From an optimization exercise on the open Yosys and OpenROAD flow, aimed at small area, a short achievable clock period and few clock cycles; shortcuts taken in it are not production practice. In this exercise RTL edits were held to simulation tests only and were not proved equivalent to the original. Not every run is shown, and edits may drop behaviour that the tests do not exercise. No activity file was given, so power comes from the tool's default toggle rates.

$ cat design/flow/design.v
module IfDecode(input [5:0] op, output jt, jal, jr);
	assign jt  = !op[5] && op[0] && !op[3] && (!op[1] || op[2]);    
	assign jal = !op[5] && op[2] && !op[3];
	assign jr  = !op[5] && op[1] && !op[2];
endmodule
module Controller(input [5:0] op, func, input jal, output rtype, useimm, regwrite, memread, memwrite, beq,
                  rdrs, rdrt, sub, andop, orop, slt);
	wire addi = !jal && !op[5] && op[3] && !op[4];
	wire slti = !jal && op[5] && op[0];
	wire lw   = !jal && op[5] && op[2] && !op[1];
	wire sw   = !jal && op[5] && op[1] && !op[0];
	assign beq    = !jal && !op[5] && op[4];
	assign rtype  = !jal && !op[5] && !op[0];
	assign useimm = addi || slti || lw || sw || jal;
	assign regwrite = rtype || addi || slti || lw || jal;
	assign memread  = lw;
	assign memwrite = sw;
	assign rdrs = rtype || addi || slti || lw || sw || beq;
	assign rdrt = rtype || sw || beq;
	assign sub   = rtype && func[4];
	assign andop = rtype && func[3];
	assign orop  = rtype && func[2];
	assign slt   = (rtype && func[1]) || slti;
endmodule
module HazardUnit(input d_valid, rdrs, rdrt, input [4:0] rs, rt, input e_memread, input [4:0] e_rd, output stall);
	assign stall = d_valid && e_memread && ((rdrs && rs == e_rd) || (rdrt && rt == e_rd));
endmodule
module ForwardUnit(input e_regwrite, input [4:0] e_rd, rs, rt, input jal, output fa, ft);
	assign fa = e_regwrite && (e_rd == rs) && !jal;
	assign ft = e_regwrite && (e_rd == rt);
endmodule
module RegFile(input clk, we, input [4:0] wa, input [31:0] wd_a, wd_b, input [31:1] s1, s2,
               output [31:0] rd1_n, rd2_n);
	wire [32*31-1:0] q;
	wire [31:1] wsel;
	Dec5 My_WDec(.a(wa), .en(we), .y(wsel));
	genvar k;
	generate
		for (k = 1; k < 32; k = k + 1) begin : r
			reg [31:0] v;
			always @(posedge clk)
				if (wsel[k])
					v <= (k < 16) ? wd_a : wd_b;
			assign q[(k-1)*32 +: 32] = v;
		end
	endgenerate
	ReadPort My_RP1(.s(s1), .q(q), .y_n(rd1_n));
	ReadPort My_RP2(.s(s2), .q(q), .y_n(rd2_n));
endmodule
module Dec5(input [4:0] a, input en, output [31:1] y);
	genvar k;
	generate
		for (k = 1; k < 32; k = k + 1) begin : d
			assign y[k] = en && (a == k);
		end
	endgenerate
endmodule
module ReadPort(input [31:1] s, input [32*31-1:0] q, output [31:0] y_n);
	genvar b, g;
	generate
		for (b = 0; b < 32; b = b + 1) begin : bt
			wire [10:0] n;
			wire [2:0] t;
			for (g = 0; g < 10; g = g + 1) begin : grp
				C_AOI222 My_G(.a1(s[3*g+1]), .a2(q[(3*g)*32 + b]), .b1(s[3*g+2]), .b2(q[(3*g+1)*32 + b]),
				              .c1(s[3*g+3]), .c2(q[(3*g+2)*32 + b]), .y(n[g]));
			end
			C_NAND2 My_G10(.a(s[31]), .b(q[30*32 + b]), .y(n[10]));
			C_NAND4 My_T0(.a(n[0]), .b(n[1]), .c(n[2]), .d(n[3]), .y(t[0]));
			C_NAND4 My_T1(.a(n[4]), .b(n[5]), .c(n[6]), .d(n[7]), .y(t[1]));
			C_NAND3 My_T2(.a(n[8]), .b(n[9]), .c(n[10]), .y(t[2]));
			C_NOR3 My_Y(.a(t[0]), .b(t[1]), .c(t[2]), .y(y_n[b]));
		end
	endgenerate
endmodule
module BrCmp(input [31:0] a_n, b_n, input go_n, output [3:0] taken, ntaken);
	wire [31:0] ne;
	wire [15:0] e2;
	wire [7:0] d4;
	wire [3:0] e8;
	wire [1:0] d16;
	genvar i;
	generate
		for (i = 0; i < 32; i = i + 1) begin : x
			C_XOR2 My_X(.a(a_n[i]), .b(b_n[i]), .y(ne[i]));
		end
		C_NOR3 My_E0(.a(ne[0]), .b(ne[1]), .c(go_n), .y(e2[0]));
		for (i = 1; i < 16; i = i + 1) begin : l1
			C_NOR2 My_E(.a(ne[2*i]), .b(ne[2*i+1]), .y(e2[i]));
		end
		for (i = 0; i < 8; i = i + 1) begin : l2
			C_NAND2 My_D(.a(e2[2*i]), .b(e2[2*i+1]), .y(d4[i]));
		end
		for (i = 0; i < 4; i = i + 1) begin : l3
			C_NOR2 My_E(.a(d4[2*i]), .b(d4[2*i+1]), .y(e8[i]));
		end
		for (i = 0; i < 2; i = i + 1) begin : l4
			C_NAND2 My_D(.a(e8[2*i]), .b(e8[2*i+1]), .y(d16[i]));
		end
		for (i = 0; i < 4; i = i + 1) begin : l5
			C_NOR2 My_T(.a(d16[0]), .b(d16[1]), .y(taken[i]));
			C_NAND4 My_N(.a(e8[0]), .b(e8[1]), .c(e8[2]), .d(e8[3]), .y(ntaken[i]));
		end
	endgenerate
endmodule
module ALU(input [31:0] m, ea, eb, input [16:0] imm, input fa, ra, fb, rb, ib, sub, ssum, andop, orop, slt,
           output [31:0] out);
	wire [31:0] a_n, b_n, bx_n, g0, p0, o0, s;
	genvar i;
	generate
		for (i = 0; i < 32; i = i + 1) begin : op
			C_AOI22 My_A(.a1(fa), .a2(m[i]), .b1(ra), .b2(ea[i]), .y(a_n[i]));
			if (i < 17) begin : lo
				C_AOI222 My_B(.a1(fb), .a2(m[i]), .b1(rb), .b2(eb[i]), .c1(ib), .c2(imm[i]), .y(b_n[i]));
			end else begin : hi
				C_AOI22 My_B(.a1(fb), .a2(m[i]), .b1(rb), .b2(eb[i]), .y(b_n[i]));
			end
			C_XOR2 My_X(.a(b_n[i]), .b(sub), .y(bx_n[i]));
			C_NOR2 My_G(.a(a_n[i]), .b(bx_n[i]), .y(g0[i]));
			C_XOR2 My_P(.a(a_n[i]), .b(bx_n[i]), .y(p0[i]));
			C_NAND2 My_O(.a(a_n[i]), .b(bx_n[i]), .y(o0[i]));
		end
	endgenerate
	wire pg_1;
	C_AOI21 My_AOI21_2(.a1(p0[0]), .a2(sub), .b1(g0[0]), .y(pg_1));
	wire pi_3;
	C_INV My_INV_4(.a(pg_1), .y(pi_3));
	wire pg_5;
	C_AOI21 My_AOI21_6(.a1(p0[1]), .a2(pi_3), .b1(g0[1]), .y(pg_5));
	wire pg_7;
	C_AOI21 My_AOI21_8(.a1(p0[3]), .a2(g0[2]), .b1(g0[3]), .y(pg_7));
	wire pp_9;
	C_NAND2 My_NAND2_10(.a(p0[3]), .b(p0[2]), .y(pp_9));
	wire pg_11;
	C_AOI21 My_AOI21_12(.a1(p0[5]), .a2(g0[4]), .b1(g0[5]), .y(pg_11));
	wire pp_13;
	C_NAND2 My_NAND2_14(.a(p0[5]), .b(p0[4]), .y(pp_13));
	wire pg_15;
	C_AOI21 My_AOI21_16(.a1(p0[7]), .a2(g0[6]), .b1(g0[7]), .y(pg_15));
	wire pp_17;
	C_NAND2 My_NAND2_18(.a(p0[7]), .b(p0[6]), .y(pp_17));
	wire pg_19;
	C_AOI21 My_AOI21_20(.a1(p0[9]), .a2(g0[8]), .b1(g0[9]), .y(pg_19));
	wire pp_21;
	C_NAND2 My_NAND2_22(.a(p0[9]), .b(p0[8]), .y(pp_21));
	wire pg_23;
	C_AOI21 My_AOI21_24(.a1(p0[11]), .a2(g0[10]), .b1(g0[11]), .y(pg_23));
	wire pp_25;
	C_NAND2 My_NAND2_26(.a(p0[11]), .b(p0[10]), .y(pp_25));
	wire pg_27;
	C_AOI21 My_AOI21_28(.a1(p0[13]), .a2(g0[12]), .b1(g0[13]), .y(pg_27));
	wire pp_29;
	C_NAND2 My_NAND2_30(.a(p0[13]), .b(p0[12]), .y(pp_29));
	wire pg_31;
	C_AOI21 My_AOI21_32(.a1(p0[15]), .a2(g0[14]), .b1(g0[15]), .y(pg_31));
	wire pp_33;
	C_NAND2 My_NAND2_34(.a(p0[15]), .b(p0[14]), .y(pp_33));
	wire pg_35;
	C_AOI21 My_AOI21_36(.a1(p0[17]), .a2(g0[16]), .b1(g0[17]), .y(pg_35));
	wire pp_37;
	C_NAND2 My_NAND2_38(.a(p0[17]), .b(p0[16]), .y(pp_37));
	wire pg_39;
	C_AOI21 My_AOI21_40(.a1(p0[19]), .a2(g0[18]), .b1(g0[19]), .y(pg_39));
	wire pp_41;
	C_NAND2 My_NAND2_42(.a(p0[19]), .b(p0[18]), .y(pp_41));
	wire pg_43;
	C_AOI21 My_AOI21_44(.a1(p0[21]), .a2(g0[20]), .b1(g0[21]), .y(pg_43));
	wire pp_45;
	C_NAND2 My_NAND2_46(.a(p0[21]), .b(p0[20]), .y(pp_45));
	wire pg_47;
	C_AOI21 My_AOI21_48(.a1(p0[23]), .a2(g0[22]), .b1(g0[23]), .y(pg_47));
	wire pp_49;
	C_NAND2 My_NAND2_50(.a(p0[23]), .b(p0[22]), .y(pp_49));
	wire pg_51;
	C_AOI21 My_AOI21_52(.a1(p0[25]), .a2(g0[24]), .b1(g0[25]), .y(pg_51));
	wire pp_53;
	C_NAND2 My_NAND2_54(.a(p0[25]), .b(p0[24]), .y(pp_53));
	wire pg_55;
	C_AOI21 My_AOI21_56(.a1(p0[27]), .a2(g0[26]), .b1(g0[27]), .y(pg_55));
	wire pp_57;
	C_NAND2 My_NAND2_58(.a(p0[27]), .b(p0[26]), .y(pp_57));
	wire pg_59;
	C_AOI21 My_AOI21_60(.a1(p0[29]), .a2(g0[28]), .b1(g0[29]), .y(pg_59));
	wire pp_61;
	C_NAND2 My_NAND2_62(.a(p0[29]), .b(p0[28]), .y(pp_61));
	wire pg_63;
	C_AOI21 My_AOI21_64(.a1(p0[31]), .a2(g0[30]), .b1(g0[31]), .y(pg_63));
	wire pp_65;
	C_NAND2 My_NAND2_66(.a(p0[31]), .b(p0[30]), .y(pp_65));
	wire pg_67;
	C_OAI21 My_OAI21_68(.a1(pp_9), .a2(pg_5), .b1(pg_7), .y(pg_67));
	wire pg_69;
	C_OAI21 My_OAI21_70(.a1(pp_17), .a2(pg_11), .b1(pg_15), .y(pg_69));
	wire pp_71;
	C_NOR2 My_NOR2_72(.a(pp_17), .b(pp_13), .y(pp_71));
	wire pg_73;
	C_OAI21 My_OAI21_74(.a1(pp_25), .a2(pg_19), .b1(pg_23), .y(pg_73));
	wire pp_75;
	C_NOR2 My_NOR2_76(.a(pp_25), .b(pp_21), .y(pp_75));
	wire pg_77;
	C_OAI21 My_OAI21_78(.a1(pp_33), .a2(pg_27), .b1(pg_31), .y(pg_77));
	wire pp_79;
	C_NOR2 My_NOR2_80(.a(pp_33), .b(pp_29), .y(pp_79));
	wire pg_81;
	C_OAI21 My_OAI21_82(.a1(pp_41), .a2(pg_35), .b1(pg_39), .y(pg_81));
	wire pp_83;
	C_NOR2 My_NOR2_84(.a(pp_41), .b(pp_37), .y(pp_83));
	wire pg_85;
	C_OAI21 My_OAI21_86(.a1(pp_49), .a2(pg_43), .b1(pg_47), .y(pg_85));
	wire pp_87;
	C_NOR2 My_NOR2_88(.a(pp_49), .b(pp_45), .y(pp_87));
	wire pg_89;
	C_OAI21 My_OAI21_90(.a1(pp_57), .a2(pg_51), .b1(pg_55), .y(pg_89));
	wire pp_91;
	C_NOR2 My_NOR2_92(.a(pp_57), .b(pp_53), .y(pp_91));
	wire pg_93;
	C_OAI21 My_OAI21_94(.a1(pp_65), .a2(pg_59), .b1(pg_63), .y(pg_93));
	wire pp_95;
	C_NOR2 My_NOR2_96(.a(pp_65), .b(pp_61), .y(pp_95));
	wire pg_97;
	C_AOI21 My_AOI21_98(.a1(pp_71), .a2(pg_67), .b1(pg_69), .y(pg_97));
	wire pg_99;
	C_AOI21 My_AOI21_100(.a1(pp_79), .a2(pg_73), .b1(pg_77), .y(pg_99));
	wire pp_101;
	C_NAND2 My_NAND2_102(.a(pp_79), .b(pp_75), .y(pp_101));
	wire pg_103;
	C_AOI21 My_AOI21_104(.a1(pp_87), .a2(pg_81), .b1(pg_85), .y(pg_103));
	wire pp_105;
	C_NAND2 My_NAND2_106(.a(pp_87), .b(pp_83), .y(pp_105));
	wire pg_107;
	C_AOI21 My_AOI21_108(.a1(pp_95), .a2(pg_89), .b1(pg_93), .y(pg_107));
	wire pp_109;
	C_NAND2 My_NAND2_110(.a(pp_95), .b(pp_91), .y(pp_109));
	wire pg_111;
	C_OAI21 My_OAI21_112(.a1(pp_101), .a2(pg_97), .b1(pg_99), .y(pg_111));
	wire pg_113;
	C_OAI21 My_OAI21_114(.a1(pp_109), .a2(pg_103), .b1(pg_107), .y(pg_113));
	wire pp_115;
	C_NOR2 My_NOR2_116(.a(pp_109), .b(pp_105), .y(pp_115));
	wire pg_117;
	C_AOI21 My_AOI21_118(.a1(pp_115), .a2(pg_111), .b1(pg_113), .y(pg_117));
	wire pi_119;
	C_INV My_INV_120(.a(pg_111), .y(pi_119));
	wire pg_121;
	C_OAI21 My_OAI21_122(.a1(pp_105), .a2(pi_119), .b1(pg_103), .y(pg_121));
	wire pi_123;
	C_INV My_INV_124(.a(pg_97), .y(pi_123));
	wire pg_125;
	C_AOI21 My_AOI21_126(.a1(pp_75), .a2(pi_123), .b1(pg_73), .y(pg_125));
	wire pg_127;
	C_AOI21 My_AOI21_128(.a1(pp_83), .a2(pg_111), .b1(pg_81), .y(pg_127));
	wire pg_129;
	C_AOI21 My_AOI21_130(.a1(pp_91), .a2(pg_121), .b1(pg_89), .y(pg_129));
	wire pi_131;
	C_INV My_INV_132(.a(pg_67), .y(pi_131));
	wire pg_133;
	C_OAI21 My_OAI21_134(.a1(pp_13), .a2(pi_131), .b1(pg_11), .y(pg_133));
	wire pg_135;
	C_OAI21 My_OAI21_136(.a1(pp_21), .a2(pg_97), .b1(pg_19), .y(pg_135));
	wire pg_137;
	C_OAI21 My_OAI21_138(.a1(pp_29), .a2(pg_125), .b1(pg_27), .y(pg_137));
	wire pg_139;
	C_OAI21 My_OAI21_140(.a1(pp_37), .a2(pi_119), .b1(pg_35), .y(pg_139));
	wire pg_141;
	C_OAI21 My_OAI21_142(.a1(pp_45), .a2(pg_127), .b1(pg_43), .y(pg_141));
	wire pi_143;
	C_INV My_INV_144(.a(pg_121), .y(pi_143));
	wire pg_145;
	C_OAI21 My_OAI21_146(.a1(pp_53), .a2(pi_143), .b1(pg_51), .y(pg_145));
	wire pg_147;
	C_OAI21 My_OAI21_148(.a1(pp_61), .a2(pg_129), .b1(pg_59), .y(pg_147));
	wire pi_149;
	C_INV My_INV_150(.a(pg_5), .y(pi_149));
	wire pg_151;
	C_AOI21 My_AOI21_152(.a1(p0[2]), .a2(pi_149), .b1(g0[2]), .y(pg_151));
	wire pg_153;
	C_AOI21 My_AOI21_154(.a1(p0[4]), .a2(pg_67), .b1(g0[4]), .y(pg_153));
	wire pg_155;
	C_AOI21 My_AOI21_156(.a1(p0[6]), .a2(pg_133), .b1(g0[6]), .y(pg_155));
	wire pg_157;
	C_AOI21 My_AOI21_158(.a1(p0[8]), .a2(pi_123), .b1(g0[8]), .y(pg_157));
	wire pg_159;
	C_AOI21 My_AOI21_160(.a1(p0[10]), .a2(pg_135), .b1(g0[10]), .y(pg_159));
	wire pi_161;
	C_INV My_INV_162(.a(pg_125), .y(pi_161));
	wire pg_163;
	C_AOI21 My_AOI21_164(.a1(p0[12]), .a2(pi_161), .b1(g0[12]), .y(pg_163));
	wire pg_165;
	C_AOI21 My_AOI21_166(.a1(p0[14]), .a2(pg_137), .b1(g0[14]), .y(pg_165));
	wire pg_167;
	C_AOI21 My_AOI21_168(.a1(p0[16]), .a2(pg_111), .b1(g0[16]), .y(pg_167));
	wire pg_169;
	C_AOI21 My_AOI21_170(.a1(p0[18]), .a2(pg_139), .b1(g0[18]), .y(pg_169));
	wire pi_171;
	C_INV My_INV_172(.a(pg_127), .y(pi_171));
	wire pg_173;
	C_AOI21 My_AOI21_174(.a1(p0[20]), .a2(pi_171), .b1(g0[20]), .y(pg_173));
	wire pg_175;
	C_AOI21 My_AOI21_176(.a1(p0[22]), .a2(pg_141), .b1(g0[22]), .y(pg_175));
	wire pg_177;
	C_AOI21 My_AOI21_178(.a1(p0[24]), .a2(pg_121), .b1(g0[24]), .y(pg_177));
	wire pg_179;
	C_AOI21 My_AOI21_180(.a1(p0[26]), .a2(pg_145), .b1(g0[26]), .y(pg_179));
	wire pi_181;
	C_INV My_INV_182(.a(pg_129), .y(pi_181));
	wire pg_183;
	C_AOI21 My_AOI21_184(.a1(p0[28]), .a2(pi_181), .b1(g0[28]), .y(pg_183));
	wire pg_185;
	C_AOI21 My_AOI21_186(.a1(p0[30]), .a2(pg_147), .b1(g0[30]), .y(pg_185));
	C_XNOR2 My_XNOR2_187(.a(p0[1]), .b(pg_1), .y(s[1]));
	C_XNOR2 My_XNOR2_188(.a(p0[2]), .b(pg_5), .y(s[2]));
	C_XNOR2 My_XNOR2_189(.a(p0[3]), .b(pg_151), .y(s[3]));
	C_XOR2 My_XOR2_190(.a(p0[4]), .b(pg_67), .y(s[4]));
	C_XNOR2 My_XNOR2_191(.a(p0[5]), .b(pg_153), .y(s[5]));
	C_XOR2 My_XOR2_192(.a(p0[6]), .b(pg_133), .y(s[6]));
	C_XNOR2 My_XNOR2_193(.a(p0[7]), .b(pg_155), .y(s[7]));
	C_XNOR2 My_XNOR2_194(.a(p0[8]), .b(pg_97), .y(s[8]));
	C_XNOR2 My_XNOR2_195(.a(p0[9]), .b(pg_157), .y(s[9]));
	C_XOR2 My_XOR2_196(.a(p0[10]), .b(pg_135), .y(s[10]));
	C_XNOR2 My_XNOR2_197(.a(p0[11]), .b(pg_159), .y(s[11]));
	C_XNOR2 My_XNOR2_198(.a(p0[12]), .b(pg_125), .y(s[12]));
	C_XNOR2 My_XNOR2_199(.a(p0[13]), .b(pg_163), .y(s[13]));
	C_XOR2 My_XOR2_200(.a(p0[14]), .b(pg_137), .y(s[14]));
	C_XNOR2 My_XNOR2_201(.a(p0[15]), .b(pg_165), .y(s[15]));
	C_XOR2 My_XOR2_202(.a(p0[16]), .b(pg_111), .y(s[16]));
	C_XNOR2 My_XNOR2_203(.a(p0[17]), .b(pg_167), .y(s[17]));
	C_XOR2 My_XOR2_204(.a(p0[18]), .b(pg_139), .y(s[18]));
	C_XNOR2 My_XNOR2_205(.a(p0[19]), .b(pg_169), .y(s[19]));
	C_XNOR2 My_XNOR2_206(.a(p0[20]), .b(pg_127), .y(s[20]));
	C_XNOR2 My_XNOR2_207(.a(p0[21]), .b(pg_173), .y(s[21]));
	C_XOR2 My_XOR2_208(.a(p0[22]), .b(pg_141), .y(s[22]));
	C_XNOR2 My_XNOR2_209(.a(p0[23]), .b(pg_175), .y(s[23]));
	C_XOR2 My_XOR2_210(.a(p0[24]), .b(pg_121), .y(s[24]));
	C_XNOR2 My_XNOR2_211(.a(p0[25]), .b(pg_177), .y(s[25]));
	C_XOR2 My_XOR2_212(.a(p0[26]), .b(pg_145), .y(s[26]));
	C_XNOR2 My_XNOR2_213(.a(p0[27]), .b(pg_179), .y(s[27]));
	C_XNOR2 My_XNOR2_214(.a(p0[28]), .b(pg_129), .y(s[28]));
	C_XNOR2 My_XNOR2_215(.a(p0[29]), .b(pg_183), .y(s[29]));
	C_XOR2 My_XOR2_216(.a(p0[30]), .b(pg_147), .y(s[30]));
	C_XNOR2 My_XNOR2_217(.a(p0[31]), .b(pg_185), .y(s[31]));
	wire lt_218;
	assign lt_218 = pg_117;
	wire lt = lt_218;
	C_XOR2 My_XOR2_219(.a(p0[0]), .b(sub), .y(s[0]));
	wire [31:0] lg;
	assign lg = ({32{andop}} & g0) | ({32{orop}} & o0);
	generate
		for (i = 1; i < 32; i = i + 1) begin : rs
			C_A21O My_R(.a1(ssum), .a2(s[i]), .b1(lg[i]), .y(out[i]));
		end
	endgenerate
	wire r0;
	C_A21O My_R0(.a1(ssum), .a2(s[0]), .b1(lg[0]), .y(r0));
	C_A21O My_R0s(.a1(slt), .a2(lt), .b1(r0), .y(out[0]));
endmodule
module C_INV(input a, output y);
	assign y = !a;
endmodule
module C_NAND2(input a, b, output y);
	assign y = !(a && b);
endmodule
module C_NOR2(input a, b, output y);
	assign y = !(a || b);
endmodule
module C_XOR2(input a, b, output y);
	assign y = a ^ b;
endmodule
module C_XNOR2(input a, b, output y);
	assign y = !(a ^ b);
endmodule
module C_NAND3(input a, b, c, output y);
	assign y = !(a && b && c);
endmodule
module C_NAND4(input a, b, c, d, output y);
	assign y = !(a && b && c && d);
endmodule
module C_NOR3(input a, b, c, output y);
	assign y = !(a || b || c);
endmodule
module C_NOR4(input a, b, c, d, output y);
	assign y = !(a || b || c || d);
endmodule
module C_OR3(input a, b, c, output y);
	assign y = a || b || c;
endmodule
module C_OR2(input a, b, output y);
	assign y = a || b;
endmodule
module C_AOI21(input a1, a2, b1, output y);
	assign y = !((a1 && a2) || b1);
endmodule
module C_OAI21(input a1, a2, b1, output y);
	assign y = !((a1 || a2) && b1);
endmodule
module C_A21O(input a1, a2, b1, output y);
	assign y = (a1 && a2) || b1;
endmodule
module C_AOI22(input a1, a2, b1, b2, output y);
	assign y = !((a1 && a2) || (b1 && b2));
endmodule
module C_AOI222(input a1, a2, b1, b2, c1, c2, output y);
	assign y = !((a1 && a2) || (b1 && b2) || (c1 && c2));
endmodule
module C_MUX2(input a0, a1, s, output y);
	assign y = s ? a1 : a0;
endmodule
module MipsProcessor(input clk, rst, output [31:0] imem_addr, input [31:0] imem_data,
                     output [31:0] dmem_addr, dmem_wdata, output dmem_we, dmem_re, input [31:0] dmem_rdata);
	reg  [31:0] pc;
	wire [31:1] inc = pc[31:1] + 31'd1;
	wire [31:0] pc1 = pc[0] ? {inc, 1'b0} : {pc[31:1], 1'b1};
	wire [31:0] pc2 = {inc, pc[0]};
	wire [5:0]  iop = imem_data[31:26];
	wire if_jt, if_jal, if_jr, if_jal_a, if_jal_b, nc_a1, nc_a2, nc_b1, nc_b2;
	IfDecode My_IfDecode(.op(iop), .jt(if_jt), .jal(if_jal), .jr(if_jr));
	IfDecode My_IfDecodeA(.op(iop), .jt(nc_a1), .jal(if_jal_a), .jr(nc_a2));
	IfDecode My_IfDecodeB(.op(iop), .jt(nc_b1), .jal(if_jal_b), .jr(nc_b2));
	wire stall;
	wire [3:0] br_taken, br_ntaken;    
	wire [31:0] br_target;
	wire [31:0] pc_seq = if_jt ? {pc1[31:26], imem_data[25:0]} : (if_jr ? pc2 : pc1);
	wire [31:0] pc_hold = stall ? pc : pc_seq;
	wire [31:0] pc_next;
	genvar i;
	generate
		for (i = 0; i < 32; i = i + 1) begin : pcm
			wire t_n, h_n;
			C_NAND2 My_T(.a(br_taken[i/8]), .b(br_target[i]), .y(t_n));
			C_NAND2 My_H(.a(br_ntaken[i/8]), .b(pc_hold[i]), .y(h_n));
			C_NAND2 My_M(.a(t_n), .b(h_n), .y(pc_next[i]));
		end
	endgenerate
	always @(posedge clk, posedge rst) begin
		if (rst)
			pc <= 32'd0;
		else
			pc <= pc_next;
	end
	OutRegR My_PcOut(.clk(clk), .rst(rst), .d(pc_next), .q(imem_addr));
	reg        d_valid;
	reg [31:0] d_w;
	always @(posedge clk, posedge rst) begin
		if (rst)
			d_valid <= 1'b0;
		else
			d_valid <= br_ntaken[3] && (stall ? d_valid : 1'b1);
	end
	reg [31:1] d_s1, d_s2;
	wire [31:1] n_s1, n_s2;
	Dec5 My_SDec1(.a(stall ? d_w[25:21] : imem_data[25:21]), .en(1'b1), .y(n_s1));
	Dec5 My_SDec2(.a(stall ? d_w[20:16] : imem_data[20:16]), .en(1'b1), .y(n_s2));
	always @(posedge clk) begin
		d_s1 <= n_s1;
		d_s2 <= n_s2;
	end
	always @(posedge clk) begin
		if (!stall)
			d_w <= {imem_data[31:26], if_jal_b ? pc1[25:13] : imem_data[25:13], if_jal_a ? pc1[12:0] : imem_data[12:0]};
	end
	wire [4:0] d_rs = d_w[25:21];
	wire [4:0] d_rt = d_w[20:16];
	wire [4:0] d_rd = d_w[15:11];
	wire d_jal = !d_w[31] && d_w[28] && !d_w[29];
	wire c_rtype, c_useimm, c_regwrite, c_memread, c_memwrite, c_beq, c_rdrs, c_rdrt, c_sub, c_and, c_or, c_slt;
	Controller My_Controller(.op(d_w[31:26]), .func(d_w[5:0]), .jal(d_jal), .rtype(c_rtype), .useimm(c_useimm),
	                         .regwrite(c_regwrite), .memread(c_memread), .memwrite(c_memwrite), .beq(c_beq),
	                         .rdrs(c_rdrs), .rdrt(c_rdrt), .sub(c_sub), .andop(c_and), .orop(c_or), .slt(c_slt));
	wire [4:0] d_dst = d_jal ? 5'd31 : (c_rtype ? d_rd : d_rt);
	wire        m_regwrite;
	wire [4:0]  m_rd;
	wire [31:0] m_wd, m_wd_b;
	wire [31:0] rf1_n, rf2_n;
	RegFile My_RegFile(.clk(clk), .we(m_regwrite), .wa(m_rd), .wd_a(m_wd), .wd_b(m_wd_b), .s1(d_s1), .s2(d_s2), .rd1_n(rf1_n), .rd2_n(rf2_n));
	wire byp1 = m_regwrite && (m_rd == d_rs);
	wire byp2 = m_regwrite && (m_rd == d_rt);
	wire sa_jal = d_jal;
	wire sa_rd  = !d_jal && byp1 && m_memread;
	wire sa_res = !d_jal && byp1 && !m_memread;
	wire sa_rf_n = d_jal || byp1;
	wire sb_rd  = byp2 && m_memread;
	wire sb_res = byp2 && !m_memread;
	wire sb_rf_n = byp2;
	wire [31:0] jalv = {pc[31:26], d_w[25:0]};
	wire [31:0] opa, opb;
	generate
		for (i = 0; i < 32; i = i + 1) begin : byp
			wire na_rd, na_res, na_jal, na_rf, nb_rd, nb_res, nb_rf;
			C_NAND2 My_ARd(.a(sa_rd), .b(dmem_rdata[i]), .y(na_rd));
			C_NAND2 My_ARes(.a(sa_res), .b(m_res[i]), .y(na_res));
			C_NAND2 My_AJal(.a(sa_jal), .b(jalv[i]), .y(na_jal));
			C_OR2 My_ARf(.a(sa_rf_n), .b(rf1_n[i]), .y(na_rf));
			C_NAND4 My_A(.a(na_rd), .b(na_res), .c(na_jal), .d(na_rf), .y(opa[i]));
			C_NAND2 My_BRd(.a(sb_rd), .b(dmem_rdata[i]), .y(nb_rd));
			C_NAND2 My_BRes(.a(sb_res), .b(m_res[i]), .y(nb_res));
			C_OR2 My_BRf(.a(sb_rf_n), .b(rf2_n[i]), .y(nb_rf));
			C_NAND3 My_B(.a(nb_rd), .b(nb_res), .c(nb_rf), .y(opb[i]));
		end
	endgenerate
	BrCmp My_BrCmp(.a_n(rf1_n), .b_n(rf2_n), .go_n(!(d_valid && c_beq)), .taken(br_taken), .ntaken(br_ntaken));
	assign br_target = pc + {15'd0, d_w[15], d_w[15:0]};
	reg        e_regwrite, e_memread, e_memwrite;
	reg [4:0]  e_rd;
	HazardUnit My_HazardUnit(.d_valid(d_valid), .rdrs(c_rdrs), .rdrt(c_rdrt), .rs(d_rs), .rt(d_rt),
	                         .e_memread(e_memread), .e_rd(e_rd), .stall(stall));
	wire fa, ft;
	ForwardUnit My_ForwardUnit(.e_regwrite(e_regwrite), .e_rd(e_rd), .rs(d_rs), .rt(d_rt), .jal(d_jal), .fa(fa), .ft(ft));
	reg [31:0] e_a, e_b;
	reg [15:0] e_imm;
	reg        e_fa, e_ra, e_fb, e_rb, e_ib, e_ft;
	reg        e_sub, e_ssum, e_and, e_or, e_slt;
	wire d_go = d_valid && !stall;
	always @(posedge clk, posedge rst) begin
		if (rst) begin
			e_regwrite <= 1'b0; e_memread <= 1'b0; e_memwrite <= 1'b0;
		end else begin
			e_regwrite <= d_go && c_regwrite && (d_dst != 5'd0);
			e_memread  <= d_go && c_memread;
			e_memwrite <= d_go && c_memwrite;
		end
	end
	always @(posedge clk) begin
		e_rd   <= d_dst;
		e_a    <= opa;
		e_b    <= opb;
		e_imm  <= d_w[15:0];
		e_fa   <= fa;
		e_ra   <= !fa;
		e_ft   <= ft;
		e_fb   <= ft && !c_useimm;
		e_rb   <= !ft && !c_useimm;
		e_ib   <= c_useimm && !d_jal;
		e_sub  <= c_sub | c_slt;
		e_ssum <= !(c_and | c_or | c_slt);
		e_and  <= c_and;
		e_or   <= c_or;
		e_slt  <= c_slt;
	end
	reg [31:0] m_res, m_sd;
	wire [31:0] sd = e_ft ? m_res : e_b;
	wire [31:0] res;
	OutReg My_AddrOut(.clk(clk), .d(res), .q(dmem_addr));
	ALU My_ALU(.m(m_res), .ea(e_a), .eb(e_b), .imm({e_imm[15], e_imm}), .fa(e_fa), .ra(e_ra), .fb(e_fb), .rb(e_rb), .ib(e_ib),
	           .sub(e_sub), .ssum(e_ssum), .andop(e_and), .orop(e_or), .slt(e_slt), .out(res));
	reg m_regwrite_r, m_memread, m_memwrite;
	reg [4:0] m_rd_r;
	always @(posedge clk, posedge rst) begin
		if (rst) begin
			m_regwrite_r <= 1'b0; m_memread <= 1'b0; m_memwrite <= 1'b0;
		end else begin
			m_regwrite_r <= e_regwrite; m_memread <= e_memread; m_memwrite <= e_memwrite;
		end
	end
	reg m_re_o;
	always @(posedge clk) begin
		m_re_o <= e_memread;
		m_rd_r <= e_rd;
		m_res  <= res;
		m_sd   <= sd;
	end
	assign m_regwrite = m_regwrite_r;
	assign m_rd = m_rd_r;
	generate
		for (i = 0; i < 32; i = i + 1) begin : wdm
			C_MUX2 My_WA(.a0(m_res[i]), .a1(dmem_rdata[i]), .s(m_memread), .y(m_wd[i]));
			C_MUX2 My_WB(.a0(m_res[i]), .a1(dmem_rdata[i]), .s(m_memread), .y(m_wd_b[i]));
		end
	endgenerate
	assign dmem_wdata = m_sd;
	assign dmem_we    = m_memwrite;
	assign dmem_re    = m_re_o;
endmodule
module OutReg(input clk, input [31:0] d, output reg [31:0] q);
	always @(posedge clk)
		q <= d;
endmodule
module OutRegR(input clk, rst, input [31:0] d, output reg [31:0] q);
	always @(posedge clk, posedge rst)
		if (rst)
			q <= 32'd0;
		else
			q <= d;
endmodule
$ cat design/flow/flow/run.sh
#!/bin/bash
# The standard synthesis and layout (standard.sh), with:
#  - ports buffered with buf_4 instead of the library's first buffer;
#  - larger clock-tree sink clusters and no dummy clock loads;
#  - after global routing, cells with ample slack are downsized (flow/downsize.tcl).
set -o pipefail
bash standard.sh \
  SETUP_SLACK_MARGIN=8.6 \
  MATCH_CELL_FOOTPRINT=0 \
  "BUFFER_PORTS_ARGS=-buffer_cell sky130_fd_sc_hd__buf_4" \
  "CTS_ARGS=-sink_clustering_enable -repair_clock_nets -sink_clustering_size 25 -sink_clustering_max_diameter 80 -dont_use_dummy_load" \
  POST_GLOBAL_ROUTE_TCL=$PWD/flow/post_grt.tcl \
  finish > flow_make.log 2>&1
$ cat design/flow/flow/downsize.tcl
# Area recovery: replace cells by smaller sizes of the same function where the
# timing through them stays well above the design's worst setup slack.
# Runs inside ORFS (after global route repair); parasitics from global routing.
proc ds_smaller_cells { lc } {
  set name [get_property $lc name]
  if {![regexp {^(sky130_fd_sc_hd__[a-z0-9]+)_([0-9]+)$} $name -> base sz]} { return {} }
  set a [get_property $lc area]
  set out {}
  foreach c [get_lib_cells */${base}_*] {
    set cn [get_property $c name]
    if {[get_property $c dont_use]} continue
    set ca [get_property $c area]
    if {$ca < $a} { lappend out [list $ca $c] }
  }
  return [lsort -real -index 0 $out]
}
proc ds_inst_slack { inst } {
  set sl 1e9
  foreach p [get_pins -of $inst] {
    set s [get_property $p slack_max]
    if {$s ne "INF" && $s < $sl} { set sl $s }
  }
  return $sl
}
proc ds_max_out_cap { inst } {
  # largest total capacitance driven by an output of the instance (pF)
  set mx 0
  foreach p [get_pins -of $inst -filter "direction==output"] {
    set net [get_nets -quiet -of $p]
    if {$net eq ""} continue
    set c [sta::Net_capacitance $net [sta::cmd_scene] max]
    if {$c > $mx} { set mx $c }
  }
  return [expr {$mx * 1e12}]
}
proc ds_drv_ok { rs rc } {
  # worst max-slew and max-capacitance slack, relative to the limit
  return [expr {[sta::max_slew_check_slack_limit] >= $rs && [sta::max_capacitance_check_slack_limit] >= $rc}]
}
proc downsize_all { guard } {
  set wns [worst_slack -max]
  set rs [expr {min(0.2, [sta::max_slew_check_slack_limit])}]
  set rc [expr {min(0.2, [sta::max_capacitance_check_slack_limit])}]
  puts "downsize: slew and capacitance margins kept at $rs $rc"
  set thr [expr {$wns + $guard}]
  puts "downsize: worst slack $wns, keeping instance slack above $thr"
  set saved 0; set n 0
  set cands {}
  foreach inst [get_cells *] {
    set lc [get_lib_cells -of $inst]
    if {$lc eq "NULL" || $lc eq ""} continue
    set cn [get_property $lc name]
    if {[string match "*clkbuf*" $cn] || [string match "*clkinv*" $cn] || [string match "*tap*" $cn] || [string match "*fill*" $cn] || [string match "*decap*" $cn] || [string match "*dly*" $cn]} continue
    set sm [ds_smaller_cells $lc]
    if {[llength $sm] == 0} continue
    set sl [ds_inst_slack $inst]
    if {$sl < $thr + 0.05} continue
    # a weak driver on a long or heavily loaded net is left alone: its delay
    # depends most on parasitics that change after detailed routing
    if {[ds_max_out_cap $inst] > 0.02} continue
    lappend cands [list $sl $inst]
  }
  # most slack first
  foreach c [lsort -real -decreasing -index 0 $cands] {
    set inst [lindex $c 1]
    set lc [get_lib_cells -of $inst]
    set a0 [get_property $lc area]
    foreach s [ds_smaller_cells $lc] {
      set nc [lindex $s 1]
      replace_cell $inst $nc
      if {[ds_inst_slack $inst] >= $thr && [worst_slack -max] >= $wns - 1e-4 && [ds_drv_ok $rs $rc]} {
        set saved [expr {$saved + $a0 - [lindex $s 0]}]
        incr n
        break
      } else {
        replace_cell $inst $lc
      }
    }
  }
  puts "downsize: resized $n instances, saved [format %.1f $saved] um2, worst slack now [worst_slack -max]"
}
$ cat design/flow/flow/post_grt.tcl
# After the global-route timing repair: recover area from cells on paths
# with ample slack (see downsize.tcl). The estimated parasitics are written
# to SPEF and read back so that they stay attached to the nets while cells
# are swapped.
source [file join [file dirname [info script]] downsize.tcl]
set ds_spef [file join $::env(RESULTS_DIR) 5_1_grt_est.spef]
estimate_parasitics -global_routing -spef_file $ds_spef
read_spef $ds_spef
downsize_all 0.30
$ cat design/flow/standard.sh
#!/bin/bash
# synth_recipe.tcl (not shown) runs the flow's synth.tcl, then flattens the netlist and writes it again
# the make line also repeats each setting of config.mk as NAME=value (left out here)
make -C /OpenROAD-flow-scripts/flow DESIGN_CONFIG=/design/flow/config.mk WORK_HOME=/design/flow/orfs CLKGATE_MAP_FILE= SYNTH_SCRIPT=/design/flow/synth_recipe.tcl "${@:-finish}"
$ cat design/flow/config.mk
export PLATFORM = sky130hd
export DESIGN_NAME = MipsProcessor
export DESIGN_NICKNAME = MipsProcessor
export VERILOG_FILES = /design/flow/design.v
export SDC_FILE = /design/flow/constraint.sdc
export NUM_CORES = 8
export LEC_CHECK = 0
export CAP_MARGIN = 20
export CORE_MARGIN = 2
export CORE_UTILIZATION = 60
export PLACE_DENSITY = 0.7
export SLEW_MARGIN = 20
export SYNTH_HIERARCHICAL = 1
$ cat design/flow/constraint.sdc
create_clock -name core_clock -period 12.0 [get_ports {clk}]
set_input_delay 2.4000 -clock core_clock [delete_from_list [all_inputs] [get_ports {clk}]]
set_output_delay 2.4000 -clock core_clock [all_outputs]
set_load 0.01 [all_outputs]
run_1/hierarchy.png
Drawn at 1.5 px/µm. Other sequential cells in the stronger gray, the rest of the logic in the fainter gray.
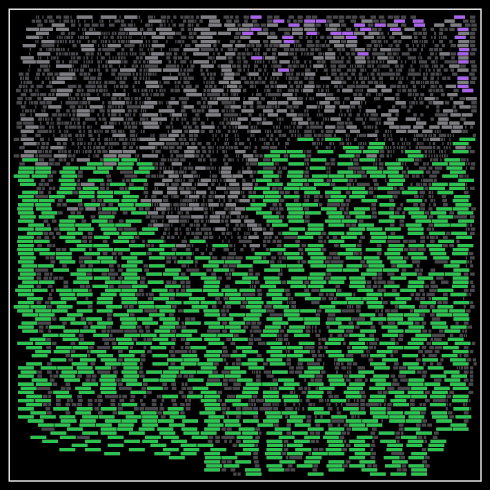
| scope | color | sequential cells |
|---|---|---|
| `My_AddrOut` | purple | 32 |
| `My_RegFile` | green | 992 |

run_1/met3.png
Drawn at 1 px/µm. Cells faint in the background.
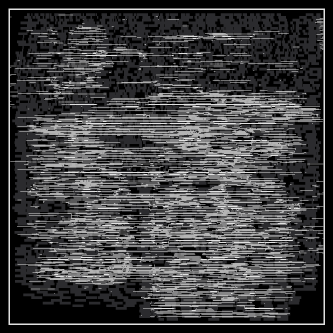
share of all routed wire: 18%
main direction: horizontal
longest straight run: 191 µm

run_1/metal_stack.png
Drawn at 1.5 px/µm. Two of the layers only.
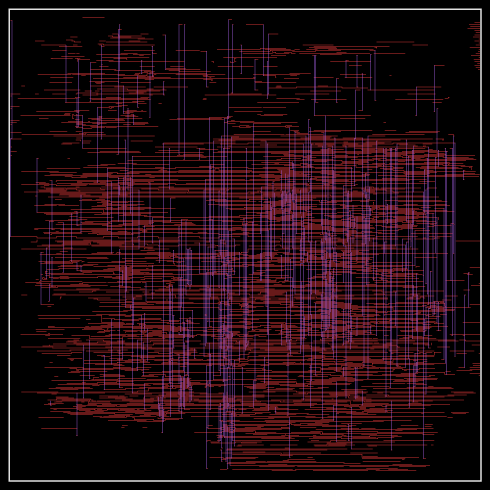
| layer | color | wire length |
|---|---|---|
| met3 | red | 40.1 mm |
| met4 | purple | 15,400 µm |

run_1/registers.png
Drawn at 1.5 px/µm. Other sequential cells in the stronger gray, the rest of the logic in the fainter gray.
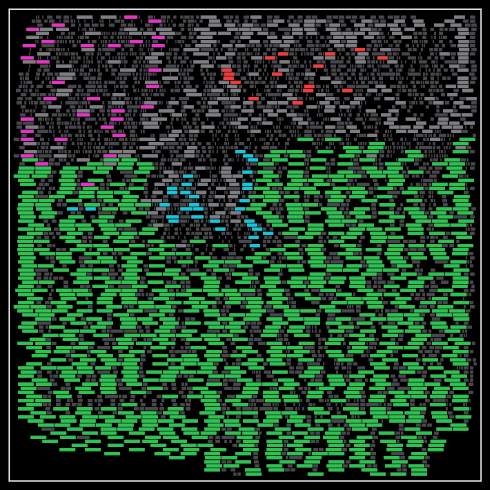
| name in the netlist | color | sequential cells |
|---|---|---|
| `e_imm` | red | 16 |
| `d_s2` | cyan | 31 |
| `My_RegFile.r.v` | green | 992 |
| `My_PcOut.q` | magenta | 32 |
not colored: 284

==> summary.txt, run 1 <==
wire length of the first global-routing pass 297,000 µm; stage delay of the slowest cell on the critical path 0.45 ns; Floorplan Core Area 95,000 µm²; synthesized area divided by synthesized cell count 14.2 µm²; y dimension of the die 313 µm; Die Width 313 µm; CP cell instances buf_6; Max Fclk 0.272 GHz; buffers and inverters on the worst path 1; proportion of layout cells with a drive suffix above 1 16.8%; Area Overhead vs Synth 11.7%; number of warnings reported in the yosys synthesis log 10; outcome timing/DRC/antenna clean; total instance count after detailed placement 5,547; residual overflow from global routing 0; maximum number of pins on one net before global-route repair 55; drt first-iter violations 11,467; CP required 9.60 ns; crit-path max FO 1; mean number of vias per cell 7.80; clock slew at reported path FFs 0.09 ns; NumNets Final 4,539; area of the die 98,200 µm²; starting density of the core 60.5%; Setup TNS Final 0 ns; highest ir drop seen on vdd 0.119 mV; Post-DRT Antenna Nets 0; Layout Cells excl Fill 5,723; detailed-route wire length 217,000 µm; post-layout util 67.5%; number of cells produced by synthesis 4,043; min Tclk post-route 3.67 ns; arrival time of the worst setup path 1.27 ns; Clock Tree Root sky130_fd_sc_hd__clkbuf_16; most common cell after layout, fill and taps aside sky130_fd_sc_hd__edfxtp_1; gate family responsible for the most delay along the worst path flip-flops; routability cong. 0.988; final hold violation count 0; total routing usage reported by global routing 42.7%; H-tree lvl count 3; power density of the placed cells 174 nW/µm²; sum of internal, switching and leakage power 11.2 mW; number of I/O port buffers 163; via count of the first global-routing pass 41,554; post-route DRC violation count 0; Resized cells post-CTS 215; clock tree from TritonCTS done; initial antenna violation count 6; Setup-failing EPs final 0
Testbench counts for the RTL of run 1, summed over its fixed seeds: cycles 49,457.
[run 1: per-layer routing]
| layer | routed length [µm] | share of wire, % | GRT usage (%) |
|---|---|---|---|
| met1 | 70300 | 32 | 54.5 |
| met2 | 91500 | 42 | 61.7 |
| met3 | 40100 | 18 | 17.8 |
| met4 | 15400 | 7.1 | 23.7 |
| met5 | 181 | 0.083 | 1.16 |
[run 1: area by class of cell]
type / instances / area, µm²
fill: 6877 / 30900
antenna: 6 / 15.0
tap: 1265 / 1580
timing repair buffer: 388 / 3430
multi-input combinational: 2610 / 19500
clock buffer: 67 / 1680
sequential: 1355 / 37800
inverter: 32 / 124
[run 1: worst paths after layout]
check / startpoint / to / slack, ns / depth (start not counted)
min in group asynchronous: rst / My_PcOut.q[23] / 1.87 / 3
max in group asynchronous: rst / m_memread / 9.62 / 3
min reg2reg: e_memwrite / m_memwrite / 0.36 / 0
max: My_PcOut.q[31] / imem_addr[31] / 8.33 / 1
max reg2reg: d_s2[12] / My_PcOut.q[20] / 8.41 / 14
min: e_memwrite / m_memwrite / 0.36 / 0
[run 1: report_power, final]
part,switching (mW),internal [mW]
clock network,1.44,1.00
logic,1.58,0.871
registers,0.444,5.84
[run 1: per-stage QoR]
| stage | setup slack (ns) | cell area [µm²] |
|---|---|---|
| 2_1_floorplan | 8.30 | 57600 |
| 3_5_place_dp | 7.36 | 61200 |
| 4_1_cts | 8.32 | 63900 |
| 3_3_place_gp | 7.43 | 61200 |
| 6_report | 8.33 | 64100 |
[run 1: sequential cells by signal, summed over array words and instances, names as in the netlist, 5 cells and up]
register / cells
My_RegFile.r.v: 992
My_AddrOut.q: 32
My_PcOut.q: 32
d_w: 32
e_a: 32
e_b: 32
m_res: 32
m_sd: 32
pc: 32
d_s1: 31
d_s2: 31
e_imm: 16
e_rd: 5
m_rd_r: 5
==> run 2: changes to the inputs <==
--- a/design/flow/flow/run.sh
+++ b/design/flow/flow/run.sh
@@ -5,7 +5,7 @@
 #  - after global routing, cells with ample slack are downsized (flow/downsize.tcl).
 set -o pipefail
 bash standard.sh \
-  SETUP_SLACK_MARGIN=8.6 \
+  SETUP_SLACK_MARGIN=8.45 \
   MATCH_CELL_FOOTPRINT=0 \
   "BUFFER_PORTS_ARGS=-buffer_cell sky130_fd_sc_hd__buf_4" \
   "CTS_ARGS=-sink_clustering_enable -repair_clock_nets -sink_clustering_size 25 -sink_clustering_max_diameter 80 -dont_use_dummy_load" \
--- a/design/flow/flow/post_grt.tcl
+++ b/design/flow/flow/post_grt.tcl
@@ -6,4 +6,4 @@
 set ds_spef [file join $::env(RESULTS_DIR) 5_1_grt_est.spef]
 estimate_parasitics -global_routing -spef_file $ds_spef
 read_spef $ds_spef
-downsize_all 0.30
+downsize_all 0.25
==> run 2 against run 1 <==
Effect of this change: setup slack worse by 0.020 ns; combinational power down 4%; global-route usage up 0.51 points; hold slack better by 0.0058 ns; design area down 1.9%; wire length down 0.36%; flip-flop and latch count unchanged; clock skew down 0.0050 ns; still clean; via count down 0.43%; die area unchanged; count of clock-buffer cells in the layout down 1; critical path depth unchanged.
==> summary.txt, run 2 <==
relative max-transition margin 30.8%; combinational share of power 21.3% (-0.6 points); crit-path max FO 1 (unchanged); total area of multi-input combinational cells 19,200 µm² (-1.3%); post-route DRC violation count 0 (unchanged); post-route cell area 62,900 µm² (-1.9%); slowest cell on the critical path sky130_fd_sc_hd__dfrtp_1; Leakage Power 21.3 nW; Max-Cap Viols 0; stage delay of the slowest cell on the critical path 0.47 ns (+0.02 ns); outcome timing/DRC/antenna clean; area of the die 98,200 µm² (unchanged); TritonCTS Buffers 66; number of I/O port buffers 163 (unchanged); drt first-iter violations 11,001 (-4.1%); y dimension of the die 313 µm (unchanged); CP cell instances buf_6; iteration count of the initial detailed-routing pass 13; power density of the placed cells 175 nW/µm² (+0.63%); commonest non-fill, non-tap cells in the layout sky130_fd_sc_hd__edfxtp_1, sky130_fd_sc_hd__a222oi_1, sky130_fd_sc_hd__nand2_1; clock tree from TritonCTS done; share of power burned in registers 56.8% (+0.6 points); Setup TNS Final 0 ns (unchanged); Period Utilization, post-route 30.7%; arrival time of the worst setup path 1.29 ns (+0.02 ns); post-synthesis instance area 57,400 µm²; Area Overhead vs Synth 9.49%; Post-DRT Antenna Nets 0 (unchanged); highest ir drop seen on vdd 0.158 mV (+32%); proportion of layout cells with a drive suffix above 1 13.7% (-3.1 points); Top reg by flops My_RegFile.r.v; residual overflow from global routing 0 (unchanged); Pint 7.62 mW (-1.2%); synthesized area divided by synthesized cell count 14.2 µm² (unchanged); switching power of the nets 3.40 mW (-1.5%); relative contribution of the clock network to total power 21.9% (about the same); critical path start-end classification register to output port; quantity of hold-fixing buffers added after cts 0; via count of the first global-routing pass 42,028 (+1.1%); NumNets Final 4,467 (-1.6%); total routing usage reported by global routing 43.2% (+0.51 points); DP Wirelength 128,000 µm; clock slew at reported path FFs 0.10 ns (about the same); CP required 9.60 ns (about the same); most common cell after layout, fill and taps aside sky130_fd_sc_hd__edfxtp_1; number of placement rows 113; Die Width 313 µm (unchanged); starting density of the core 60.5% (unchanged); mean number of vias per cell 7.87 (+0.84%); sum of internal, switching and leakage power 11.0 mW (-1.3%); gate family responsible for the most delay along the worst path flip-flops; Resized cells post-CTS 84 (-61%); H-tree lvl count 3 (unchanged); sw frac 30.9% (-0.060 points); number of warnings reported in the yosys synthesis log 10 (unchanged); Wirelength per Cell 38.3 µm; max reg flops 992 (unchanged); maximum number of pins on one net before global-route repair 55 (unchanged); later-pin clock latency in the skew report 0.69 ns; Layout Skew 0.0761 ns; Setup-failing EPs final 0 (unchanged); initial antenna violation count 5 (-1); type of the most critical hold path register to register; post-layout util 66.2% (-1.3 points); postcts setup bufs 14; final hold violation count 0 (unchanged); kind of start point of the critical path register; Clock Tree Root sky130_fd_sc_hd__clkbuf_16; Worst-Margin Slew 1.04 ns; wire length of the first global-routing pass 301,000 µm (+1.4%); number of cells produced by synthesis 4,043 (unchanged); total number of clock tree sinks 1,355; flip-flop and latch area 37,800 µm² (-0.18%); routability cong. 0.971 (-1.7%); Crit. End Element output port; Max clock buf depth 3; Max Fclk 0.271 GHz (-0.53%); instance area after placement 61,100 µm² (-0.19%); layout filler cell count 6,977 (+1.5%); number of I/O pins 164; Floorplan Core Area 95,000 µm² (unchanged); vias after detailed routing 44,448; max-slew violation count 0; buffers and inverters on the worst path 1 (unchanged); detailed-route wire length 217,000 µm (-0.36%); min Tclk post-route 3.69 ns (+0.0195 ns)
[run 2: power by group through the flow]
stage               Clock [mW]  Combinational [mW]  Sequential [mW]
finish                    2.41                2.35             6.26
CTS                       2.40                2.26             6.25
detailed placement           0                2.20             6.35
global placement             0                2.19             6.35
floorplan                    0                1.33             6.20
[run 2: worst reg2reg max path: cells and delay by family, from the launching register on]
| family | cells | cell delay [ns] |
|---|---|---|
| simple gates | 8 | 1.94 |
| buf+inv | 3 | 0.69 |
| compound gates | 1 | 0.45 |
| flops | 1 | 0.31 |
| xor+xnor | 1 | 0.14 |
[run 2: final timing paths]
kind,startpoint,end,slack (ns),cells after the start
setup / recovery,My_PcOut.q[31],imem_addr[31],8.31,1
setup reg to reg,d_s2[7],pc[14],8.32,13
min in group asynchronous,rst,My_PcOut.q[24],1.87,3
hold / removal,e_memwrite,m_memwrite,0.36,0
max in group asynchronous,rst,m_memread,9.59,3
hold reg to reg,e_memwrite,m_memwrite,0.36,0
[run 2: cell type report]
cell class	instances	area share, %
diodes	6	0.0239
clock buffers	66	2.63
inverters	32	0.197
multi-input cells	2610	30.6
flip-flops and latches	1355	60.1
well taps	1265	2.52
repair buffers	317	4.01
[run 2: through the flow]
stage | worst slack (ns) | instances | hold WS, ns
after floorplan | 8.34 | 4058 | 0.331
after CTS | 8.31 | 5614 | 0.366
after detailed placement | 7.39 | 5533 | 0.346
final | 8.31 | 5651 | 0.364
after global placement | 7.46 | 5533 | 0.347
[run 2: layer usage]
layer / track usage [%] / part of all wire (%) / vias up / wire length (µm)
li1: - / - / 17735 / -
met1: 54.7 / 33 / 21339 / 70700
met2: 61.4 / 41 / 4423 / 89600
met3: 18.5 / 18 / 945 / 39000
met4: 26.4 / 7.8 / 6 / 16900
met5: 0.580 / 0.17 / - / 374
run_2/met3.png
Drawn at 1 px/µm. Cells faint in the background.
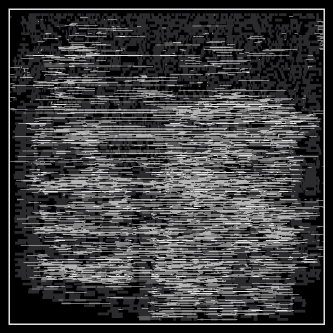
main direction: horizontal
nets with wire on the layer: 757
share of all routed wire: 18%
wire length on this layer: 39.0 mm
longest straight run: 182 µm

run_2/registers.png
Drawn at 1.5 px/µm. Other sequential cells in the stronger gray, the rest of the logic in the fainter gray.
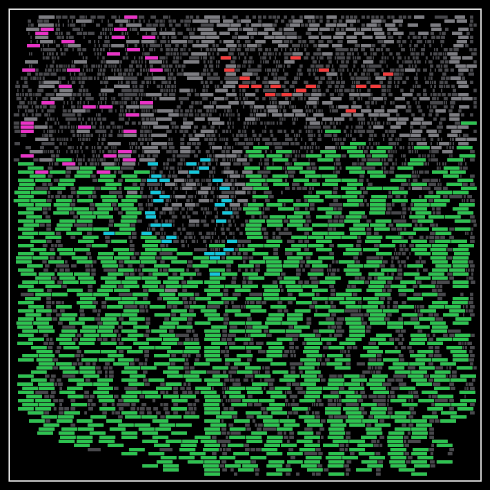
| name in the netlist | color | sequential cells |
|---|---|---|
| `e_imm` | red | 16 |
| `d_s2` | cyan | 31 |
| `My_PcOut.q` | magenta | 32 |
| `My_RegFile.r.v` | green | 992 |

run_2/metal_stack.png
Drawn at 1.5 px/µm. Two of the layers only.
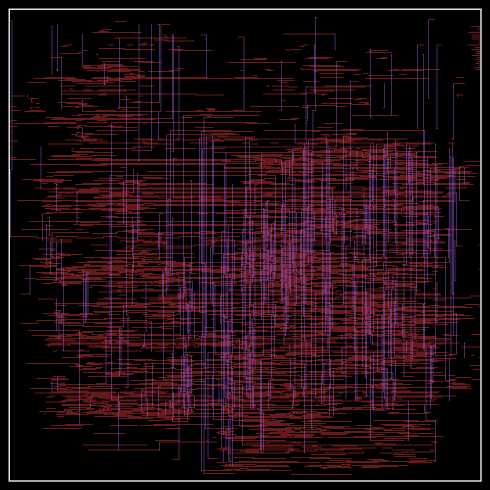
| layer | color | wire length |
|---|---|---|
| met4 | purple | 16,900 µm |
| met3 | red | 39.0 mm |

==> run 3: changes to the inputs <==
--- a/design/flow/design.v
+++ b/design/flow/design.v
@@ -30,7 +30,7 @@
 	assign ft = e_regwrite && (e_rd == rt);
 endmodule
 module RegFile(input clk, we, input [4:0] wa, input [31:0] wd_a, wd_b, input [31:1] s1, s2,
-               output [31:0] rd1_n, rd2_n);
+               output [31:0] rd1_n, rd2_n, rc1_n, rc2_n);
 	wire [32*31-1:0] q;
 	wire [31:1] wsel;
 	Dec5 My_WDec(.a(wa), .en(we), .y(wsel));
@@ -44,8 +44,8 @@
 			assign q[(k-1)*32 +: 32] = v;
 		end
 	endgenerate
-	ReadPort My_RP1(.s(s1), .q(q), .y_n(rd1_n));
-	ReadPort My_RP2(.s(s2), .q(q), .y_n(rd2_n));
+	ReadPort My_RP1(.s(s1), .q(q), .y_n(rd1_n), .c_n(rc1_n));
+	ReadPort My_RP2(.s(s2), .q(q), .y_n(rd2_n), .c_n(rc2_n));
 endmodule
 module Dec5(input [4:0] a, input en, output [31:1] y);
 	genvar k;
@@ -55,7 +55,7 @@
 		end
 	endgenerate
 endmodule
-module ReadPort(input [31:1] s, input [32*31-1:0] q, output [31:0] y_n);
+module ReadPort(input [31:1] s, input [32*31-1:0] q, output [31:0] y_n, c_n);
 	genvar b, g;
 	generate
 		for (b = 0; b < 32; b = b + 1) begin : bt
@@ -70,6 +70,7 @@
 			C_NAND4 My_T1(.a(n[4]), .b(n[5]), .c(n[6]), .d(n[7]), .y(t[1]));
 			C_NAND3 My_T2(.a(n[8]), .b(n[9]), .c(n[10]), .y(t[2]));
 			C_NOR3 My_Y(.a(t[0]), .b(t[1]), .c(t[2]), .y(y_n[b]));
+			C_NOR3 My_C(.a(t[0]), .b(t[1]), .c(t[2]), .y(c_n[b]));
 		end
 	endgenerate
 endmodule
@@ -469,8 +470,8 @@
 	wire        m_regwrite;
 	wire [4:0]  m_rd;
 	wire [31:0] m_wd, m_wd_b;
-	wire [31:0] rf1_n, rf2_n;
-	RegFile My_RegFile(.clk(clk), .we(m_regwrite), .wa(m_rd), .wd_a(m_wd), .wd_b(m_wd_b), .s1(d_s1), .s2(d_s2), .rd1_n(rf1_n), .rd2_n(rf2_n));
+	wire [31:0] rf1_n, rf2_n, rc1_n, rc2_n;
+	RegFile My_RegFile(.clk(clk), .we(m_regwrite), .wa(m_rd), .wd_a(m_wd), .wd_b(m_wd_b), .s1(d_s1), .s2(d_s2), .rd1_n(rf1_n), .rd2_n(rf2_n), .rc1_n(rc1_n), .rc2_n(rc2_n));
 	wire byp1 = m_regwrite && (m_rd == d_rs);
 	wire byp2 = m_regwrite && (m_rd == d_rt);
 	wire sa_jal = d_jal;
@@ -496,7 +497,7 @@
 			C_NAND3 My_B(.a(nb_rd), .b(nb_res), .c(nb_rf), .y(opb[i]));
 		end
 	endgenerate
-	BrCmp My_BrCmp(.a_n(rf1_n), .b_n(rf2_n), .go_n(!(d_valid && c_beq)), .taken(br_taken), .ntaken(br_ntaken));
+	BrCmp My_BrCmp(.a_n(rc1_n), .b_n(rc2_n), .go_n(!(d_valid && c_beq)), .taken(br_taken), .ntaken(br_ntaken));
 	assign br_target = pc + {15'd0, d_w[15], d_w[15:0]};
 	reg        e_regwrite, e_memread, e_memwrite;
 	reg [4:0]  e_rd;
==> run 3 against run 2 <==
Effect of this change: non-clock buffer count up 52; sequential power about the same; clock skew shrank 0.022 ns; count of clock-buffer cells in the layout unchanged; synthesized cell count grew 1.6%; clock power about the same; first-iteration DRC count fell by 9.2%; fmax rose by 1.2%; utilization is 0.44 points lower; critical path depth is the same; highest routed layer unchanged.
==> summary.txt, run 3 <==
outcome timing/DRC/antenna clean; commonest non-fill, non-tap cells in the layout sky130_fd_sc_hd__edfxtp_1, sky130_fd_sc_hd__a222oi_1, sky130_fd_sc_hd__nand2_1; drt first-iter violations 9,991 (-9.2%); number of cells produced by synthesis 4,107 (+1.6%); number of placement rows 114 (+0.88%); critical path start-end classification register to output port; Floorplan Core Area 96,300 µm² (+1.3%); number of warnings reported in the yosys synthesis log 10 (unchanged); DP Wirelength 128,000 µm (about the same); post-route DRC violation count 0 (unchanged); Max Fclk 0.274 GHz (+1.2%); Worst-Margin Slew 1.13 ns (+0.0953 ns); Max-Cap Viols 0 (unchanged); Area Overhead vs Synth 9.00%; post-layout util 65.8% (-0.44 points); vias after detailed routing 45,018 (+1.3%); number of I/O pins 164 (unchanged); slowest cell on the critical path sky130_fd_sc_hd__dfrtp_2; Setup TNS Final 0 ns (unchanged); min Tclk post-route 3.65 ns (-0.0433 ns); number of I/O port buffers 163 (unchanged); CP cell instances buf_6; Post-DRT Antenna Nets 0 (unchanged); wire length of the first global-routing pass 299,000 µm (-0.54%); detailed-route wire length 216,000 µm (-0.15%); relative max-transition margin 24.1% (-6.8 points); Resized cells post-CTS 63 (-25%); H-tree lvl count 3 (unchanged); power density of the placed cells 174 nW/µm² (-0.69%); type of the most critical hold path register to register; maximum number of pins on one net before global-route repair 55 (unchanged); post-synthesis instance area 58,100 µm² (+1.1%); proportion of layout cells with a drive suffix above 1 14.0% (+0.27 points); highest ir drop seen on vdd 0.123 mV (-22%); stage delay of the slowest cell on the critical path 0.46 ns (about the same); Crit. End Element output port; total routing usage reported by global routing 42.7% (-0.49 points); iteration count of the initial detailed-routing pass 15 (+2); final hold violation count 0 (unchanged); Setup-failing EPs final 0 (unchanged); NumNets Final 4,583 (+2.6%); Leakage Power 21.5 nW (+0.92%); TritonCTS Buffers 66 (unchanged); routability cong. 0.934 (-3.8%); synthesized area divided by synthesized cell count 14.1 µm² (-0.46%); area of the die 99,300 µm² (+1.1%); max reg flops 992 (unchanged); max-slew violation count 0 (unchanged); Clock Tree Root sky130_fd_sc_hd__clkbuf_16; Top reg by flops My_RegFile.r.v; Wirelength per Cell 37.4 µm (-2.4%); Period Utilization, post-route 30.4% (-0.36 points); initial antenna violation count 11 (+6); Die Width 315 µm (+0.55%); Layout Skew 0.0545 ns (-0.0216 ns); crit-path max FO 1 (unchanged); residual overflow from global routing 0 (unchanged); via count of the first global-routing pass 42,387 (+0.85%); y dimension of the die 315 µm (+0.55%); gate family responsible for the most delay along the worst path flip-flops; postcts setup bufs 28 (+14); most common cell after layout, fill and taps aside sky130_fd_sc_hd__edfxtp_1; clock tree from TritonCTS done; mean number of vias per cell 7.79 (-1.0%); CP required 9.60 ns (about the same); arrival time of the worst setup path 1.25 ns (-0.04 ns); quantity of hold-fixing buffers added after cts 0 (unchanged); kind of start point of the critical path register; starting density of the core 60.3% (-0.13 points); buffers and inverters on the worst path 1 (unchanged); clock slew at reported path FFs 0.10 ns (about the same); Max clock buf depth 3 (unchanged)
Testbench counts for the RTL of run 3, summed over its fixed seeds: cycles 49,457.
-- run 3: path summary, 6_finish.rpt --
path,startpoint,to,slack (ns),depth (start not counted)
max,My_PcOut.q[24],imem_addr[24],8.35,1
min,e_memwrite,m_memwrite,0.36,0
max reg2reg,d_s2[8],pc[9],8.41,13
min reg2reg,e_memwrite,m_memwrite,0.36,0
max in group asynchronous,rst,m_memread,9.51,2
min in group asynchronous,rst,My_PcOut.q[27],1.87,3
-- run 3: cell type report --
type / count / area, µm²
timing repair buffer: 369 / 2740
sequential: 1355 / 37700
clock buffer: 66 / 1650
inverter: 32 / 125
antenna: 10 / 25.0
tap: 1276 / 1600
fill: 7164 / 33000
multi-input combinational: 2674 / 19400
-- run 3: power breakdown --
part / switching (mW) / internal, mW / total [mW] / leakage, nW
clock: 1.42 / 0.989 / 2.41 / 0.813
combinational: 1.57 / 0.806 / 2.37 / 8.26
sequential: 0.411 / 5.82 / 6.23 / 12.4
total: 3.40 / 7.62 / 11.0 / 21.5
-- run 3: layer usage --
layer  wire (µm)  track usage [%]  vias up
met5         249             1.35        -
met4       16000             26.7       12
met3       39200             17.5      808
met2       89100             60.0     4272
met1       71600             54.8    21827
li1            -                -    18099
-- run 3: through the flow --
| stage | setup WS (ns) | area [µm²] | instances | hold WS (ns) | power, mW |
|---|---|---|---|---|---|
| after floorplan | 8.34 | 58300 | 4122 | 0.331 | 7.57 |
| after global placement | 7.44 | 61800 | 5611 | 0.338 | 8.57 |
| after detailed placement | 7.41 | 61800 | 5611 | 0.337 | 8.61 |
| after CTS | 8.34 | 63900 | 5706 | 0.358 | 11.0 |
| final | 8.35 | 63300 | 5782 | 0.356 | 11.0 |
run_3/metal_stack.png
Drawn at 1.5 px/µm. Two of the layers only.
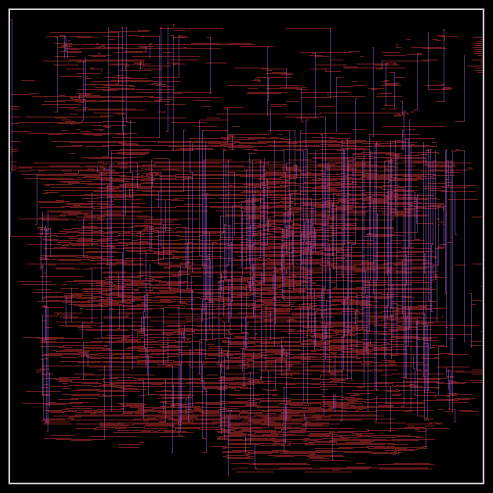
| layer | color | wire length |
|---|---|---|
| met3 | red | 39.2 mm |
| met4 | purple | 16,000 µm |

run_3/registers.png
Drawn at 1.5 px/µm. Other sequential cells in the stronger gray, the rest of the logic in the fainter gray.
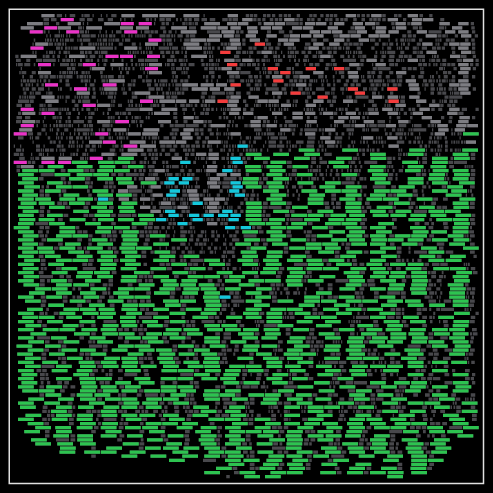
| name in the netlist | color | sequential cells |
|---|---|---|
| `My_PcOut.q` | magenta | 32 |
| `e_imm` | red | 16 |
| `d_s2` | cyan | 31 |
| `My_RegFile.r.v` | green | 992 |
not colored: 284

run_3/final_clocks.png
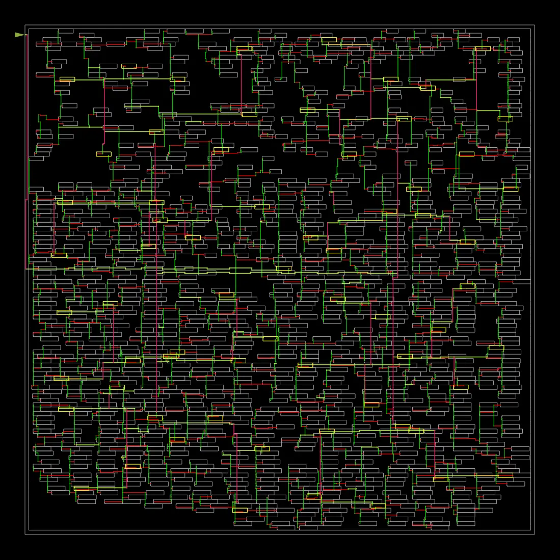
later-pin clock latency in the skew report: 0.68 ns
sequential cell count of the final layout: 1,355
# clk buffers: 66
total number of clock tree sinks: 1,355

==> run 4: changes to the inputs <==
--- a/design/flow/design.v
+++ b/design/flow/design.v
@@ -30,7 +30,7 @@
 	assign ft = e_regwrite && (e_rd == rt);
 endmodule
 module RegFile(input clk, we, input [4:0] wa, input [31:0] wd_a, wd_b, input [31:1] s1, s2,
-               output [31:0] rd1_n, rd2_n, rc1_n, rc2_n);
+               output [31:0] rd1_n, rd2_n);
 	wire [32*31-1:0] q;
 	wire [31:1] wsel;
 	Dec5 My_WDec(.a(wa), .en(we), .y(wsel));
@@ -44,8 +44,8 @@
 			assign q[(k-1)*32 +: 32] = v;
 		end
 	endgenerate
-	ReadPort My_RP1(.s(s1), .q(q), .y_n(rd1_n), .c_n(rc1_n));
-	ReadPort My_RP2(.s(s2), .q(q), .y_n(rd2_n), .c_n(rc2_n));
+	ReadPort My_RP1(.s(s1), .q(q), .y_n(rd1_n));
+	ReadPort My_RP2(.s(s2), .q(q), .y_n(rd2_n));
 endmodule
 module Dec5(input [4:0] a, input en, output [31:1] y);
 	genvar k;
@@ -55,7 +55,7 @@
 		end
 	endgenerate
 endmodule
-module ReadPort(input [31:1] s, input [32*31-1:0] q, output [31:0] y_n, c_n);
+module ReadPort(input [31:1] s, input [32*31-1:0] q, output [31:0] y_n);
 	genvar b, g;
 	generate
 		for (b = 0; b < 32; b = b + 1) begin : bt
@@ -70,7 +70,6 @@
 			C_NAND4 My_T1(.a(n[4]), .b(n[5]), .c(n[6]), .d(n[7]), .y(t[1]));
 			C_NAND3 My_T2(.a(n[8]), .b(n[9]), .c(n[10]), .y(t[2]));
 			C_NOR3 My_Y(.a(t[0]), .b(t[1]), .c(t[2]), .y(y_n[b]));
-			C_NOR3 My_C(.a(t[0]), .b(t[1]), .c(t[2]), .y(c_n[b]));
 		end
 	endgenerate
 endmodule
@@ -387,6 +386,9 @@
 module C_OR2(input a, b, output y);
 	assign y = a || b;
 endmodule
+module C_OAI211(input a1, a2, b1, c1, output y);
+	assign y = !((a1 || a2) && b1 && c1);
+endmodule
 module C_AOI21(input a1, a2, b1, output y);
 	assign y = !((a1 && a2) || b1);
 endmodule
@@ -437,7 +439,7 @@
 		else
 			pc <= pc_next;
 	end
-	OutRegR My_PcOut(.clk(clk), .rst(rst), .d(pc_next), .q(imem_addr));
+	assign imem_addr = pc;
 	reg        d_valid;
 	reg [31:0] d_w;
 	always @(posedge clk, posedge rst) begin
@@ -470,8 +472,8 @@
 	wire        m_regwrite;
 	wire [4:0]  m_rd;
 	wire [31:0] m_wd, m_wd_b;
-	wire [31:0] rf1_n, rf2_n, rc1_n, rc2_n;
-	RegFile My_RegFile(.clk(clk), .we(m_regwrite), .wa(m_rd), .wd_a(m_wd), .wd_b(m_wd_b), .s1(d_s1), .s2(d_s2), .rd1_n(rf1_n), .rd2_n(rf2_n), .rc1_n(rc1_n), .rc2_n(rc2_n));
+	wire [31:0] rf1_n, rf2_n;
+	RegFile My_RegFile(.clk(clk), .we(m_regwrite), .wa(m_rd), .wd_a(m_wd), .wd_b(m_wd_b), .s1(d_s1), .s2(d_s2), .rd1_n(rf1_n), .rd2_n(rf2_n));
 	wire byp1 = m_regwrite && (m_rd == d_rs);
 	wire byp2 = m_regwrite && (m_rd == d_rt);
 	wire sa_jal = d_jal;
@@ -485,19 +487,16 @@
 	wire [31:0] opa, opb;
 	generate
 		for (i = 0; i < 32; i = i + 1) begin : byp
-			wire na_rd, na_res, na_jal, na_rf, nb_rd, nb_res, nb_rf;
+			wire na_rd, na_oth, nb_rd, nb_res;
 			C_NAND2 My_ARd(.a(sa_rd), .b(dmem_rdata[i]), .y(na_rd));
-			C_NAND2 My_ARes(.a(sa_res), .b(m_res[i]), .y(na_res));
-			C_NAND2 My_AJal(.a(sa_jal), .b(jalv[i]), .y(na_jal));
-			C_OR2 My_ARf(.a(sa_rf_n), .b(rf1_n[i]), .y(na_rf));
-			C_NAND4 My_A(.a(na_rd), .b(na_res), .c(na_jal), .d(na_rf), .y(opa[i]));
+			C_AOI22 My_AOth(.a1(sa_res), .a2(m_res[i]), .b1(sa_jal), .b2(jalv[i]), .y(na_oth));
+			C_OAI211 My_A(.a1(sa_rf_n), .a2(rf1_n[i]), .b1(na_rd), .c1(na_oth), .y(opa[i]));
 			C_NAND2 My_BRd(.a(sb_rd), .b(dmem_rdata[i]), .y(nb_rd));
 			C_NAND2 My_BRes(.a(sb_res), .b(m_res[i]), .y(nb_res));
-			C_OR2 My_BRf(.a(sb_rf_n), .b(rf2_n[i]), .y(nb_rf));
-			C_NAND3 My_B(.a(nb_rd), .b(nb_res), .c(nb_rf), .y(opb[i]));
+			C_OAI211 My_B(.a1(sb_rf_n), .a2(rf2_n[i]), .b1(nb_rd), .c1(nb_res), .y(opb[i]));
 		end
 	endgenerate
-	BrCmp My_BrCmp(.a_n(rc1_n), .b_n(rc2_n), .go_n(!(d_valid && c_beq)), .taken(br_taken), .ntaken(br_ntaken));
+	BrCmp My_BrCmp(.a_n(rf1_n), .b_n(rf2_n), .go_n(!(d_valid && c_beq)), .taken(br_taken), .ntaken(br_ntaken));
 	assign br_target = pc + {15'd0, d_w[15], d_w[15:0]};
 	reg        e_regwrite, e_memread, e_memwrite;
 	reg [4:0]  e_rd;
@@ -539,7 +538,6 @@
 	reg [31:0] m_res, m_sd;
 	wire [31:0] sd = e_ft ? m_res : e_b;
 	wire [31:0] res;
-	OutReg My_AddrOut(.clk(clk), .d(res), .q(dmem_addr));
 	ALU My_ALU(.m(m_res), .ea(e_a), .eb(e_b), .imm({e_imm[15], e_imm}), .fa(e_fa), .ra(e_ra), .fb(e_fb), .rb(e_rb), .ib(e_ib),
 	           .sub(e_sub), .ssum(e_ssum), .andop(e_and), .orop(e_or), .slt(e_slt), .out(res));
 	reg m_regwrite_r, m_memread, m_memwrite;
@@ -566,18 +564,8 @@
 			C_MUX2 My_WB(.a0(m_res[i]), .a1(dmem_rdata[i]), .s(m_memread), .y(m_wd_b[i]));
 		end
 	endgenerate
+	assign dmem_addr  = m_res;
 	assign dmem_wdata = m_sd;
 	assign dmem_we    = m_memwrite;
 	assign dmem_re    = m_re_o;
 endmodule
-module OutReg(input clk, input [31:0] d, output reg [31:0] q);
-	always @(posedge clk)
-		q <= d;
-endmodule
-module OutRegR(input clk, rst, input [31:0] d, output reg [31:0] q);
-	always @(posedge clk, posedge rst)
-		if (rst)
-			q <= 32'd0;
-		else
-			q <= d;
-endmodule
--- a/design/flow/flow/downsize.tcl
+++ b/design/flow/flow/downsize.tcl
@@ -57,7 +57,7 @@
     if {$sl < $thr + 0.05} continue
     # a weak driver on a long or heavily loaded net is left alone: its delay
     # depends most on parasitics that change after detailed routing
-    if {[ds_max_out_cap $inst] > 0.02} continue
+    if {[ds_max_out_cap $inst] > 0.04} continue
     lappend cands [list $sl $inst]
   }
   # most slack first
--- a/design/flow/flow/post_grt.tcl
+++ b/design/flow/flow/post_grt.tcl
@@ -6,4 +6,4 @@
 set ds_spef [file join $::env(RESULTS_DIR) 5_1_grt_est.spef]
 estimate_parasitics -global_routing -spef_file $ds_spef
 read_spef $ds_spef
-downsize_all 0.25
+downsize_all 0.30
==> run 4 against run 3 <==
Effect of this change: flip-flop and latch count down 64; global-route usage down 2.8 points; die area down 3.2%; sequential power down 7.1%; wire length down 9.3%; combinational power up 5%.
==> summary.txt, run 4 <==
outcome timing/DRC/antenna clean; relative max-transition margin 34.3% (+10 points); power density of the placed cells 172 nW/µm² (-1.4%); Crit. End Element output port; CP cell instances buf_8 > buf_6; Area Overhead vs Synth 8.81%; DP Wirelength 120,000 µm (-5.8%); mean number of vias per cell 7.68 (-1.4%); H-tree lvl count 2 (-1); kind of start point of the critical path register; minimum hold slack 0.357 ns (+0.000829 ns); iteration count of the initial detailed-routing pass 14 (-1); Max clock buf depth 3 (unchanged); total number of clock tree sinks 1,291 (-4.7%); Resized cells post-CTS 226 (+260%); Worst-Margin Slew 0.984 ns (-0.149 ns); most common cell after layout, fill and taps aside sky130_fd_sc_hd__edfxtp_1; Layout Skew 0.0766 ns (+0.0221 ns); number of I/O port buffers 163 (unchanged); vias after detailed routing 42,483 (-5.6%); Max-Cap Viols 0 (unchanged); via count of the first global-routing pass 40,480 (-4.5%); final hold violation count 0 (unchanged); Clock Tree Root sky130_fd_sc_hd__clkbuf_16; post-route DRC violation count 0 (unchanged); stage delay of the slowest cell on the critical path 0.40 ns (-0.06 ns); buffers and inverters on the worst path 2 (+1); clock slew at reported path FFs 0.11 ns (about the same); gate family responsible for the most delay along the worst path flip-flops; commonest non-fill, non-tap cells in the layout sky130_fd_sc_hd__edfxtp_1, sky130_fd_sc_hd__a222oi_1, sky130_fd_sc_hd__nand2_1; routability cong. 1.00 (+7.1%); Setup TNS Final 0 ns (unchanged); number of warnings reported in the yosys synthesis log 8 (-2); Top reg by flops My_RegFile.r.v; crit-path max FO 2 (+1); initial antenna violation count 6 (-5); Post-DRT Antenna Nets 0 (unchanged); number of cells produced by synthesis 3,882 (-5.5%); slowest cell on the critical path sky130_fd_sc_hd__dfrtp_1; residual overflow from global routing 0 (unchanged); quantity of hold-fixing buffers added after cts 0 (unchanged); critical path start-end classification register to output port; starting density of the core 60.4% (+0.068 points); number of placement rows 112 (-1.8%); maximum number of pins on one net before global-route repair 55 (unchanged); Wirelength per Cell 35.5 µm (-5.2%); TritonCTS Buffers 60 (-9.1%); proportion of layout cells with a drive suffix above 1 14.4% (+0.39 points); post-synthesis instance area 56,200 µm² (-3.2%); type of the most critical hold path register to register; clock tree from TritonCTS done; drt first-iter violations 9,266 (-7.3%); Setup-failing EPs final 0 (unchanged); CP required 9.60 ns (about the same); max reg flops 992 (unchanged); NumNets Final 4,358 (-4.9%); number of I/O pins 164 (unchanged); synthesized area divided by synthesized cell count 14.5 µm² (+2.4%); min Tclk post-route 3.79 ns (+0.148 ns); highest ir drop seen on vdd 0.124 mV (+1.1%); total routing usage reported by global routing 39.9% (-2.8 points); layout filler cell count 7,072 (-1.3%); Period Utilization, post-route 31.6% (+1.2 points); post-layout util 65.7% (about the same); Leakage Power 20.1 nW (-6.2%); worst reg2reg setup slack 8.25 ns (-0.16 ns); Max Fclk 0.264 GHz (-3.9%)
Testbench counts for the RTL of run 4, summed over its fixed seeds: cycles 49,457.
-- run 4: layout make-up --
cell class	instances	area [µm²]	share of cell area, %
Timing Repair inverter	2	12.5	0.0205
Tap cell	1254	1570	2.57
Inverter	31	124	0.203
Timing Repair Buffer	373	2790	4.57
Sequential cell	1291	36500	59.7
Antenna cell	7	17.5	0.0286
Multi-Input combinational cell	2514	18600	30.5
Clock buffer	60	1500	2.46
-- run 4: final timing paths --
kind	startpoint	end	cells past startpoint
max	pc[26]	imem_addr[26]	2
min	e_memwrite	m_memwrite	0
max reg2reg	d_s2[1]	pc[25]	12
min reg2reg	e_memwrite	m_memwrite	0
max in group asynchronous	rst	m_memread	2
min in group asynchronous	rst	pc[27]	2
-- run 4: per-stage QoR --
stage / setup WS [ns] / area, µm² / power (mW) / instances
final: 8.21 / 61200 / 10.5 / 5532
after CTS: 8.22 / 62700 / 10.6 / 5508
after detailed placement: 7.39 / 59900 / 8.17 / 5367
after global placement: 7.40 / 59900 / 8.14 / 5367
after floorplan: 8.34 / 56400 / 7.25 / 3897
-- run 4: where the power goes --
group	internal (mW)	total (mW)	switching, mW
Sequential	5.57	5.79	0.215
Combinational	0.862	2.49	1.62
Clock	0.888	2.22	1.33
-- run 4: per-layer routing --
metal / up-vias / share of wire, % / track usage, %
met5: - / 0.014 / 0
met4: 4 / 7.6 / 24.6
met3: 672 / 15 / 10.1
met2: 3801 / 44 / 60.1
met1: 20547 / 33 / 52.3
li1: 17459 / - / -
run_4/registers.png
Drawn at 1.5 px/µm. Other sequential cells in the stronger gray, the rest of the logic in the fainter gray.
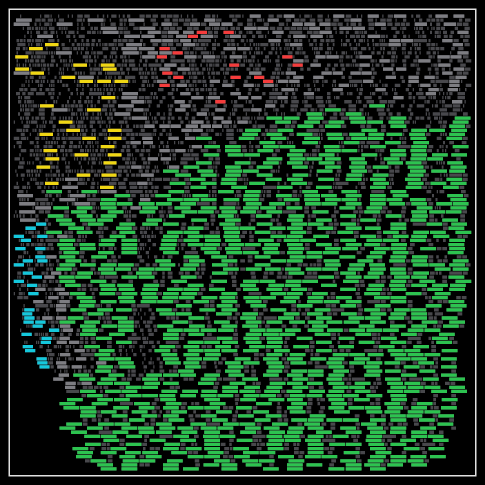
| name in the netlist | color | sequential cells |
|---|---|---|
| `My_RegFile.r.v` | green | 992 |
| `d_s2` | cyan | 31 |
| `pc` | yellow | 32 |
| `e_imm` | red | 16 |
not colored: 220

run_4/final_clocks.png
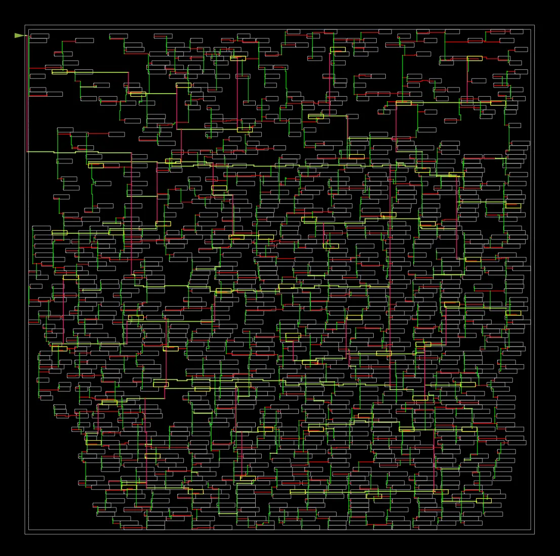
clock network power: 2.22 mW
later-pin clock latency in the skew report: 0.75 ns

run_4/final_all.png
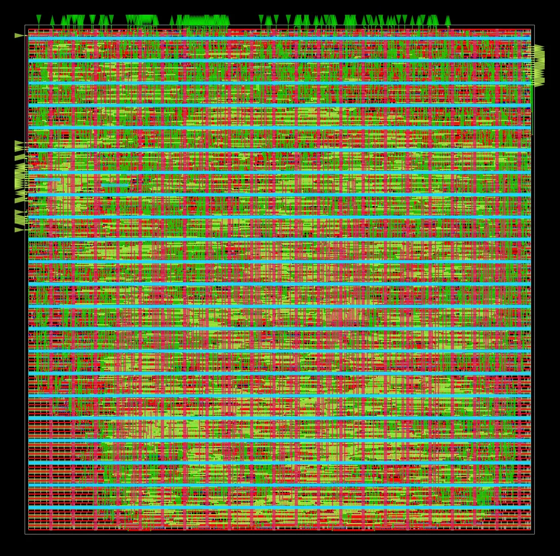
y dimension of the die: 310 µm
Die Width: 310 µm
detailed-route wire length: 196,000 µm
area of the die: 96,100 µm²
post-route cell area: 61,200 µm²

==> run 5: changes to the inputs <==
--- a/design/flow/flow/run.sh
+++ b/design/flow/flow/run.sh
@@ -6,6 +6,7 @@
 set -o pipefail
 bash standard.sh \
   SETUP_SLACK_MARGIN=8.45 \
+  TNS_END_PERCENT=5 \
   MATCH_CELL_FOOTPRINT=0 \
   "BUFFER_PORTS_ARGS=-buffer_cell sky130_fd_sc_hd__buf_4" \
   "CTS_ARGS=-sink_clustering_enable -repair_clock_nets -sink_clustering_size 25 -sink_clustering_max_diameter 80 -dont_use_dummy_load" \
==> run 5 against run 4 <==
Effect of this change: synthesized area unchanged; clock power about the same; clock skew decreased by 0.0026 ns; register-to-register slack improved by 0.06 ns; sequential power increased by 2%; global-route usage decreased by 0.36 points; design area decreased by 0.97%; die area unchanged; setup slack improved by 0.019 ns; critical path depth unchanged; fmax increased by 0.50%; critical path type unchanged.
==> summary.txt, run 5 <==
residual overflow from global routing 0 (unchanged); total routing usage reported by global routing 39.6% (-0.36 points); highest ir drop seen on vdd 0.125 mV (+1.0%); Layout Skew 0.0740 ns (-0.00260 ns); drt first-iter violations 9,122 (-1.6%); post-route DRC violation count 0 (unchanged); most common cell after layout, fill and taps aside sky130_fd_sc_hd__edfxtp_1; combinational share of power 21.1% (-2.6 points); Clock Tree Root sky130_fd_sc_hd__clkbuf_16; CP required 9.60 ns (about the same); commonest non-fill, non-tap cells in the layout sky130_fd_sc_hd__edfxtp_1, sky130_fd_sc_hd__a222oi_1, sky130_fd_sc_hd__nand2_1; synthesized area divided by synthesized cell count 14.5 µm² (unchanged); relative max-transition margin 31.9% (-2.4 points); clock slew at reported path FFs 0.09 ns (-0.02 ns); quantity of hold-fixing buffers added after cts 0 (unchanged); Layout Cells excl Fill 5,463 (-1.2%); final hold violation count 0 (unchanged); Wirelength per Cell 35.6 µm (+0.34%); outcome timing/DRC/antenna clean; total instance count after detailed placement 5,365 (-0.037%); area of the die 96,100 µm² (unchanged); Worst-Margin Slew 1.02 ns (+0.0361 ns); sum of internal, switching and leakage power 10.4 mW (-1.3%); endpoint of the worst hold path m_memwrite; Period Utilization, post-route 31.5% (-0.16 points); share of power burned in registers 57.1% (+2.0 points); Worst Hold Launch e_memwrite; sw frac 30.2% (about the same); critical path start-end classification register to output port; Die Width 310 µm (unchanged); Post-DRT Antenna Nets 0 (unchanged); total number of clock tree sinks 1,291 (unchanged); Max Fclk 0.265 GHz (+0.50%); H-tree lvl count 2 (unchanged); post-synthesis instance area 56,200 µm² (unchanged); starting density of the core 60.4% (unchanged); maximum number of pins on one net before global-route repair 55 (unchanged); crit-path max FO 2 (unchanged); Crit. End Element output port; number of I/O port buffers 163 (unchanged); kind of start point of the critical path register; worst reg2reg setup slack 8.31 ns (+0.06 ns); number of placement rows 112 (unchanged); vias after detailed routing 42,127 (-0.84%); number of I/O pins 164 (unchanged)
## run 5: final cells by class
class | instances | area, µm² | share of cell area (%)
Multi-Input combinational cell | 2513 | 18800 | 31.1
Sequential cell | 1291 | 36400 | 60.1
Clock buffer | 61 | 1530 | 2.52
Antenna cell | 5 | 12.5 | 0.0207
Inverter | 31 | 120 | 0.198
Tap cell | 1254 | 1570 | 2.59
Timing Repair Buffer | 308 | 2120 | 3.50
## run 5: per-stage QoR
| step | util (%) | area, µm² |
|---|---|---|
| finish | 65.1 | 60600 |
| CTS | 66.3 | 61700 |
| detailed placement | 64.3 | 59800 |
| global placement | 64.3 | 59800 |
| floorplan | - | 56300 |
## run 5: worst max path at each step
stage	startpoint	end	slack [ns]	cells after the start
after floorplan	e_sub	m_res[31]	7.86	15
after global placement	imem_data[28]	pc[29]	7.37	12
after detailed placement	imem_data[28]	pc[30]	7.36	11
after CTS	pc[0]	imem_addr[0]	8.22	2
final	pc[27]	imem_addr[27]	8.22	2
## run 5: power groups by stage
| stage | logic (mW) | registers, mW | clock network, mW |
|---|---|---|---|
| after global placement | 2.11 | 6.02 | 0 |
| final | 2.19 | 5.91 | 2.25 |
| after floorplan | 1.32 | 5.91 | 0 |
| after CTS | 2.21 | 5.93 | 2.25 |
| after detailed placement | 2.14 | 6.03 | 0 |
## run 5: critical path, cell delays in order (launching register included)
cell	delay [ns]
sky130_fd_sc_hd__dfrtp_1	0.40
sky130_fd_sc_hd__buf_8	0.15
sky130_fd_sc_hd__buf_6	0.12
## run 5: metal layers
metal,track usage (%),up-vias,wire (µm)
li1,-,17315,-
met1,52.8,20496,65600
met2,59.3,3698,85800
met3,8.27,606,28600
met4,25.5,12,14300
met5,0,-,86
run_5/registers.png
Drawn at 1.5 px/µm. Other sequential cells in the stronger gray, the rest of the logic in the fainter gray.
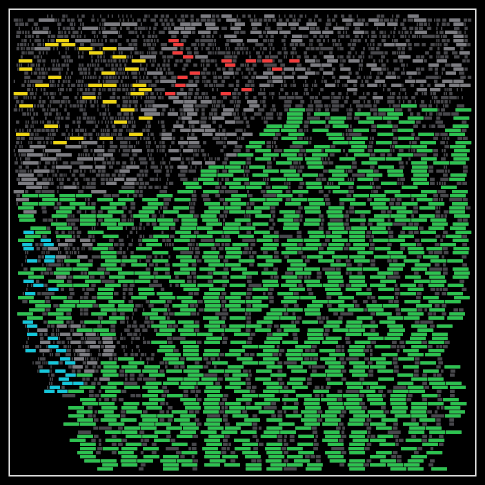
| name in the netlist | color | sequential cells |
|---|---|---|
| `e_imm` | red | 16 |
| `My_RegFile.r.v` | green | 992 |
| `d_s2` | cyan | 31 |
| `pc` | yellow | 32 |
not colored: 220

run_5/final_all.png
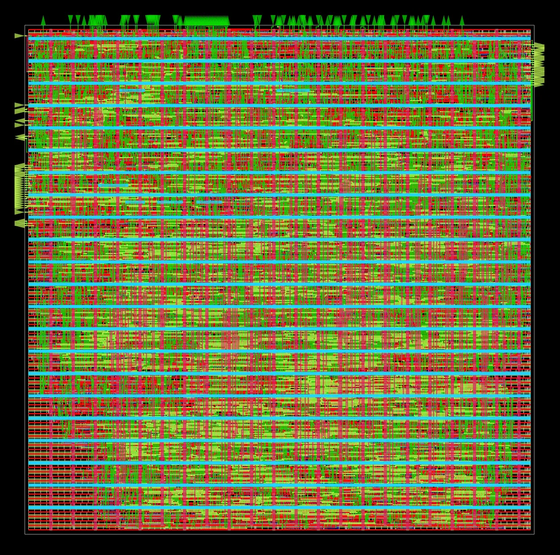
post-route cell area: 60,600 µm²
detailed-route wire length: 194,000 µm

run_5/metal_stack.png
Drawn at 1.5 px/µm. Two of the layers only.
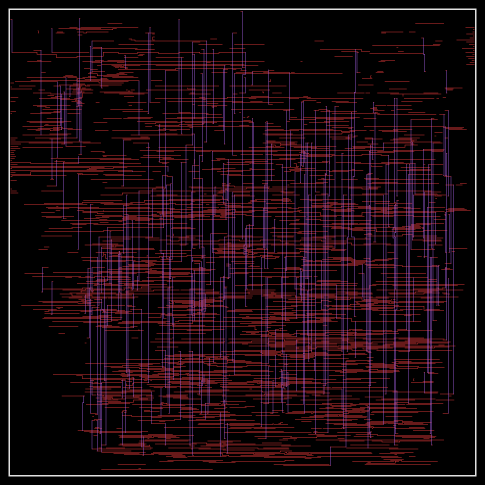
| layer | color | wire length |
|---|---|---|
| met4 | purple | 14,300 µm |
| met3 | red | 28.6 mm |

==> run 6: changes to the inputs <==
--- a/design/flow/flow/run.sh
+++ b/design/flow/flow/run.sh
@@ -5,7 +5,7 @@
 #  - after global routing, cells with ample slack are downsized (flow/downsize.tcl).
 set -o pipefail
 bash standard.sh \
-  SETUP_SLACK_MARGIN=8.45 \
+  SETUP_SLACK_MARGIN=8.6 \
   TNS_END_PERCENT=5 \
   MATCH_CELL_FOOTPRINT=0 \
   "BUFFER_PORTS_ARGS=-buffer_cell sky130_fd_sc_hd__buf_4" \
==> run 6 against run 5 <==
Effect of this change: still clean; utilization barely moved; non-clock buffer count rose by 17; sequential share of layout area barely moved; die area did not move; wire length fell by 0.16%; synthesized area did not move; power fell by 0.37%; sequential power barely moved; via count fell by 0.11%; synthesized cell count did not move; largest cell class unchanged.
==> summary.txt, run 6 <==
outcome timing/DRC/antenna clean; drt first-iter violations 9,340 (+2.4%); maximum number of pins on one net before global-route repair 55 (unchanged); post-route DRC violation count 0 (unchanged); Layout Skew 0.0652 ns (-0.00880 ns); max reg flops 992; most common cell after layout, fill and taps aside sky130_fd_sc_hd__edfxtp_1; Worst-Margin Slew 1.05 ns (+0.0327 ns); gate family responsible for the most delay along the worst path flip-flops; CP required 9.60 ns (about the same); total routing usage reported by global routing 39.7% (+0.13 points); number of I/O port buffers 163 (unchanged); top layer used by detailed routing met5; Die Width 310 µm (unchanged); Resized cells post-CTS 124; instance area after placement 59,900 µm² (+0.13%); final hold violation count 0 (unchanged); starting density of the core 60.4% (unchanged); total instance count after detailed placement 5,370 (+0.093%); Post-DRT Antenna Nets 0 (unchanged); total routed wire length on the met1 layer 64,000 µm (-2.5%); quantity of hold-fixing buffers added after cts 0 (unchanged); area of the die 96,100 µm² (unchanged); CP cell instances buf_6; stage delay of the slowest cell on the critical path 0.53 ns (+0.13 ns); Max Fclk 0.266 GHz (+0.32%); synthesized area divided by synthesized cell count 14.5 µm² (unchanged); metal2 WL 85,800 µm (about the same); post-synthesis instance area 56,200 µm² (unchanged); H-tree lvl count 2 (unchanged); Period Utilization, post-route 31.4% (-0.10 points); slowest cell on the critical path sky130_fd_sc_hd__dfrtp_4; clock slew at reported path FFs 0.10 ns (about the same); sum of met3 wire segment lengths after detailed routing 29,100 µm (+1.5%); buffers and inverters on the worst path 1 (-1); kind of start point of the critical path register; residual overflow from global routing 0 (unchanged); relative max-transition margin 29.2% (-2.7 points); Crit. End Element output port; Clock Tree Root sky130_fd_sc_hd__clkbuf_16; detailed-route wire length 194,000 µm (-0.16%); vias after detailed routing 42,079 (-0.11%); Wirelength per Cell 35.5 µm (-0.39%); Max-Cap Viols 0
==> run 6: changes by cell type in the layout (fill, tap and decap cells not counted), moves of 4 or more <==
cell                      delta
sky130_fd_sc_hd__a22oi_1     +5
sky130_fd_sc_hd__buf_4       +4
sky130_fd_sc_hd__nor3_1      +8
sky130_fd_sc_hd__a21oi_1     +4
sky130_fd_sc_hd__diode_2     -4
sky130_fd_sc_hd__buf_6       +8
sky130_fd_sc_hd__nor3_4      -7
sky130_fd_sc_hd__o21ai_1     +4
sky130_fd_sc_hd__a22oi_2     -5
==> run 6: routing by layer <==
metal / global-route usage [%] / vias up
li1: - / 17370
met1: 52.5 / 20194
met2: 60.1 / 3745
met3: 8.33 / 756
met4: 25.3 / 14
met5: 0 / -
==> run 6: layout make-up <==
cell class / instances / area (µm²) / share of cell area (%)
diodes: 1 / 2.50 / 0.00413
clock buffers: 60 / 1500 / 2.48
inverters: 31 / 128 / 0.211
multi-input cells: 2514 / 18700 / 30.8
flip-flops and latches: 1291 / 36400 / 60.1
well taps: 1254 / 1570 / 2.59
repair buffers: 325 / 2280 / 3.77
==> run 6: stage by stage <==
stage               power [mW]  utilization (%)  hold WS (ns)
floorplan                 7.24                -         0.331
global placement          8.13             64.4         0.349
detailed placement        8.16             64.4         0.348
CTS                       10.4             66.7         0.370
finish                    10.3             65.1         0.362
==> run 6: worst reg2reg max path: cells and delay by family, from the launching register on <==
kind | cells | cell delay, ns
AO/OA/AOI/OAI | 1 | 0.51
AND/OR/NAND/NOR | 9 | 2.26
flip-flops | 1 | 0.31
XOR/XNOR | 1 | 0.14
buffers and inverters | 1 | 0.30
==> run 6: final timing paths <==
kind	startpoint	cells after the start	to	slack, ns
max in group asynchronous	rst	2	pc[27]	9.31
worst max-delay path	pc[27]	1	imem_addr[27]	8.24
worst min register to register	e_memwrite	0	m_memwrite	0.36
worst min-delay path	e_memwrite	0	m_memwrite	0.36
min in group asynchronous	rst	2	pc[8]	1.93
worst max register to register	d_s2[4]	12	pc[19]	8.37
==> run 6: power breakdown <==
part / total, mW / internal (mW) / switching, mW
combinational: 2.21 / 0.766 / 1.44
clock: 2.23 / 0.889 / 1.34
sequential: 5.88 / 5.56 / 0.322
run_6/final_all.png
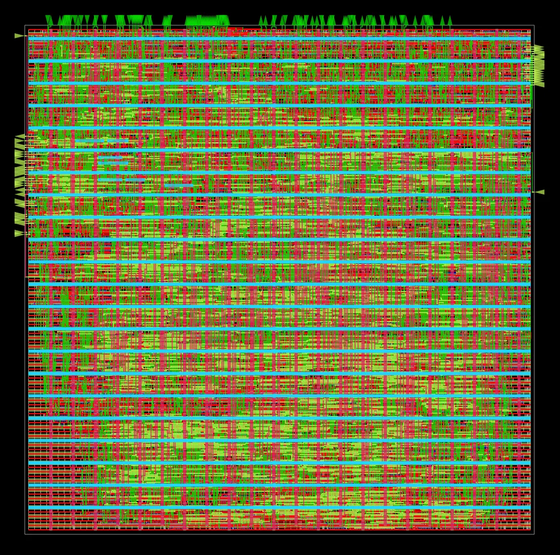
number of I/O pins: 164
Layout Cells excl Fill: 5,476
number of placement rows: 112
post-layout util: 65.1%
post-route cell area: 60,600 µm²

run_6/final_clocks.png
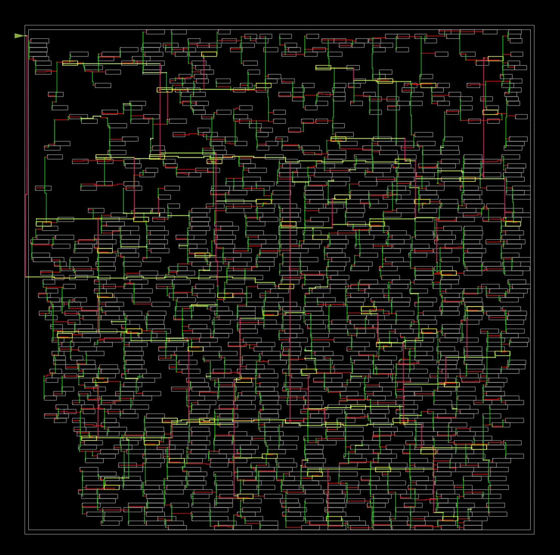
total number of clock tree sinks: 1,291
later-pin clock latency in the skew report: 0.73 ns
# clk buffers: 60

run_6/metal_stack.png
Drawn at 1.5 px/µm. Two of the layers only.
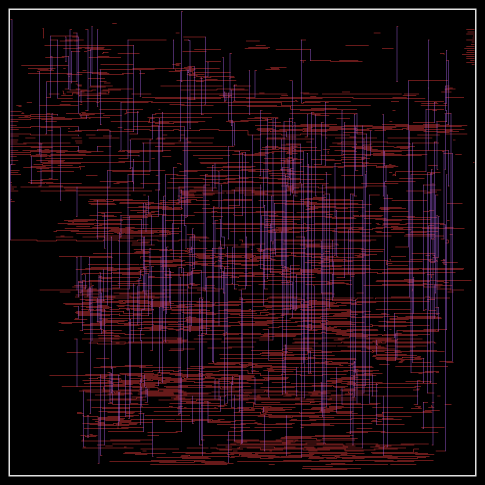
| layer | color | wire length |
|---|---|---|
| met3 | red | 29.1 mm |
| met4 | purple | 15,200 µm |

==> run 7: changes to the inputs <==
--- a/design/flow/flow/post_grt.tcl
+++ b/design/flow/flow/post_grt.tcl
@@ -6,4 +6,4 @@
 set ds_spef [file join $::env(RESULTS_DIR) 5_1_grt_est.spef]
 estimate_parasitics -global_routing -spef_file $ds_spef
 read_spef $ds_spef
-downsize_all 0.30
+downsize_all 0.20
==> run 7 against run 6 <==
Effect of this change: still clean on timing, DRC and antenna; sequential power about the same; clock skew increased by 0.0093 ns; via count about the same; count of clock-buffer cells in the layout unchanged.
==> summary.txt, run 7 <==
outcome timing/DRC/antenna clean; global routing met1 resource utilization 52.5% (unchanged); Period Utilization, post-route 31.3% (-0.093 points); Setup-failing EPs final 0; total instance count after detailed placement 5,370 (unchanged); mean number of vias per cell 7.68; CP required 9.60 ns (about the same); type of the most critical hold path register to register; Max clock buf depth 3; clock tree from TritonCTS done; Max Fclk 0.267 GHz (+0.30%); total routing usage reported by global routing 39.7% (unchanged); relative max-transition margin 29.8% (+0.68 points); buffers and inverters on the worst path 1 (unchanged); clock slew at reported path FFs 0.10 ns (about the same); arrival time of the worst setup path 1.35 ns; total number of clock tree sinks 1,291 (unchanged); maximum number of pins on one net before global-route repair 55 (unchanged); synthesized area divided by synthesized cell count 14.5 µm² (unchanged); later-pin clock latency in the skew report 0.73 ns (about the same); Area Overhead vs Synth 7.35%; most crowded layer after global routing met2; kind of start point of the critical path register; post-synthesis instance area 56,200 µm² (unchanged); Clock Tree Root sky130_fd_sc_hd__clkbuf_16; starting density of the core 60.4% (unchanged); detailed-route wire length 194,000 µm (about the same); slowest cell on the critical path sky130_fd_sc_hd__dfrtp_4; power density of the placed cells 171 nW/µm²; max reg flops 992 (unchanged); met3 track utilization from global routing 8.33% (unchanged); DP Wirelength 120,000 µm; Resized cells post-CTS 124 (unchanged); most common cell after layout, fill and taps aside sky130_fd_sc_hd__edfxtp_1; via count of the first global-routing pass 40,051; Crit. End Element output port; area of the die 96,100 µm² (unchanged); wire length of the first global-routing pass 274,000 µm; Floorplan Core Area 93,000 µm²; drt first-iter violations 9,066 (-2.9%); Wirelength per Cell 35.5 µm (about the same); vias after detailed routing 42,051 (-0.067%); quantity of hold-fixing buffers added after cts 0 (unchanged); NumNets Final 4,308; min Tclk post-route 3.75 ns; stage delay of the slowest cell on the critical path 0.52 ns (about the same); number of placement rows 112 (unchanged); routability cong. 0.963; highest ir drop seen on vdd 0.124 mV; max-slew violation count 0; commonest non-fill, non-tap cells in the layout sky130_fd_sc_hd__edfxtp_1, sky130_fd_sc_hd__a222oi_1, sky130_fd_sc_hd__nand2_1; gate family responsible for the most delay along the worst path flip-flops; Top reg by flops My_RegFile.r.v; number of I/O port buffers 163 (unchanged); Worst-Margin Slew 1.04 ns (-0.0100 ns); critical path start-end classification register to output port; met2 Use GR 60.1% (unchanged); Max-Cap Viols 0 (unchanged); initial antenna violation count 8; number of I/O pins 164 (unchanged); Setup TNS Final 0 ns; Post-DRT Antenna Nets 0 (unchanged); final hold violation count 0 (unchanged); postcts setup bufs 36; Die Width 310 µm (unchanged); post-route DRC violation count 0 (unchanged); proportion of layout cells with a drive suffix above 1 12.9%; Leakage Power 19.9 nW; H-tree lvl count 2 (unchanged); number of warnings reported in the yosys synthesis log 8; y dimension of the die 310 µm; Layout Cells excl Fill 5,476 (unchanged); CP cell instances buf_6; iteration count of the initial detailed-routing pass 14; crit-path max FO 2; number of cells produced by synthesis 3,882; residual overflow from global routing 0 (unchanged)
run 7: per-layer routing:
metal | part of all wire (%) | up-vias
met4 | 7.7 | 14
met3 | 15 | 740
met2 | 44 | 3654
li1 | - | 17367
met5 | 0.048 | -
met1 | 33 | 20276
run 7: layout make-up:
class | count | area, µm²
flip-flops and latches | 1291 | 36400
fillers | 7110 | 32700
multi-input cells | 2514 | 18500
repair buffers | 325 | 2250
well taps | 1254 | 1570
clock buffers | 60 | 1500
inverters | 31 | 128
diodes | 1 | 2.50
run 7: power by group:
group | leakage, nW | switching, mW | internal, mW
combinational | 7.44 | 1.43 | 0.756
clock | 0.739 | 1.35 | 0.889
sequential | 11.7 | 0.323 | 5.56
run 7: worst paths after layout:
path	cells after the start	endpoint	slack (ns)	start
min in group asynchronous	2	pc[8]	1.93	rst
min	0	m_memwrite	0.36	e_memwrite
max reg2reg	12	pc[9]	8.25	d_s1[4]
max	1	imem_addr[27]	8.25	pc[27]
max in group asynchronous	2	pc[27]	9.31	rst
min reg2reg	0	m_memwrite	0.36	e_memwrite
run 7: metrics by stage:
step	area (µm²)	utilization [%]	worst slack [ns]	power (mW)	hold WS, ns
2_1_floorplan	56300	-	8.39	7.24	0.331
3_3_place_gp	59900	64.4	7.49	8.13	0.349
3_5_place_dp	59900	64.4	7.48	8.16	0.348
4_1_cts	62000	66.7	8.23	10.4	0.370
6_report	60300	64.8	8.25	10.3	0.362
run_7/final_clocks.png
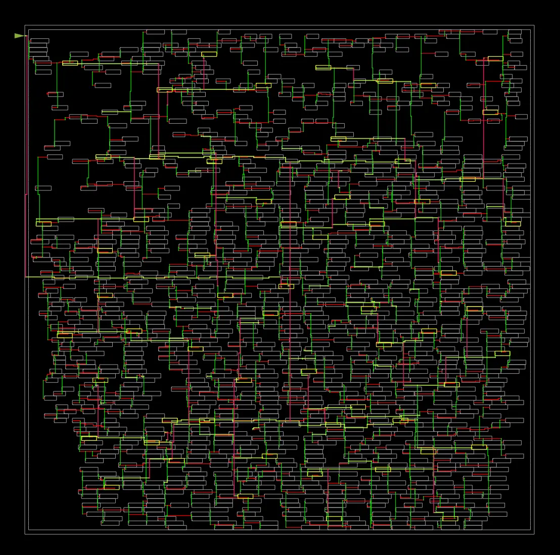
TritonCTS Buffers: 60
sequential cell count of the final layout: 1,291
Layout Skew: 0.0745 ns
clock network power: 2.23 mW

run_7/density.png
Drawn at 1 px/µm. 31 x 31 tiles, from dark blue (low) to red (high), 0 to 100% covered.
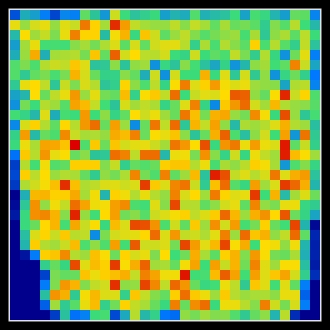
mean over tiles: 61%
fullest tile: 100%
tiles over 75% full: 25%

run_7/metal_stack.png
Drawn at 1.5 px/µm. Two of the layers only.
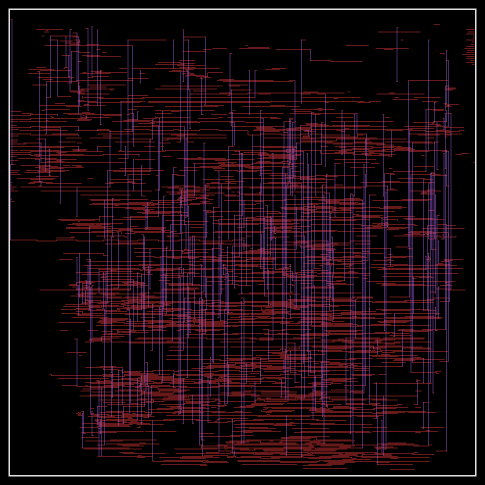
| layer | color | wire length |
|---|---|---|
| met3 | red | 29.0 mm |
| met4 | purple | 15,000 µm |

==> run 8: changes to the inputs <==
--- a/design/flow/design.v
+++ b/design/flow/design.v
@@ -29,7 +29,7 @@
 	assign fa = e_regwrite && (e_rd == rs) && !jal;
 	assign ft = e_regwrite && (e_rd == rt);
 endmodule
-module RegFile(input clk, we, input [4:0] wa, input [31:0] wd_a, wd_b, input [31:1] s1, s2,
+module RegFile(input clk, we, input [4:0] wa, input [31:0] wd, input [31:1] s1, s2,
                output [31:0] rd1_n, rd2_n);
 	wire [32*31-1:0] q;
 	wire [31:1] wsel;
@@ -40,7 +40,7 @@
 			reg [31:0] v;
 			always @(posedge clk)
 				if (wsel[k])
-					v <= (k < 16) ? wd_a : wd_b;
+					v <= wd;
 			assign q[(k-1)*32 +: 32] = v;
 		end
 	endgenerate
@@ -471,9 +471,9 @@
 	wire [4:0] d_dst = d_jal ? 5'd31 : (c_rtype ? d_rd : d_rt);
 	wire        m_regwrite;
 	wire [4:0]  m_rd;
-	wire [31:0] m_wd, m_wd_b;
+	wire [31:0] m_wd;
 	wire [31:0] rf1_n, rf2_n;
-	RegFile My_RegFile(.clk(clk), .we(m_regwrite), .wa(m_rd), .wd_a(m_wd), .wd_b(m_wd_b), .s1(d_s1), .s2(d_s2), .rd1_n(rf1_n), .rd2_n(rf2_n));
+	RegFile My_RegFile(.clk(clk), .we(m_regwrite), .wa(m_rd), .wd(m_wd), .s1(d_s1), .s2(d_s2), .rd1_n(rf1_n), .rd2_n(rf2_n));
 	wire byp1 = m_regwrite && (m_rd == d_rs);
 	wire byp2 = m_regwrite && (m_rd == d_rt);
 	wire sa_jal = d_jal;
@@ -560,8 +560,7 @@
 	assign m_rd = m_rd_r;
 	generate
 		for (i = 0; i < 32; i = i + 1) begin : wdm
-			C_MUX2 My_WA(.a0(m_res[i]), .a1(dmem_rdata[i]), .s(m_memread), .y(m_wd[i]));
-			C_MUX2 My_WB(.a0(m_res[i]), .a1(dmem_rdata[i]), .s(m_memread), .y(m_wd_b[i]));
+			C_MUX2 My_W(.a0(m_res[i]), .a1(dmem_rdata[i]), .s(m_memread), .y(m_wd[i]));
 		end
 	endgenerate
 	assign dmem_addr  = m_res;
--- a/design/flow/flow/post_grt.tcl
+++ b/design/flow/flow/post_grt.tcl
@@ -6,4 +6,4 @@
 set ds_spef [file join $::env(RESULTS_DIR) 5_1_grt_est.spef]
 estimate_parasitics -global_routing -spef_file $ds_spef
 read_spef $ds_spef
-downsize_all 0.20
+downsize_all 0.30
==> run 8 against run 7 <==
Effect of this change: fmax fell by 1.2%; hold slack gained 0.016 ns; non-clock buffer count grew 16; largest cell class unchanged; sequential share of layout area is 0.28 points higher; critical path depth rose by 1; utilization up 0.49 points; still clean.
==> summary.txt, run 8 <==
critical path start-end classification register to output port; number of I/O pins 164 (unchanged); total number of clock tree sinks 1,291 (unchanged); Setup-failing EPs final 0 (unchanged); number of I/O port buffers 163 (unchanged); TritonCTS Buffers 60 (unchanged); routability cong. 0.947 (-1.7%); Area Overhead vs Synth 7.64%; initial antenna violation count 5 (-3); vias after detailed routing 41,813 (-0.57%); crit-path max FO 2 (unchanged); metal2 WL 83,900 µm (-2.4%); mean number of vias per cell 7.67 (-0.16%); launch instance of the worst register-to-register path d_s1[19]; type of the most critical hold path register to register; clock tree from TritonCTS done; drt first-iter violations 9,028 (-0.42%); CP required 9.60 ns (about the same); quantity of hold-fixing buffers added after cts 0 (unchanged); Layout Skew 0.0670 ns (-0.00756 ns); number of cells produced by synthesis 3,850 (-0.82%); worst reg2reg setup slack 8.33 ns (+0.08 ns); maximum number of pins on one net before global-route repair 55 (unchanged); Wirelength per Cell 35.5 µm (+0.18%); most common cell after layout, fill and taps aside sky130_fd_sc_hd__edfxtp_1; number of placement rows 111 (-0.89%); number of warnings reported in the yosys synthesis log 8 (unchanged); iteration count of the initial detailed-routing pass 13 (-1); Leakage Power 19.7 nW (-1.0%); post-synthesis instance area 55,700 µm² (-0.85%); outcome timing/DRC/antenna clean; top layer used by detailed routing met5; Worst-Margin Slew 0.972 ns (-0.0710 ns); Worst Hold Launch e_memwrite; Floorplan Core Area 91,800 µm² (-1.3%); Post-DRT Antenna Nets 0 (unchanged); starting density of the core 60.7% (+0.30 points); pre-CTS WS 7.50 ns (+0.0227 ns); detailed-route wire length 194,000 µm (-0.22%); Resized cells post-CTS 116 (-6.5%); H-tree lvl count 2 (unchanged); total routing usage reported by global routing 39.9% (+0.21 points); Clock Tree Root sky130_fd_sc_hd__clkbuf_16; proportion of layout cells with a drive suffix above 1 12.4% (-0.50 points); sum of met3 wire segment lengths after detailed routing 31,400 µm (+8.1%); WHS Path Cells 0 (unchanged); commonest non-fill, non-tap cells in the layout sky130_fd_sc_hd__edfxtp_1, sky130_fd_sc_hd__a222oi_1, sky130_fd_sc_hd__nand2_1; post-route DRC violation count 0 (unchanged); highest ir drop seen on vdd 0.139 mV (+12%); Crit. End Element output port; area of the die 95,300 µm² (-0.84%); Top reg by flops My_RegFile.r.v; CP startpoint pc[30]; max reg flops 992 (unchanged); NumNets Final 4,292 (-0.37%); post-layout util 65.3% (+0.49 points); synthesized area divided by synthesized cell count 14.5 µm² (about the same); postcts setup bufs 29 (-19%); minimum hold slack 0.379 ns (+0.0165 ns); Die Width 309 µm (-0.42%); worst setup slack after layout 8.20 ns (-0.0468 ns); endpoint of the worst hold path m_memwrite; kind of start point of the critical path register; max-slew violation count 0 (unchanged); power density of the placed cells 170 nW/µm² (-0.41%); total routed wire length on the met1 layer 64,900 µm (+1.2%); relative max-transition margin 34.6% (+4.8 points); DP Wirelength 120,000 µm (-0.47%); destination of the worst register-to-register timing path pc[11]
Testbench counts for the RTL of run 8, summed over its fixed seeds: cycles 49,457.
## run 8: final cells by class
cell class / count / area, µm²
Sequential cell: 1291 / 36400
Fill cell: 6907 / 31800
Multi-Input combinational cell: 2482 / 18200
Timing Repair Buffer: 341 / 2250
Tap cell: 1243 / 1560
Clock buffer: 60 / 1500
Inverter: 31 / 124
Antenna cell: 6 / 15.0
## run 8: worst max path at each step
stage                               end  slack, ns  depth (start not counted)
after global placement           pc[27]       7.47                         10
after floorplan                  pc[21]       8.39                          9
after detailed placement         pc[27]       7.50                         10
final                     imem_addr[30]       8.20                          2
after CTS                 imem_addr[30]       8.20                          1
## run 8: through the flow
stage | instance area (µm²) | instances
6_report | 60000 | 5454
4_1_cts | 61500 | 5414
3_5_place_dp | 59400 | 5323
3_3_place_gp | 59400 | 5323
2_1_floorplan | 55900 | 3865
## run 8: critical path, cell delays in order (launching register included)
cell and delay, ns:
sky130_fd_sc_hd__dfrtp_2 0.44, sky130_fd_sc_hd__buf_12 0.15, sky130_fd_sc_hd__buf_6 0.12
## run 8: per-layer routing
| metal | track usage, % | vias up |
|---|---|---|
| met4 | 23.9 | 6 |
| met1 | 54.1 | 20162 |
| met2 | 58.3 | 3771 |
| met5 | 0 | - |
| met3 | 10.3 | 619 |
| li1 | - | 17255 |
## run 8: report_power, final
part	internal, mW	leakage [nW]	switching, mW
combinational	0.690	7.23	1.40
sequential	5.55	11.7	0.331
clock	0.889	0.739	1.33
total	7.13	19.7	3.07
run_8/density.png
Drawn at 1 px/µm. 31 x 31 tiles, from dark blue (low) to red (high), 0 to 100% covered.
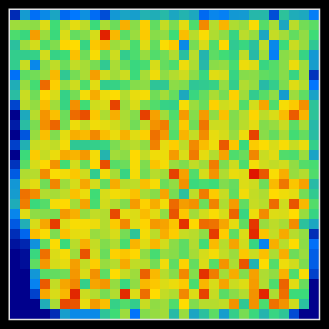
fullest tile: 98%
mean over tiles: 61%
nearly empty tiles: 2.4%
tiles over 75% full: 23%

run_8/final_clocks.png
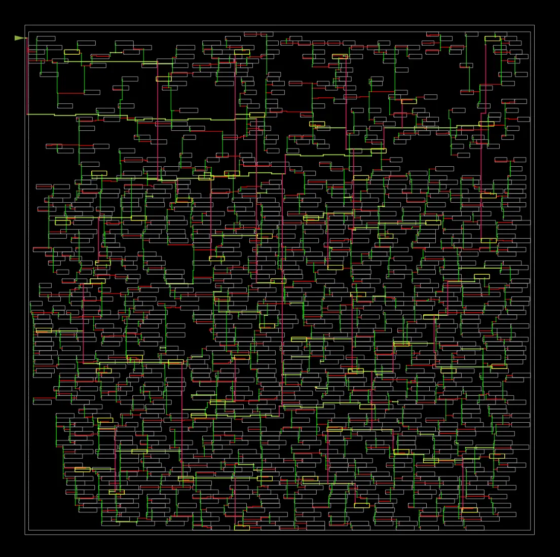
later-pin clock latency in the skew report: 0.72 ns
clock network power: 2.22 mW

run_8/metal_stack.png
Drawn at 1.5 px/µm. Two of the layers only.
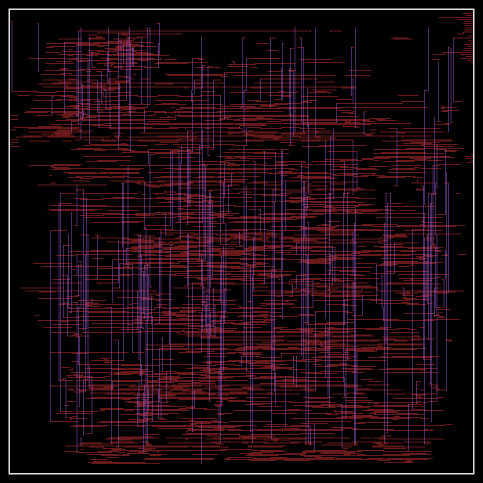
| layer | color | wire length |
|---|---|---|
| met4 | purple | 13,600 µm |
| met3 | red | 31.4 mm |

==> run 9: changes to the inputs <==
--- a/design/flow/config.mk
+++ b/design/flow/config.mk
@@ -7,7 +7,7 @@
 export LEC_CHECK = 0
 export CAP_MARGIN = 20
 export CORE_MARGIN = 2
-export CORE_UTILIZATION = 60
-export PLACE_DENSITY = 0.7
+export CORE_UTILIZATION = 68
+export PLACE_DENSITY = 0.75
 export SLEW_MARGIN = 20
 export SYNTH_HIERARCHICAL = 1
==> run 9 against run 8 <==
Effect of this change: setup slack better by 0.10 ns; die area down 12%; wire length rose by 6.0%; largest cell class unchanged; largest power group unchanged.
==> summary.txt, run 9 <==
slowest cell on the critical path sky130_fd_sc_hd__dfrtp_2; CP required 9.60 ns (about the same); power density of the placed cells 172 nW/µm² (+1.3%); initial antenna violation count 5 (unchanged); mean number of vias per cell 8.33 (+8.6%); buffers and inverters on the worst path 2 (unchanged); DP Wirelength 122,000 µm (+1.9%); Wirelength per Cell 38.8 µm (+9.1%); starting density of the core 69.0% (+8.3 points); clock tree from TritonCTS done; Die Width 290 µm (-6.0%); TritonCTS Buffers 60 (unchanged); routability cong. 0.962 (+1.6%); Leakage Power 20.0 nW (+1.7%); number of cells produced by synthesis 3,850 (unchanged); Floorplan Core Area 80,800 µm² (-12%); crit-path max FO 2 (unchanged); number of logic stages on the critical path including buffering 2 (unchanged); most common cell after layout, fill and taps aside sky130_fd_sc_hd__edfxtp_1; Layout Cells excl Fill 5,301 (-2.8%); post-route DRC violation count 0 (unchanged); Post-DRT Antenna Nets 0 (unchanged); Resized cells post-CTS 142 (+22%); CP cell instances buf_12 > buf_6; max-slew violation count 0 (unchanged); max reg flops 992 (unchanged); Worst-Margin Slew 1.23 ns (+0.255 ns); gate family responsible for the most delay along the worst path flip-flops; post-synthesis instance area 55,700 µm² (unchanged); Area Overhead vs Synth 8.60%; proportion of layout cells with a drive suffix above 1 14.0% (+1.6 points); vias after detailed routing 44,131 (+5.5%); commonest non-fill, non-tap cells in the layout sky130_fd_sc_hd__edfxtp_1, sky130_fd_sc_hd__a222oi_1, sky130_fd_sc_hd__nand2_1; iteration count of the initial detailed-routing pass 19 (+6); H-tree lvl count 2 (unchanged); detailed-route wire length 205,000 µm (+6.0%); outcome timing/DRC/antenna clean; maximum number of pins on one net before global-route repair 55 (unchanged); instance area after placement 59,100 µm² (-0.42%); number of I/O pins 164 (unchanged); critical path start-end classification register to output port
[run 9: changes by cell type in the layout (fill, tap and decap cells not counted), sizes merged]
cell	change
buf	+30
clkbuf	+2
clkinv	+1
clkinvlp	+1
diode	-2
inv	-2
[run 9: final cells by class]
type                       count  area [µm²]  share of cell area (%)
inverter                      31         128                   0.211
timing repair buffer         373        2650                    4.39
antenna                        4        10.0                  0.0165
clock buffer                  60        1500                    2.48
tap                         1060        1330                    2.19
sequential                  1291       36400                    60.2
multi-input combinational   2482       18500                    30.6
[run 9: final timing paths]
check	slack (ns)	endpoint	start
worst max register to register	8.34	pc[9]	d_s1[23]
max in group asynchronous	9.65	pc[8]	rst
worst min-delay path	0.36	m_memwrite	e_memwrite
worst max-delay path	8.30	imem_addr[0]	pc[0]
min in group asynchronous	1.87	pc[22]	rst
worst min register to register	0.36	m_memwrite	e_memwrite
[run 9: report_power, final]
part	internal, mW	leakage [nW]	switching [mW]
Combinational	0.730	7.58	1.60
Clock	0.888	0.739	1.33
Sequential	5.56	11.7	0.319
Total	7.18	20.0	3.25
[run 9: per-layer routing]
| metal | up-vias | routed length (µm) | global-route usage [%] |
|---|---|---|---|
| met5 | - | 307 | 2.27 |
| met4 | 6 | 19000 | 31.8 |
| met3 | 1208 | 37800 | 19.1 |
| met2 | 4748 | 87100 | 69.6 |
| met1 | 20848 | 61300 | 57.6 |
| li1 | 17321 | - | - |
[run 9: per-stage QoR]
step | total power [mW] | setup WS, ns
3_3_place_gp | 8.05 | 7.43
4_1_cts | 10.4 | 8.30
6_report | 10.4 | 8.30
2_1_floorplan | 7.18 | 8.39
3_5_place_dp | 8.15 | 7.45
run_9/final_clocks.png
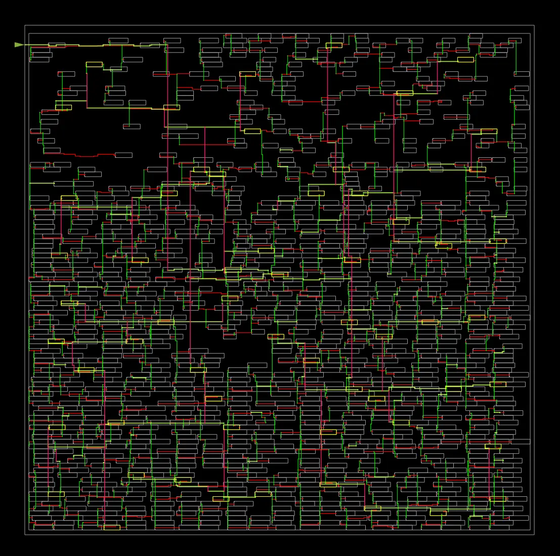
Layout Skew: 0.102 ns
clock network power: 2.21 mW
later-pin clock latency in the skew report: 0.73 ns

run_9/final_all.png
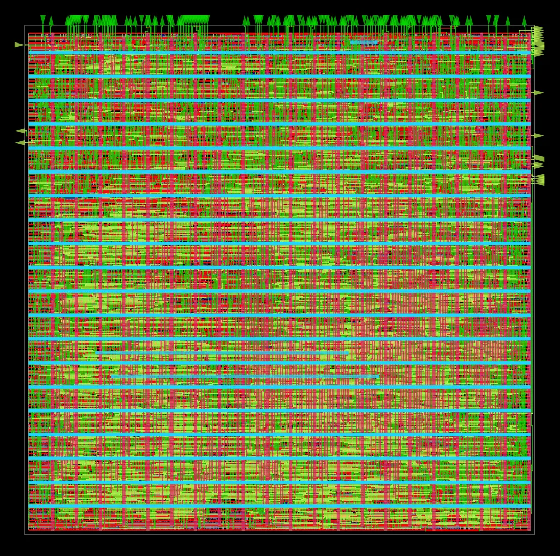
post-route cell area: 60,500 µm²
area of the die: 84,300 µm²
number of placement rows: 104
y dimension of the die: 290 µm
post-layout util: 74.9%

run_9/met3.png
Drawn at 1 px/µm. Cells faint in the background.
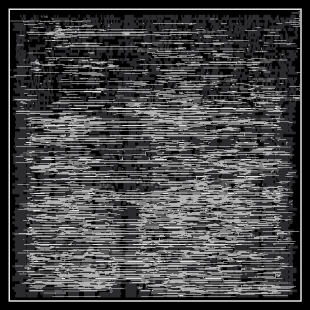
wire length on this layer: 37.8 mm
longest straight run: 183 µm

==> run 10: changes to the inputs <==
--- a/design/flow/design.v
+++ b/design/flow/design.v
@@ -439,7 +439,7 @@
 		else
 			pc <= pc_next;
 	end
-	assign imem_addr = pc;
+	OutRegR My_PcOut(.clk(clk), .rst(rst), .d(pc_next), .q(imem_addr));
 	reg        d_valid;
 	reg [31:0] d_w;
 	always @(posedge clk, posedge rst) begin
@@ -538,6 +538,7 @@
 	reg [31:0] m_res, m_sd;
 	wire [31:0] sd = e_ft ? m_res : e_b;
 	wire [31:0] res;
+	OutReg My_AddrOut(.clk(clk), .d(res), .q(dmem_addr));
 	ALU My_ALU(.m(m_res), .ea(e_a), .eb(e_b), .imm({e_imm[15], e_imm}), .fa(e_fa), .ra(e_ra), .fb(e_fb), .rb(e_rb), .ib(e_ib),
 	           .sub(e_sub), .ssum(e_ssum), .andop(e_and), .orop(e_or), .slt(e_slt), .out(res));
 	reg m_regwrite_r, m_memread, m_memwrite;
@@ -563,8 +564,18 @@
 			C_MUX2 My_W(.a0(m_res[i]), .a1(dmem_rdata[i]), .s(m_memread), .y(m_wd[i]));
 		end
 	endgenerate
-	assign dmem_addr  = m_res;
 	assign dmem_wdata = m_sd;
 	assign dmem_we    = m_memwrite;
 	assign dmem_re    = m_re_o;
 endmodule
+module OutReg(input clk, input [31:0] d, output reg [31:0] q);
+	always @(posedge clk)
+		q <= d;
+endmodule
+module OutRegR(input clk, rst, input [31:0] d, output reg [31:0] q);
+	always @(posedge clk, posedge rst)
+		if (rst)
+			q <= 32'd0;
+		else
+			q <= d;
+endmodule
--- a/design/flow/config.mk
+++ b/design/flow/config.mk
@@ -7,7 +7,7 @@
 export LEC_CHECK = 0
 export CAP_MARGIN = 20
 export CORE_MARGIN = 2
-export CORE_UTILIZATION = 68
-export PLACE_DENSITY = 0.75
+export CORE_UTILIZATION = 60
+export PLACE_DENSITY = 0.7
 export SLEW_MARGIN = 20
 export SYNTH_HIERARCHICAL = 1
==> run 10 against run 9 <==
Effect of this change: global-route usage is 7.0 points lower; synthesized cell count is 1.7% higher; critical path depth is 1 lower; fmax is 1.6% higher; sequential share of layout area is 0.73 points higher; largest power group unchanged; highest routed layer unchanged.
==> summary.txt, run 10 <==
CP cell instances buf_6; H-tree lvl count 3 (+1); switching power of the nets 3.22 mW (-0.93%); post-synthesis instance area 57,200 µm² (+2.6%); combinational share of power 20.3% (-2.1 points); vias after detailed routing 43,019 (-2.5%); power density of the placed cells 174 nW/µm² (+0.76%); sw frac 29.9% (-1.3 points); launch instance of the worst register-to-register path d_s1[22]; top layer used by detailed routing met5; drt first-iter violations 9,876; Layout Skew 0.0601 ns (-0.0421 ns); endpoint of the worst hold path m_memwrite; WHS Path Cells 0; metal2 WL 87,700 µm (+0.71%); later-pin clock latency in the skew report 0.67 ns (-0.06 ns); worst setup slack after layout 8.36 ns (+0.0594 ns); Max Fclk 0.275 GHz; clock tree from TritonCTS done; Pint 7.54 mW (+5.1%); Clock Tree Root sky130_fd_sc_hd__clkbuf_16; post-route DRC violation count 0 (unchanged); commonest non-fill, non-tap cells in the layout sky130_fd_sc_hd__edfxtp_1, sky130_fd_sc_hd__a222oi_1, sky130_fd_sc_hd__nand2_1; critical path start-end classification register to output port; Max clock buf depth 3; most common cell after layout, fill and taps aside sky130_fd_sc_hd__edfxtp_1; total number of clock tree sinks 1,355; share of power burned in registers 57.2% (+0.8 points); Die Width 313 µm (+7.7%); instance area after placement 60,800 µm² (+2.9%); number of cells produced by synthesis 3,915 (+1.7%); buffers and inverters on the worst path 1 (-1); slowest cell on the critical path sky130_fd_sc_hd__dfrtp_1; relative contribution of the clock network to total power 22.5% (+1.3 points); total routed wire length on the met1 layer 67,300 µm (+9.9%); CP required 9.60 ns (about the same); Worst-Margin Slew 0.924 ns (-0.302 ns); iteration count of the initial detailed-routing pass 13 (-6); number of I/O port buffers 163; number of I/O pins 164 (unchanged); DP Wirelength 122,000 µm (+0.24%); Layout Cells excl Fill 5,542 (+4.5%); crit-path max FO 1 (-1); sum of met3 wire segment lengths after detailed routing 31,900 µm (-16%); Wirelength per Cell 36.5 µm (-6.0%); Resized cells post-CTS 62 (-56%); Leakage Power 20.6 nW (+2.8%); worst reg2reg setup slack 8.40 ns (+0.06 ns); max reg flops 992 (unchanged); y dimension of the die 313 µm (+7.7%); Post-DRT Antenna Nets 0 (unchanged); destination of the worst register-to-register timing path pc[15]; Floorplan Core Area 94,700 µm² (+17%); number of placement rows 113 (+8.7%); max-slew violation count 0 (unchanged); Worst Hold Launch e_memwrite; Area Overhead vs Synth 8.44%; mean number of vias per cell 7.76 (-6.8%); post-route cell area 62,000 µm² (+2.4%); initial antenna violation count 0 (-5); routability cong. 0.958 (-0.42%); TritonCTS Buffers 67 (+12%); pre-CTS WS 7.28 ns (-0.171 ns); residual overflow from global routing 0; gate family responsible for the most delay along the worst path flip-flops; maximum number of pins on one net before global-route repair 55 (unchanged); detailed-route wire length 202,000 µm (-1.7%); outcome timing/DRC/antenna clean; type of the most critical hold path register to register; starting density of the core 60.3% (-8.6 points); wire length of the first global-routing pass 286,000 µm; final hold violation count 0; proportion of layout cells with a drive suffix above 1 12.5% (-1.5 points); number of warnings reported in the yosys synthesis log 10; area of the die 97,800 µm² (+16%); stage delay of the slowest cell on the critical path 0.44 ns
Testbench counts for the RTL of run 10, summed over its fixed seeds: cycles 49,457.
run 10: cell count changes in the layout (fill, tap and decap cells not counted), moves of 15 or more:
cell | previous run | this run
sky130_fd_sc_hd__dfxtp_1 | 188 | 257
sky130_fd_sc_hd__dfrtp_1 | 8 | 71
sky130_fd_sc_hd__dfrtp_2 | 31 | 0
sky130_fd_sc_hd__dfxtp_2 | 31 | 1
sky130_fd_sc_hd__nor3_2 | 13 | 36
sky130_fd_sc_hd__nor3_1 | 26 | 11
run 10: how the worst max path moves through the flow:
stage	slack, ns	depth (start not counted)	start	to
after floorplan	8.37	9	imem_data[28]	My_PcOut.q[21]
final	8.36	1	My_PcOut.q[5]	imem_addr[5]
after global placement	7.33	10	imem_data[28]	My_PcOut.q[8]
after CTS	8.34	1	My_PcOut.q[5]	imem_addr[5]
after detailed placement	7.28	10	imem_data[28]	pc[8]
run 10: area by class of cell:
type                            count  area (µm²)
Tap cell                         1265        1580
Multi-Input combinational cell   2482       18600
Sequential cell                  1355       37700
Inverter                           32         128
Timing Repair Buffer              337        2220
Clock buffer                       67        1680
Fill cell                        7029       32700
Antenna cell                        4        10.0
run 10: routing by layer:
layer | vias up | track usage [%]
li1 | 17437 | -
met1 | 20917 | 52.9
met4 | 2 | 26.0
met5 | - | 0.774
met3 | 734 | 11.2
met2 | 3929 | 59.6
run 10: power by group through the flow:
stage                     clock [mW]  sequential, mW  combinational, mW
after floorplan                    0            6.20               1.28
after detailed placement           0            6.28               2.13
after CTS                       2.42            6.17               2.18
final                           2.42            6.16               2.18
after global placement             0            6.27               2.10
run 10: stage by stage:
step	utilization [%]	power, mW
after floorplan	-	7.49
after global placement	64.2	8.37
after detailed placement	64.2	8.41
after CTS	66.5	10.8
final	65.4	10.8
run_10/metal_stack.png
Drawn at 1.5 px/µm. Two of the layers only.
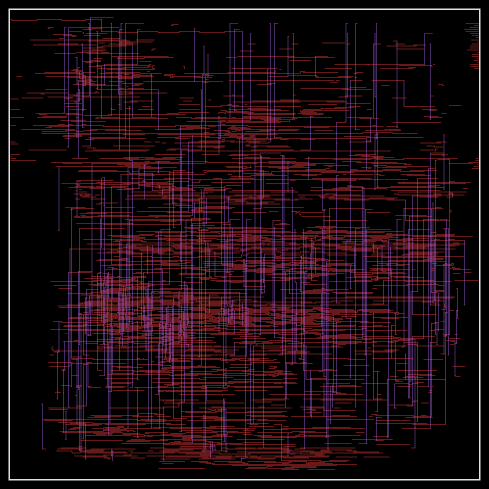
| layer | color | wire length |
|---|---|---|
| met4 | purple | 14,900 µm |
| met3 | red | 31.9 mm |

run_10/met3.png
Drawn at 1 px/µm. Cells faint in the background.
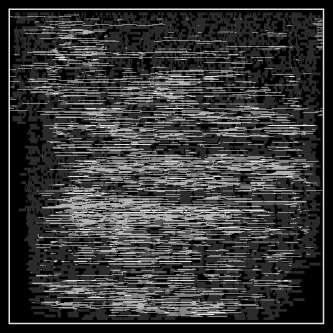
nets with wire on the layer: 670
main direction: horizontal

run_10/hierarchy.png
Drawn at 1.5 px/µm. Other sequential cells in the stronger gray, the rest of the logic in the fainter gray.
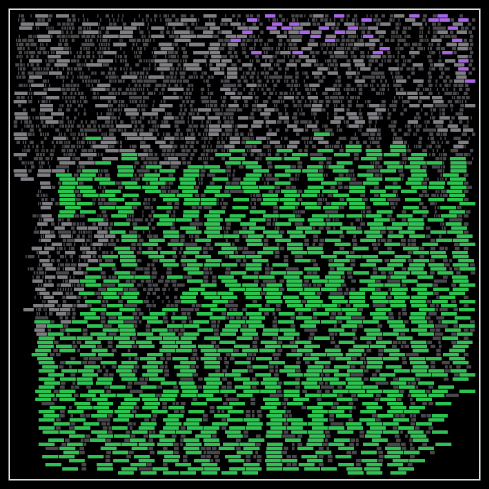
| scope | color | sequential cells |
|---|---|---|
| `My_AddrOut` | purple | 32 |
| `My_RegFile` | green | 992 |
not colored: 331

==> run 11: changes to the inputs <==
--- a/design/flow/design.v
+++ b/design/flow/design.v
@@ -3,6 +3,14 @@
 	assign jal = !op[5] && op[2] && !op[3];
 	assign jr  = !op[5] && op[1] && !op[2];
 endmodule
+module PcSel(input [5:0] op, input stall, output sj, s2, s1, sh);
+	wire jt, jal, jr;
+	IfDecode My_D(.op(op), .jt(jt), .jal(jal), .jr(jr));
+	assign sj = jt && !stall;
+	assign s2 = jr && !stall;
+	assign s1 = !jt && !jr && !stall;
+	assign sh = stall;
+endmodule
 module Controller(input [5:0] op, func, input jal, output rtype, useimm, regwrite, memread, memwrite, beq,
                   rdrs, rdrt, sub, andop, orop, slt);
 	wire addi = !jal && !op[5] && op[3] && !op[4];
@@ -29,7 +37,7 @@
 	assign fa = e_regwrite && (e_rd == rs) && !jal;
 	assign ft = e_regwrite && (e_rd == rt);
 endmodule
-module RegFile(input clk, we, input [4:0] wa, input [31:0] wd, input [31:1] s1, s2,
+module RegFile(input clk, we, input [4:0] wa, input [31:0] wd_a, wd_b, input [31:1] s1, s2,
                output [31:0] rd1_n, rd2_n);
 	wire [32*31-1:0] q;
 	wire [31:1] wsel;
@@ -40,7 +48,7 @@
 			reg [31:0] v;
 			always @(posedge clk)
 				if (wsel[k])
-					v <= wd;
+					v <= (k < 16) ? wd_a : wd_b;
 			assign q[(k-1)*32 +: 32] = v;
 		end
 	endgenerate
@@ -414,18 +422,28 @@
 	wire [31:0] pc1 = pc[0] ? {inc, 1'b0} : {pc[31:1], 1'b1};
 	wire [31:0] pc2 = {inc, pc[0]};
 	wire [5:0]  iop = imem_data[31:26];
-	wire if_jt, if_jal, if_jr, if_jal_a, if_jal_b, nc_a1, nc_a2, nc_b1, nc_b2;
-	IfDecode My_IfDecode(.op(iop), .jt(if_jt), .jal(if_jal), .jr(if_jr));
+	wire if_jal_a, if_jal_b, nc_a1, nc_a2, nc_b1, nc_b2;
 	IfDecode My_IfDecodeA(.op(iop), .jt(nc_a1), .jal(if_jal_a), .jr(nc_a2));
 	IfDecode My_IfDecodeB(.op(iop), .jt(nc_b1), .jal(if_jal_b), .jr(nc_b2));
 	wire stall;
 	wire [3:0] br_taken, br_ntaken;    
 	wire [31:0] br_target;
-	wire [31:0] pc_seq = if_jt ? {pc1[31:26], imem_data[25:0]} : (if_jr ? pc2 : pc1);
-	wire [31:0] pc_hold = stall ? pc : pc_seq;
-	wire [31:0] pc_next;
+	wire [3:0] sj, s2, s1, sh;
+	wire [31:0] pc_hold;
 	genvar i;
 	generate
+		for (i = 0; i < 4; i = i + 1) begin : psel
+			PcSel My_S(.op(iop), .stall(stall), .sj(sj[i]), .s2(s2[i]), .s1(s1[i]), .sh(sh[i]));
+		end
+		for (i = 0; i < 32; i = i + 1) begin : pch
+			wire ya, yb;
+			C_AOI22 My_A(.a1(sj[i/8]), .a2((i < 26) ? imem_data[i] : pc1[i]), .b1(s2[i/8]), .b2(pc2[i]), .y(ya));
+			C_AOI22 My_B(.a1(s1[i/8]), .a2(pc1[i]), .b1(sh[i/8]), .b2(pc[i]), .y(yb));
+			C_NAND2 My_H(.a(ya), .b(yb), .y(pc_hold[i]));
+		end
+	endgenerate
+	wire [31:0] pc_next;
+	generate
 		for (i = 0; i < 32; i = i + 1) begin : pcm
 			wire t_n, h_n;
 			C_NAND2 My_T(.a(br_taken[i/8]), .b(br_target[i]), .y(t_n));
@@ -439,7 +457,7 @@
 		else
 			pc <= pc_next;
 	end
-	OutRegR My_PcOut(.clk(clk), .rst(rst), .d(pc_next), .q(imem_addr));
+	assign imem_addr = pc;
 	reg        d_valid;
 	reg [31:0] d_w;
 	always @(posedge clk, posedge rst) begin
@@ -471,9 +489,9 @@
 	wire [4:0] d_dst = d_jal ? 5'd31 : (c_rtype ? d_rd : d_rt);
 	wire        m_regwrite;
 	wire [4:0]  m_rd;
-	wire [31:0] m_wd;
+	wire [31:0] m_wd, m_wd_b;
 	wire [31:0] rf1_n, rf2_n;
-	RegFile My_RegFile(.clk(clk), .we(m_regwrite), .wa(m_rd), .wd(m_wd), .s1(d_s1), .s2(d_s2), .rd1_n(rf1_n), .rd2_n(rf2_n));
+	RegFile My_RegFile(.clk(clk), .we(m_regwrite), .wa(m_rd), .wd_a(m_wd), .wd_b(m_wd_b), .s1(d_s1), .s2(d_s2), .rd1_n(rf1_n), .rd2_n(rf2_n));
 	wire byp1 = m_regwrite && (m_rd == d_rs);
 	wire byp2 = m_regwrite && (m_rd == d_rt);
 	wire sa_jal = d_jal;
@@ -538,7 +556,6 @@
 	reg [31:0] m_res, m_sd;
 	wire [31:0] sd = e_ft ? m_res : e_b;
 	wire [31:0] res;
-	OutReg My_AddrOut(.clk(clk), .d(res), .q(dmem_addr));
 	ALU My_ALU(.m(m_res), .ea(e_a), .eb(e_b), .imm({e_imm[15], e_imm}), .fa(e_fa), .ra(e_ra), .fb(e_fb), .rb(e_rb), .ib(e_ib),
 	           .sub(e_sub), .ssum(e_ssum), .andop(e_and), .orop(e_or), .slt(e_slt), .out(res));
 	reg m_regwrite_r, m_memread, m_memwrite;
@@ -561,21 +578,12 @@
 	assign m_rd = m_rd_r;
 	generate
 		for (i = 0; i < 32; i = i + 1) begin : wdm
-			C_MUX2 My_W(.a0(m_res[i]), .a1(dmem_rdata[i]), .s(m_memread), .y(m_wd[i]));
+			C_MUX2 My_WA(.a0(m_res[i]), .a1(dmem_rdata[i]), .s(m_memread), .y(m_wd[i]));
+			C_MUX2 My_WB(.a0(m_res[i]), .a1(dmem_rdata[i]), .s(m_memread), .y(m_wd_b[i]));
 		end
 	endgenerate
+	assign dmem_addr  = m_res;
 	assign dmem_wdata = m_sd;
 	assign dmem_we    = m_memwrite;
 	assign dmem_re    = m_re_o;
 endmodule
-module OutReg(input clk, input [31:0] d, output reg [31:0] q);
-	always @(posedge clk)
-		q <= d;
-endmodule
-module OutRegR(input clk, rst, input [31:0] d, output reg [31:0] q);
-	always @(posedge clk, posedge rst)
-		if (rst)
-			q <= 32'd0;
-		else
-			q <= d;
-endmodule
==> run 11 against run 10 <==
Effect of this change: sequential share of layout area shrank 1.2 points; power shrank 3.6%; first-iteration DRC count shrank 4.7%; design area shrank 1.6%; fmax shrank 3.7%; critical path type unchanged; largest cell class unchanged; synthesized area shrank 0.92%; setup slack lost 0.14 ns.
==> summary.txt, run 11 <==
drt first-iter violations 9,413 (-4.7%); clock tree from TritonCTS done; later-pin clock latency in the skew report 0.72 ns (+0.05 ns); type of the most critical hold path register to register; sum of internal, switching and leakage power 10.4 mW (-3.6%); Area Overhead vs Synth 7.65%; number of placement rows 112 (-0.88%); post-synthesis instance area 56,600 µm² (-0.92%); post-layout util 65.2% (-0.21 points); power density of the placed cells 170 nW/µm² (-2.0%); y dimension of the die 311 µm (-0.46%); Max clock buf depth 3 (unchanged); outcome timing/DRC/antenna clean; starting density of the core 60.6% (+0.25 points); endpoint of the worst hold path m_memwrite; destination of the worst register-to-register timing path e_b[28]; most common cell after layout, fill and taps aside sky130_fd_sc_hd__edfxtp_1; post-route DRC violation count 0 (unchanged); commonest non-fill, non-tap cells in the layout sky130_fd_sc_hd__edfxtp_1, sky130_fd_sc_hd__a222oi_1, sky130_fd_sc_hd__nand2_1; number of warnings reported in the yosys synthesis log 8 (-2); CP startpoint m_sd[14]; critical path start-end classification register to output port; CP cell instances buf_4; number of I/O port buffers 163 (unchanged); number of cells produced by synthesis 3,843 (-1.8%); Leakage Power 20.4 nW (-0.96%); WHS Path Cells 0 (unchanged); maximum number of pins on one net before global-route repair 42 (-24%); max reg flops 992 (unchanged); Wirelength per Cell 38.8 µm (+6.4%); buffers and inverters on the worst path 1 (unchanged); post-route cell area 61,000 µm² (-1.6%); Clock Tree Root sky130_fd_sc_hd__clkbuf_16; max-slew violation count 0 (unchanged); Floorplan Core Area 93,500 µm² (-1.3%); instance area after placement 60,500 µm² (-0.57%); iteration count of the initial detailed-routing pass 14 (+1); Layout Skew 0.0566 ns (-0.00353 ns); TritonCTS Buffers 60 (-10%); layout filler cell count 7,016 (-0.18%); launch instance of the worst register-to-register path d_w[20]; mean number of vias per cell 7.88 (+1.5%); crit-path max FO 1 (unchanged); CP required 9.60 ns (about the same); metal2 WL 89,300 µm (+1.8%); detailed-route wire length 212,000 µm (+5.1%); gate family responsible for the most delay along the worst path flip-flops; total routed wire length on the met1 layer 67,400 µm (about the same); Worst-Margin Slew 1.19 ns (+0.268 ns); sum of met3 wire segment lengths after detailed routing 37,000 µm (+16%); Die Width 311 µm (-0.46%); flip-flop and latch area 36,400 µm² (-3.6%); top layer used by detailed routing met5; DP Wirelength 123,000 µm (+0.51%); total area of multi-input combinational cells 18,900 µm² (+1.6%); final hold violation count 0 (unchanged)
Testbench counts for the RTL of run 11, summed over its fixed seeds: cycles 49,457.
-- run 11: worst max-delay path by stage --
stage                     depth (start not counted)        endpoint  slack (ns)
final                                             1  dmem_wdata[14]        8.22
after detailed placement                         16       m_res[31]        7.34
after floorplan                                   7          pc[16]        8.46
after CTS                                         2    imem_addr[0]        8.22
after global placement                           16       m_res[31]        7.43
-- run 11: where the power goes --
part / total, mW / leakage [nW] / internal [mW] / switching, mW
Combinational: 2.24 / 7.92 / 0.784 / 1.46
Sequential: 5.89 / 11.7 / 5.55 / 0.337
Clock: 2.23 / 0.739 / 0.889 / 1.34
-- run 11: worst reg2reg max path, cell delays in order, from the launching register on --
cell	delay [ns]
sky130_fd_sc_hd__edfxtp_1	0.93
sky130_fd_sc_hd__xor2_1	0.15
sky130_fd_sc_hd__nor4_1	0.28
sky130_fd_sc_hd__and3_2	0.23
sky130_fd_sc_hd__buf_4	0.59
sky130_fd_sc_hd__and2_2	0.73
sky130_fd_sc_hd__buf_4	0.43
sky130_fd_sc_hd__nand2_1	0.14
sky130_fd_sc_hd__o211ai_2	0.09
-- run 11: cell type report --
cell class	instances	area share, %
clock buffers	60	2.46
diodes	8	0.0328
multi-input cells	2490	31.1
inverters	23	0.148
flip-flops and latches	1291	59.7
well taps	1254	2.57
repair buffers	347	4.03
-- run 11: per-stage QoR --
| stage | cells | worst slack, ns |
|---|---|---|
| 2_1_floorplan | 3858 | 8.46 |
| 3_3_place_gp | 5345 | 7.43 |
| 3_5_place_dp | 5345 | 7.34 |
| 4_1_cts | 5442 | 8.22 |
| 6_report | 5473 | 8.22 |
-- run 11: metal layers --
| metal | up-vias | GRT usage, % |
|---|---|---|
| met5 | - | 0.445 |
| met4 | 12 | 30.1 |
| met3 | 880 | 15.2 |
| met2 | 4223 | 62.4 |
| met1 | 20721 | 52.5 |
| li1 | 17303 | - |
run_11/met3.png
Drawn at 1 px/µm. Cells faint in the background.
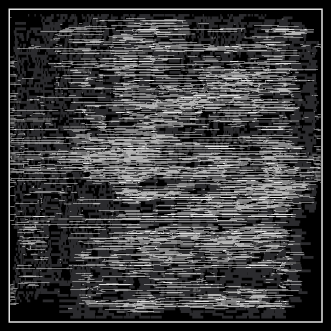
share of all routed wire: 17%
longest straight run: 223 µm

run_11/metal_stack.png
Drawn at 1.5 px/µm. Two of the layers only.
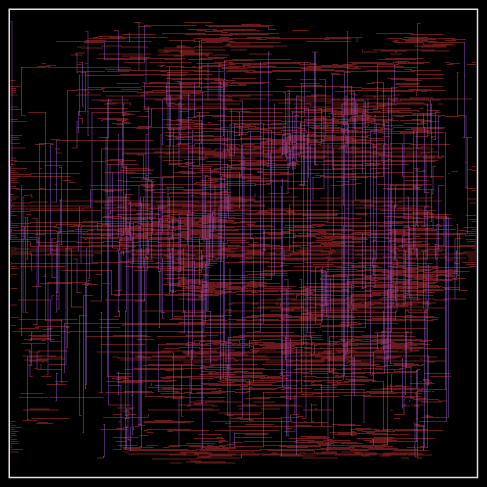
| layer | color | wire length |
|---|---|---|
| met4 | purple | 18,500 µm |
| met3 | red | 37.0 mm |

run_11/density.png
Drawn at 1 px/µm. 31 x 31 tiles, from dark blue (low) to red (high), 0 to 100% covered.
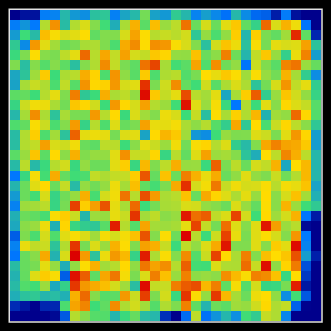
tiles over 75% full: 23%
nearly empty tiles: 2.5%
mean over tiles: 61%
fullest tile: 100%

==> run 12: changes to the inputs <==
--- a/design/flow/design.v
+++ b/design/flow/design.v
@@ -3,14 +3,6 @@
 	assign jal = !op[5] && op[2] && !op[3];
 	assign jr  = !op[5] && op[1] && !op[2];
 endmodule
-module PcSel(input [5:0] op, input stall, output sj, s2, s1, sh);
-	wire jt, jal, jr;
-	IfDecode My_D(.op(op), .jt(jt), .jal(jal), .jr(jr));
-	assign sj = jt && !stall;
-	assign s2 = jr && !stall;
-	assign s1 = !jt && !jr && !stall;
-	assign sh = stall;
-endmodule
 module Controller(input [5:0] op, func, input jal, output rtype, useimm, regwrite, memread, memwrite, beq,
                   rdrs, rdrt, sub, andop, orop, slt);
 	wire addi = !jal && !op[5] && op[3] && !op[4];
@@ -92,8 +84,7 @@
 		for (i = 0; i < 32; i = i + 1) begin : x
 			C_XOR2 My_X(.a(a_n[i]), .b(b_n[i]), .y(ne[i]));
 		end
-		C_NOR3 My_E0(.a(ne[0]), .b(ne[1]), .c(go_n), .y(e2[0]));
-		for (i = 1; i < 16; i = i + 1) begin : l1
+		for (i = 0; i < 16; i = i + 1) begin : l1
 			C_NOR2 My_E(.a(ne[2*i]), .b(ne[2*i+1]), .y(e2[i]));
 		end
 		for (i = 0; i < 8; i = i + 1) begin : l2
@@ -106,8 +97,8 @@
 			C_NAND2 My_D(.a(e8[2*i]), .b(e8[2*i+1]), .y(d16[i]));
 		end
 		for (i = 0; i < 4; i = i + 1) begin : l5
-			C_NOR2 My_T(.a(d16[0]), .b(d16[1]), .y(taken[i]));
-			C_NAND4 My_N(.a(e8[0]), .b(e8[1]), .c(e8[2]), .d(e8[3]), .y(ntaken[i]));
+			C_NOR3 My_T(.a(d16[0]), .b(d16[1]), .c(go_n), .y(taken[i]));
+			C_OR3 My_N(.a(d16[0]), .b(d16[1]), .c(go_n), .y(ntaken[i]));
 		end
 	endgenerate
 endmodule
@@ -391,12 +382,6 @@
 module C_OR3(input a, b, c, output y);
 	assign y = a || b || c;
 endmodule
-module C_OR2(input a, b, output y);
-	assign y = a || b;
-endmodule
-module C_OAI211(input a1, a2, b1, c1, output y);
-	assign y = !((a1 || a2) && b1 && c1);
-endmodule
 module C_AOI21(input a1, a2, b1, output y);
 	assign y = !((a1 && a2) || b1);
 endmodule
@@ -422,27 +407,15 @@
 	wire [31:0] pc1 = pc[0] ? {inc, 1'b0} : {pc[31:1], 1'b1};
 	wire [31:0] pc2 = {inc, pc[0]};
 	wire [5:0]  iop = imem_data[31:26];
-	wire if_jal_a, if_jal_b, nc_a1, nc_a2, nc_b1, nc_b2;
-	IfDecode My_IfDecodeA(.op(iop), .jt(nc_a1), .jal(if_jal_a), .jr(nc_a2));
-	IfDecode My_IfDecodeB(.op(iop), .jt(nc_b1), .jal(if_jal_b), .jr(nc_b2));
+	wire if_jt, if_jal, if_jr;
+	IfDecode My_IfDecode(.op(iop), .jt(if_jt), .jal(if_jal), .jr(if_jr));
 	wire stall;
 	wire [3:0] br_taken, br_ntaken;    
 	wire [31:0] br_target;
-	wire [3:0] sj, s2, s1, sh;
-	wire [31:0] pc_hold;
-	genvar i;
-	generate
-		for (i = 0; i < 4; i = i + 1) begin : psel
-			PcSel My_S(.op(iop), .stall(stall), .sj(sj[i]), .s2(s2[i]), .s1(s1[i]), .sh(sh[i]));
-		end
-		for (i = 0; i < 32; i = i + 1) begin : pch
-			wire ya, yb;
-			C_AOI22 My_A(.a1(sj[i/8]), .a2((i < 26) ? imem_data[i] : pc1[i]), .b1(s2[i/8]), .b2(pc2[i]), .y(ya));
-			C_AOI22 My_B(.a1(s1[i/8]), .a2(pc1[i]), .b1(sh[i/8]), .b2(pc[i]), .y(yb));
-			C_NAND2 My_H(.a(ya), .b(yb), .y(pc_hold[i]));
-		end
-	endgenerate
+	wire [31:0] pc_seq = if_jt ? {pc1[31:26], imem_data[25:0]} : (if_jr ? pc2 : pc1);
+	wire [31:0] pc_hold = stall ? pc : pc_seq;
 	wire [31:0] pc_next;
+	genvar i;
 	generate
 		for (i = 0; i < 32; i = i + 1) begin : pcm
 			wire t_n, h_n;
@@ -476,7 +449,7 @@
 	end
 	always @(posedge clk) begin
 		if (!stall)
-			d_w <= {imem_data[31:26], if_jal_b ? pc1[25:13] : imem_data[25:13], if_jal_a ? pc1[12:0] : imem_data[12:0]};
+			d_w <= {imem_data[31:26], if_jal ? pc1[25:0] : imem_data[25:0]};
 	end
 	wire [4:0] d_rs = d_w[25:21];
 	wire [4:0] d_rt = d_w[20:16];
@@ -505,13 +478,11 @@
 	wire [31:0] opa, opb;
 	generate
 		for (i = 0; i < 32; i = i + 1) begin : byp
-			wire na_rd, na_oth, nb_rd, nb_res;
-			C_NAND2 My_ARd(.a(sa_rd), .b(dmem_rdata[i]), .y(na_rd));
-			C_AOI22 My_AOth(.a1(sa_res), .a2(m_res[i]), .b1(sa_jal), .b2(jalv[i]), .y(na_oth));
-			C_OAI211 My_A(.a1(sa_rf_n), .a2(rf1_n[i]), .b1(na_rd), .c1(na_oth), .y(opa[i]));
-			C_NAND2 My_BRd(.a(sb_rd), .b(dmem_rdata[i]), .y(nb_rd));
-			C_NAND2 My_BRes(.a(sb_res), .b(m_res[i]), .y(nb_res));
-			C_OAI211 My_B(.a1(sb_rf_n), .a2(rf2_n[i]), .b1(nb_rd), .c1(nb_res), .y(opb[i]));
+			wire ya, yb;
+			C_AOI222 My_YA(.a1(sa_rd), .a2(dmem_rdata[i]), .b1(sa_res), .b2(m_res[i]), .c1(sa_jal), .c2(jalv[i]), .y(ya));
+			C_OAI21 My_A(.a1(sa_rf_n), .a2(rf1_n[i]), .b1(ya), .y(opa[i]));
+			C_AOI22 My_YB(.a1(sb_rd), .a2(dmem_rdata[i]), .b1(sb_res), .b2(m_res[i]), .y(yb));
+			C_OAI21 My_B(.a1(sb_rf_n), .a2(rf2_n[i]), .b1(yb), .y(opb[i]));
 		end
 	endgenerate
 	BrCmp My_BrCmp(.a_n(rf1_n), .b_n(rf2_n), .go_n(!(d_valid && c_beq)), .taken(br_taken), .ntaken(br_ntaken));
==> design/flow/flow/run.sh (replaced) <==
#!/bin/bash
# The standard synthesis and layout (standard.sh), with:
#  - ports buffered with buf_4 instead of the library's first buffer;
#  - larger clock-tree sink clusters and no dummy clock loads.
set -o pipefail
bash standard.sh \
  SETUP_SLACK_MARGIN=8.3 \
  MATCH_CELL_FOOTPRINT=0 \
  "BUFFER_PORTS_ARGS=-buffer_cell sky130_fd_sc_hd__buf_4" \
  "CTS_ARGS=-sink_clustering_enable -repair_clock_nets -sink_clustering_size 25 -sink_clustering_max_diameter 80 -dont_use_dummy_load" \
  finish > flow_make.log 2>&1
removed: design/flow/flow/downsize.tcl
removed: design/flow/flow/post_grt.tcl
==> run 12 against run 11 <==
Effect of this change: count of clock-buffer cells in the layout unchanged; power rose by 4.2%; synthesized area fell by 1.8%; still clean on timing, DRC and antenna; global-route usage up 2.3 points; fmax grew 1.4%; utilization up 2.8 points; setup slack improved by 0.052 ns; hold slack lost 0.011 ns; non-clock buffer count up 41; first-iteration DRC count grew 17%.
==> summary.txt, run 12 <==
Floorplan Core Area 91,800 µm² (-1.8%); CP startpoint pc[28]; crit-path max FO 2 (+1); number of I/O port buffers 163 (unchanged); drt first-iter violations 10,977 (+17%); starting density of the core 60.6% (about the same); worst setup slack after layout 8.27 ns (+0.0518 ns); instance area after placement 59,200 µm² (-2.1%); max reg flops 992 (unchanged); post-route cell area 62,400 µm² (+2.4%); destination of the worst register-to-register timing path pc[17]; DP Wirelength 124,000 µm (+1.3%); Area Overhead vs Synth 12.2%; Layout Cells excl Fill 5,467 (-0.11%); pre-CTS WS 7.31 ns (-0.0351 ns); outcome timing/DRC/antenna clean; iteration count of the initial detailed-routing pass 13 (-1); launch instance of the worst register-to-register path d_s2[11]; total instance count after detailed placement 5,292 (-0.99%); final hold violation count 0 (unchanged); type of the most critical hold path register to register; top layer used by detailed routing met5; post-layout util 68.0% (+2.8 points); clock tree from TritonCTS done; Worst-Margin Slew 1.08 ns (-0.113 ns); mean number of vias per cell 8.00 (+1.4%); buffers and inverters on the worst path 1 (unchanged); number of warnings reported in the yosys synthesis log 8 (unchanged); post-synthesis instance area 55,600 µm² (-1.8%); number of cells produced by synthesis 3,815 (-0.73%); Die Width 309 µm (-0.88%); gate family responsible for the most delay along the worst path flip-flops; layout filler cell count 6,488 (-7.5%); y dimension of the die 309 µm (-0.88%); maximum number of pins on one net before global-route repair 58 (+38%); detailed-route wire length 217,000 µm (+2.4%); commonest non-fill, non-tap cells in the layout sky130_fd_sc_hd__edfxtp_1, sky130_fd_sc_hd__a222oi_1, sky130_fd_sc_hd__buf_4; Leakage Power 21.0 nW (+2.9%); most crowded layer after global routing met2; Max clock buf depth 3 (unchanged)
Testbench counts for the RTL of run 12, summed over its fixed seeds: cycles 49,457.
-- run 12: changes by cell type in the layout (fill, tap and decap cells not counted), moves of 61 or more --
cell and delta:
sky130_fd_sc_hd__o21ai_1 +61, sky130_fd_sc_hd__nand2_1 -116, sky130_fd_sc_hd__a22oi_2 +74, sky130_fd_sc_hd__buf_4 +119, sky130_fd_sc_hd__buf_1 -95, sky130_fd_sc_hd__a22oi_1 -134
-- run 12: area by class of cell --
type                    instances  area (µm²)  share of cell area, %
flip-flops and latches       1291       36500                   58.4
multi-input cells            2444       19600                   31.4
repair buffers                388        3120                   5.00
well taps                    1243        1560                   2.49
clock buffers                  60        1500                   2.41
inverters                      36         139                  0.223
diodes                          5        12.5                 0.0200
-- run 12: worst max path at each step --
stage	end	slack, ns	cells after the start
floorplan	pc[16]	8.23	9
global placement	pc[27]	7.34	9
detailed placement	pc[27]	7.31	9
CTS	m_res[31]	8.23	17
global route	d_w[22]	8.26	5
finish	imem_addr[28]	8.27	1
-- run 12: per-module statistics from Yosys (local to each module, per instance), a selection --
module | cell area (µm²) | flip-flops and latches | cells | times used
C_NAND3 | 5.00 | 0 | 1 | 64
C_MUX2 | 15.0 | 0 | 1 | 64
C_NAND2 | 3.75 | 0 | 1 | 220
C_A21O | 7.51 | 0 | 1 | 33
RegFile | 29800 | 992 | 992 | 1
C_NAND4 | 6.26 | 0 | 1 | 128
HazardUnit | 119 | 0 | 15 | 1
C_XOR2 | 8.76 | 0 | 1 | 107
ForwardUnit | 121 | 0 | 14 | 1
-- run 12: power breakdown --
group / leakage, nW / internal [mW] / total [mW] / switching (mW)
Combinational: 8.52 / 0.921 / 2.75 / 1.83
Sequential: 11.7 / 5.56 / 5.80 / 0.236
Clock: 0.739 / 0.889 / 2.26 / 1.37
Total: 21.0 / 7.37 / 10.8 / 3.44
-- run 12: cells by family after synthesis --
| logic type | after synthesis | synth area share [%] |
|---|---|---|
| DFF | 1291 | 65.2 |
| AOI/OAI and AO/OA | 1128 | 18.4 |
| and+or+nand+nor | 947 | 8.83 |
| xor gates and xnor gates | 221 | 3.48 |
| muxes | 111 | 2.66 |
| buffers and inverters | 97 | 0.953 |
| adders and majority gates | 19 | 0.441 |
| other | 1 | 0.00674 |
run_12/met3.png
Drawn at 1 px/µm. Cells faint in the background.
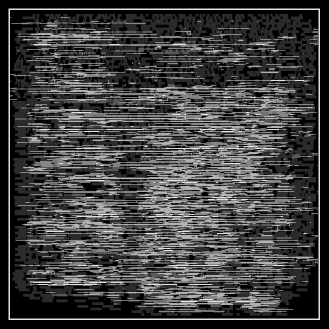
main direction: horizontal
share of all routed wire: 18%
wire length on this layer: 39.6 mm
nets with wire on the layer: 740

run_12/final_clocks.png
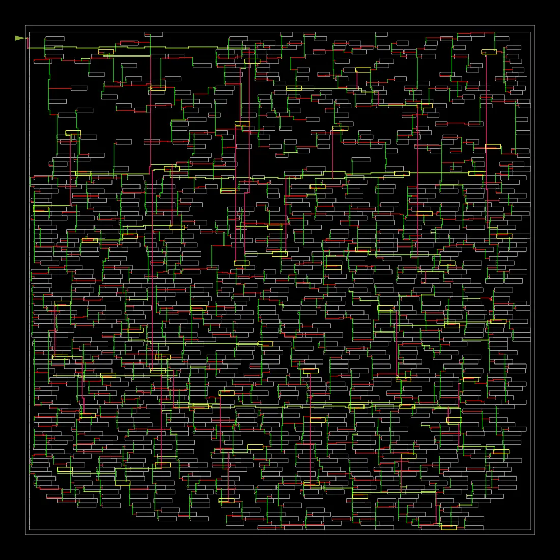
later-pin clock latency in the skew report: 0.74 ns
clock network power: 2.26 mW
Layout Skew: 0.0652 ns

run_12/metal_stack.png
Drawn at 1.5 px/µm. Two of the layers only.
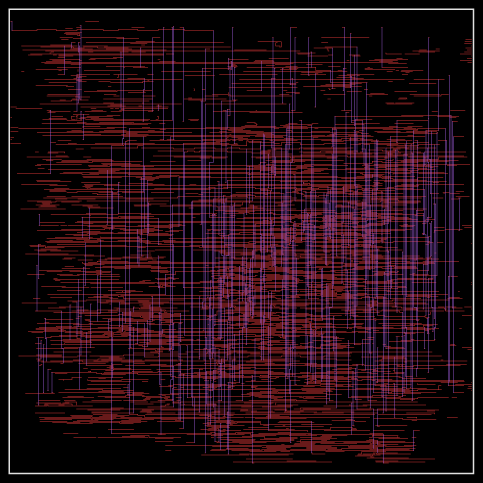
| layer | color | wire length |
|---|---|---|
| met3 | red | 39.6 mm |
| met4 | purple | 18,300 µm |

[static timing again, ports no longer ideal]
The flow's constraints put no driver on any port. The routed layouts listed below were extracted and timed again, unchanged, in two steps.
Step 1, drivers: a clkbuf_16 drives clk and a buf_2 each remaining input, both assumed.
Step 2 also shifts input and output timing later by t, the mid clock arrival at the registers, as if the neighbouring blocks saw the same clock.
Three values: ideal ports, drivers, drivers and shift; two values: the first two.
| run | t (ns) | setup WS [ns] | hold WS [ns] | slew at the worst register clock pin (ns) | worst data-port slew with drivers (ns) |
|---|---|---|---|---|---|
| run 1 | 0.728 | 8.330 / 8.261 / 7.914 | 0.358 / 0.358 / 0.358 | 0.10 / 0.10 | 0.07 |
| run 2 | 0.723 | 8.310 / 8.243 / 7.828 | 0.364 / 0.364 / 0.364 | 0.10 / 0.10 | 0.08 |
| run 3 | 0.726 | 8.353 / 8.284 / 7.807 | 0.356 / 0.356 / 0.356 | 0.10 / 0.10 | 0.07 |
| run 4 | 0.792 | 8.206 / 8.128 / 7.727 | 0.357 / 0.357 / 0.357 | 0.11 / 0.11 | 0.10 |
| run 5 | 0.774 | 8.224 / 8.143 / 7.734 | 0.380 / 0.380 / 0.380 | 0.10 / 0.10 | 0.14 |
| run 6 | 0.766 | 8.237 / 8.166 / 7.643 | 0.362 / 0.362 / 0.362 | 0.11 / 0.11 | 0.12 |
| run 7 | 0.768 | 8.248 / 8.176 / 7.617 | 0.362 / 0.362 / 0.362 | 0.11 / 0.11 | 0.12 |
| run 8 | 0.762 | 8.201 / 8.124 / 7.770 | 0.379 / 0.379 / 0.379 | 0.10 / 0.10 | 0.09 |
| run 9 | 0.752 | 8.302 / 8.229 / 7.745 | 0.363 / 0.363 / 0.363 | 0.11 / 0.11 | 0.04 |
| run 10 | 0.722 | 8.362 / 8.283 / 7.788 | 0.391 / 0.391 / 0.391 | 0.10 / 0.10 | 0.08 |
| run 11 | 0.767 | 8.220 / 8.142 / 7.938 | 0.377 / 0.377 / 0.377 | 0.10 / 0.10 | 0.14 |
| run 12 | 0.785 | 8.272 / 8.197 / 7.582 | 0.366 / 0.366 / 0.366 | 0.11 / 0.11 | 0.06 |
After both steps every run listed still meets setup and hold. For run 12, which loses most, drivers alone change the setup slack by -0.075 ns; drivers and shift together by -0.690 ns.
